This is an optimization exercise on Yosys and OpenROAD, whose aim is small area and few clock cycles, not a production implementation.
The RTL was checked by simulation tests, not by an equivalence proof against the original design.
Not every run is shown, and edits may drop behaviour that the tests do not exercise.

### design/flow/config.mk
export PLATFORM = sky130hd
export DESIGN_NAME = uBlock_enc_top
export DESIGN_NICKNAME = uBlock_enc_top
export VERILOG_FILES = /design/flow/design.v
export SDC_FILE = /design/flow/constraint.sdc
export NUM_CORES = 4
export LEC_CHECK = 0
export CAP_MARGIN = 20
export CORE_MARGIN = 2
export CORE_UTILIZATION = 40
export SLEW_MARGIN = 20
### design/flow/constraint.sdc
create_clock -name core_clock -period 10.0 [get_ports {clk}]
set_input_delay 2.0000 -clock core_clock [delete_from_list [all_inputs] [get_ports {clk}]]
set_output_delay 2.0000 -clock core_clock [all_outputs]
set_load 0.01 [all_outputs]
### design/flow/design.v
`timescale 1ns / 1ps
module round_constant_gen(
	input 			clk,
    input 			rst_n,
    input 			round_const_ena,
    output [31:0] 	round_constant
    );
	wire [7:0] 	round_constant_p3, round_constant_p2, round_constant_p1, round_constant_p0;
	wire [8:0] 	LFSR_d;
	reg  [7:0] 	LFSR_q;
	assign LFSR_d = {LFSR_q,
                 LFSR_q[7] ^ LFSR_q[6] ^ LFSR_q[2] ^ LFSR_q[1]
    };
	assign round_constant_p3 = {LFSR_d[7], ~LFSR_d[6], LFSR_d[5:0]};
	assign round_constant_p2 = {LFSR_d[7], ~LFSR_d[6], LFSR_d[5], ~LFSR_d[4], LFSR_d[3], ~LFSR_d[2], LFSR_d[1:0]};
	assign round_constant_p1 = {LFSR_d[7:5], ~LFSR_d[4], LFSR_d[3:1], ~LFSR_d[0]};
	assign round_constant_p0 = {LFSR_d[7:3], ~LFSR_d[2], LFSR_d[1], ~LFSR_d[0]};
	assign round_constant = {round_constant_p3,
							round_constant_p2,
							round_constant_p1,
							round_constant_p0
	};
	always@(posedge clk or negedge rst_n) begin
		if (!rst_n) begin
			LFSR_q <= 8'b0;
		end        
		else if (!round_const_ena) begin
			LFSR_q <= 8'b01101100;
		end
		else if (round_const_ena) begin
			LFSR_q <= LFSR_d[7:0];
		end
	end
endmodule
`timescale 1ns / 1ps
module shared_block_left_circular_shift_20bit(
	input [63:0] block_left_circular_shift_input0,
	input [63:0] block_left_circular_shift_input1,
    output [63:0] block_left_circular_shift_output0,
    output [63:0] block_left_circular_shift_output1
    );
	genvar i;
	generate
	for (i=0 ;i<2;i=i+1) begin: for_shift_block
		assign block_left_circular_shift_output0[(i+1)*32-1:i*32] = {block_left_circular_shift_input0[(i+1)*32-21:i*32], 
																	 block_left_circular_shift_input0[(i+1)*32-1:(i+1)*32-20]
																	};
		assign block_left_circular_shift_output1[(i+1)*32-1:i*32] = {block_left_circular_shift_input1[(i+1)*32-21:i*32], 
																	 block_left_circular_shift_input1[(i+1)*32-1:(i+1)*32-20]
																	};
	end
	endgenerate
endmodule
`timescale 1ns / 1ps
module shared_block_left_circular_shift_4bit(
	input 	[63:0] block_left_circular_shift_input0,
	input 	[63:0] block_left_circular_shift_input1,
    output 	[63:0] block_left_circular_shift_output0,
    output 	[63:0] block_left_circular_shift_output1
    );
	genvar i;
	generate
	for (i=0 ;i<2;i=i+1) begin: for_shift_block
		assign block_left_circular_shift_output0[(i+1)*32-1:i*32] = {block_left_circular_shift_input0[(i+1)*32-5:i*32], 
																	 block_left_circular_shift_input0[(i+1)*32-1:(i+1)*32-4]};
		assign block_left_circular_shift_output1[(i+1)*32-1:i*32] = {block_left_circular_shift_input1[(i+1)*32-5:i*32], 
																	 block_left_circular_shift_input1[(i+1)*32-1:(i+1)*32-4]};
	end
	endgenerate
endmodule
`timescale 1ns / 1ps
module shared_block_left_circular_shift_8bit(
	input [63:0] block_left_circular_shift_input0,
	input [63:0] block_left_circular_shift_input1,
    output [63:0] block_left_circular_shift_output0,
    output [63:0] block_left_circular_shift_output1
    );
	genvar i;
	generate
	for (i=0 ;i<2;i=i+1) begin: for_shift_block
		assign block_left_circular_shift_output0[(i+1)*32-1:i*32] = {block_left_circular_shift_input0[(i+1)*32-9:i*32], 
																	 block_left_circular_shift_input0[(i+1)*32-1:(i+1)*32-8]
																	};
		assign block_left_circular_shift_output1[(i+1)*32-1:i*32] = {block_left_circular_shift_input1[(i+1)*32-9:i*32], 
																	 block_left_circular_shift_input1[(i+1)*32-1:(i+1)*32-8]
																	};															
	end
	endgenerate
endmodule
`timescale 1ns / 1ps
module shared_permutation_key(
	input	[63:0]	permutation_input0,
	input	[63:0]	permutation_input1,
	output	[63:0]	permutation_output0,
	output	[63:0]	permutation_output1
    );
	assign permutation_output0[63:60] = permutation_input0[39:36];
	assign permutation_output0[59:56] = permutation_input0[63:60];
	assign permutation_output0[55:52] = permutation_input0[31:28];
	assign permutation_output0[51:48] = permutation_input0[11:08];
	assign permutation_output0[47:44] = permutation_input0[59:56];
	assign permutation_output0[43:40] = permutation_input0[03:00];
	assign permutation_output0[39:36] = permutation_input0[43:40];
	assign permutation_output0[35:32] = permutation_input0[23:20];
	assign permutation_output0[31:28] = permutation_input0[47:44];
	assign permutation_output0[27:24] = permutation_input0[27:24];
	assign permutation_output0[23:20] = permutation_input0[15:12];
	assign permutation_output0[19:16] = permutation_input0[55:52];
	assign permutation_output0[15:12] = permutation_input0[19:16];
	assign permutation_output0[11:08] = permutation_input0[51:48];
	assign permutation_output0[07:04] = permutation_input0[35:32];
	assign permutation_output0[03:00] = permutation_input0[07:04];
	assign permutation_output1[63:60] = permutation_input1[39:36];
	assign permutation_output1[59:56] = permutation_input1[63:60];
	assign permutation_output1[55:52] = permutation_input1[31:28];
	assign permutation_output1[51:48] = permutation_input1[11:08];
	assign permutation_output1[47:44] = permutation_input1[59:56];
	assign permutation_output1[43:40] = permutation_input1[03:00];
	assign permutation_output1[39:36] = permutation_input1[43:40];
	assign permutation_output1[35:32] = permutation_input1[23:20];
	assign permutation_output1[31:28] = permutation_input1[47:44];
	assign permutation_output1[27:24] = permutation_input1[27:24];
	assign permutation_output1[23:20] = permutation_input1[15:12];
	assign permutation_output1[19:16] = permutation_input1[55:52];
	assign permutation_output1[15:12] = permutation_input1[19:16];
	assign permutation_output1[11:08] = permutation_input1[51:48];
	assign permutation_output1[07:04] = permutation_input1[35:32];
	assign permutation_output1[03:00] = permutation_input1[07:04];
endmodule
`timescale 1ns / 1ps
module shared_permutation_left(
	input [63:0] permutation_input0,
	input [63:0] permutation_input1,
    output [63:0] permutation_output0,
    output [63:0] permutation_output1
    );
	assign permutation_output0 = {permutation_input0[55:48],
								  permutation_input0[39:32],
								  permutation_input0[31:24],
								  permutation_input0[15:08],
								  permutation_input0[63:56],
								  permutation_input0[47:40],
								  permutation_input0[07:00],
								  permutation_input0[23:16]
    };
	assign permutation_output1 = {permutation_input1[55:48],
                                  permutation_input1[39:32],
                                  permutation_input1[31:24],
                                  permutation_input1[15:08],
                                  permutation_input1[63:56],
                                  permutation_input1[47:40],
                                  permutation_input1[07:00],
                                  permutation_input1[23:16]
    };
endmodule
`timescale 1ns / 1ps
module shared_permutation_right(
	input [63:0] permutation_input0,
	input [63:0] permutation_input1,
    output [63:0] permutation_output0,
    output [63:0] permutation_output1
    );
	assign permutation_output0 = {permutation_input0[47:40],
                                  permutation_input0[07:00],
                                  permutation_input0[23:16],
                                  permutation_input0[63:56],
                                  permutation_input0[55:48],
                                  permutation_input0[15:08],
                                  permutation_input0[31:24],
                                  permutation_input0[39:32]
    };
	assign permutation_output1 = {permutation_input1[47:40],
                                  permutation_input1[07:00],
                                  permutation_input1[23:16],
                                  permutation_input1[63:56],
                                  permutation_input1[55:48],
                                  permutation_input1[15:08],
                                  permutation_input1[31:24],
                                  permutation_input1[39:32]
    };
endmodule
`timescale 1ns / 1ps
module shared_transformation_array(
	input	[31:00]	transformation_array_input0,
	input	[31:00]	transformation_array_input1,
	output	[31:00]	transformation_array_output0,
	output	[31:00]	transformation_array_output1
    );
	shared_transformation shared_transformation_Inst0(
	.transformation_input0		(transformation_array_input0[31:28]),
	.transformation_input1		(transformation_array_input1[31:28]),
	.transformation_output0		(transformation_array_output0[31:28]),
	.transformation_output1		(transformation_array_output1[31:28])
	);
	shared_transformation shared_transformation_Inst1(
	.transformation_input0		(transformation_array_input0[27:24]),
	.transformation_input1		(transformation_array_input1[27:24]),
	.transformation_output0		(transformation_array_output0[27:24]),
	.transformation_output1		(transformation_array_output1[27:24])
	);
	shared_transformation shared_transformation_Inst2(
	.transformation_input0		(transformation_array_input0[23:20]),
	.transformation_input1		(transformation_array_input1[23:20]),
	.transformation_output0		(transformation_array_output0[23:20]),
	.transformation_output1		(transformation_array_output1[23:20])
	);
	shared_transformation shared_transformation_Inst3(
	.transformation_input0		(transformation_array_input0[19:16]),
	.transformation_input1		(transformation_array_input1[19:16]),
	.transformation_output0		(transformation_array_output0[19:16]),
	.transformation_output1		(transformation_array_output1[19:16])
	);
	shared_transformation shared_transformation_Inst4(
	.transformation_input0		(transformation_array_input0[15:12]),
	.transformation_input1		(transformation_array_input1[15:12]),
	.transformation_output0		(transformation_array_output0[15:12]),
	.transformation_output1		(transformation_array_output1[15:12])
	);
	shared_transformation shared_transformation_Inst5(
	.transformation_input0		(transformation_array_input0[11:08]),
	.transformation_input1		(transformation_array_input1[11:08]),
	.transformation_output0		(transformation_array_output0[11:08]),
	.transformation_output1		(transformation_array_output1[11:08])
	);
	shared_transformation shared_transformation_Inst6(
	.transformation_input0		(transformation_array_input0[07:04]),
	.transformation_input1		(transformation_array_input1[07:04]),
	.transformation_output0		(transformation_array_output0[07:04]),
	.transformation_output1		(transformation_array_output1[07:04])
	);
	shared_transformation shared_transformation_Inst7(
	.transformation_input0		(transformation_array_input0[03:00]),
	.transformation_input1		(transformation_array_input1[03:00]),
	.transformation_output0		(transformation_array_output0[03:00]),
	.transformation_output1		(transformation_array_output1[03:00])
	);
endmodule
module shared_transformation(
	input	[03:00]	transformation_input0,
	input	[03:00]	transformation_input1,
	output reg	[03:00]	transformation_output0,
	output reg	[03:00]	transformation_output1
	);
	always @(transformation_input0) 
	begin
		if(transformation_input0[3] == 1'b1)
			transformation_output0 = {transformation_input0[2:0], 1'b0} ^ 4'b0011;
		else 
			transformation_output0 = {transformation_input0[2:0], 1'b0};
	end
	always @(transformation_input1) 
	begin
		if(transformation_input1[3] == 1'b1)
			transformation_output1 = {transformation_input1[2:0], 1'b0} ^ 4'b0011;
		else
			transformation_output1 = {transformation_input1[2:0], 1'b0};
	end
endmodule
`timescale 1ns / 1ps
module shared_sbox(
	input				clk,
	input	[03:00]		d0c0b0a0,
	input	[03:00]		d1c1b1a1,
	input	[09:00]		guards,
	output	[03:00]		h0g0f0e0,
	output	[03:00]		h1g1f1e1
    );
	wire 				d0, d1;
	wire 				c0, c1;
	wire 				b0, b1;
	wire 				a0, a1;
	wire				e0, e1, e2, e3;
	wire				f0, f1, f2, f3;
	wire				f4, f5, f6, f7;
	wire				g0, g1, g2, g3;
	wire				g4, g5, g6, g7;
	wire				h0, h1, h2, h3;
	reg					e0_r, e1_r, e2_r, e3_r;
	reg					f0_r, f1_r, f2_r, f3_r;
	reg					f4_r, f5_r, f6_r, f7_r;
	reg					g0_r, g1_r, g2_r, g3_r;
	reg					g4_r, g5_r, g6_r, g7_r;
	reg					h0_r, h1_r, h2_r, h3_r;
	wire				e0e1, e2e3;
	wire				f0f1f2f3, f4f5f6f7;
	wire				g0g1g2g3, g4g5g6g7;
	wire				h0h1, h2h3;
	wire 				rj;
	wire 				ri;
	wire 				rh;
	wire 				rg;
	wire 				rf;
	wire 				re;
	wire 				rd;
	wire 				rc;
	wire 				rb;
	wire 				ra;
	assign rj = guards[9];
	assign ri = guards[8];
	assign rh = guards[7];
	assign rg = guards[6];
	assign rf = guards[5];
	assign re = guards[4];
	assign rd = guards[3];
	assign rc = guards[2];
	assign rb = guards[1];
	assign ra = guards[0];
	assign d0 = d0c0b0a0[3];
	assign c0 = d0c0b0a0[2];
	assign b0 = d0c0b0a0[1];
	assign a0 = d0c0b0a0[0];
	assign d1 = d1c1b1a1[3];
	assign c1 = d1c1b1a1[2];
	assign b1 = d1c1b1a1[1];
	assign a1 = d1c1b1a1[0];
	assign e0 = (c0 & d0) ^ 1'b1 ^ rj;
	assign e1 = (c1 & d1) ^ a0   ^ rj;
	assign e2 = (c0 & d1)        ^ rj;
	assign e3 = (c1 & d0) ^ a1   ^ rj;
	assign f0 = (a0 & b0 & c0) ^ (a0 & b0) ^ (a0 & d0)                         ^ a0 ^ 1'b1    ^ rh ^ rg;
	assign f1 = (a0 & b0 & c1)                         ^ (b0 & c1)             ^ a0 ^ c1      ^ rg ^ rf;
	assign f2 = (a0 & b1 & c0)             ^ (a0 & c0)                         ^ a0 ^ d1      ^ rf ^ re;
	assign f3 = (a0 & b1 & c1) ^ (a0 & b1) ^ (a0 & c1) ^ (b1 & c1) ^ (a0 & d1) ^ b1 ^ c1 ^ d1 ^ re ^ rh;
	assign f4 = (a1 & b0 & c0) ^ (a1 & d0) ^ (c0 & d0) 						   ^ a1 ^ c0 ^ d0 ^ rh ^ rg;
	assign f5 = (a1 & b0 & c1) ^ (a1 & b0) ^ (b0 & c1) ^ (c1 & d0) 			   ^ b0 ^ d0      ^ rg ^ rf;
	assign f6 = (a1 & b1 & c0) ^ (a1 & b1) ^ (a1 & c0) ^ (a1 & d1) ^ (c0 & d1) ^ c0           ^ rf ^ re;
	assign f7 = (a1 & b1 & c1) ^ (a1 & c1) ^ (b1 & c1) ^ (c1 & d1)                            ^ re ^ rh;
	assign g0 = (b0 & c0 & d1) ^ (c0 & d1) 											^ 1'b1    ^ rd ^ rc;
	assign g1 = (b1 & c0 & d0) ^ a0 ^ b1 ^ d0 												  ^ rc ^ rb;
	assign g2 = (b0 & c1 & d0) ^ (b0 & c1) 													  ^ rb ^ ra;
	assign g3 = (b1 & c1 & d1) ^ (b1 & c1) ^ (c1 & d1) ^ a1 ^ c1 ^ d1 						  ^ ra ^ rd;
	assign g4 = (b0 & c0 & d0) ^ (a0 & b0) ^ a0 ^ b0 										  ^ rd ^ rc;
	assign g5 = (b1 & c0 & d1) ^ (a0 & b1) ^ (c0 & d1) ^ b1 ^ c0 ^ d1 						  ^ rc ^ rb;
	assign g6 = (b0 & c1 & d1) ^ (a1 & b0) ^ (b0 & c1) ^ (c1 & d1) 							  ^ rb ^ ra;
	assign g7 = (b1 & c1 & d0) ^ (a1 & b1) ^ (b1 & c1) ^ a1 ^ b1 ^ d0 						  ^ ra ^ rd;
	assign h0 = (b0 & c0)           ^ ri;
	assign h1 = (b0 & c1) ^ b0 ^ d1 ^ ri;
	assign h2 = (b1 & c0) ^ c0 ^ d0 ^ ri;
	assign h3 = (b1 & c1) ^ b1 ^ c1 ^ ri;
	always @(posedge clk) e0_r <= e0;
	always @(posedge clk) e1_r <= e1;
	always @(posedge clk) e2_r <= e2;
	always @(posedge clk) e3_r <= e3;
	always @(posedge clk) f0_r <= f0;
	always @(posedge clk) f1_r <= f1;
	always @(posedge clk) f2_r <= f2;
	always @(posedge clk) f3_r <= f3;
	always @(posedge clk) f4_r <= f4;
	always @(posedge clk) f5_r <= f5;
	always @(posedge clk) f6_r <= f6;
	always @(posedge clk) f7_r <= f7;
	always @(posedge clk) g0_r <= g0;
	always @(posedge clk) g1_r <= g1;
	always @(posedge clk) g2_r <= g2;
	always @(posedge clk) g3_r <= g3;
	always @(posedge clk) g4_r <= g4;
	always @(posedge clk) g5_r <= g5;
	always @(posedge clk) g6_r <= g6;
	always @(posedge clk) g7_r <= g7;
	always @(posedge clk) h0_r <= h0;
	always @(posedge clk) h1_r <= h1;
	always @(posedge clk) h2_r <= h2;
	always @(posedge clk) h3_r <= h3;
	assign e0e1 = e0_r ^ e1_r;
	assign e2e3 = e2_r ^ e3_r;
	assign f0f1f2f3 = f0_r ^ f1_r ^ f2_r ^ f3_r;
	assign f4f5f6f7 = f4_r ^ f5_r ^ f6_r ^ f7_r;
	assign g0g1g2g3 = g0_r ^ g1_r ^ g2_r ^ g3_r;
	assign g4g5g6g7 = g4_r ^ g5_r ^ g6_r ^ g7_r;
	assign h0h1 = h0_r ^ h1_r;
	assign h2h3 = h2_r ^ h3_r;
	assign h0g0f0e0 = {h0h1, g0g1g2g3, f0f1f2f3, e0e1};
	assign h1g1f1e1 = {h2h3, g4g5g6g7, f4f5f6f7, e2e3};
endmodule
`timescale 1ns / 1ps
module shared_s_box_array(
	input			clk,
	input	[63:0]	sbox_array_input0,
	input	[63:0]	sbox_array_input1,
	output	[63:0]	sbox_array_output0,
	output	[63:0]	sbox_array_output1
    );
	shared_sbox shared_sbox_Inst0(
	.clk			(clk),
	.d0c0b0a0		(sbox_array_input0[63:60]),
	.d1c1b1a1		(sbox_array_input1[63:60]),
	.guards			(sbox_array_input0[59:50]),
	.h0g0f0e0		(sbox_array_output0[63:60]),
	.h1g1f1e1		(sbox_array_output1[63:60])
    );
	shared_sbox shared_sbox_Inst1(
	.clk			(clk),
	.d0c0b0a0		(sbox_array_input0[59:56]),
	.d1c1b1a1		(sbox_array_input1[59:56]),
	.guards			(sbox_array_input0[55:46]),
	.h0g0f0e0		(sbox_array_output0[59:56]),
	.h1g1f1e1		(sbox_array_output1[59:56])
    );
	shared_sbox shared_sbox_Inst2(
	.clk			(clk),
	.d0c0b0a0		(sbox_array_input0[55:52]),
	.d1c1b1a1		(sbox_array_input1[55:52]),
	.guards			(sbox_array_input0[51:42]),
	.h0g0f0e0		(sbox_array_output0[55:52]),
	.h1g1f1e1		(sbox_array_output1[55:52])
    );
	shared_sbox shared_sbox_Inst3(
	.clk			(clk),
	.d0c0b0a0		(sbox_array_input0[51:48]),
	.d1c1b1a1		(sbox_array_input1[51:48]),
	.guards			(sbox_array_input0[47:38]),
	.h0g0f0e0		(sbox_array_output0[51:48]),
	.h1g1f1e1		(sbox_array_output1[51:48])
    );
	shared_sbox shared_sbox_Inst4(
	.clk			(clk),
	.d0c0b0a0		(sbox_array_input0[47:44]),
	.d1c1b1a1		(sbox_array_input1[47:44]),
	.guards			(sbox_array_input0[43:34]),
	.h0g0f0e0		(sbox_array_output0[47:44]),
	.h1g1f1e1		(sbox_array_output1[47:44])
    );
	shared_sbox shared_sbox_Inst5(
	.clk			(clk),
	.d0c0b0a0		(sbox_array_input0[43:40]),
	.d1c1b1a1		(sbox_array_input1[43:40]),
	.guards			(sbox_array_input0[39:30]),
	.h0g0f0e0		(sbox_array_output0[43:40]),
	.h1g1f1e1		(sbox_array_output1[43:40])
    );
	shared_sbox shared_sbox_Inst6(
	.clk			(clk),
	.d0c0b0a0		(sbox_array_input0[39:36]),
	.d1c1b1a1		(sbox_array_input1[39:36]),
	.guards			(sbox_array_input0[35:26]),
	.h0g0f0e0		(sbox_array_output0[39:36]),
	.h1g1f1e1		(sbox_array_output1[39:36])
    );
	shared_sbox shared_sbox_Inst7(
	.clk			(clk),
	.d0c0b0a0		(sbox_array_input0[35:32]),
	.d1c1b1a1		(sbox_array_input1[35:32]),
	.guards			(sbox_array_input0[31:22]),
	.h0g0f0e0		(sbox_array_output0[35:32]),
	.h1g1f1e1		(sbox_array_output1[35:32])
    );
	shared_sbox shared_sbox_Inst8(
	.clk			(clk),
	.d0c0b0a0		(sbox_array_input0[31:28]),
	.d1c1b1a1		(sbox_array_input1[31:28]),
	.guards			(sbox_array_input0[27:18]),
	.h0g0f0e0		(sbox_array_output0[31:28]),
	.h1g1f1e1		(sbox_array_output1[31:28])
    );
	shared_sbox shared_sbox_Inst9(
	.clk			(clk),
	.d0c0b0a0		(sbox_array_input0[27:24]),
	.d1c1b1a1		(sbox_array_input1[27:24]),
	.guards			(sbox_array_input0[23:14]),
	.h0g0f0e0		(sbox_array_output0[27:24]),
	.h1g1f1e1		(sbox_array_output1[27:24])
    );
	shared_sbox shared_sbox_Insta(
	.clk			(clk),
	.d0c0b0a0		(sbox_array_input0[23:20]),
	.d1c1b1a1		(sbox_array_input1[23:20]),
	.guards			(sbox_array_input0[19:10]),
	.h0g0f0e0		(sbox_array_output0[23:20]),
	.h1g1f1e1		(sbox_array_output1[23:20])
    );
	shared_sbox shared_sbox_Instb(
	.clk			(clk),
	.d0c0b0a0		(sbox_array_input0[19:16]),
	.d1c1b1a1		(sbox_array_input1[19:16]),
	.guards			(sbox_array_input0[15: 6]),
	.h0g0f0e0		(sbox_array_output0[19:16]),
	.h1g1f1e1		(sbox_array_output1[19:16])
    );
	shared_sbox shared_sbox_Instc(
	.clk			(clk),
	.d0c0b0a0		(sbox_array_input0[15:12]),
	.d1c1b1a1		(sbox_array_input1[15:12]),
	.guards			(sbox_array_input0[11: 2]),
	.h0g0f0e0		(sbox_array_output0[15:12]),
	.h1g1f1e1		(sbox_array_output1[15:12])
    );
	shared_sbox shared_sbox_Instd(
	.clk			(clk),
	.d0c0b0a0		(sbox_array_input0[11:08]),
	.d1c1b1a1		(sbox_array_input1[11:08]),
	.guards			({sbox_array_input0[07:00], sbox_array_input0[63:62]}),
	.h0g0f0e0		(sbox_array_output0[11:08]),
	.h1g1f1e1		(sbox_array_output1[11:08])
    );
	shared_sbox shared_sbox_Inste(
	.clk			(clk),
	.d0c0b0a0		(sbox_array_input0[07:04]),
	.d1c1b1a1		(sbox_array_input1[07:04]),
	.guards			({sbox_array_input0[03:00], sbox_array_input0[63:58]}),
	.h0g0f0e0		(sbox_array_output0[07:04]),
	.h1g1f1e1		(sbox_array_output1[07:04])
    );
	shared_sbox shared_sbox_Instf(
	.clk			(clk),
	.d0c0b0a0		(sbox_array_input0[03:00]),
	.d1c1b1a1		(sbox_array_input1[03:00]),
	.guards			(sbox_array_input0[63:54]),
	.h0g0f0e0		(sbox_array_output0[03:00]),
	.h1g1f1e1		(sbox_array_output1[03:00])
    );
endmodule
`timescale 1ns / 1ps
module shared_sbox_array_for_key(
	input				clk,
	input	[31:0]	sbox_array_input0,
	input	[31:0]	sbox_array_input1,
	output	[31:0]	sbox_array_output0,
	output	[31:0]	sbox_array_output1
    );
	shared_sbox shared_sbox_Inst0(
	.clk			(clk),
	.d0c0b0a0		(sbox_array_input0[31:28]),
	.d1c1b1a1		(sbox_array_input1[31:28]),
	.guards			(sbox_array_input0[27:18]),
	.h0g0f0e0		(sbox_array_output0[31:28]),
	.h1g1f1e1		(sbox_array_output1[31:28])
    );
	shared_sbox shared_sbox_Inst1(
	.clk			(clk),
	.d0c0b0a0		(sbox_array_input0[27:24]),
	.d1c1b1a1		(sbox_array_input1[27:24]),
	.guards			(sbox_array_input0[23:14]),
	.h0g0f0e0		(sbox_array_output0[27:24]),
	.h1g1f1e1		(sbox_array_output1[27:24])
    );
	shared_sbox shared_sbox_Inst2(
	.clk			(clk),
	.d0c0b0a0		(sbox_array_input0[23:20]),
	.d1c1b1a1		(sbox_array_input1[23:20]),
	.guards			(sbox_array_input0[19:10]),
	.h0g0f0e0		(sbox_array_output0[23:20]),
	.h1g1f1e1		(sbox_array_output1[23:20])
    );
	shared_sbox shared_sbox_Inst3(
	.clk			(clk),
	.d0c0b0a0		(sbox_array_input0[19:16]),
	.d1c1b1a1		(sbox_array_input1[19:16]),
	.guards			(sbox_array_input0[15:06]),
	.h0g0f0e0		(sbox_array_output0[19:16]),
	.h1g1f1e1		(sbox_array_output1[19:16])
    );
	shared_sbox shared_sbox_Inst4(
	.clk			(clk),
	.d0c0b0a0		(sbox_array_input0[15:12]),
	.d1c1b1a1		(sbox_array_input1[15:12]),
	.guards			(sbox_array_input0[11:02]),
	.h0g0f0e0		(sbox_array_output0[15:12]),
	.h1g1f1e1		(sbox_array_output1[15:12])
    );
	shared_sbox shared_sbox_Inst5(
	.clk			(clk),
	.d0c0b0a0		(sbox_array_input0[11:08]),
	.d1c1b1a1		(sbox_array_input1[11:08]),
	.guards			({sbox_array_input0[07:00], sbox_array_input0[31:30]}),
	.h0g0f0e0		(sbox_array_output0[11:08]),
	.h1g1f1e1		(sbox_array_output1[11:08])
    );
	shared_sbox shared_sbox_Inst6(
	.clk			(clk),
	.d0c0b0a0		(sbox_array_input0[07:04]),
	.d1c1b1a1		(sbox_array_input1[07:04]),
	.guards			({sbox_array_input0[03:00], sbox_array_input0[31:26]}),
	.h0g0f0e0		(sbox_array_output0[07:04]),
	.h1g1f1e1		(sbox_array_output1[07:04])
    );
	shared_sbox shared_sbox_Inst7(
	.clk			(clk),
	.d0c0b0a0		(sbox_array_input0[03:00]),
	.d1c1b1a1		(sbox_array_input1[03:00]),
	.guards			(sbox_array_input0[31:22]),
	.h0g0f0e0		(sbox_array_output0[03:00]),
	.h1g1f1e1		(sbox_array_output1[03:00])
    );
endmodule
`timescale 1ns / 1ps
module shared_enc_round_func(
	input				clk,
	input		[127:0]	round_input0,
	input		[127:0]	round_input1,
	input		[127:0]	round_key0,
	input		[127:0]	round_key1,
	output		[127:0]	round_output0,
	output		[127:0]	round_output1
    );
	wire	[63:0]	text_msb_00;
	wire	[63:0]	text_msb_01;
	wire	[63:0]	text_lsb_00;
	wire	[63:0]	text_lsb_01;
	wire	[63:0]	text_msb_10;
	wire	[63:0]	text_msb_11;
	wire	[63:0]	text_lsb_10;
	wire	[63:0]	text_lsb_11;
	wire	[63:0]	text_msb_20;
	wire	[63:0]	text_msb_21;
	wire	[63:0]	text_lsb_20;
	wire	[63:0]	text_lsb_21;
	wire	[63:0]	text_msb_30;
	wire	[63:0]	text_msb_31;
	wire	[63:0]	text_lsb_30;
	wire	[63:0]	text_lsb_31;
	wire	[63:0]	text_msb_40;
	wire	[63:0]	text_msb_41;
	wire	[63:0]	text_lsb_40;
	wire	[63:0]	text_lsb_41;
	wire	[63:0]	text_msb_50;
	wire	[63:0]	text_msb_51;
	wire	[63:0]	text_lsb_50;
	wire	[63:0]	text_lsb_51;
	wire	[63:0]	text_msb_60;
	wire	[63:0]	text_msb_61;
	wire	[63:0]	text_lsb_60;
	wire	[63:0]	text_lsb_61;
	wire	[63:0]	text_msb_70;
	wire	[63:0]	text_msb_71;
	wire	[63:0]	text_lsb_70;
	wire	[63:0]	text_lsb_71;
	assign text_msb_00 = round_input0[127:64] ^ round_key0[127:64];
	assign text_msb_01 = round_input1[127:64] ^ round_key1[127:64];
	assign text_lsb_00 = round_input0[63:00] ^ round_key0[63:00];
	assign text_lsb_01 = round_input1[63:00] ^ round_key1[63:00];
	assign text_lsb_20 = text_msb_10 ^ text_lsb_10;
	assign text_lsb_21 = text_msb_11 ^ text_lsb_11;
	assign text_msb_20 = text_msb_10 ^ text_lsb_30;
	assign text_msb_21 = text_msb_11 ^ text_lsb_31;
	assign text_lsb_40 = text_msb_30 ^ text_lsb_20;
	assign text_lsb_41 = text_msb_31 ^ text_lsb_21;
	assign text_msb_40 = text_msb_20 ^ text_lsb_50;
	assign text_msb_41 = text_msb_21 ^ text_lsb_51;
	assign text_lsb_60 = text_msb_50 ^ text_lsb_40;
	assign text_lsb_61 = text_msb_51 ^ text_lsb_41;
	assign text_msb_60 = text_msb_40 ^ text_lsb_60;
	assign text_msb_61 = text_msb_41 ^ text_lsb_61;
	assign round_output0[127:64] = text_msb_70;
	assign round_output1[127:64] = text_msb_71;
	assign round_output0[63:00] = text_lsb_70;
	assign round_output1[63:00] = text_lsb_71;
	shared_s_box_array shared_s_box_array_msb(
	.clk				(clk),
	.sbox_array_input0	(text_msb_00),
	.sbox_array_input1	(text_msb_01),
	.sbox_array_output0	(text_msb_10),
	.sbox_array_output1	(text_msb_11)
    );
	shared_s_box_array shared_s_box_array_lsb(
	.clk				(clk),
	.sbox_array_input0	(text_lsb_00),
	.sbox_array_input1	(text_lsb_01),
	.sbox_array_output0	(text_lsb_10),
	.sbox_array_output1	(text_lsb_11)
    );
	shared_block_left_circular_shift_4bit shared_block_left_circular_shift_4bit_Inst(
	.block_left_circular_shift_input0		(text_lsb_20),
	.block_left_circular_shift_input1		(text_lsb_21),
    .block_left_circular_shift_output0		(text_lsb_30),
    .block_left_circular_shift_output1		(text_lsb_31)
    );
	shared_block_left_circular_shift_8bit shared_block_left_circular_shift_8bit_Inst0(
	.block_left_circular_shift_input0		(text_msb_20),
	.block_left_circular_shift_input1		(text_msb_21),
    .block_left_circular_shift_output0		(text_msb_30),
    .block_left_circular_shift_output1		(text_msb_31)
    );
	shared_block_left_circular_shift_8bit shared_block_left_circular_shift_8bit_Inst1(
	.block_left_circular_shift_input0		(text_lsb_40),
	.block_left_circular_shift_input1		(text_lsb_41),
    .block_left_circular_shift_output0		(text_lsb_50),
    .block_left_circular_shift_output1		(text_lsb_51)
    );
	shared_block_left_circular_shift_20bit shared_block_left_circular_shift_20bit_Inst(
	.block_left_circular_shift_input0		(text_msb_40),
	.block_left_circular_shift_input1		(text_msb_41),
    .block_left_circular_shift_output0		(text_msb_50),
    .block_left_circular_shift_output1		(text_msb_51)
    );
	shared_permutation_left shared_permutation_left_Inst(
	.permutation_input0						(text_msb_60),
	.permutation_input1						(text_msb_61),
    .permutation_output0					(text_msb_70),
    .permutation_output1					(text_msb_71)
    );
	shared_permutation_right shared_permutation_right_Inst(
	.permutation_input0						(text_lsb_60),
	.permutation_input1						(text_lsb_61),
    .permutation_output0					(text_lsb_70),
    .permutation_output1					(text_lsb_71)
    );
endmodule
`timescale 1ns / 1ps
module shared_enc_core(
	input				clk,
	input				rstn,
	input				enc_ena,
	input		[04:00]	enc_round_cnt,
	input		[127:0]	plain0,
	input		[127:0]	plain1,
	input		[127:0]	round_key0,
	input		[127:0]	round_key1,
	output  	[127:0]	cipher0,
	output 	 	[127:0]	cipher1
    );
	wire		[127:0]	enc_round_result_q0;
	wire		[127:0]	enc_round_result_q1;
	wire		[127:0]	enc_round_result_d0;
	wire		[127:0]	enc_round_result_d1;
	assign enc_round_result_q0 = (enc_round_cnt == 5'd0) ? plain0 : enc_round_result_d0;
	assign enc_round_result_q1 = (enc_round_cnt == 5'd0) ? plain1 : enc_round_result_d1;
	assign cipher0 = enc_round_result_d0 ^ round_key0;
	assign cipher1 = enc_round_result_d1 ^ round_key1;
	shared_enc_round_func shared_enc_round_func_Inst(
	.clk				(clk),
	.round_input0		(enc_round_result_q0),
	.round_input1		(enc_round_result_q1),
	.round_key0			(round_key0),
	.round_key1			(round_key1),
	.round_output0		(enc_round_result_d0),
	.round_output1		(enc_round_result_d1)
    );
endmodule
`timescale 1ns / 1ps
module shared_key_expansion_round_func(
	input			clk,
	input			rstn,
	input			round_const_ena,
	input	[127:0]	full_pre_round_key_input0,
	input	[127:0]	full_pre_round_key_input1,
	input	[127:0]	full_round_key_input0,
	input	[127:0]	full_round_key_input1,
	output	[127:0]	full_round_key_output0,
	output	[127:0]	full_round_key_output1
    );
	wire	[31:0]	round_constant;
	wire	[31:0]	inter_round_key_p3_00;
	wire	[31:0]	inter_round_key_p3_01;
	wire	[31:0]	inter_pre_round_key_p3_00;
	wire	[31:0]	inter_pre_round_key_p3_01;
	wire	[31:0]	inter_round_key_p3_10;
	wire	[31:0]	inter_round_key_p3_11;
	wire	[31:0]	inter_round_key_p3_20;
	wire	[31:0]	inter_round_key_p3_21;
	wire	[31:0]	inter_round_key_p2_00;
	wire	[31:0]	inter_round_key_p2_01;
	wire	[31:0]	inter_pre_round_key_p2_00;
	wire	[31:0]	inter_pre_round_key_p2_01;
	wire	[31:0]	inter_pre_round_key_p2_10;
	wire	[31:0]	inter_pre_round_key_p2_11;
	wire	[31:0]	inter_round_key_p1_00;
	wire	[31:0]	inter_round_key_p1_01;
	wire	[31:0]	inter_round_key_p0_00;
	wire	[31:0]	inter_round_key_p0_01;
	assign inter_round_key_p3_10 = inter_round_key_p3_00 ^ round_constant;
	assign inter_round_key_p3_11 = inter_round_key_p3_01;
	assign inter_round_key_p1_00 = inter_round_key_p3_20 ^ full_pre_round_key_input0[63:32];
	assign inter_round_key_p1_01 = inter_round_key_p3_21 ^ full_pre_round_key_input1[63:32];
	assign inter_round_key_p0_00 = inter_pre_round_key_p2_10 ^ full_pre_round_key_input0[31:00];
	assign inter_round_key_p0_01 = inter_pre_round_key_p2_11 ^ full_pre_round_key_input1[31:00];
	assign full_round_key_output0[127:096] = inter_round_key_p1_00;
	assign full_round_key_output0[095:064] = inter_round_key_p0_00;
	assign full_round_key_output0[063:032] = inter_pre_round_key_p2_00;
	assign full_round_key_output0[031:000] = inter_pre_round_key_p3_00;
	assign full_round_key_output1[127:096] = inter_round_key_p1_01;
	assign full_round_key_output1[095:064] = inter_round_key_p0_01;
	assign full_round_key_output1[063:032] = inter_pre_round_key_p2_01;
	assign full_round_key_output1[031:000] = inter_pre_round_key_p3_01;
	shared_permutation_key shared_permutation_key_Inst0(
	.permutation_input0				(full_round_key_input0[127:64]),
	.permutation_input1				(full_round_key_input1[127:64]),
	.permutation_output0			({inter_round_key_p3_00, inter_round_key_p2_00}),
	.permutation_output1			({inter_round_key_p3_01, inter_round_key_p2_01})
    );
	shared_permutation_key shared_permutation_key_Inst1(
	.permutation_input0				(full_pre_round_key_input0[127:64]),
	.permutation_input1				(full_pre_round_key_input1[127:64]),
	.permutation_output0			({inter_pre_round_key_p3_00, inter_pre_round_key_p2_00}),
	.permutation_output1			({inter_pre_round_key_p3_01, inter_pre_round_key_p2_01})
    );
	round_constant_gen round_constant_gen_Inst(
	.clk							(clk),
    .rst_n							(rstn),
    .round_const_ena				(round_const_ena),
    .round_constant					(round_constant)
    );
	shared_sbox_array_for_key shared_sbox_array_for_key_Inst(
	.clk							(clk),
	.sbox_array_input0				(inter_round_key_p3_10),
	.sbox_array_input1				(inter_round_key_p3_11),
	.sbox_array_output0				(inter_round_key_p3_20),
	.sbox_array_output1				(inter_round_key_p3_21)
    );
	shared_transformation_array shared_transformation_array_Inst(
	.transformation_array_input0	(inter_pre_round_key_p2_00),
	.transformation_array_input1	(inter_pre_round_key_p2_01),
	.transformation_array_output0	(inter_pre_round_key_p2_10),
	.transformation_array_output1	(inter_pre_round_key_p2_11)
    );
endmodule
`timescale 1ns / 1ps
module shared_key_expansion(
	input					clk,
	input					rstn,
	input					key_exp_ena,
	input		[04:00]		key_exp_round_cnt,
	input		[127:0]		mkey0,
	input		[127:0]		mkey1,
	output 		[127:0]		full_round_key0,
	output 		[127:0]		full_round_key1
    );
	wire		[127:0]		full_round_key_q0;
	wire		[127:0]		full_round_key_q1;
	wire		[127:0]		full_round_key_d0;
	wire		[127:0]		full_round_key_d1;
	reg 		[127:0]		full_round_keyr_0;
	reg 		[127:0]		full_round_keyr_1;
	assign full_round_key0 = (key_exp_round_cnt == 5'd0) ? mkey0 : full_round_key_d0;
	assign full_round_key1 = (key_exp_round_cnt == 5'd0) ? mkey1 : full_round_key_d1;
	assign full_round_key_q0 = (key_exp_round_cnt == 5'd0) ? mkey0 : full_round_key_d0;
	assign full_round_key_q1 = (key_exp_round_cnt == 5'd0) ? mkey1 : full_round_key_d1;
	shared_key_expansion_round_func shared_key_expansion_round_func_Inst(
	.clk						(clk),
	.rstn						(rstn),
	.round_const_ena			(key_exp_ena),
	.full_pre_round_key_input0	(full_round_keyr_0),
	.full_pre_round_key_input1	(full_round_keyr_1),
	.full_round_key_input0		(full_round_key_q0),
	.full_round_key_input1		(full_round_key_q1),
	.full_round_key_output0		(full_round_key_d0),
	.full_round_key_output1		(full_round_key_d1)
    );
	always @(posedge clk or negedge rstn)
	begin
		if(~rstn) begin
			full_round_keyr_0 <= 128'd0;
			full_round_keyr_1 <= 128'd0;
		end
		else if(key_exp_round_cnt == 0) begin
			full_round_keyr_0 <= mkey0;
			full_round_keyr_1 <= mkey1;
		end
		else begin
			full_round_keyr_0 <= full_round_key_d0;
			full_round_keyr_1 <= full_round_key_d1;
		end
	end
endmodule
`timescale 1ns / 1ps
module uBlock_enc_top(
	input			clk,
	input			rstn,
	input	[127:0]	plain0,
	input	[127:0]	plain1,
	input	[127:0]	key0,
	input	[127:0]	key1,
	input			start,
	output	[127:0]	cipher0,
	output	[127:0]	cipher1,
	output			done,
	output	reg		occupied
    );
	wire	[127:0]	enc_full_round_key0;
	wire	[127:0]	enc_full_round_key1;
	reg		[04:00]	round_cnt;
	assign done = (round_cnt == 16) ? 1'b1 : 1'b0;
	shared_key_expansion shared_key_expansion_Inst(
	.clk				(clk),
	.rstn				(rstn),
	.key_exp_ena		(occupied),
	.key_exp_round_cnt	(round_cnt),
	.mkey0				(key0),
	.mkey1				(key1),
	.full_round_key0	(enc_full_round_key0),
	.full_round_key1	(enc_full_round_key1)
    );
	shared_enc_core shared_enc_core_Inst(
	.clk				(clk),
	.rstn				(rstn),
	.enc_ena			(occupied),
	.enc_round_cnt		(round_cnt),
	.plain0				(plain0),
	.plain1				(plain1),
	.round_key0			(enc_full_round_key0),
	.round_key1			(enc_full_round_key1),
	.cipher0			(cipher0),
	.cipher1			(cipher1)
    );
	always @(posedge clk or negedge rstn)
	begin
		if(~rstn) begin
			occupied <= 1'b0;
		end
		else if(start & ~occupied) begin
			occupied <= 1'b1;
		end
		else if(done) begin
			occupied <= 1'b0;
		end
		else begin
			occupied <= occupied;
		end
	end
	always @(posedge clk or negedge rstn)
	begin
		if(~rstn) begin
			round_cnt <= 0;
		end
		else if(round_cnt == 5'd16) begin
			round_cnt <= 5'd0;
		end
		else if(occupied) begin
			round_cnt <= round_cnt + 1'b1;
		end
		else begin
			round_cnt <= 5'd0;
		end
	end
endmodule
### design/flow/run.sh
#!/bin/bash
# synth_recipe.tcl (not shown) runs the flow's synth.tcl, then flattens the netlist and writes it again
# the make line also repeats each setting of config.mk as NAME=value (left out here)
make -C /OpenROAD-flow-scripts/flow DESIGN_CONFIG=/design/flow/config.mk WORK_HOME=/design/flow/orfs CLKGATE_MAP_FILE= SYNTH_SCRIPT=/design/flow/synth_recipe.tcl finish
==> reports/results.tsv, run 1 <==
metric	value	unit
dr_wl_met2	186000	um
grt_max_degree	122	
rrSetupSlack	4320	ps
hp-class	flop to flop	
yosysTopAreaCell	xnor2_1	
grt_use_met1	47.2	%
ys_ff_latch	1230	
crit_arrival	5540	ps
drc	0	
finalWeightedCongestion	1.06	
critPathCaptureType	primary output	
slowest_stage	xnor2_1	
cts_resized	0	
fp.dieArea	205000	um2
cp_top_family	XOR/XNOR gates	
fin_skew	39.8	ps
status	timing/DRC/antenna clean	
grt_pass1_wl	547000	um
regToRegStartpoint	round_cnt[0]	
dominantRegCellSynth	dfxtp_1	
ctsHoldBuffers	0	
syn_area	80500	um2
synth.area.top_cells	xnor2_1, dfxtp_1, xor2_1	
wirelength	420000	um
synthAdderAreaFrac	0.0311	%
rsz0062_at_grt	false	
grtUsageTotal	40.0	%
post-place-cells	11600	
start_util	40.3	%
grt_pass1_vias	60300	
area_growth_syn_to_layout	22.2	%
cts_tree	built	
fin_worst_hold_slack	495	ps
synthTopCellsByCount	xnor2_1, dfxtp_1, xor2_1	
synth.net_count	8750	
num_rows	164	
hold_viol	0	
Testbench counts for the RTL of run 1, summed over its fixed seeds: cycles 6,912.
-- run 1: per-stage QoR --
step           util (%)  setup slack [ps]
5_1_grt            49.2              2480
6_report           49.2              2460
3_3_place_gp       46.6              3290
2_1_floorplan         -              4930
4_1_cts            49.1              2490
3_5_place_dp       46.6              3290
-- run 1: placed cells by master, fill, tap and decap left out, drive strengths merged, types with 8 or more instances in the layout --
cell type         n
nor2            545
nor3             87
dfxtp           960
inv             280
nand2b           39
nand3b           13
nand2           498
buf             350
nand3            71
and3             18
nor3b            24
o21a             13
o31ai             8
diode            12
dfrtp           270
mux2i           347
or3              23
a211oi           10
clkbuf          247
clkinv           27
xor3             29
o22ai            19
and2             18
o32ai            12
xnor3           111
o21ai           231
a31oi            37
or3b              8
a21oi           355
xor2            902
clkdlybuf4s50   771
nor2b            58
xnor2          2805
-- run 1: area by class of cell --
type	count	area, um2
Inverter	287	1080
Clock buffer	247	4660
Multi-Input combinational cell	6351	52400
Clock inverter	31	400
Antenna cell	12	30.0
Tap cell	2656	3320
Fill cell	18900	102000
Timing Repair Buffer	1121	10400
Sequential cell	1230	26000
==> run_1/pdn.png <==
Pins as bars on the die edge.
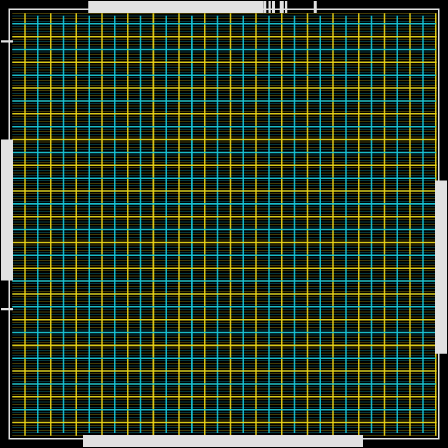
net	colour
VSS	yellow
VDD	cyan
signal pins	773
met5 straps	32
rows	164
met4 straps	33

==> run_1/cell_classes.png <==
(1 px per um) Fill, decap, tap and diode cells in grey.
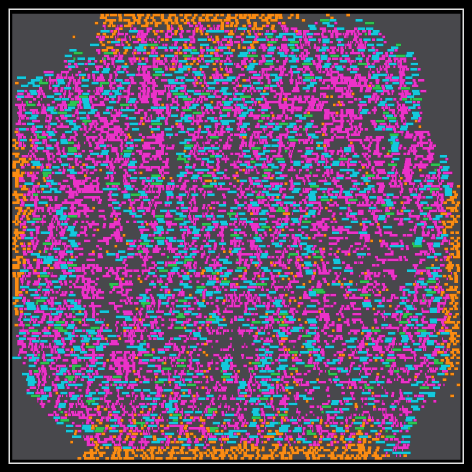
class	colour	cells	share of their area
all other logic	magenta	6638	56%
clock drivers and dummy loads	green	278	5.3%
flip-flops	cyan	1230	27%
other buffers and delay cells	orange	1121	11%

==> run_1/clock_map.png <==
(1 px per um)
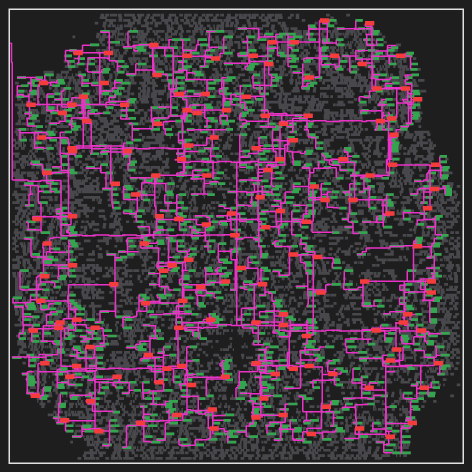
[flip-flops] green | count: 1230
[clock wires] magenta | length: 18100 um
[cells driving clock nets] red | count: 151
routed clock nets	152
flops lie	all over the die

==> run_1/final_congestion.png <==
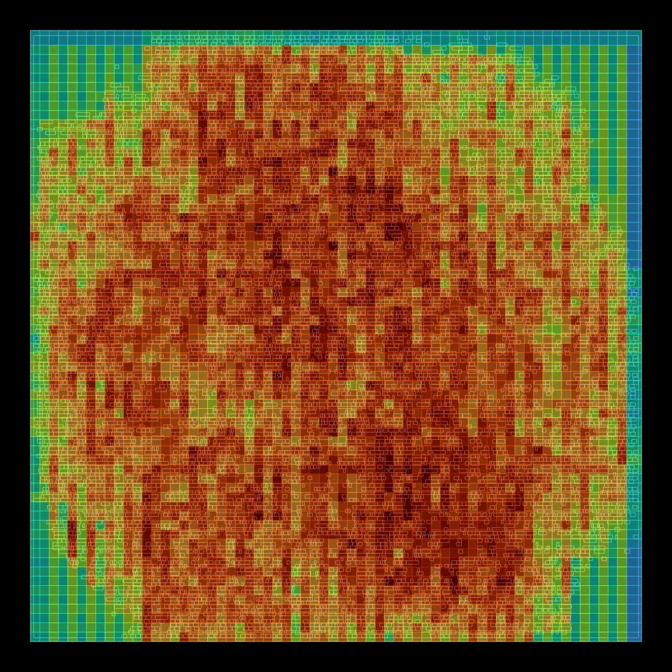

==> run 2, diff against run 1 <==
--- a/design/flow/design.v
+++ b/design/flow/design.v
@@ -3,4 +3,4 @@
 	input 			clk,
-    input 			rst_n,
-    input 			round_const_ena,
+    input 			advance,
+	output reg [7:0] lfsr,
     output [31:0] 	round_constant
@@ -8,7 +8,4 @@
 	wire [7:0] 	round_constant_p3, round_constant_p2, round_constant_p1, round_constant_p0;
-	wire [8:0] 	LFSR_d;
-	reg  [7:0] 	LFSR_q;
-	assign LFSR_d = {LFSR_q,
-                 LFSR_q[7] ^ LFSR_q[6] ^ LFSR_q[2] ^ LFSR_q[1]
-    };
+	wire [7:0] 	LFSR_d;
+	assign LFSR_d = {lfsr[6:0], lfsr[7] ^ lfsr[6] ^ lfsr[2] ^ lfsr[1]};
 	assign round_constant_p3 = {LFSR_d[7], ~LFSR_d[6], LFSR_d[5:0]};
@@ -17,18 +14,5 @@
 	assign round_constant_p0 = {LFSR_d[7:3], ~LFSR_d[2], LFSR_d[1], ~LFSR_d[0]};
-	assign round_constant = {round_constant_p3,
-							round_constant_p2,
-							round_constant_p1,
-							round_constant_p0
-	};
-	always@(posedge clk or negedge rst_n) begin
-		if (!rst_n) begin
-			LFSR_q <= 8'b0;
-		end        
-		else if (!round_const_ena) begin
-			LFSR_q <= 8'b01101100;
-		end
-		else if (round_const_ena) begin
-			LFSR_q <= LFSR_d[7:0];
-		end
-	end
+	assign round_constant = {round_constant_p3, round_constant_p2, round_constant_p1, round_constant_p0};
+	always @(posedge clk)
+		lfsr <= advance ? LFSR_d : 8'b01101100;
 endmodule
@@ -587,6 +571,4 @@
 	input				clk,
-	input		[127:0]	round_input0,
-	input		[127:0]	round_input1,
-	input		[127:0]	round_key0,
-	input		[127:0]	round_key1,
+	input		[127:0]	sbox_input0,
+	input		[127:0]	sbox_input1,
 	output		[127:0]	round_output0,
@@ -594,38 +576,14 @@
     );
-	wire	[63:0]	text_msb_00;
-	wire	[63:0]	text_msb_01;
-	wire	[63:0]	text_lsb_00;
-	wire	[63:0]	text_lsb_01;
-	wire	[63:0]	text_msb_10;
-	wire	[63:0]	text_msb_11;
-	wire	[63:0]	text_lsb_10;
-	wire	[63:0]	text_lsb_11;
-	wire	[63:0]	text_msb_20;
-	wire	[63:0]	text_msb_21;
-	wire	[63:0]	text_lsb_20;
-	wire	[63:0]	text_lsb_21;
-	wire	[63:0]	text_msb_30;
-	wire	[63:0]	text_msb_31;
-	wire	[63:0]	text_lsb_30;
-	wire	[63:0]	text_lsb_31;
-	wire	[63:0]	text_msb_40;
-	wire	[63:0]	text_msb_41;
-	wire	[63:0]	text_lsb_40;
-	wire	[63:0]	text_lsb_41;
-	wire	[63:0]	text_msb_50;
-	wire	[63:0]	text_msb_51;
-	wire	[63:0]	text_lsb_50;
-	wire	[63:0]	text_lsb_51;
-	wire	[63:0]	text_msb_60;
-	wire	[63:0]	text_msb_61;
-	wire	[63:0]	text_lsb_60;
-	wire	[63:0]	text_lsb_61;
-	wire	[63:0]	text_msb_70;
-	wire	[63:0]	text_msb_71;
-	wire	[63:0]	text_lsb_70;
-	wire	[63:0]	text_lsb_71;
-	assign text_msb_00 = round_input0[127:64] ^ round_key0[127:64];
-	assign text_msb_01 = round_input1[127:64] ^ round_key1[127:64];
-	assign text_lsb_00 = round_input0[63:00] ^ round_key0[63:00];
-	assign text_lsb_01 = round_input1[63:00] ^ round_key1[63:00];
+	wire	[63:0]	text_msb_10, text_msb_11;
+	wire	[63:0]	text_lsb_10, text_lsb_11;
+	wire	[63:0]	text_msb_20, text_msb_21;
+	wire	[63:0]	text_lsb_20, text_lsb_21;
+	wire	[63:0]	text_msb_30, text_msb_31;
+	wire	[63:0]	text_lsb_30, text_lsb_31;
+	wire	[63:0]	text_msb_40, text_msb_41;
+	wire	[63:0]	text_lsb_40, text_lsb_41;
+	wire	[63:0]	text_msb_50, text_msb_51;
+	wire	[63:0]	text_lsb_50, text_lsb_51;
+	wire	[63:0]	text_msb_60, text_msb_61;
+	wire	[63:0]	text_lsb_60, text_lsb_61;
 	assign text_lsb_20 = text_msb_10 ^ text_lsb_10;
@@ -642,10 +600,6 @@
 	assign text_msb_61 = text_msb_41 ^ text_lsb_61;
-	assign round_output0[127:64] = text_msb_70;
-	assign round_output1[127:64] = text_msb_71;
-	assign round_output0[63:00] = text_lsb_70;
-	assign round_output1[63:00] = text_lsb_71;
 	shared_s_box_array shared_s_box_array_msb(
 	.clk				(clk),
-	.sbox_array_input0	(text_msb_00),
-	.sbox_array_input1	(text_msb_01),
+	.sbox_array_input0	(sbox_input0[127:64]),
+	.sbox_array_input1	(sbox_input1[127:64]),
 	.sbox_array_output0	(text_msb_10),
@@ -655,4 +609,4 @@
 	.clk				(clk),
-	.sbox_array_input0	(text_lsb_00),
-	.sbox_array_input1	(text_lsb_01),
+	.sbox_array_input0	(sbox_input0[63:0]),
+	.sbox_array_input1	(sbox_input1[63:0]),
 	.sbox_array_output0	(text_lsb_10),
@@ -687,4 +641,4 @@
 	.permutation_input1						(text_msb_61),
-    .permutation_output0					(text_msb_70),
-    .permutation_output1					(text_msb_71)
+    .permutation_output0					(round_output0[127:64]),
+    .permutation_output1					(round_output1[127:64])
     );
@@ -693,4 +647,4 @@
 	.permutation_input1						(text_lsb_61),
-    .permutation_output0					(text_lsb_70),
-    .permutation_output1					(text_lsb_71)
+    .permutation_output0					(round_output0[63:0]),
+    .permutation_output1					(round_output1[63:0])
     );
@@ -700,5 +654,3 @@
 	input				clk,
-	input				rstn,
-	input				enc_ena,
-	input		[04:00]	enc_round_cnt,
+	input				busy,
 	input		[127:0]	plain0,
@@ -710,18 +662,16 @@
     );
-	wire		[127:0]	enc_round_result_q0;
-	wire		[127:0]	enc_round_result_q1;
-	wire		[127:0]	enc_round_result_d0;
-	wire		[127:0]	enc_round_result_d1;
-	assign enc_round_result_q0 = (enc_round_cnt == 5'd0) ? plain0 : enc_round_result_d0;
-	assign enc_round_result_q1 = (enc_round_cnt == 5'd0) ? plain1 : enc_round_result_d1;
-	assign cipher0 = enc_round_result_d0 ^ round_key0;
-	assign cipher1 = enc_round_result_d1 ^ round_key1;
+	wire		[127:0]	state0;
+	wire		[127:0]	state1;
+	wire		[127:0]	sin0;
+	wire		[127:0]	sin1;
+	assign sin0 = (busy ? state0 : plain0) ^ round_key0;
+	assign sin1 = (busy ? state1 : plain1) ^ round_key1;
+	assign cipher0 = sin0;
+	assign cipher1 = sin1;
 	shared_enc_round_func shared_enc_round_func_Inst(
 	.clk				(clk),
-	.round_input0		(enc_round_result_q0),
-	.round_input1		(enc_round_result_q1),
-	.round_key0			(round_key0),
-	.round_key1			(round_key1),
-	.round_output0		(enc_round_result_d0),
-	.round_output1		(enc_round_result_d1)
+	.sbox_input0		(sin0),
+	.sbox_input1		(sin1),
+	.round_output0		(state0),
+	.round_output1		(state1)
     );
@@ -731,61 +681,29 @@
 	input			clk,
-	input			rstn,
-	input			round_const_ena,
-	input	[127:0]	full_pre_round_key_input0,
-	input	[127:0]	full_pre_round_key_input1,
-	input	[127:0]	full_round_key_input0,
-	input	[127:0]	full_round_key_input1,
-	output	[127:0]	full_round_key_output0,
-	output	[127:0]	full_round_key_output1
-    );
-	wire	[31:0]	round_constant;
-	wire	[31:0]	inter_round_key_p3_00;
-	wire	[31:0]	inter_round_key_p3_01;
-	wire	[31:0]	inter_pre_round_key_p3_00;
-	wire	[31:0]	inter_pre_round_key_p3_01;
-	wire	[31:0]	inter_round_key_p3_10;
-	wire	[31:0]	inter_round_key_p3_11;
-	wire	[31:0]	inter_round_key_p3_20;
-	wire	[31:0]	inter_round_key_p3_21;
-	wire	[31:0]	inter_round_key_p2_00;
-	wire	[31:0]	inter_round_key_p2_01;
-	wire	[31:0]	inter_pre_round_key_p2_00;
-	wire	[31:0]	inter_pre_round_key_p2_01;
-	wire	[31:0]	inter_pre_round_key_p2_10;
-	wire	[31:0]	inter_pre_round_key_p2_11;
-	wire	[31:0]	inter_round_key_p1_00;
-	wire	[31:0]	inter_round_key_p1_01;
-	wire	[31:0]	inter_round_key_p0_00;
-	wire	[31:0]	inter_round_key_p0_01;
-	assign inter_round_key_p3_10 = inter_round_key_p3_00 ^ round_constant;
-	assign inter_round_key_p3_11 = inter_round_key_p3_01;
-	assign inter_round_key_p1_00 = inter_round_key_p3_20 ^ full_pre_round_key_input0[63:32];
-	assign inter_round_key_p1_01 = inter_round_key_p3_21 ^ full_pre_round_key_input1[63:32];
-	assign inter_round_key_p0_00 = inter_pre_round_key_p2_10 ^ full_pre_round_key_input0[31:00];
-	assign inter_round_key_p0_01 = inter_pre_round_key_p2_11 ^ full_pre_round_key_input1[31:00];
-	assign full_round_key_output0[127:096] = inter_round_key_p1_00;
-	assign full_round_key_output0[095:064] = inter_round_key_p0_00;
-	assign full_round_key_output0[063:032] = inter_pre_round_key_p2_00;
-	assign full_round_key_output0[031:000] = inter_pre_round_key_p3_00;
-	assign full_round_key_output1[127:096] = inter_round_key_p1_01;
-	assign full_round_key_output1[095:064] = inter_round_key_p0_01;
-	assign full_round_key_output1[063:032] = inter_pre_round_key_p2_01;
-	assign full_round_key_output1[031:000] = inter_pre_round_key_p3_01;
+	input	[31:0]	round_constant,
+	input	[127:0]	cur_key0,
+	input	[127:0]	cur_key1,
+	input	[127:0]	pre_key0,
+	input	[127:0]	pre_key1,
+	output	[127:0]	next_key0,
+	output	[127:0]	next_key1
+    );
+	wire	[31:0]	cur_p3_0, cur_p3_1;
+	wire	[31:0]	cur_p2_0, cur_p2_1;
+	wire	[31:0]	pre_p3_0, pre_p3_1;
+	wire	[31:0]	pre_p2_0, pre_p2_1;
+	wire	[31:0]	pre_t2_0, pre_t2_1;
+	wire	[31:0]	s_0, s_1;
+	assign next_key0 = {s_0 ^ pre_key0[63:32], pre_t2_0 ^ pre_key0[31:0], pre_p2_0, pre_p3_0};
+	assign next_key1 = {s_1 ^ pre_key1[63:32], pre_t2_1 ^ pre_key1[31:0], pre_p2_1, pre_p3_1};
 	shared_permutation_key shared_permutation_key_Inst0(
-	.permutation_input0				(full_round_key_input0[127:64]),
-	.permutation_input1				(full_round_key_input1[127:64]),
-	.permutation_output0			({inter_round_key_p3_00, inter_round_key_p2_00}),
-	.permutation_output1			({inter_round_key_p3_01, inter_round_key_p2_01})
+	.permutation_input0				(cur_key0[127:64]),
+	.permutation_input1				(cur_key1[127:64]),
+	.permutation_output0			({cur_p3_0, cur_p2_0}),
+	.permutation_output1			({cur_p3_1, cur_p2_1})
     );
 	shared_permutation_key shared_permutation_key_Inst1(
-	.permutation_input0				(full_pre_round_key_input0[127:64]),
-	.permutation_input1				(full_pre_round_key_input1[127:64]),
-	.permutation_output0			({inter_pre_round_key_p3_00, inter_pre_round_key_p2_00}),
-	.permutation_output1			({inter_pre_round_key_p3_01, inter_pre_round_key_p2_01})
-    );
-	round_constant_gen round_constant_gen_Inst(
-	.clk							(clk),
-    .rst_n							(rstn),
-    .round_const_ena				(round_const_ena),
-    .round_constant					(round_constant)
+	.permutation_input0				(pre_key0[127:64]),
+	.permutation_input1				(pre_key1[127:64]),
+	.permutation_output0			({pre_p3_0, pre_p2_0}),
+	.permutation_output1			({pre_p3_1, pre_p2_1})
     );
@@ -793,12 +711,12 @@
 	.clk							(clk),
-	.sbox_array_input0				(inter_round_key_p3_10),
-	.sbox_array_input1				(inter_round_key_p3_11),
-	.sbox_array_output0				(inter_round_key_p3_20),
-	.sbox_array_output1				(inter_round_key_p3_21)
+	.sbox_array_input0				(cur_p3_0 ^ round_constant),
+	.sbox_array_input1				(cur_p3_1),
+	.sbox_array_output0				(s_0),
+	.sbox_array_output1				(s_1)
     );
 	shared_transformation_array shared_transformation_array_Inst(
-	.transformation_array_input0	(inter_pre_round_key_p2_00),
-	.transformation_array_input1	(inter_pre_round_key_p2_01),
-	.transformation_array_output0	(inter_pre_round_key_p2_10),
-	.transformation_array_output1	(inter_pre_round_key_p2_11)
+	.transformation_array_input0	(pre_p2_0),
+	.transformation_array_input1	(pre_p2_1),
+	.transformation_array_output0	(pre_t2_0),
+	.transformation_array_output1	(pre_t2_1)
     );
@@ -808,46 +726,39 @@
 	input					clk,
-	input					rstn,
-	input					key_exp_ena,
-	input		[04:00]		key_exp_round_cnt,
+	input					start,
+	input					busy,
+	input					done,
 	input		[127:0]		mkey0,
 	input		[127:0]		mkey1,
-	output 		[127:0]		full_round_key0,
-	output 		[127:0]		full_round_key1
+	output		[7:0]		lfsr,
+	output 		[127:0]		round_key0,
+	output 		[127:0]		round_key1
+    );
+	wire		[127:0]		next_key0;
+	wire		[127:0]		next_key1;
+	wire		[31:0]		round_constant;
+	reg 		[127:0]		keyr0;
+	reg 		[127:0]		keyr1;
+	assign round_key0 = busy ? next_key0 : mkey0;
+	assign round_key1 = busy ? next_key1 : mkey1;
+	always @(posedge clk)
+	begin
+		keyr0 <= round_key0;
+		keyr1 <= round_key1;
+	end
+	round_constant_gen round_constant_gen_Inst(
+	.clk							(clk),
+	.advance						((start | busy) & ~done),
+	.lfsr							(lfsr),
+	.round_constant					(round_constant)
     );
-	wire		[127:0]		full_round_key_q0;
-	wire		[127:0]		full_round_key_q1;
-	wire		[127:0]		full_round_key_d0;
-	wire		[127:0]		full_round_key_d1;
-	reg 		[127:0]		full_round_keyr_0;
-	reg 		[127:0]		full_round_keyr_1;
-	assign full_round_key0 = (key_exp_round_cnt == 5'd0) ? mkey0 : full_round_key_d0;
-	assign full_round_key1 = (key_exp_round_cnt == 5'd0) ? mkey1 : full_round_key_d1;
-	assign full_round_key_q0 = (key_exp_round_cnt == 5'd0) ? mkey0 : full_round_key_d0;
-	assign full_round_key_q1 = (key_exp_round_cnt == 5'd0) ? mkey1 : full_round_key_d1;
 	shared_key_expansion_round_func shared_key_expansion_round_func_Inst(
 	.clk						(clk),
-	.rstn						(rstn),
-	.round_const_ena			(key_exp_ena),
-	.full_pre_round_key_input0	(full_round_keyr_0),
-	.full_pre_round_key_input1	(full_round_keyr_1),
-	.full_round_key_input0		(full_round_key_q0),
-	.full_round_key_input1		(full_round_key_q1),
-	.full_round_key_output0		(full_round_key_d0),
-	.full_round_key_output1		(full_round_key_d1)
+	.round_constant				(round_constant),
+	.cur_key0					(round_key0),
+	.cur_key1					(round_key1),
+	.pre_key0					(keyr0),
+	.pre_key1					(keyr1),
+	.next_key0					(next_key0),
+	.next_key1					(next_key1)
     );
-	always @(posedge clk or negedge rstn)
-	begin
-		if(~rstn) begin
-			full_round_keyr_0 <= 128'd0;
-			full_round_keyr_1 <= 128'd0;
-		end
-		else if(key_exp_round_cnt == 0) begin
-			full_round_keyr_0 <= mkey0;
-			full_round_keyr_1 <= mkey1;
-		end
-		else begin
-			full_round_keyr_0 <= full_round_key_d0;
-			full_round_keyr_1 <= full_round_key_d1;
-		end
-	end
 endmodule
@@ -867,15 +778,16 @@
     );
-	wire	[127:0]	enc_full_round_key0;
-	wire	[127:0]	enc_full_round_key1;
-	reg		[04:00]	round_cnt;
-	assign done = (round_cnt == 16) ? 1'b1 : 1'b0;
+	wire	[127:0]	rk0;
+	wire	[127:0]	rk1;
+	wire	[7:0]	lfsr;
+	assign done = occupied & (lfsr == 8'he1);
 	shared_key_expansion shared_key_expansion_Inst(
 	.clk				(clk),
-	.rstn				(rstn),
-	.key_exp_ena		(occupied),
-	.key_exp_round_cnt	(round_cnt),
+	.start				(start),
+	.busy				(occupied),
+	.done				(done),
 	.mkey0				(key0),
 	.mkey1				(key1),
-	.full_round_key0	(enc_full_round_key0),
-	.full_round_key1	(enc_full_round_key1)
+	.lfsr				(lfsr),
+	.round_key0			(rk0),
+	.round_key1			(rk1)
     );
@@ -883,9 +795,7 @@
 	.clk				(clk),
-	.rstn				(rstn),
-	.enc_ena			(occupied),
-	.enc_round_cnt		(round_cnt),
+	.busy				(occupied),
 	.plain0				(plain0),
 	.plain1				(plain1),
-	.round_key0			(enc_full_round_key0),
-	.round_key1			(enc_full_round_key1),
+	.round_key0			(rk0),
+	.round_key1			(rk1),
 	.cipher0			(cipher0),
@@ -895,29 +805,8 @@
 	begin
-		if(~rstn) begin
+		if(~rstn)
 			occupied <= 1'b0;
-		end
-		else if(start & ~occupied) begin
+		else if(start & ~occupied)
 			occupied <= 1'b1;
-		end
-		else if(done) begin
+		else if(done)
 			occupied <= 1'b0;
-		end
-		else begin
-			occupied <= occupied;
-		end
-	end
-	always @(posedge clk or negedge rstn)
-	begin
-		if(~rstn) begin
-			round_cnt <= 0;
-		end
-		else if(round_cnt == 5'd16) begin
-			round_cnt <= 5'd0;
-		end
-		else if(occupied) begin
-			round_cnt <= round_cnt + 1'b1;
-		end
-		else begin
-			round_cnt <= 5'd0;
-		end
 	end
--- a/design/flow/config.mk
+++ b/design/flow/config.mk
@@ -9,3 +9,4 @@
 export CORE_MARGIN = 2
-export CORE_UTILIZATION = 40
+export CORE_UTILIZATION = 60
+export GPL_TIMING_DRIVEN = 0
 export SLEW_MARGIN = 20
==> run_2/final_congestion.png <==
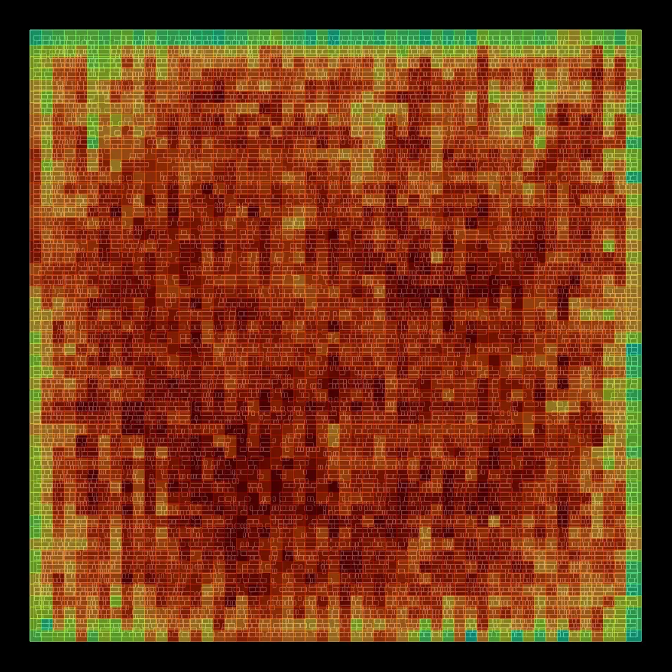
met2 usage: 79.8%
GRT Total Usage: 58.2%

==> run 2 against run 1 <==
  * Via count increased by 9.1%
  * Synthesized cell count decreased by 0.85%
  * Design area decreased by 3.3%
  * Register-to-register slack got worse by 960 ps
  * Worst setup slack got worse by 1900 ps
  * Clock skew decreased by 3.0 ps
  * First-iteration DRC count increased by 85%
  * Fmax decreased by 21%
  * Non-clock buffer count increased by 234
==> reports/results.tsv, run 2 <==
metric	value	unit	change
synth.area.top_cells	dfxtp_1, xnor2_1, xor2_1		
layout.nonclk_buf_share	11.9	%	+1.3 points
crit_arrival	7480	ps	+1940 ps
n_all_inverters	467		+63%
regToRegStartpoint	occupied		
dominantRegCellSynth	dfxtp_1		
yosysTopAreaCell	dfxtp_1		
clkbuf_count	187		-24%
buffers	1355		+21%
cp_top_family	buffers and inverters		
seq_cell_count	1225		-0.41%
layout_common_cells	xnor2_1, dfxtp_1, clkdlybuf4s50_1		
ys_ff_latch	1225		-0.41%
hp-class	flop to flop		
grt_pass1_wl	533000	um	-2.6%
seqCellArea	24500	um2	-5.6%
utilization	72.3	%	+23 points
cts_resized	0		unchanged
clk_share	4.83	%	-0.31 points
finalWeightedCongestion	1.17		+10%
synth.net_count	8679		-0.81%
multi_input_area	50600	um2	-3.4%
fp.dieArea	135000	um2	-34%
critPathCaptureType	primary output		
status	timing/DRC/antenna clean		
ctsHoldBuffers	0		unchanged
hold_viol	0		unchanged
multi_input_area_share	53.3	%	-0.069 points
slowest_stage	xor2_1		
cts_tree	built		
seq_share	25.8	%	-0.62 points
rrSetupSlack	3360	ps	-960 ps
layout_commonest_cell	xnor2_1		
synthAdderAreaFrac	0.0157	%	-0.015 points
biggestCellCategory	multi-input gates		
multi_input_comb_cells	5912		-6.9%
taps	1755		-34%
rsz0062_at_grt	false		
synthTopCellsByCount	xnor2_1, dfxtp_1, xor2_1		
drc	0		unchanged
Testbench counts for the RTL of run 2, summed over its fixed seeds: cycles 6,528.
==> run_2/metal_stack.png <==
(1.5 px per um) Two of the layers only.
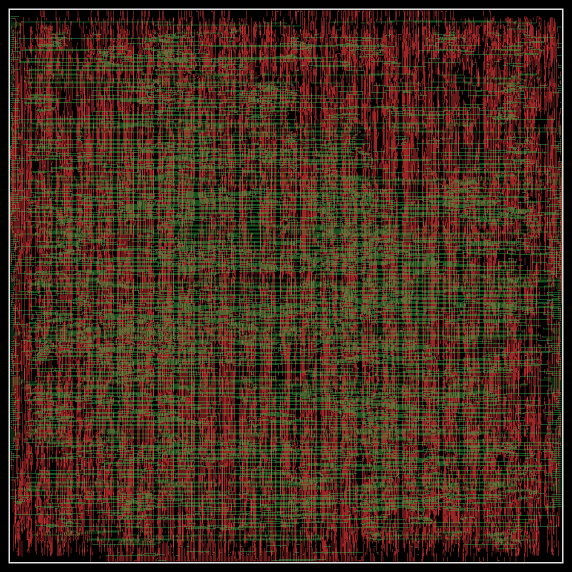
layer	colour	wire length
met2	red	157 mm
met3	green	68.7 mm

==> run 2: per-stage QoR <==
step | cell area (um2) | setup slack (ps)
after CTS | 94800 | 1130
after global placement | 89400 | 966
after floorplan | 79500 | 4390
final | 95100 | 517
after detailed placement | 90200 | 2010
after global routing | 95000 | 1030
==> run 2: worst max path at each step <==
stage | end | slack, ps | cells after the start
finish | cipher1[104] | 520 | 10
global route | cipher1[104] | 1030 | 10
CTS | cipher1[104] | 1130 | 10
detailed placement | cipher1[104] | 2010 | 10
global placement | cipher1[41] | 970 | 12
floorplan | cipher1[107] | 4390 | 5
==> run 2: cells by family after synthesis <==
logic type / Yosys count
flops: 1225
compound gates: 757
fa+ha+maj: 1
xor+xnor: 3495
mux: 362
buf+inv: 1026
simple gates: 1297
==> run 2: metal layers <==
metal	up-vias	track usage, %	share of wire, %
met4	14	53.3	12
met2	6694	79.8	39
met5	-	0.178	0.024
met3	1827	28.5	17
li1	27600	-	-
met1	32600	65.9	33
==> run 2: worst register-to-register path: cells and delay by family (launching register included) <==
kind	cells	cell delay (ps)
AO/OA/AOI/OAI	2	610
AND/OR/NAND/NOR	1	100
buffers and inverters	6	3950
XOR/XNOR	2	1340
flip-flops	1	360
multiplexers	1	170
==> run_2/cell_classes.png <==
(1 px per um) Fill, decap, tap and diode cells in grey.
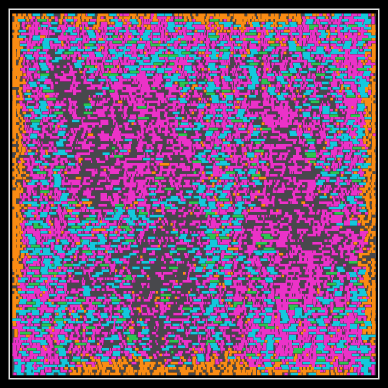

==> run 3, diff against run 2 <==
--- a/design/flow/config.mk
+++ b/design/flow/config.mk
@@ -9,4 +9,3 @@
 export CORE_MARGIN = 2
-export CORE_UTILIZATION = 60
-export GPL_TIMING_DRIVEN = 0
+export CORE_UTILIZATION = 40
 export SLEW_MARGIN = 20
==> run_3/cell_classes.png <==
(1 px per um) Fill, decap, tap and diode cells in grey.
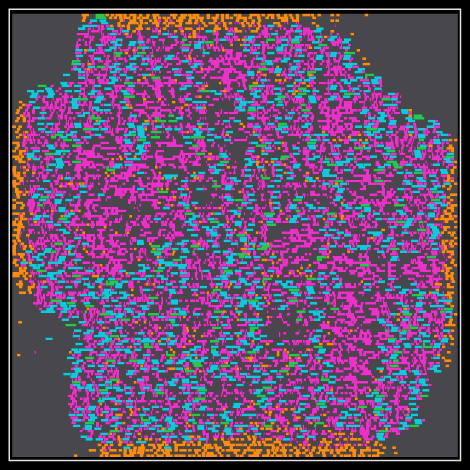
class	colour	cells	share of their area
clock drivers and dummy loads	green	269	5.6%
other buffers and delay cells	orange	1033	11%
all other logic	magenta	6379	57%
flip-flops	cyan	1225	27%

==> run 3 against run 2 <==
  * Worst hold slack about the same
  * Die area increased by 49%
  * Global-route usage decreased by 22 points
  * Critical path type is now input port to primary output
  * Count of clock-buffer cells in the layout increased by 27
  * Non-clock buffer count decreased by 322
  * Fmax increased by 23%
  * Clock skew decreased by 1.0 ps
  * Design area decreased by 0.14%
  * Routed wire length decreased by 7.2%
==> reports/results.tsv, run 3 <==
metric	value	unit	change
grt.met3_usage	5.79	%	-23 points
biggestCellCategory	multi-input gates		
hp-class	flop to flop		
busiest_layer	met2		
rrSetupSlack	4890	ps	+1530 ps
critPathCaptureType	primary output		
n_all_inverters	467		unchanged
dominantRegCellSynth	dfxtp_1		
layout_commonest_cell	xnor2_1		
rsz0062_at_grt	false		
status	timing/DRC/antenna clean		
top_layer	met5		
dr_wl_met2	170000	um	+8.6%
hold_viol	0		unchanged
ctsHoldBuffers	0		unchanged
crit_arrival	5740	ps	-1740 ps
multi_input_area_share	53.2	%	-0.095 points
layout_common_cells	xnor2_1, dfxtp_1, clkdlybuf4s50_1		
yosys_warnings	5		
met1Wirelength	144000	um	+9.1%
fin_skew	35.8	ps	
clkbuf_count	214		+14%
met2_usage	57.2	%	-23 points
ys_ff_latch	1225		unchanged
cts_tree	built		
cts_resized	0		unchanged
seq_share	25.8	%	+0.040 points
stdcell_area	94900	um2	-0.14%
buffers	1033		-24%
seq_cell_count	1225		unchanged
multi_input_area	50500	um2	-0.32%
synthTopCellsByCount	xnor2_1, dfxtp_1, xor2_1		
place_area	89800	um2	-0.54%
clk_share	5.38	%	+0.55 points
worst_slack	2260	ps	+1740 ps
wl_met3	25500	um	-63%
synth.net_count	8679		unchanged
taps	2640		+50%
grt_use_met1	43.1	%	-23 points
grtUsageTotal	36.1	%	-22 points
seqCellArea	24500	um2	about the same
grt_pass1_wl	497000	um	-6.6%
utilization	48.1	%	-24 points
layout.nonclk_buf_share	10.3	%	-1.7 points
drc	0		unchanged
drt_iter0_drc	6291		
place_ws	2370	ps	+362 ps
yosysTopAreaCell	dfxtp_1		
==> run_3/pdn.png <==
Pins as bars on the die edge.
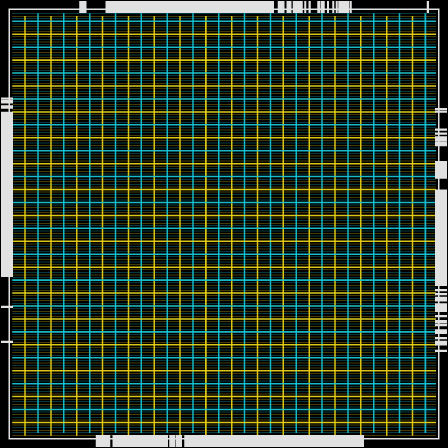
net	colour
VDD	cyan
VSS	yellow
met5 straps	32
signal pins	773

==> run 3: cell counts after synthesis <==
No cell type changed its count.
==> run 3: worst max-delay path by stage <==
stage                     startpoint            to  slack, ps  depth (start not counted)
after detailed placement   key1[127]  cipher1[127]       2370                          6
after CTS                  key1[127]  cipher1[127]       2370                          6
after global placement     key1[127]  cipher1[127]       2520                          6
final                      key1[127]  cipher1[127]       2260                          6
after global routing       key1[127]  cipher1[127]       2140                          6
after floorplan            key1[107]  cipher1[107]       4390                          5
==> run 3: worst max-delay path, cell delays in order <==
cell	delay, ps
clkdlybuf4s50_1	550
mux2i_1	840
clkinv_1	590
xnor2_2	650
clkinv_1	390
clkdlybuf4s50_1	710
==> run 3: logic make-up (layout without fill, tap and decap cells) <==
| group | after synthesis | count (layout) | synth area share, % |
|---|---|---|---|
| flops | 1225 | 1225 | 30.9 |
| simple gates | 1297 | 1297 | 7.10 |
| fa+ha+maj | 1 | 1 | 0.0157 |
| mux | 362 | 362 | 4.63 |
| xor+xnor | 3495 | 3495 | 45.9 |
| other cells | 0 | 8 | 0 |
| buf+inv | 1026 | 1769 | 6.23 |
| compound gates | 757 | 757 | 5.31 |
==> run_3/clock_map.png <==
(1 px per um)
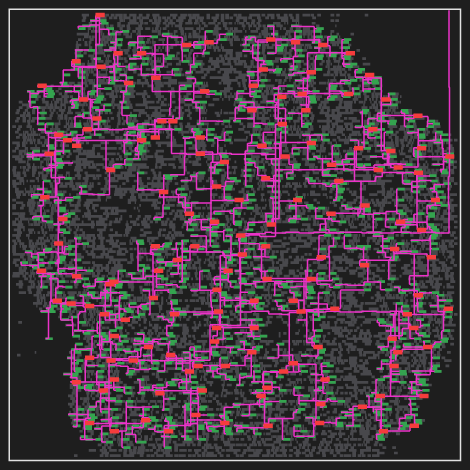

==> run 4, diff against run 3 <==
==> design/flow/flow/run.sh (new file) <==
#!/bin/bash
# Standard layout, except: area-oriented ABC mapping in synthesis, buf_1
# port buffers, and a clock tree of small clock buffers without dummy loads.
set -euo pipefail
W=$PWD
export FLOW_WORK=$W
export FLOW_ABC_SCRIPT=$W/flow/area.script
bash standard.sh \
  SYNTH_SCRIPT=$W/flow/synth.tcl \
  "BUFFER_PORTS_ARGS=-buffer_cell sky130_fd_sc_hd__buf_1" \
  "CTS_ARGS=-sink_clustering_enable -repair_clock_nets -dont_use_dummy_load -buf_list {sky130_fd_sc_hd__clkbuf_4 sky130_fd_sc_hd__clkbuf_8} -sink_clustering_size 20 -sink_clustering_max_diameter 60" \
  finish > $W/flow_make.log 2>&1
==> design/flow/flow/area.script (new file) <==
strash
&get -n
&st
&dch -f
&nf -a -R 1000
&put
==> design/flow/flow/synth.tcl (new file) <==
# The standard synthesis, with an area-oriented ABC script in place of
# the speed script; everything else (registers, names, flattening) is unchanged.
proc abc {args} {
  set i [lsearch -exact $args -script]
  if {$i >= 0} { lset args [expr {$i + 1}] $::env(FLOW_ABC_SCRIPT) }
  yosys abc {*}$args
}
source $::env(FLOW_WORK)/synth_recipe.tcl
==> design/flow/standard.sh (new file) <==
#!/bin/bash
# synth_recipe.tcl (not shown) runs the flow's synth.tcl, then flattens the netlist and writes it again
# the make line also repeats each setting of config.mk as NAME=value (left out here)
make -C /OpenROAD-flow-scripts/flow DESIGN_CONFIG=/design/flow/config.mk WORK_HOME=/design/flow/orfs CLKGATE_MAP_FILE= SYNTH_SCRIPT=/design/flow/synth_recipe.tcl "${@:-finish}"
--- a/design/flow/config.mk
+++ b/design/flow/config.mk
@@ -10,2 +10,3 @@
 export CORE_UTILIZATION = 40
+export GPL_TIMING_DRIVEN = 0
 export SLEW_MARGIN = 20
removed: design/flow/run.sh
==> run_4/clock_map.png <==
(1.5 px per um)
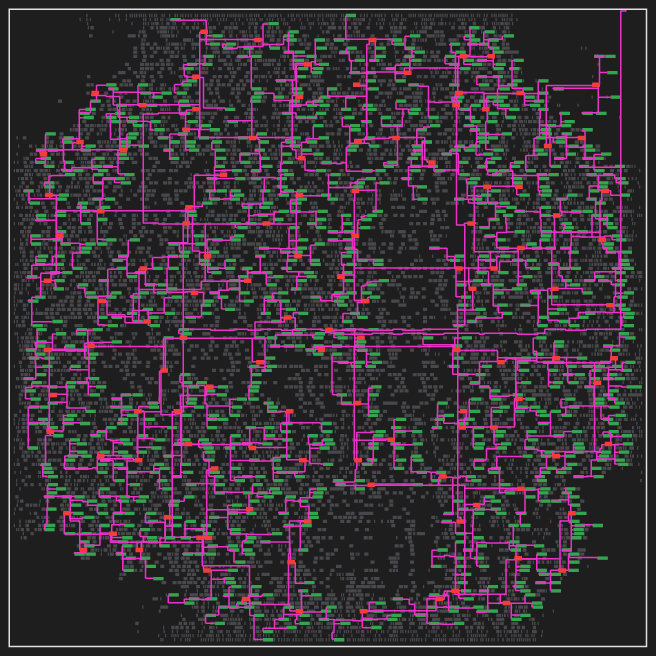
[clock wires] magenta | length: 16600 um
[cells driving clock nets] red | count: 121
[flip-flops] green | count: 1225
flops lie	all over the die

==> run 4 against run 3 <==
  * Still clean
  * Sequential share of layout area increased by 3.4 points
  * Critical path depth increased by 6
  * Worst hold slack got worse by 8.9 ps
  * Critical path type is now flop to primary output
  * Critical endpoint is now cipher0[37]
==> reports/results.tsv, run 4 <==
metric	value	unit	change
drc	0		unchanged
grt_use_met1	45.1	%	+2.0 points
cp_top_family	XOR/XNOR gates		
grtUsageTotal	38.9	%	+2.8 points
slowest_stage	xnor2_1		
ys_ff_latch	1225		unchanged
yosys_warnings	5		unchanged
crit_cells	12		+6
cp_slowest_stage_delay	1090	ps	+250 ps
critPathBufInv	3		-1
ctsHoldBuffers	0		unchanged
cts_resized	0		unchanged
wl_met3	23500	um	-7.9%
synthTopCellsByCount	xnor2_1, dfxtp_1, xor2_1		
top_layer	met5		
layout_common_cells	xnor2_1, dfxtp_1, xor2_1		
rrSetupSlack	3910	ps	-980 ps
hold_viol	0		unchanged
status	timing/DRC/antenna clean		
crit_arrival	6380	ps	+640 ps
crit_top_cell	xnor2_1		
dr_wl_met2	164000	um	-4.0%
met1Wirelength	135000	um	-6.3%
path_cells	xor2_1 > xnor2_1 > xnor2_1 > xnor2_1 > xnor2_1 > xnor2_1 > nand2_1 > o21ai_0 > xnor2_1 > clkinv_1 > buf_4 > buf_1		
dominantRegCellSynth	dfxtp_1		
yosysTopAreaCell	dfxtp_1		
critPathCaptureType	primary output		
synth.net_count	8312		-4.2%
worst_slack	1620	ps	-640 ps
stdcell_area	83800	um2	-12%
drt_iter0_drc	6148		-2.3%
==> run_4/cell_classes.png <==
(1 px per um) Fill, decap, tap and diode cells in grey.
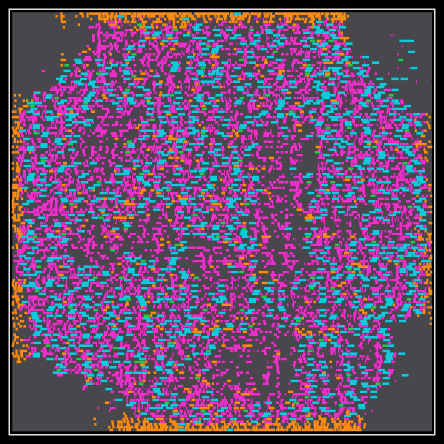
class	colour	cells	share of their area
all other logic	magenta	6315	57%
other buffers and delay cells	orange	1298	10%
cells driving clock nets	green	121	2.1%
flip-flops	cyan	1225	30%

-- run 4: cell count changes in the layout (fill, tap and decap cells not counted), sizes merged, moves of 88 or more --
cell / previous run / this run
xor2: 596 / 996
xnor3: 231 / 0
buf: 261 / 1298
nand3: 125 / 37
xnor2: 2609 / 2440
o21ai: 220 / 526
nand2: 342 / 724
clkdlybuf4s50: 772 / 0
inv: 452 / 0
clkinv: 48 / 349
nor2: 543 / 424
a21oi: 374 / 286
clkbuf: 214 / 121
mux2i: 340 / 158
-- run 4: logic make-up after synthesis --
| group | count (synthesis) | synth area share, % |
|---|---|---|
| adder cells (fa/ha/maj) | 1 | 0.0177 |
| AND/OR/NAND/NOR | 1398 | 8.18 |
| flip-flops | 1225 | 34.8 |
| multiplexers | 160 | 2.27 |
| buffers and inverters | 605 | 4.58 |
| XOR/XNOR | 3436 | 42.7 |
| AO/OA/AOI/OAI | 971 | 7.50 |
-- run 4: layout make-up --
class	count	area (um2)	area share [%]
Antenna cell	17	42.5	0.0508
Clock buffer	121	1670	1.99
Inverter	349	1310	1.56
Tap cell	2340	2930	3.49
Buffer	256	1920	2.29
Multi-Input combinational cell	5966	44900	53.6
Sequential cell	1225	24500	29.3
Timing Repair Buffer	1042	6490	7.74
==> run_4/metal_stack.png <==
(1.5 px per um) Two of the layers only.
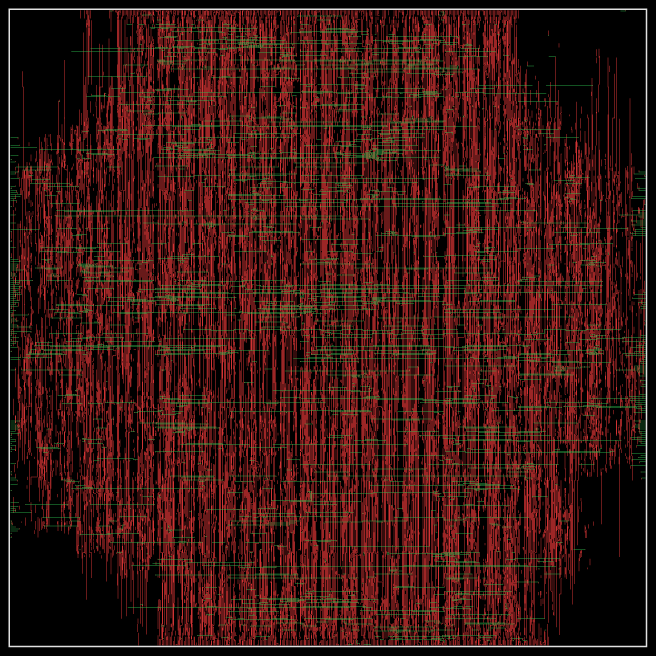

==> run 5, diff against run 4 <==
--- a/design/flow/flow/run.sh
+++ b/design/flow/flow/run.sh
@@ -10,3 +10,3 @@
   "BUFFER_PORTS_ARGS=-buffer_cell sky130_fd_sc_hd__buf_1" \
-  "CTS_ARGS=-sink_clustering_enable -repair_clock_nets -dont_use_dummy_load -buf_list {sky130_fd_sc_hd__clkbuf_4 sky130_fd_sc_hd__clkbuf_8} -sink_clustering_size 20 -sink_clustering_max_diameter 60" \
+  "CTS_ARGS=-sink_clustering_enable -repair_clock_nets -dont_use_dummy_load -buf_list {sky130_fd_sc_hd__clkbuf_4 sky130_fd_sc_hd__clkbuf_8} -sink_clustering_size 16 -sink_clustering_max_diameter 50" \
   finish > $W/flow_make.log 2>&1
--- a/design/flow/config.mk
+++ b/design/flow/config.mk
@@ -10,3 +10,2 @@
 export CORE_UTILIZATION = 40
-export GPL_TIMING_DRIVEN = 0
 export SLEW_MARGIN = 20
==> run_5/metal_stack.png <==
(1.5 px per um) Two of the layers only.
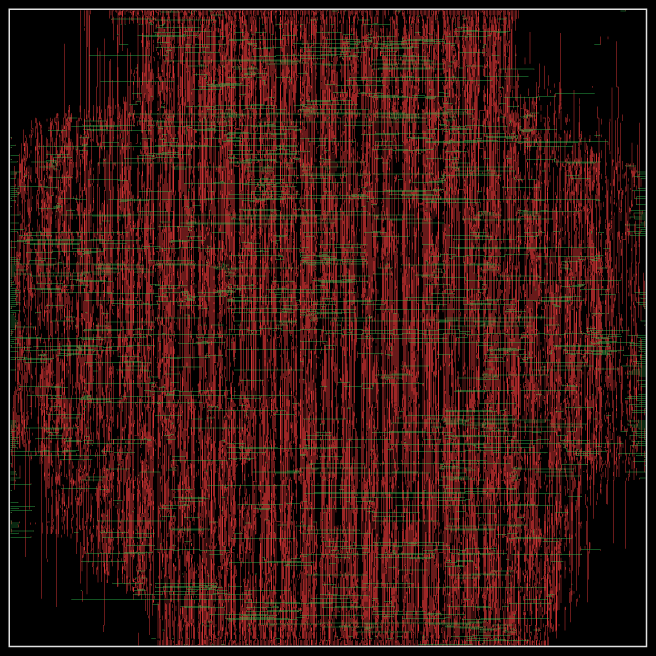
layer	colour	wire length
met2	red	166 mm
met3	green	24.6 mm

==> run 5 against run 4 <==
  * Global-route usage is 1.4 points higher
  * Core utilization is 1.9 points lower
  * Largest cell class unchanged
  * Count of clock-buffer cells in the layout is 37 higher
  * Sequential share of layout area is 1.2 points higher
  * Via count is 0.39% higher
  * Worst hold slack worse by 34 ps
  * Critical path depth is 1 higher
  * Final cell count is 1.3% lower
==> reports/results.tsv, run 5 <==
metric	value	unit	change
status	timing/DRC/antenna clean		
multi_input_comb_cells	5966		unchanged
crit_arrival	5990	ps	-390 ps
clk_share	2.71	%	+0.72 points
crit_top_cell	xnor2_1		
cp_top_family	XOR/XNOR gates		
critPathCaptureType	primary output		
met1Wirelength	140000	um	+3.4%
stdcell_area	80400	um2	-4.1%
ctsHoldBuffers	0		unchanged
drt_iter0_drc	6165		+0.28%
seqCellArea	24500	um2	unchanged
biggestCellCategory	multi-input gates		
n_all_inverters	349		unchanged
cts_resized	0		unchanged
critPathBufInv	2		-1
top_layer	met5		
multi_input_area_share	54.6	%	+1.0 points
seq_cell_count	1225		unchanged
grtUsageTotal	40.3	%	+1.4 points
area_growth_syn_to_layout	14.0	%	
hold_viol	0		unchanged
taps	2340		unchanged
multi_input_area	43900	um2	-2.2%
layout.nonclk_buf_share	6.79	%	-3.2 points
slowest_stage	xnor2_1		
cp_slowest_stage_delay	760	ps	-330 ps
drc	0		unchanged
worst_slack	2010	ps	+392 ps
synthTopCellsByCount	xnor2_1, dfxtp_1, xor2_1		
ys_ff_latch	1225		unchanged
yosysTopAreaCell	dfxtp_1		
antenna_cells	25		+8
num_rows	154		
synth.net_count	8312		unchanged
vias_per_cell	5.29		
setup_tns	0	ps	
layout_common_cells	xnor2_1, dfxtp_1, xor2_1		
post-route-min-period	7990	ps	
yosys_warnings	5		unchanged
==> run_5/final_congestion.png <==
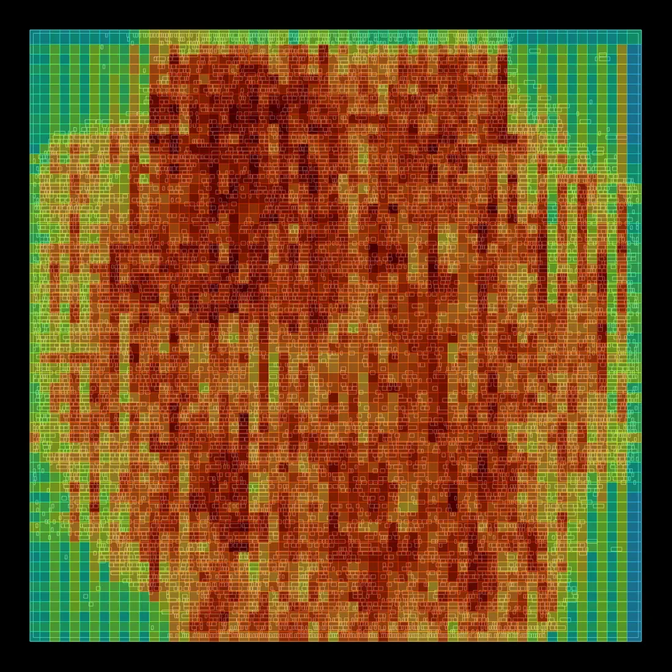
Util after Layout: 45.7%
Most Crowded Layer GR: met2

[run 5: cell types whose count changed in the layout (fill, tap and decap cells not counted), sizes merged]
cell,previous run,this run
buf,1298,1108
clkbuf,121,158
diode,17,25
[run 5: worst paths after layout]
check / end / slack (ps) / cells after the start / from
min: shared_key_expansion_Inst.keyr1[16] / 450 / 2 / shared_key_expansion_Inst.keyr1[72]
max: cipher1[126] / 2010 / 13 / flop
max in group asynchronous: occupied / 9050 / 1 / rstn
max reg2reg: flop / 4440 / 15 / flop
min reg2reg: shared_key_expansion_Inst.keyr1[16] / 450 / 2 / shared_key_expansion_Inst.keyr1[72]
min in group asynchronous: occupied / 830 / 1 / rstn
[run 5: cell families (layout without fill, tap and decap cells)]
| family | Yosys count | in the layout | synth area share [%] |
|---|---|---|---|
| XOR/XNOR | 3436 | 3436 | 42.7 |
| AND/OR/NAND/NOR | 1398 | 1398 | 8.18 |
| flip-flops | 1225 | 1225 | 34.8 |
| AO/OA/AOI/OAI | 971 | 971 | 7.50 |
| buffers and inverters | 605 | 1615 | 4.58 |
| multiplexers | 160 | 160 | 2.27 |
| adder cells (fa/ha/maj) | 1 | 1 | 0.0177 |
| other | 0 | 25 | 0 |
==> run_5/cell_classes.png <==
(1 px per um) Fill, decap, tap and diode cells in grey.
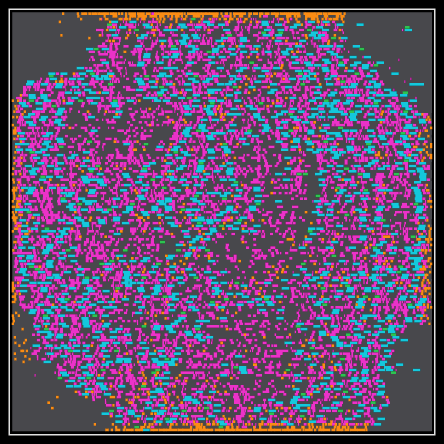

==> run 6, diff against run 5 <==
==> design/flow/flow/run.sh (replaced) <==
#!/bin/bash
# Standard layout, except: area-oriented ABC mapping in synthesis, buf_1
# port buffers, and CTS without dummy loads.
set -euo pipefail
W=$PWD
export FLOW_WORK=$W
export FLOW_ABC_SCRIPT=$W/flow/area.script
bash standard.sh \
  SYNTH_SCRIPT=$W/flow/synth.tcl \
  "BUFFER_PORTS_ARGS=-buffer_cell sky130_fd_sc_hd__buf_1" \
  "CTS_ARGS=-sink_clustering_enable -repair_clock_nets -dont_use_dummy_load" \
  finish > $W/flow_make.log 2>&1
==> run_6/cell_classes.png <==
(1 px per um) Fill, decap, tap and diode cells in grey.
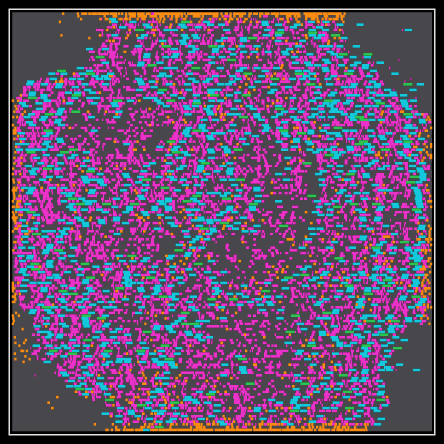
class	colour	cells	share of their area
all other logic	magenta	6315	57%
other buffers and delay cells	orange	1109	6.9%
cells driving clock nets	green	148	4.7%
flip-flops	cyan	1225	31%

==> run_6/metal_stack.png <==
(1.5 px per um) Two of the layers only.
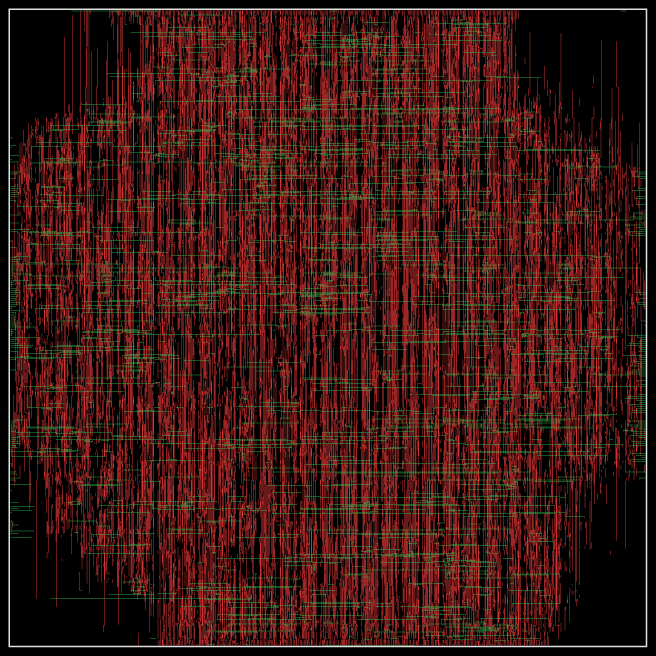
layer	colour	wire length
met2	red	166 mm
met3	green	25.2 mm

==> run 6 against run 5 <==
  * Area after synthesis did not move
  * Register-to-register slack got worse by 150 ps
  * Largest cell class unchanged
  * Non-clock buffer count rose by 1
  * Critical endpoint unchanged
==> reports/results.tsv, run 6 <==
metric	value	unit	change
status	timing/DRC/antenna clean		
crit_arrival	5820	ps	-170 ps
stdcell_area	81900	um2	+1.9%
hold_depth	2		unchanged
vias_per_cell	5.32		+0.56%
critPathCaptureType	primary output		
whs_endpoint	shared_key_expansion_Inst.keyr1[16]		
grtUsageTotal	40.5	%	+0.17 points
num_rows	154		unchanged
synth.net_count	8312		unchanged
crit_end	cipher1[126]		
synthTopCellsByCount	xnor2_1, dfxtp_1, xor2_1		
drc	0		unchanged
synthSimpleGateAreaFrac	8.18	%	unchanged
cp_slowest_stage_delay	760	ps	about the same
rrSetupSlack	4290	ps	-150 ps
synth_compound_area_share	7.50	%	unchanged
synth-xor-area-share	42.7	%	unchanged
setup_tns	0	ps	unchanged
yosysTopAreaCell	dfxtp_1		
busiest_layer	met2		
cts_resized	0		unchanged
seqCellArea	24500	um2	unchanged
crit_cells	13		unchanged
drt_iter0_drc	6672		+8.2%
synth_top_family_by_area	XOR/XNOR gates		
crit_top_cell	xnor2_1		
synthAdderAreaFrac	0.0177	%	unchanged
critPathBufInv	2		unchanged
slowest_stage	xnor2_1		
cp_top_family	XOR/XNOR gates		
multi_input_area	43900	um2	about the same
ctsHoldBuffers	0		unchanged
[run 6: cell counts after synthesis]
Identical to the previous run, type by type.
[run 6: per-stage QoR]
step           util, %  std cells  setup slack (ps)
6_report          46.6      11200              2180
5_1_grt           46.6      11100              2200
4_1_cts           46.6      11100              2290
3_5_place_dp      44.4      11000              3180
3_3_place_gp      44.4      11000              2930
2_1_floorplan        -       7796              57.1
[run 6: layout make-up]
cell class / count / share of cell area (%)
clock buffers: 148 / 4.52
flip-flops and latches: 1225 / 29.9
diodes: 27 / 0.0824
repair buffers: 1109 / 6.68
inverters: 349 / 1.60
well taps: 2340 / 3.57
multi-input cells: 5966 / 53.6
[run 6: routing by layer]
layer  vias up  routed length [um]
met5         -                  94
met4        10               45000
met3       900               25200
met2      2995              166000
met1     29000              139000
li1      26500                   -
==> run_6/final_congestion.png <==
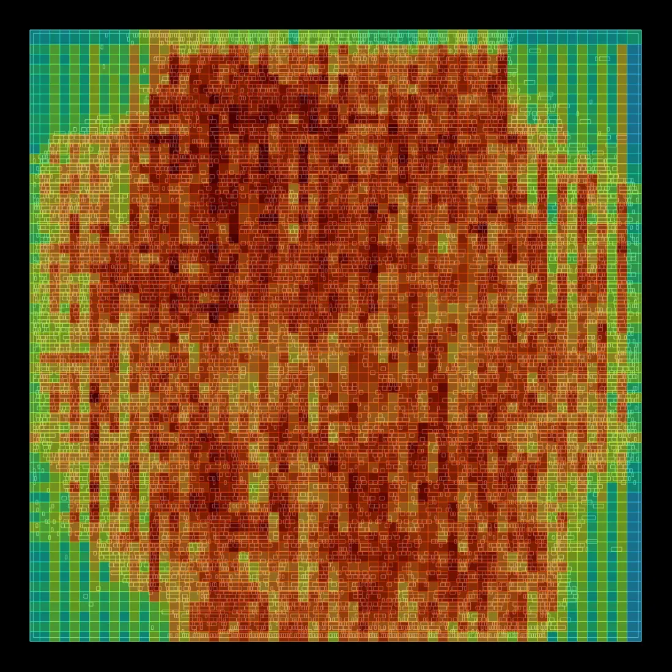

==> run 7, diff against run 6 <==
--- a/design/flow/design.v
+++ b/design/flow/design.v
@@ -300,24 +300,24 @@
 	assign e0 = (c0 & d0) ^ 1'b1 ^ rj;
-	assign e1 = (c1 & d1) ^ a0   ^ rj;
+	assign e1 = (c1 & d1) ^ (a0 ^ rj);
 	assign e2 = (c0 & d1)        ^ rj;
 	assign e3 = (c1 & d0) ^ a1   ^ rj;
-	assign f0 = (a0 & b0 & c0) ^ (a0 & b0) ^ (a0 & d0)                         ^ a0 ^ 1'b1    ^ rh ^ rg;
-	assign f1 = (a0 & b0 & c1)                         ^ (b0 & c1)             ^ a0 ^ c1      ^ rg ^ rf;
-	assign f2 = (a0 & b1 & c0)             ^ (a0 & c0)                         ^ a0 ^ d1      ^ rf ^ re;
-	assign f3 = (a0 & b1 & c1) ^ (a0 & b1) ^ (a0 & c1) ^ (b1 & c1) ^ (a0 & d1) ^ b1 ^ c1 ^ d1 ^ re ^ rh;
-	assign f4 = (a1 & b0 & c0) ^ (a1 & d0) ^ (c0 & d0) 						   ^ a1 ^ c0 ^ d0 ^ rh ^ rg;
-	assign f5 = (a1 & b0 & c1) ^ (a1 & b0) ^ (b0 & c1) ^ (c1 & d0) 			   ^ b0 ^ d0      ^ rg ^ rf;
-	assign f6 = (a1 & b1 & c0) ^ (a1 & b1) ^ (a1 & c0) ^ (a1 & d1) ^ (c0 & d1) ^ c0           ^ rf ^ re;
-	assign f7 = (a1 & b1 & c1) ^ (a1 & c1) ^ (b1 & c1) ^ (c1 & d1)                            ^ re ^ rh;
-	assign g0 = (b0 & c0 & d1) ^ (c0 & d1) 											^ 1'b1    ^ rd ^ rc;
-	assign g1 = (b1 & c0 & d0) ^ a0 ^ b1 ^ d0 												  ^ rc ^ rb;
-	assign g2 = (b0 & c1 & d0) ^ (b0 & c1) 													  ^ rb ^ ra;
-	assign g3 = (b1 & c1 & d1) ^ (b1 & c1) ^ (c1 & d1) ^ a1 ^ c1 ^ d1 						  ^ ra ^ rd;
-	assign g4 = (b0 & c0 & d0) ^ (a0 & b0) ^ a0 ^ b0 										  ^ rd ^ rc;
-	assign g5 = (b1 & c0 & d1) ^ (a0 & b1) ^ (c0 & d1) ^ b1 ^ c0 ^ d1 						  ^ rc ^ rb;
-	assign g6 = (b0 & c1 & d1) ^ (a1 & b0) ^ (b0 & c1) ^ (c1 & d1) 							  ^ rb ^ ra;
-	assign g7 = (b1 & c1 & d0) ^ (a1 & b1) ^ (b1 & c1) ^ a1 ^ b1 ^ d0 						  ^ ra ^ rd;
+	assign f0 = (a0 & b0 & c0) ^ (a0 & b0) ^ (a0 & d0) ^ a0 ^ 1'b1 ^ (rh ^ rg);
+	assign f1 = (a0 & b0 & c1) ^ (b0 & c1) ^ a0 ^ c1 ^ (rg ^ rf);
+	assign f2 = (a0 & b1 & c0) ^ (a0 & c0) ^ a0 ^ d1 ^ (rf ^ re);
+	assign f3 = (a0 & b1 & c1) ^ (a0 & b1) ^ (a0 & c1) ^ (b1 & c1) ^ (a0 & d1) ^ b1 ^ c1 ^ d1 ^ (re ^ rh);
+	assign f4 = (a1 & b0 & c0) ^ (a1 & d0) ^ (c0 & d0) ^ a1 ^ (c0 ^ d0) ^ (rh ^ rg);
+	assign f5 = (a1 & b0 & c1) ^ (a1 & b0) ^ (b0 & c1) ^ (c1 & d0) ^ b0 ^ d0 ^ (rg ^ rf);
+	assign f6 = (a1 & b1 & c0) ^ (a1 & b1) ^ (a1 & c0) ^ (a1 & d1) ^ (c0 & d1) ^ c0 ^ (rf ^ re);
+	assign f7 = (a1 & b1 & c1) ^ (a1 & c1) ^ (b1 & c1) ^ (c1 & d1) ^ (re ^ rh);
+	assign g0 = (b0 & c0 & d1) ^ (c0 & d1) ^ 1'b1 ^ (rd ^ rc);
+	assign g1 = (b1 & c0 & d0) ^ a0 ^ b1 ^ d0 ^ (rc ^ rb);
+	assign g2 = (b0 & c1 & d0) ^ (b0 & c1) ^ (rb ^ ra);
+	assign g3 = (b1 & c1 & d1) ^ (b1 & c1) ^ (c1 & d1) ^ a1 ^ c1 ^ d1 ^ (ra ^ rd);
+	assign g4 = (b0 & c0 & d0) ^ (a0 & b0) ^ (a0 ^ b0) ^ (rd ^ rc);
+	assign g5 = (b1 & c0 & d1) ^ (a0 & b1) ^ (c0 & d1) ^ b1 ^ c0 ^ d1 ^ (rc ^ rb);
+	assign g6 = (b0 & c1 & d1) ^ (a1 & b0) ^ (b0 & c1) ^ (c1 & d1) ^ (rb ^ ra);
+	assign g7 = (b1 & c1 & d0) ^ (a1 & b1) ^ (b1 & c1) ^ a1 ^ b1 ^ d0 ^ (ra ^ rd);
 	assign h0 = (b0 & c0)           ^ ri;
 	assign h1 = (b0 & c1) ^ b0 ^ d1 ^ ri;
-	assign h2 = (b1 & c0) ^ c0 ^ d0 ^ ri;
+	assign h2 = (b1 & c0) ^ (c0 ^ d0) ^ ri;
 	assign h3 = (b1 & c1) ^ b1 ^ c1 ^ ri;
==> design/flow/flow/run.sh (replaced) <==
#!/bin/bash
# The standard layout (standard.sh), except:
#  - synthesis maps with an area-oriented ABC script (flow/area.script, via
#    flow/synth.tcl) and without the adder-extraction step; registers,
#    names and flattening are those of the standard synthesis;
#  - every port gets a buf_1 buffer instead of a clkdlybuf4s50_1;
#  - the clock tree uses small clock buffers and no dummy loads.
set -euo pipefail
W=$PWD
export FLOW_WORK=$W
export FLOW_ABC_SCRIPT=$W/flow/area.script
bash standard.sh \
  SYNTH_SCRIPT=$W/flow/synth.tcl ADDER_MAP_FILE= \
  "BUFFER_PORTS_ARGS=-buffer_cell sky130_fd_sc_hd__buf_1" \
  "CTS_ARGS=-sink_clustering_enable -repair_clock_nets -dont_use_dummy_load -buf_list {sky130_fd_sc_hd__clkbuf_4 sky130_fd_sc_hd__clkbuf_8} -sink_clustering_size 16 -sink_clustering_max_diameter 50" \
  finish > $W/flow_make.log 2>&1
--- a/design/flow/config.mk
+++ b/design/flow/config.mk
@@ -9,3 +9,3 @@
 export CORE_MARGIN = 2
-export CORE_UTILIZATION = 40
+export CORE_UTILIZATION = 45
 export SLEW_MARGIN = 20
==> run_7/final_congestion.png <==
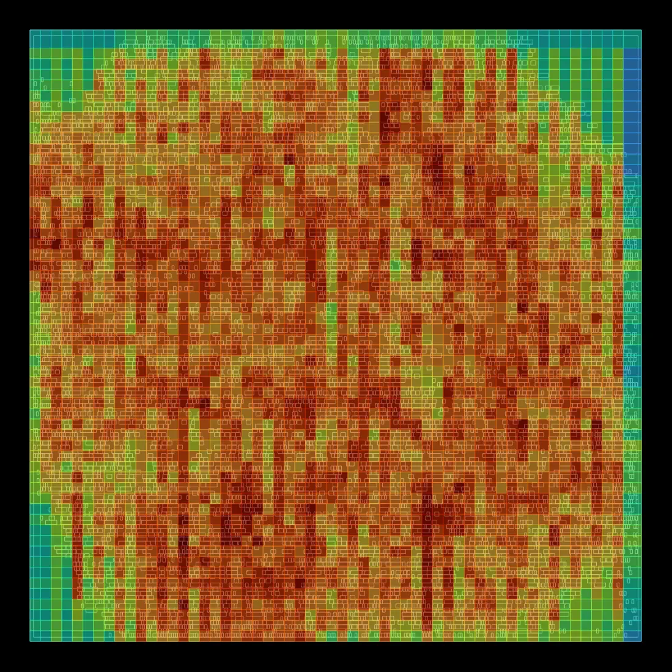
Util after Layout: 51.3%
met3 Use GR: 9.43%
GRT Total Usage: 42.4%
per-cell routed wire length: 32.2 um
M1 GR Usage: 54.7%

==> run 7 against run 6 <==
  * Critical endpoint is now cipher0[106]
  * Sequential share of layout area increased by 1.1 points
  * Routed wire length shrank 8.0%
  * Largest cell class unchanged
  * Non-clock buffer count decreased by 26
  * Still clean
  * Count of clock-buffer cells in the layout unchanged
  * Critical path type unchanged
  * Worst setup slack improved by 170 ps
  * Global-route usage rose by 1.9 points
==> reports/results.tsv, run 7 <==
metric	value	unit	change
seq_cell_count	1225		unchanged
clk_share	2.58	%	-1.9 points
multi_input_comb_cells	5843		-2.1%
seq_share	31.0	%	+1.1 points
wirelength	346000	um	
crit_arrival	5650	ps	-170 ps
num_rows	144		-6.5%
fin_cells	10700		-3.9%
n_all_inverters	377		+8.0%
cts_buffers	148		
postCtsSetupBuffers	0		
ctsHoldBuffers	0		unchanged
worst_slack	2350	ps	+173 ps
cp_top_family	XOR/XNOR gates		
drc	0		unchanged
critPathBufInv	3		+1
layout.nonclk_buf_share	6.69	%	+0.013 points
post-place-cells	10600		-3.8%
stdcell_area	79100	um2	-3.5%
hp-class	flop to flop		
vias_per_cell	5.46		+2.6%
critPathCaptureType	primary output		
met1Wirelength	138000	um	-1.3%
multi_input_area	43200	um2	-1.6%
clkbuf_count	148		unchanged
cts_resized	0		unchanged
crit_top_cell	xnor2_1		
dr_wl_met2	147000	um	-12%
cp_slowest_stage_delay	770	ps	about the same
busiest_layer	met2		
buffers	1083		-2.3%
biggestCellCategory	multi-input gates		
slowest_stage	xnor2_1		
top_layer	met5		
taps	2044		-13%
synth.most_common_cell	xnor2_1		
yosysTopAreaCell	dfxtp_1		
drt_iter0_drc	7114		+6.6%
status	timing/DRC/antenna clean		
start_kind	flop		
Testbench counts for the RTL of run 7, summed over its fixed seeds: cycles 6,528.
==> run_7/cell_classes.png <==
(1 px per um) Fill, decap, tap and diode cells in grey.
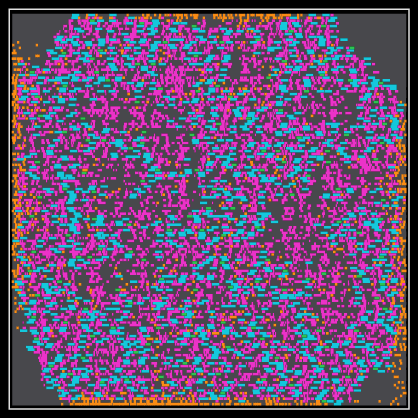
class	colour	cells	share of their area
all other logic	magenta	6220	58%
cells driving clock nets	green	148	2.7%
other buffers and delay cells	orange	1083	6.9%
flip-flops	cyan	1225	32%

[run 7: cell types whose count changed after synthesis, sizes merged, moves of 22 or more]
cell    before   now
xnor2     2440  2358
o21ai      526   564
nand2      724   662
nor2b       49    27
clkinv     349   377
mux2i      158   180
[run 7: cells by family after synthesis]
logic type,after synthesis,share of synthesized area [%]
compound gates,1013,7.95
flops,1225,35.1
buf+inv,633,4.77
mux,180,2.58
simple gates,1286,7.49
xor+xnor,3364,42.1
[run 7: final timing paths]
check | slack (ps) | start | cells after the start | end
setup / recovery | 2350 | flop | 14 | cipher0[106]
hold / removal | 460 | shared_key_expansion_Inst.keyr0[64] | 2 | shared_key_expansion_Inst.keyr0[8]
setup reg to reg | 4200 | occupied | 10 | flop
hold reg to reg | 460 | shared_key_expansion_Inst.keyr0[64] | 2 | shared_key_expansion_Inst.keyr0[8]
max in group asynchronous | 9080 | rstn | 1 | occupied
min in group asynchronous | 810 | rstn | 1 | occupied
==> run_7/clock_map.png <==
(1.5 px per um)
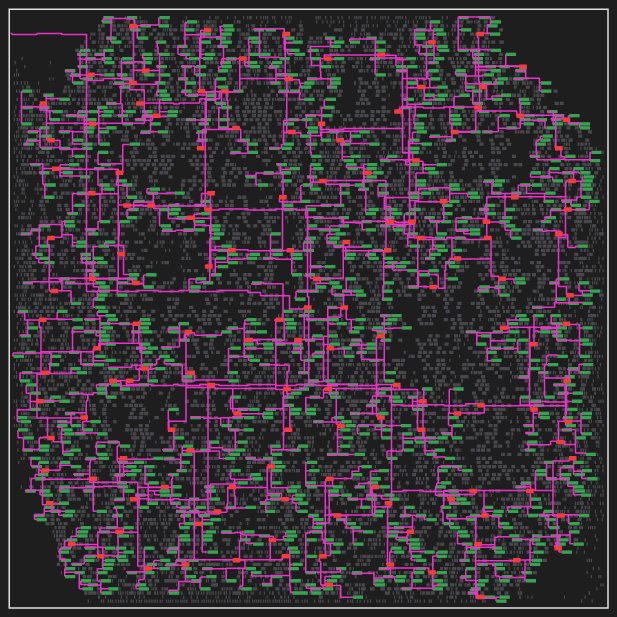

==> run 8, diff against run 7 <==
--- a/design/flow/config.mk
+++ b/design/flow/config.mk
@@ -9,3 +9,4 @@
 export CORE_MARGIN = 2
-export CORE_UTILIZATION = 45
+export CORE_UTILIZATION = 50
+export PLACE_DENSITY = 0.7
 export SLEW_MARGIN = 20
==> run_8/clock_map.png <==
(1.5 px per um)
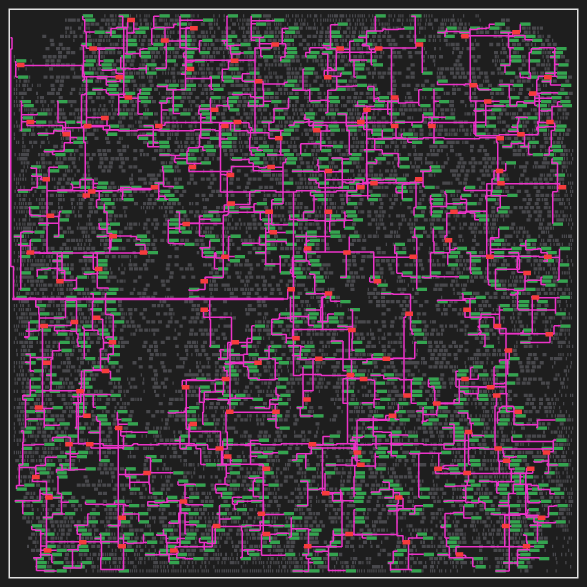
[clock wires] magenta | length: 15800 um
[flip-flops] green | count: 1225
[cells driving clock nets] red | count: 151
flops lie	all over the die
routed clock nets	152

==> run 8 against run 7 <==
  * Via count rose by 2.2%
  * Final cell count fell by 1.3%
  * Fmax fell by 0.40%
  * Worst hold slack got worse by 1.2 ps
  * Largest cell class unchanged
  * Core utilization rose by 5.5 points
  * Sequential share of layout area barely moved
  * Die area fell by 9.9%
  * Still clean
  * Highest routed layer unchanged
  * Clock skew rose by 1.2 ps
  * Routed wire length fell by 0.19%
==> reports/results.tsv, run 8 <==
metric	value	unit	change
vias_per_cell	5.65		+3.5%
grt.met3_usage	10.8	%	+1.4 points
hp-start	shared_key_expansion_Inst.keyr1[120]		
postCtsSetupBuffers	0		unchanged
yosysTopAreaCell	dfxtp_1		
hold_depth	2		unchanged
post-route-min-period	7680	ps	
die_w	378	um	
wirelength	345000	um	-0.19%
synthAdderAreaFrac	0	%	unchanged
top_layer	met5		
drt_iter0_drc	8429		+18%
num_rows	137		-4.9%
wl_per_cell	32.6	um	+1.1%
cts_buffers	151		+2.0%
ff2ff_path_depth	13		+3
critPathCaptureType	primary output		
drc	0		unchanged
synthMuxAreaShare	2.58	%	unchanged
start_kind	flop		
synthSimpleGateAreaFrac	7.49	%	unchanged
cts_resized	0		unchanged
ys_types	42		
worst_slack	2320	ps	-31.0 ps
status	timing/DRC/antenna clean		
dominantRegCellSynth	dfxtp_1		
synth-xor-area-share	42.1	%	unchanged
synth_top_family_by_area	XOR/XNOR gates		
area_growth_syn_to_layout	13.0	%	
synth.most_common_cell	xnor2_1		
grtUsageTotal	46.8	%	+4.5 points
met1Wirelength	136000	um	-1.1%
hp-class	flop to flop		
whs_endpoint	shared_key_expansion_Inst.keyr1[12]		
rrSetupSlack	4410	ps	+210 ps
crit_arrival	5680	ps	+30 ps
clkLatencyLatePin	950	ps	
place_ws	3370	ps	
io_buffers	772		
htree_levels	4		
busiest_layer	met2		
crit_end	cipher0[106]		
ctsHoldBuffers	0		unchanged
dr_wl_met2	142000	um	-3.5%
grt_use_met1	60.6	%	+5.9 points
clk_pin_slew	80	ps	
synth_compound_area_share	7.95	%	unchanged
via_count	59800		
==> run_8/pdn.png <==
(1 px per um) Pins as bars on the die edge.
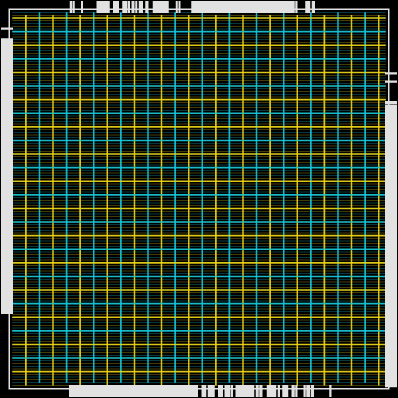
net	colour
VSS	yellow
VDD	cyan
rows	137
met4 straps	27
signal pins	773
met1 rails	138
met5 straps	27

run 8: cell counts after synthesis:
No cell type changed its count.
run 8: worst max-delay path, cell delays in order, from the launching register on:
cell and delay (ps):
dfxtp_1 320, xnor2_1 140, xnor2_1 700, xnor2_1 330, xnor2_1 440, xnor2_1 190
xnor2_1 470, xor2_1 660, nand2_1 350, o21ai_0 190, xnor2_1 140, buf_4 260
clkinv_1 330, buf_1 220
run 8: layout make-up:
cell class,instances,area [um2]
clock buffers,151,2080
multi-input cells,5843,43200
well taps,1876,2350
inverters,377,1420
diodes,18,45.0
flip-flops and latches,1225,24500
repair buffers,1105,5460
fillers,13100,60200
run 8: stage by stage:
step           hold WS, ps  util (%)  std cells  cell area [um2]
2_1_floorplan          431         -       7701            69900
3_3_place_gp           442      55.2      10400            76800
3_5_place_dp           449      55.2      10400            76900
4_1_cts                462      56.7      10600            78900
5_1_grt                497      56.8      10600            79000
6_report               463      56.8      10600            79000
==> run_8/metal_stack.png <==
(1.5 px per um) Two of the layers only.
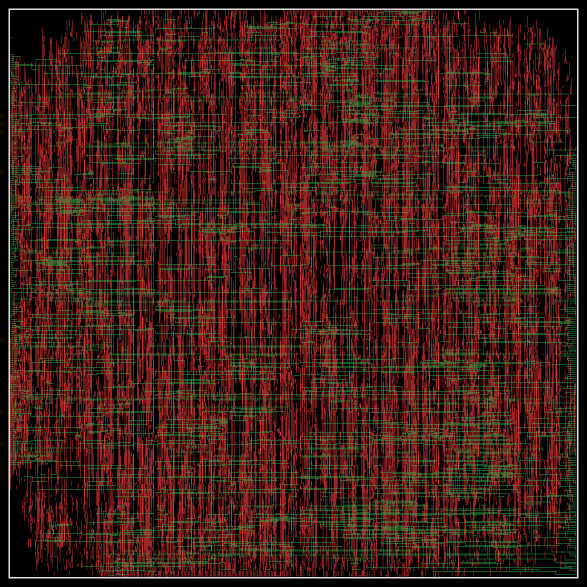

==> run 9, diff against run 8 <==
--- a/design/flow/config.mk
+++ b/design/flow/config.mk
@@ -10,3 +10,2 @@
 export CORE_UTILIZATION = 50
-export PLACE_DENSITY = 0.7
 export SLEW_MARGIN = 20
==> run_9/metal_stack.png <==
(1.5 px per um) Two of the layers only.
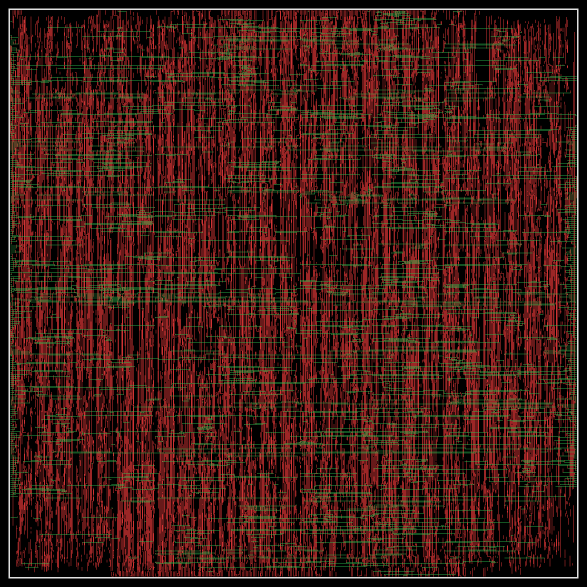
layer	colour	wire length
met2	red	144 mm
met3	green	31.5 mm

==> run 9 against run 8 <==
  * Global-route usage shrank 1.2 points
  * Area after synthesis stayed put
  * Count of clock-buffer cells in the layout fell by 7
  * First-iteration DRC count shrank 25%
  * Via count shrank 2.5%
  * Non-clock buffer count shrank 17
  * Register-to-register slack lost 220 ps
  * Critical path depth down 1
==> reports/results.tsv, run 9 <==
metric	value	unit	change
status	timing/DRC/antenna clean		
postCtsSetupBuffers	0		unchanged
wirelength	336000	um	-2.6%
ctsHoldBuffers	0		unchanged
grt_use_met1	57.3	%	-3.3 points
cp_top_family	XOR/XNOR gates		
via_count	58300		-2.5%
critPathCaptureType	primary output		
drc	0		unchanged
clkLatencyLatePin	950	ps	about the same
cts_buffers	144		-4.6%
multi_input_area	43100	um2	about the same
dominantRegCellSynth	dfxtp_1		
io_buffers	772		unchanged
place_ws	3390	ps	+26.9 ps
fill_cells	13200		+1.1%
path_cells	xnor2_1 > xnor2_1 > xnor2_1 > xnor2_1 > xor2_1 > xnor2_1 > xor2_1 > xor2_1 > nand2_1 > o21ai_0 > xnor2_1 > buf_1		
utilization	56.6	%	-0.20 points
start_kind	flop		
cp_slowest_stage_delay	810	ps	+110 ps
drt_iter0_drc	6288		-25%
stdcell_area	78700	um2	-0.36%
cts_resized	0		unchanged
htree_levels	4		unchanged
vias_per_cell	5.52		-2.2%
busiest_layer	met2		
met1Wirelength	132000	um	-3.1%
synthMuxAreaShare	2.58	%	unchanged
yosysTopAreaCell	dfxtp_1		
worst_slack	2550	ps	+232 ps
synth_top_family_by_area	XOR/XNOR gates		
==> run_9/clock_map.png <==
(1.5 px per um)
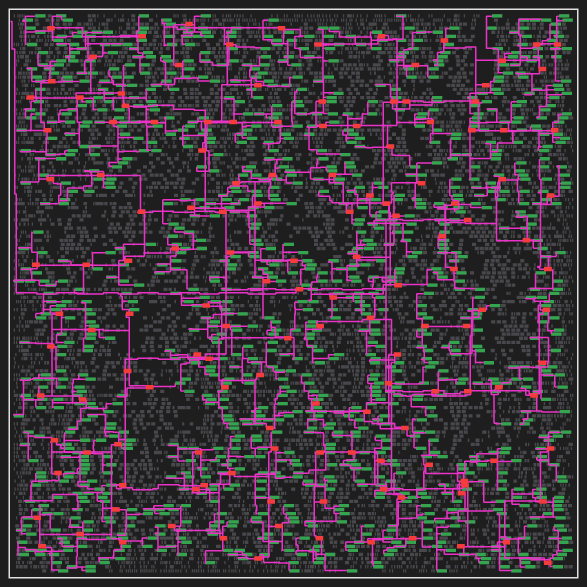
[cells driving clock nets] red | count: 144
[clock wires] magenta | length: 15800 um
[flip-flops] green | count: 1225
flops lie	all over the die
routed clock nets	145

-- run 9: cell counts after synthesis --
Identical to the previous run, type by type.
-- run 9: path summary, 6_finish.rpt --
path / startpoint / depth (start not counted) / slack, ps / to
max: flop / 12 / 2550 / cipher1[81]
min: shared_key_expansion_Inst.keyr0[104] / 2 / 480 / shared_key_expansion_Inst.keyr0[4]
max reg2reg: flop / 15 / 4190 / flop
min reg2reg: shared_key_expansion_Inst.keyr0[104] / 2 / 480 / shared_key_expansion_Inst.keyr0[4]
max in group asynchronous: rstn / 1 / 8670 / occupied
min in group asynchronous: rstn / 1 / 1000 / occupied
-- run 9: stage by stage --
step                hold slack, ps  cells
floorplan                      431   7701
global placement               446  10400
detailed placement             452  10400
CTS                            471  10600
global route                   482  10600
finish                         484  10600
-- run 9: final cells by class --
cell class / instances / area share, %
Multi-Input combinational cell: 5843 / 54.8
Sequential cell: 1225 / 31.2
Clock buffer: 144 / 2.52
Antenna cell: 5 / 0.0159
Inverter: 377 / 1.80
Tap cell: 1876 / 2.98
Timing Repair Buffer: 1088 / 6.75
==> run_9/final_congestion.png <==
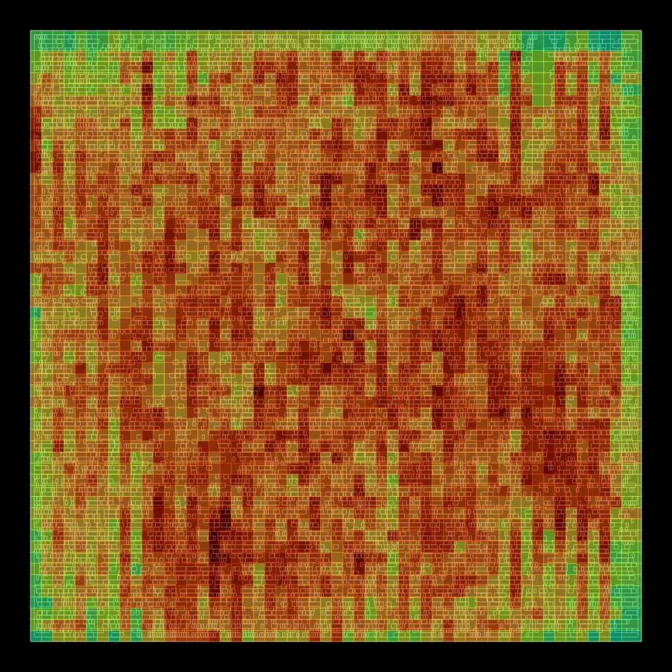

==> run 10, diff against run 9 <==
--- a/design/flow/config.mk
+++ b/design/flow/config.mk
@@ -10,2 +10,2 @@
 export CORE_UTILIZATION = 50
-export SLEW_MARGIN = 20
+export SLEW_MARGIN = 10
==> run_10/final_congestion.png <==
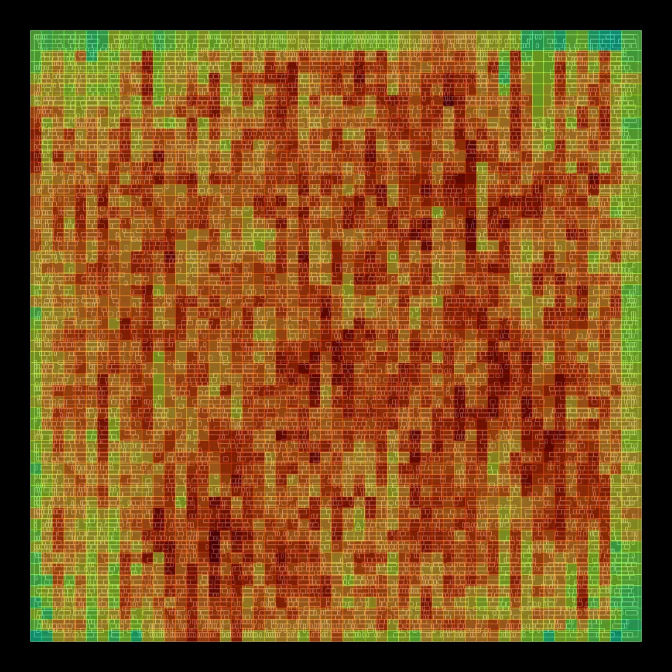
Util after Layout: 56.6%
M1 GR Usage: 57.0%
GRT Total Usage: 45.7%
met3 Use GR: 10.7%
met2 usage: 68.5%

==> run 10 against run 9 <==
  * Still clean
  * Design area is essentially flat
  * Critical path depth grew 1
  * Worst setup slack gained 84 ps
  * Routed wire length is essentially flat
  * Synthesized cell count is the same
  * Final cell count grew 0.20%
  * First-iteration DRC count grew 9.3%
  * Critical endpoint is now cipher1[66]
  * Highest routed layer unchanged
==> reports/results.tsv, run 10 <==
metric	value	unit	change
buffers	1104		+1.5%
cp_top_family	XOR/XNOR gates		
layout.nonclk_buf_share	6.92	%	+0.17 points
hp-start	shared_key_expansion_Inst.keyr1[125]		
synth_compound_area_share	7.95	%	
start_kind	flop		
whs_endpoint	shared_key_expansion_Inst.keyr1[25]		
multi_input_area	43000	um2	-0.26%
multi_input_area_share	54.6	%	-0.17 points
status	timing/DRC/antenna clean		
yosysTopAreaCell	dfxtp_1		
cts_buffers	144		unchanged
taps	1876		unchanged
multi_input_comb_cells	5843		unchanged
critPathCaptureType	primary output		
cp_slowest_stage_delay	730	ps	-80 ps
rrSetupSlack	3980	ps	-210 ps
path_cells	xor2_1 > xnor2_1 > xnor2_1 > xnor2_1 > xor2_1 > xnor2_1 > xnor2_1 > xnor2_1 > nand2_1 > o21ai_0 > xnor2_1 > clkinv_1 > buf_1		
antenna_cells	10		+5
dominantRegCellSynth	dfxtp_1		
drt_iter0_drc	6871		+9.3%
seq_share	31.1	%	about the same
wirelength	336000	um	about the same
hold_depth	2		unchanged
clkLatencyLatePin	950	ps	about the same
seq_cell_count	1225		unchanged
wl_per_cell	31.8	um	
n_all_inverters	377		unchanged
cts_resized	0		unchanged
fill_cells	13300		+0.76%
clk_share	2.52	%	about the same
vias_per_cell	5.52		about the same
io_buffers	772		unchanged
postCtsSetupBuffers	0		unchanged
via_count	58400		+0.16%
biggestCellCategory	multi-input gates		
synthMuxAreaShare	2.58	%	unchanged
htree_levels	4		unchanged
fmax	136	MHz	
synth_top_family_by_area	XOR/XNOR gates		
==> run_10/pdn.png <==
(1 px per um) Pins as bars on the die edge.
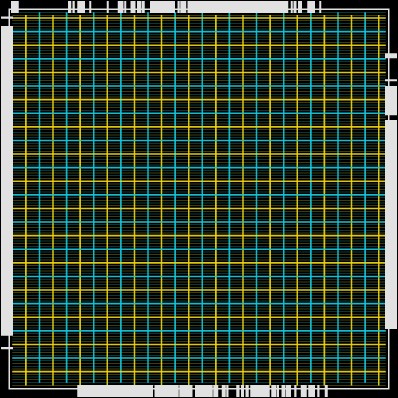
net	colour
VDD	cyan
VSS	yellow
rows	137
signal pins	773

==> run 10: worst max-delay path by stage <==
stage	startpoint	slack, ps	end
after floorplan	occupied	130	cipher1[103]
after global placement	key0[123]	3240	cipher0[123]
after detailed placement	key1[73]	3410	cipher1[73]
after CTS	flop	2640	cipher1[66]
after global routing	flop	2530	cipher1[81]
final	flop	2640	cipher1[66]
==> run 10: stage by stage <==
stage	setup slack (ps)	cell area (um2)	hold WS, ps	cells	util [%]
after floorplan	127	69900	431	7701	-
after global placement	3240	76600	446	10400	55.0
after detailed placement	3410	76700	450	10400	55.1
after CTS	2640	78700	487	10600	56.5
after global routing	2530	78800	492	10600	56.6
final	2640	78800	488	10600	56.6
==> run 10: routing by layer <==
metal | up-vias | global-route usage, % | wire length, um
li1 | 26200 | - | -
met1 | 28200 | 57.0 | 130000
met2 | 3291 | 68.5 | 143000
met3 | 747 | 10.7 | 32900
met4 | 12 | 34.6 | 29800
met5 | - | 0 | 66
==> run_10/metal_stack.png <==
(1.5 px per um) Two of the layers only.
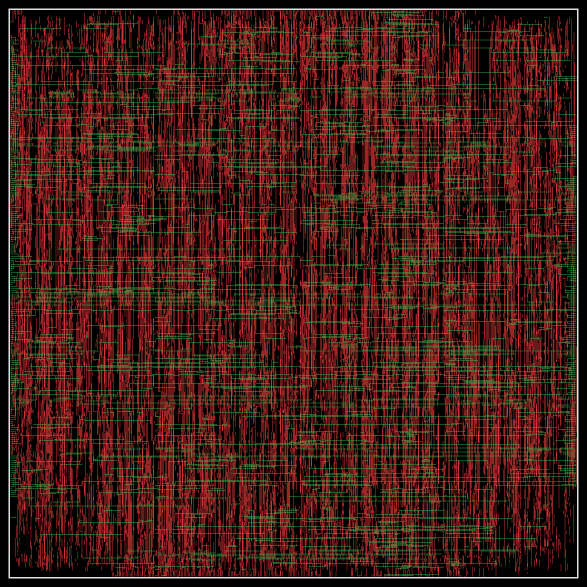

==> run 11, diff against run 10 <==
--- a/design/flow/flow/run.sh
+++ b/design/flow/flow/run.sh
@@ -12,3 +12,3 @@
 bash standard.sh \
-  SYNTH_SCRIPT=$W/flow/synth.tcl ADDER_MAP_FILE= \
+  SYNTH_SCRIPT=$W/flow/synth.tcl ADDER_MAP_FILE= GPL_KEEP_OVERFLOW=0 \
   "BUFFER_PORTS_ARGS=-buffer_cell sky130_fd_sc_hd__buf_1" \
--- a/design/flow/config.mk
+++ b/design/flow/config.mk
@@ -10,2 +10,2 @@
 export CORE_UTILIZATION = 50
-export SLEW_MARGIN = 10
+export SLEW_MARGIN = 20
==> run_11/metal_stack.png <==
(1.5 px per um) Two of the layers only.
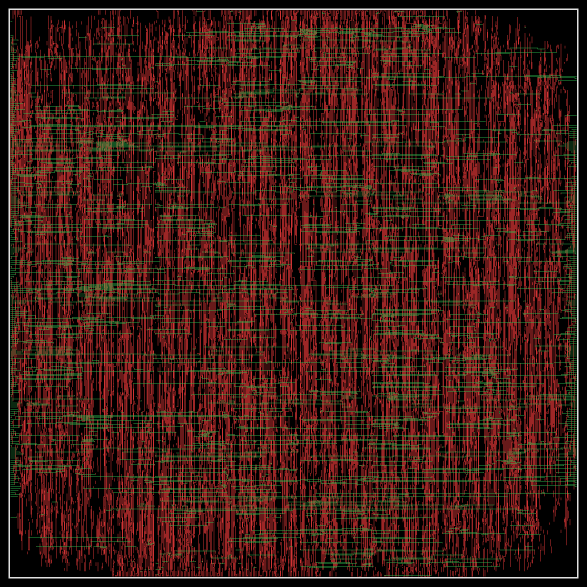
layer	colour	wire length
met3	green	31.5 mm
met2	red	141 mm

==> run_11/clock_map.png <==
(1.5 px per um)
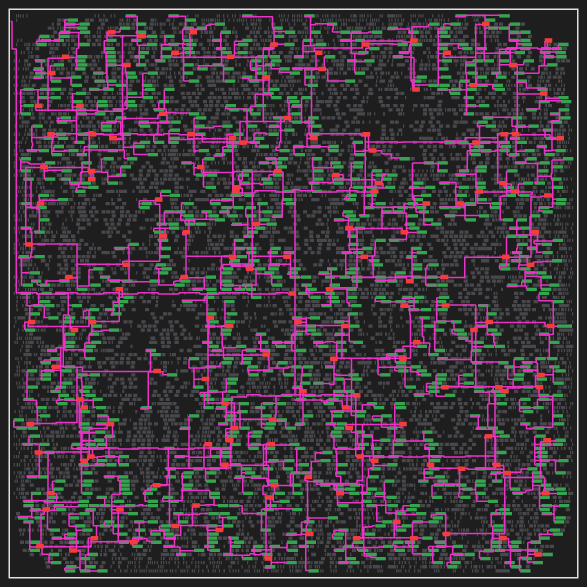
[clock wires] magenta | length: 16000 um
[cells driving clock nets] red | count: 152
[flip-flops] green | count: 1225
routed clock nets	153
flops lie	all over the die

==> run 11 against run 10 <==
  * Area after synthesis did not move
  * First-iteration DRC count down 0.76%
  * Clock skew is 11 ps lower
  * Fmax shrank 5.8%
  * Non-clock buffer count decreased by 122
  * Critical path depth is 1 lower
==> reports/results.tsv, run 11 <==
metric	value	unit	change
yosysTopAreaCell	dfxtp_1		
cp_slowest_stage_delay	920	ps	+190 ps
dominantRegCellSynth	dfxtp_1		
top_layer	met5		
wirelength	333000	um	-0.94%
clkLatencyLatePin	940	ps	about the same
fmax	128	MHz	-5.8%
place_area	78100	um2	+1.8%
fill_cells	13100		-2.0%
layout.nonclk_buf_share	7.17	%	+0.25 points
worst_slack	2180	ps	-454 ps
seq_cell_count	1225		unchanged
cts_resized	0		unchanged
fin_cells	10500		-1.1%
cp_top_family	XOR/XNOR gates		
seq_share	30.5	%	-0.60 points
via_count	58200		-0.36%
status	timing/DRC/antenna clean		
grtUsageTotal	45.3	%	-0.40 points
io_buffers	772		unchanged
place_ws	3180	ps	-230 ps
postCtsSetupBuffers	0		unchanged
buffers	982		-11%
wl_per_cell	31.8	um	+0.15%
multi_input_area	44100	um2	+2.6%
htree_levels	4		unchanged
multi_input_comb_cells	5843		unchanged
post-place-cells	10300		-1.1%
path_cells	xnor2_1 > xnor2_1 > xnor2_1 > xor2_1 > xnor2_1 > xnor2_1 > xor2_1 > nand2_1 > o21ai_0 > xnor2_1 > clkinv_1 > buf_1		
biggestCellCategory	multi-input gates		
busiest_layer	met2		
utilization	57.7	%	+1.1 points
grt.met3_usage	8.79	%	-1.9 points
n_all_inverters	377		unchanged
multi_input_area_share	55.0	%	+0.35 points
cts_buffers	152		+5.6%
grt_use_met1	57.6	%	+0.69 points
met2_usage	67.5	%	-0.93 points
stdcell_area	80300	um2	+2.0%
fin_worst_hold_slack	476	ps	-12.2 ps
==> run 11: worst register-to-register path: cells and delay by family (launching register included) <==
kind / cells / cell delay [ps]
buffers and inverters: 1 / 270
XOR/XNOR: 11 / 4580
AO/OA/AOI/OAI: 2 / 420
flip-flops: 1 / 310
==> run 11: worst paths after layout <==
kind	slack (ps)	depth (start not counted)	start	end
max in group asynchronous	9000	1	rstn	occupied
max reg2reg	4250	14	flop	flop
min reg2reg	480	2	shared_key_expansion_Inst.keyr0[124]	shared_key_expansion_Inst.keyr0[24]
min in group asynchronous	880	1	rstn	occupied
max	2180	12	flop	cipher0[113]
min	480	2	shared_key_expansion_Inst.keyr0[124]	shared_key_expansion_Inst.keyr0[24]
==> run 11: cell families after synthesis <==
kind of cell / after synthesis / synth area share [%]
XOR/XNOR: 3364 / 42.1
AND/OR/NAND/NOR: 1286 / 7.49
flip-flops: 1225 / 35.1
AO/OA/AOI/OAI: 1013 / 7.95
buffers and inverters: 633 / 4.77
multiplexers: 180 / 2.58
==> run_11/final_congestion.png <==
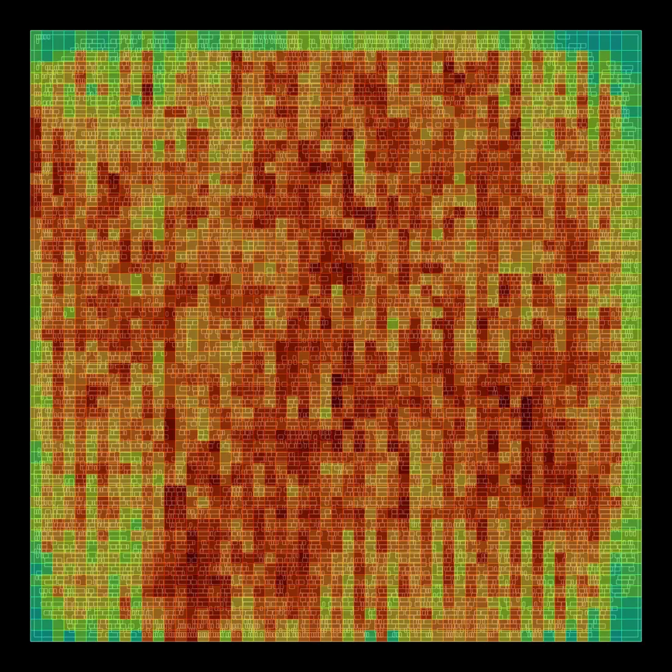

==> run 12, diff against run 11 <==
--- a/design/flow/flow/run.sh
+++ b/design/flow/flow/run.sh
@@ -12,3 +12,3 @@
 bash standard.sh \
-  SYNTH_SCRIPT=$W/flow/synth.tcl ADDER_MAP_FILE= GPL_KEEP_OVERFLOW=0 \
+  SYNTH_SCRIPT=$W/flow/synth.tcl ADDER_MAP_FILE= SYNTH_INSBUF=0 \
   "BUFFER_PORTS_ARGS=-buffer_cell sky130_fd_sc_hd__buf_1" \
--- a/design/flow/config.mk
+++ b/design/flow/config.mk
@@ -10,2 +10,3 @@
 export CORE_UTILIZATION = 50
-export SLEW_MARGIN = 20
+export GPL_TIMING_DRIVEN = 0
+export SLEW_MARGIN = 10
==> run_12/final_congestion.png <==
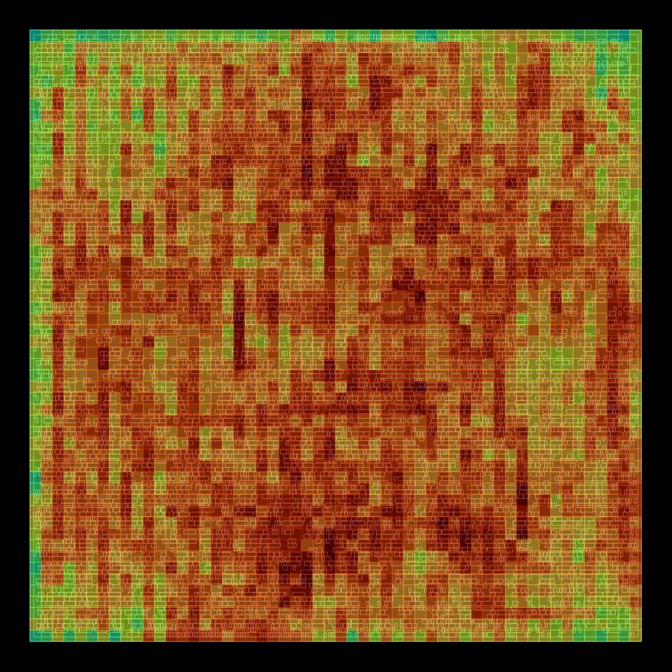
Util after Layout: 59.2%
met2 usage: 68.5%
met3 Use GR: 11.5%
M1 GR Usage: 60.4%
per-cell routed wire length: 32.5 um

==> run_12/clock_map.png <==
(1.5 px per um)
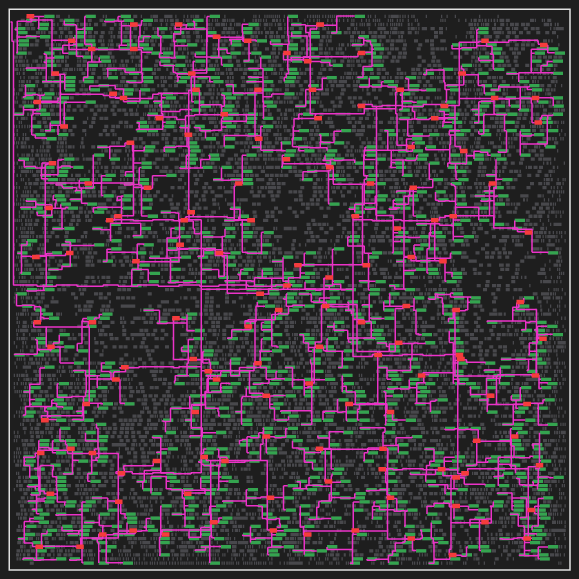
[cells driving clock nets] red | count: 143
[clock wires] magenta | length: 15600 um
[flip-flops] green | count: 1225
routed clock nets	144

==> run 12 against run 11 <==
  * Still clean on timing, DRC and antenna
  * Global-route usage grew 1.9 points
  * Routed wire length grew 1.6%
  * Worst setup slack lost 490 ps
  * Core utilization grew 1.5 points
  * Critical endpoint is now cipher1[97]
==> reports/results.tsv, run 12 <==
metric	value	unit	change
status	timing/DRC/antenna clean		
synth_compound_area_share	8.17	%	+0.22 points
whs_endpoint	shared_key_expansion_Inst.keyr0[10]		
fmax	120	MHz	-5.8%
fin_worst_hold_slack	448	ps	-27.9 ps
synthAdderAreaFrac	0	%	unchanged
multi_input_comb_cells	5843		unchanged
wirelength	339000	um	+1.6%
worst_slack	1700	ps	-485 ps
buffers	1044		+6.3%
path_cells	xor2_1 > xnor2_1 > xnor2_1 > xnor2_1 > xnor2_1 > xor2_1 > xnor2_1 > xnor2_1 > nand2_1 > o21ai_0 > xnor2_2 > buf_1		
busiest_layer	met2		
clock_sinks	1225		
rrSetupSlack	3740	ps	-510 ps
synth_top_family_by_area	XOR/XNOR gates		
n_all_inverters	377		unchanged
via_count	58800		+0.93%
postCtsSetupBuffers	0		unchanged
io_buffers	772		unchanged
fill_cells	12400		-4.7%
clkLatencyLatePin	940	ps	about the same
synthSimpleGateAreaFrac	7.70	%	+0.21 points
cp_top_family	XOR/XNOR gates		
multi_input_area_share	54.6	%	-0.36 points
multi_input_area	43700	um2	-0.90%
layout.nonclk_buf_share	7.76	%	+0.58 points
seq_cell_count	1225		unchanged
top_layer	met5		
slew_viol_final	0		
htree_levels	4		unchanged
synthMuxAreaShare	2.65	%	+0.073 points
hp-start	shared_key_expansion_Inst.keyr0[66]		
cp_slowest_stage_delay	840	ps	-80 ps
seq_share	30.6	%	+0.075 points
biggestCellCategory	multi-input gates		
dominantRegCellSynth	dfxtp_1		
place_ws	2760	ps	-418 ps
==> run 12: stage by stage <==
stage          setup TNS (ps)  std cells  utilization, %  instance area, um2
2_1_floorplan               0       7445               -               68000
3_3_place_gp         -3311420       9998            54.1               73100
3_5_place_dp                0      10300            57.6               78000
4_1_cts                     0      10400            59.1               80000
5_1_grt                     0      10400            59.2               80100
6_report                    0      10400            59.2               80100
==> run 12: worst max path at each step <==
stage | from | endpoint | cells after the start
after global routing | flop | cipher1[97] | 12
after global placement | occupied | cipher0[67] | 4
after detailed placement | flop | cipher0[105] | 14
after floorplan | occupied | cipher1[95] | 3
after CTS | flop | cipher0[105] | 14
final | flop | cipher1[97] | 12
==> run 12: cell families (layout without fill, tap and decap cells) <==
logic type / Yosys count / in the layout
compound gates: 1013 / 1013
simple gates: 1286 / 1286
xor+xnor: 3364 / 3364
other cells: 0 / 6
flops: 1225 / 1225
buf+inv: 377 / 1564
mux: 180 / 180
==> run_12/cell_classes.png <==
(1 px per um) Fill, decap, tap and diode cells in grey.
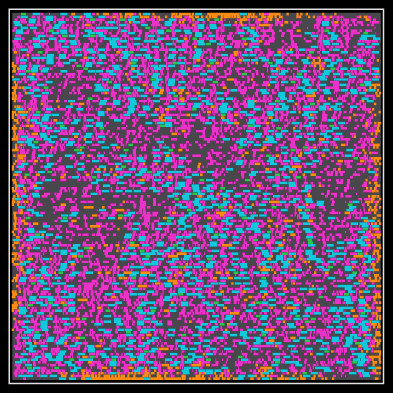

==> run 13, diff against run 12 <==
--- a/design/flow/flow/run.sh
+++ b/design/flow/flow/run.sh
@@ -12,5 +12,5 @@
 bash standard.sh \
-  SYNTH_SCRIPT=$W/flow/synth.tcl ADDER_MAP_FILE= SYNTH_INSBUF=0 \
+  SYNTH_SCRIPT=$W/flow/synth.tcl ADDER_MAP_FILE= \
   "BUFFER_PORTS_ARGS=-buffer_cell sky130_fd_sc_hd__buf_1" \
-  "CTS_ARGS=-sink_clustering_enable -repair_clock_nets -dont_use_dummy_load -buf_list {sky130_fd_sc_hd__clkbuf_4 sky130_fd_sc_hd__clkbuf_8} -sink_clustering_size 16 -sink_clustering_max_diameter 50" \
+  "CTS_ARGS=-sink_clustering_enable -repair_clock_nets -dont_use_dummy_load -buf_list {sky130_fd_sc_hd__clkbuf_4} -sink_clustering_size 10 -sink_clustering_max_diameter 40" \
   finish > $W/flow_make.log 2>&1
--- a/design/flow/config.mk
+++ b/design/flow/config.mk
@@ -10,3 +10,2 @@
 export CORE_UTILIZATION = 50
-export GPL_TIMING_DRIVEN = 0
-export SLEW_MARGIN = 10
+export SLEW_MARGIN = 20
==> run_13/cell_classes.png <==
(1 px per um) Fill, decap, tap and diode cells in grey.
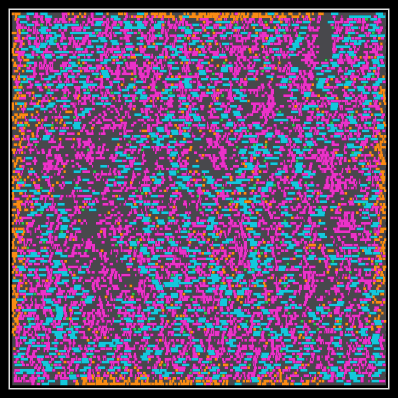
class	colour	cells	share of their area
other buffers and delay cells	orange	1088	7.0%
cells driving clock nets	green	197	1.9%
flip-flops	cyan	1225	32%
all other logic	magenta	6220	59%

==> run 13 against run 12 <==
  * Flip-flop and latch count unchanged
  * Fmax increased by 6.3%
  * Sequential share of layout area increased by 0.72 points
  * Still clean on timing, DRC and antenna
  * Clock skew increased by 35 ps
  * Highest routed layer unchanged
  * Critical path type unchanged
==> reports/results.tsv, run 13 <==
metric	value	unit	change
fill_cells	13300		+6.9%
worst_slack	2190	ps	+489 ps
htree_levels	4		unchanged
top_layer	met5		
grt_use_met1	57.8	%	-2.6 points
setup_tns	0	ps	unchanged
place_area	76700	um2	-1.6%
stdcell_area	78300	um2	-2.3%
fin_cells	10600		+2.0%
clock_sinks	1225		unchanged
wl_per_cell	31.7	um	-2.3%
status	timing/DRC/antenna clean		
fin_worst_hold_slack	431	ps	-17.3 ps
rrSetupSlack	4170	ps	+430 ps
fmax	128	MHz	+6.3%
hp-start	shared_key_expansion_Inst.keyr0[65]		
io_buffers	772		unchanged
met2_usage	68.8	%	+0.38 points
grt.met3_usage	9.29	%	-2.2 points
busiest_layer	met2		
via_count	59000		+0.39%
wirelength	337000	um	-0.38%
clkLatencyLatePin	1360	ps	+420 ps
utilization	56.2	%	-3.0 points
slew_viol_final	0		unchanged
post-place-cells	10400		+1.5%
postCtsSetupBuffers	0		unchanged
==> run_13/clock_map.png <==
(1.5 px per um)
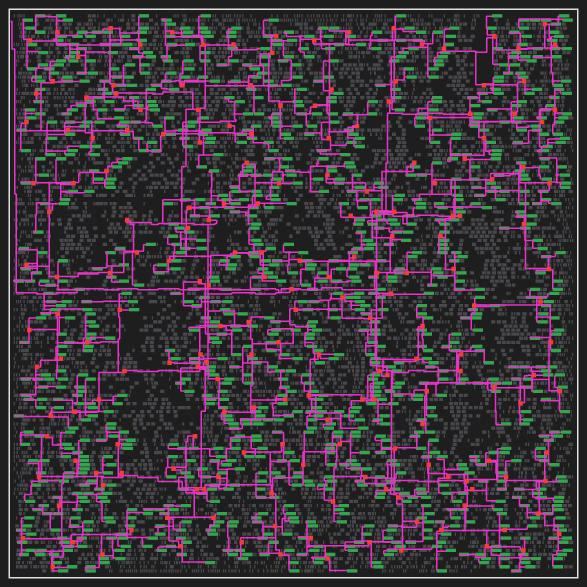
[clock wires] magenta | length: 16300 um
[flip-flops] green | count: 1225
[cells driving clock nets] red | count: 197
routed clock nets	198
flops lie	all over the die

-- run 13: changes by cell type after synthesis --
cell,previous run,this run
buf_4,0,256
-- run 13: worst max path at each step --
stage,from,end,slack [ps],cells after the start
detailed placement,key1[73],cipher1[73],3390,5
CTS,flop,cipher1[81],2250,12
global route,flop,cipher1[81],1990,12
finish,flop,cipher1[81],2190,12
floorplan,occupied,cipher1[103],130,4
global placement,key0[123],cipher0[123],3240,6
-- run 13: cells by family after synthesis --
group | after synthesis | synth area share, %
mux | 180 | 2.58
buf+inv | 633 | 4.77
simple gates | 1286 | 7.49
compound gates | 1013 | 7.95
xor+xnor | 3364 | 42.1
flops | 1225 | 35.1
-- run 13: worst max-delay path: stages, from the launching register on --
cell	delay, ps
dfxtp_1	320
xor2_1	160
xnor2_1	750
xnor2_1	250
xnor2_1	310
xor2_1	270
xnor2_1	210
xor2_1	280
xor2_1	230
nand2_1	490
o21ai_0	210
xnor2_1	770
buf_1	220
-- run 13: final cells by class --
class	count	area [um2]	share of cell area (%)
well taps	1876	2350	3.00
inverters	377	1420	1.81
flip-flops and latches	1225	24500	31.3
multi-input cells	5843	43100	55.1
diodes	20	50.0	0.0639
clock buffers	197	1480	1.89
repair buffers	1088	5320	6.79
==> run_13/final_congestion.png <==
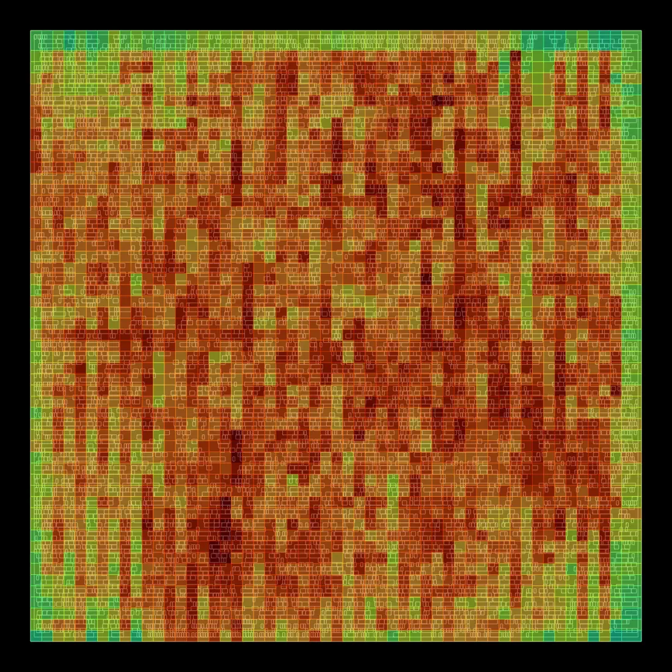

==> run 14, diff against run 13 <==
==> design/flow/flow/run.sh (replaced) <==
#!/bin/bash
# Standard layout, except: area-oriented ABC mapping in synthesis, buf_1
# port buffers, and a clock tree of small clock buffers without dummy loads.
set -euo pipefail
W=$PWD
export FLOW_WORK=$W
export FLOW_ABC_SCRIPT=$W/flow/area.script
bash standard.sh \
  SYNTH_SCRIPT=$W/flow/synth.tcl \
  "BUFFER_PORTS_ARGS=-buffer_cell sky130_fd_sc_hd__buf_1" \
  "CTS_ARGS=-sink_clustering_enable -repair_clock_nets -dont_use_dummy_load -buf_list {sky130_fd_sc_hd__clkbuf_8}" \
  finish > $W/flow_make.log 2>&1
--- a/design/flow/config.mk
+++ b/design/flow/config.mk
@@ -9,3 +9,3 @@
 export CORE_MARGIN = 2
-export CORE_UTILIZATION = 50
+export CORE_UTILIZATION = 40
 export SLEW_MARGIN = 20
==> run_14/final_congestion.png <==
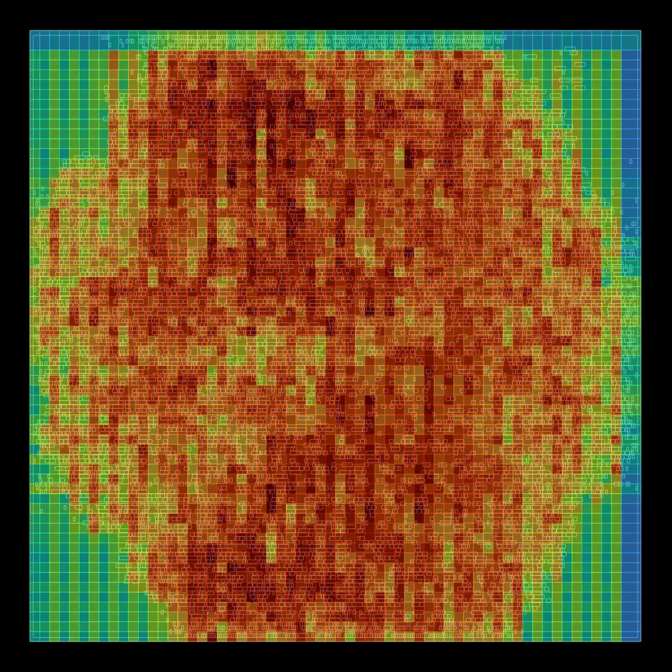
met2 usage: 61.1%
GRT Total Usage: 38.5%

==> run_14/cell_classes.png <==
(1 px per um) Fill, decap, tap and diode cells in grey.
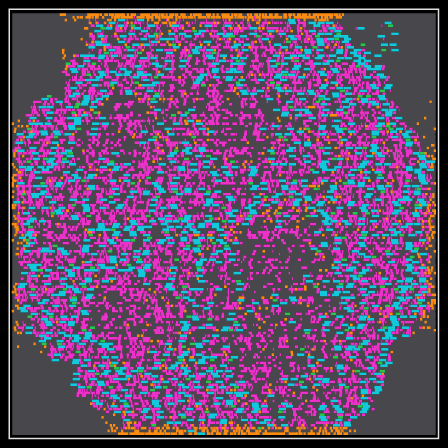
class	colour	cells	share of their area
cells driving clock nets	green	220	3.8%
other buffers and delay cells	orange	1089	6.7%
flip-flops	cyan	1225	31%
all other logic	magenta	6373	59%

==> run 14 against run 13 <==
  * Still clean
  * Flip-flop and latch count unchanged
  * Register-to-register slack better by 60 ps
  * Via count down 0.40%
  * Routed wire length up 7.9%
  * Area after synthesis up 2.7%
  * Critical endpoint is now cipher1[89]
==> reports/results.tsv, run 14 <==
metric	value	unit	change
synth_compound_area_share	7.10	%	-0.85 points
slowest_stage	xnor2_1		
multi_input_area	45100	um2	+4.7%
wl_per_cell	32.2	um	+1.6%
grt_use_met1	43.9	%	-14 points
rrSetupSlack	4230	ps	+60 ps
synth-edff-count	0		
crit_top_cell	xnor2_1		
status	timing/DRC/antenna clean		
crit_end	cipher1[89]		
cp_top_family	XOR/XNOR gates		
clkbuf_count	220		+12%
postCtsSetupBuffers	0		unchanged
io_buffers	772		unchanged
synth-xor-area-share	42.9	%	+0.81 points
cp_slowest_stage_delay	950	ps	+180 ps
synthSimpleGateAreaFrac	7.27	%	-0.22 points
slew_viol_final	0		unchanged
post-place-cells	11000		+6.1%
hp-start	shared_key_expansion_Inst.keyr0[84]		
clock_sinks	1225		unchanged
biggestCellCategory	multi-input gates		
clk_share	3.68	%	+1.8 points
fin_cells	11300		+6.2%
synthMuxAreaShare	2.55	%	-0.024 points
via_count	58800		-0.40%
seq_cell_count	1225		unchanged
busiest_layer	met2		
layout.nonclk_buf_share	6.45	%	-0.34 points
buffers	1089		+0.092%
top_layer	met5		
multi_input_area_share	54.8	%	-0.31 points
grt.met3_usage	7.31	%	-2.0 points
seq_share	29.8	%	-1.6 points
fmax	122	MHz	-4.7%
setup_tns	0	ps	unchanged
antenna_cells	28		+40%
seqCellArea	24500	um2	unchanged
crit_arrival	6200	ps	
## run 14: changes by cell type after synthesis, moves of 28 or more
| cell | delta |
|---|---|
| xnor2_1 | +185 |
| xor2_1 | -28 |
| nor2_1 | -50 |
| o311ai_0 | -31 |
| ha_1 | +81 |
| nand2_1 | +38 |
## run 14: stage by stage
step | cell area [um2] | utilization, % | setup WS [ps] | hold WS (ps)
after floorplan | 71800 | - | 30.4 | 431
after global placement | 79200 | 44.4 | 3170 | 459
after detailed placement | 79200 | 44.4 | 3150 | 465
after CTS | 82300 | 46.1 | 2010 | 476
after global routing | 82400 | 46.2 | 1860 | 507
final | 82400 | 46.2 | 1800 | 474

==> screenshots <==
Clock wires, drivers and flops.
(1.5 px per um)
panel A
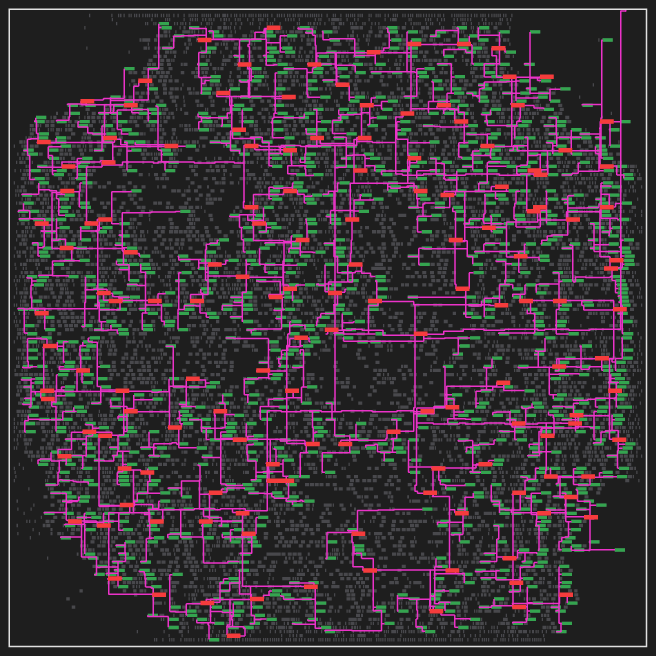
panel B
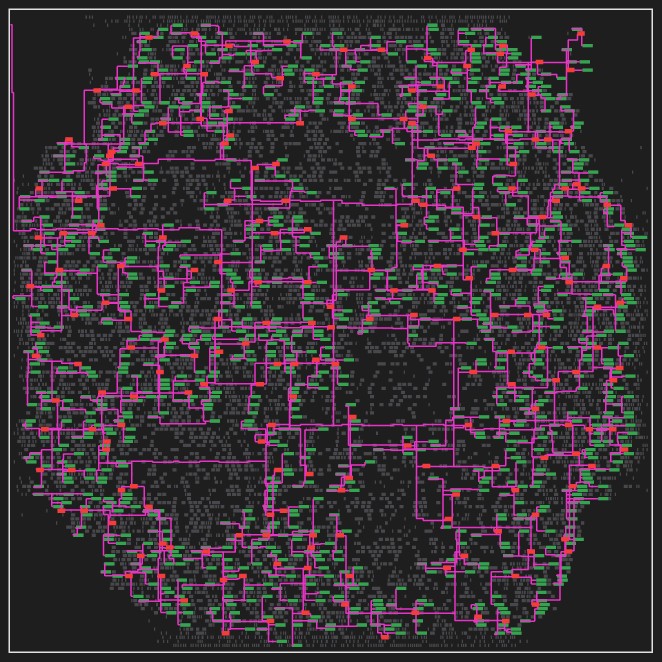
panel C
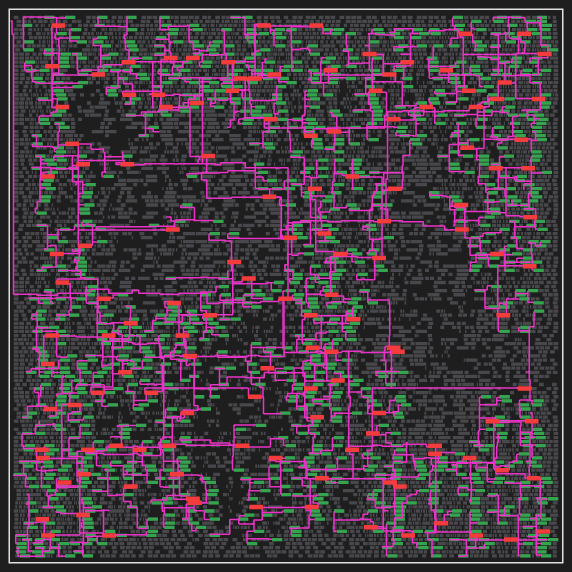
panel D
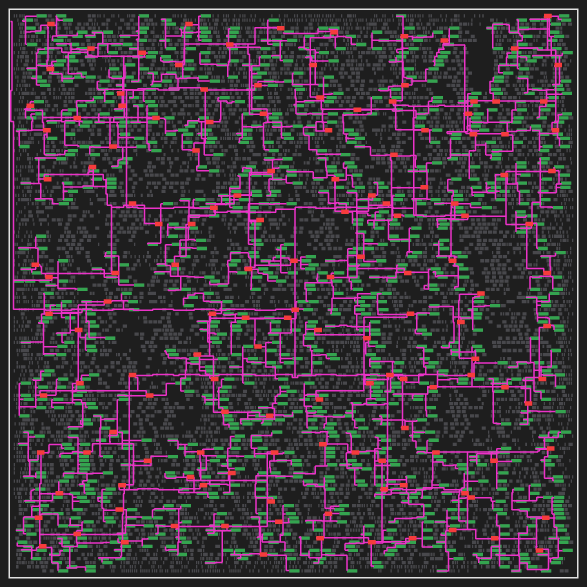
| from | picture |
|---|---|
| run 10 | panel D |
| run 6 | panel A |
| run 2 | panel C |
| run 14 | panel B |

Key to panel C:
[cells driving clock nets] red | count: 135
[clock wires] magenta | length: 16200 um
[flip-flops] green | count: 1225
flops lie	all over the die

re-timing with driven ports:
The flow's constraints put no driver on any port. The routed layouts listed below were extracted and timed again, unchanged, in two steps.
Step 1 (the two cells are an assumption about what drives the block):
set clk [get_ports {clk}]
set_driving_cell -lib_cell sky130_fd_sc_hd__clkbuf_16 $clk
set_driving_cell -lib_cell sky130_fd_sc_hd__buf_2 [delete_from_list [all_inputs] $clk]
Step 2, shift: input delay + t, output delay - t, t = (earliest + latest rising clock arrival at the registers) / 2. This alone moves slack from input paths to output paths.
Three values: no drivers, after step 1, after step 2; two values: the first two.
| run | t, ns | setup WS [ns] | worst setup path at the end | clock arrival spread, ns | pins driven straight from the clock port |
|---|---|---|---|---|---|
| run 1 | 0.913 | 2.464 / 2.370 / 3.149 | input to output | 0.040 / 0.039 | 1 |
| run 2 | 0.914 | 0.517 / 0.416 / 1.330 | register to output | 0.037 / 0.036 | 1 |
| run 3 | 0.903 | 2.262 / 2.227 / 2.227 | input to output | 0.036 / 0.037 | 1 |
| run 4 | 1.000 | 1.622 / 1.530 / 2.530 | register to output | 0.149 / 0.149 | 1 |
| run 5 | 1.018 | 2.013 / 1.918 / 2.936 | register to output | 0.146 / 0.146 | 1 |
| run 6 | 0.894 | 2.179 / 2.080 / 2.974 | register to output | 0.063 / 0.064 | 1 |
| run 7 | 0.996 | 2.352 / 2.262 / 3.258 | register to output | 0.116 / 0.115 | 1 |
| run 8 | 0.968 | 2.321 / 2.242 / 3.210 | register to output | 0.117 / 0.117 | 1 |
| run 9 | 0.996 | 2.553 / 2.459 / 3.258 | input to output | 0.095 / 0.094 | 1 |
| run 10 | 0.992 | 2.637 / 2.545 / 3.220 | input to output | 0.107 / 0.106 | 1 |
| run 11 | 0.980 | 2.183 / 2.090 / 3.070 | register to output | 0.102 / 0.102 | 1 |
| run 12 | 0.974 | 1.697 / 1.610 / 2.584 | register to output | 0.113 / 0.113 | 1 |
| run 13 | 1.377 | 2.186 / 2.094 / 3.263 | input to output | 0.148 / 0.148 | 1 |
| run 14 | 1.033 | 1.797 / 1.706 / 2.739 | register to output | 0.118 / 0.118 | 1 |
After both steps every run listed still meets setup and hold. For run 3, which loses most, drivers alone change the setup slack by -0.035 ns; drivers and shift together by -0.035 ns.
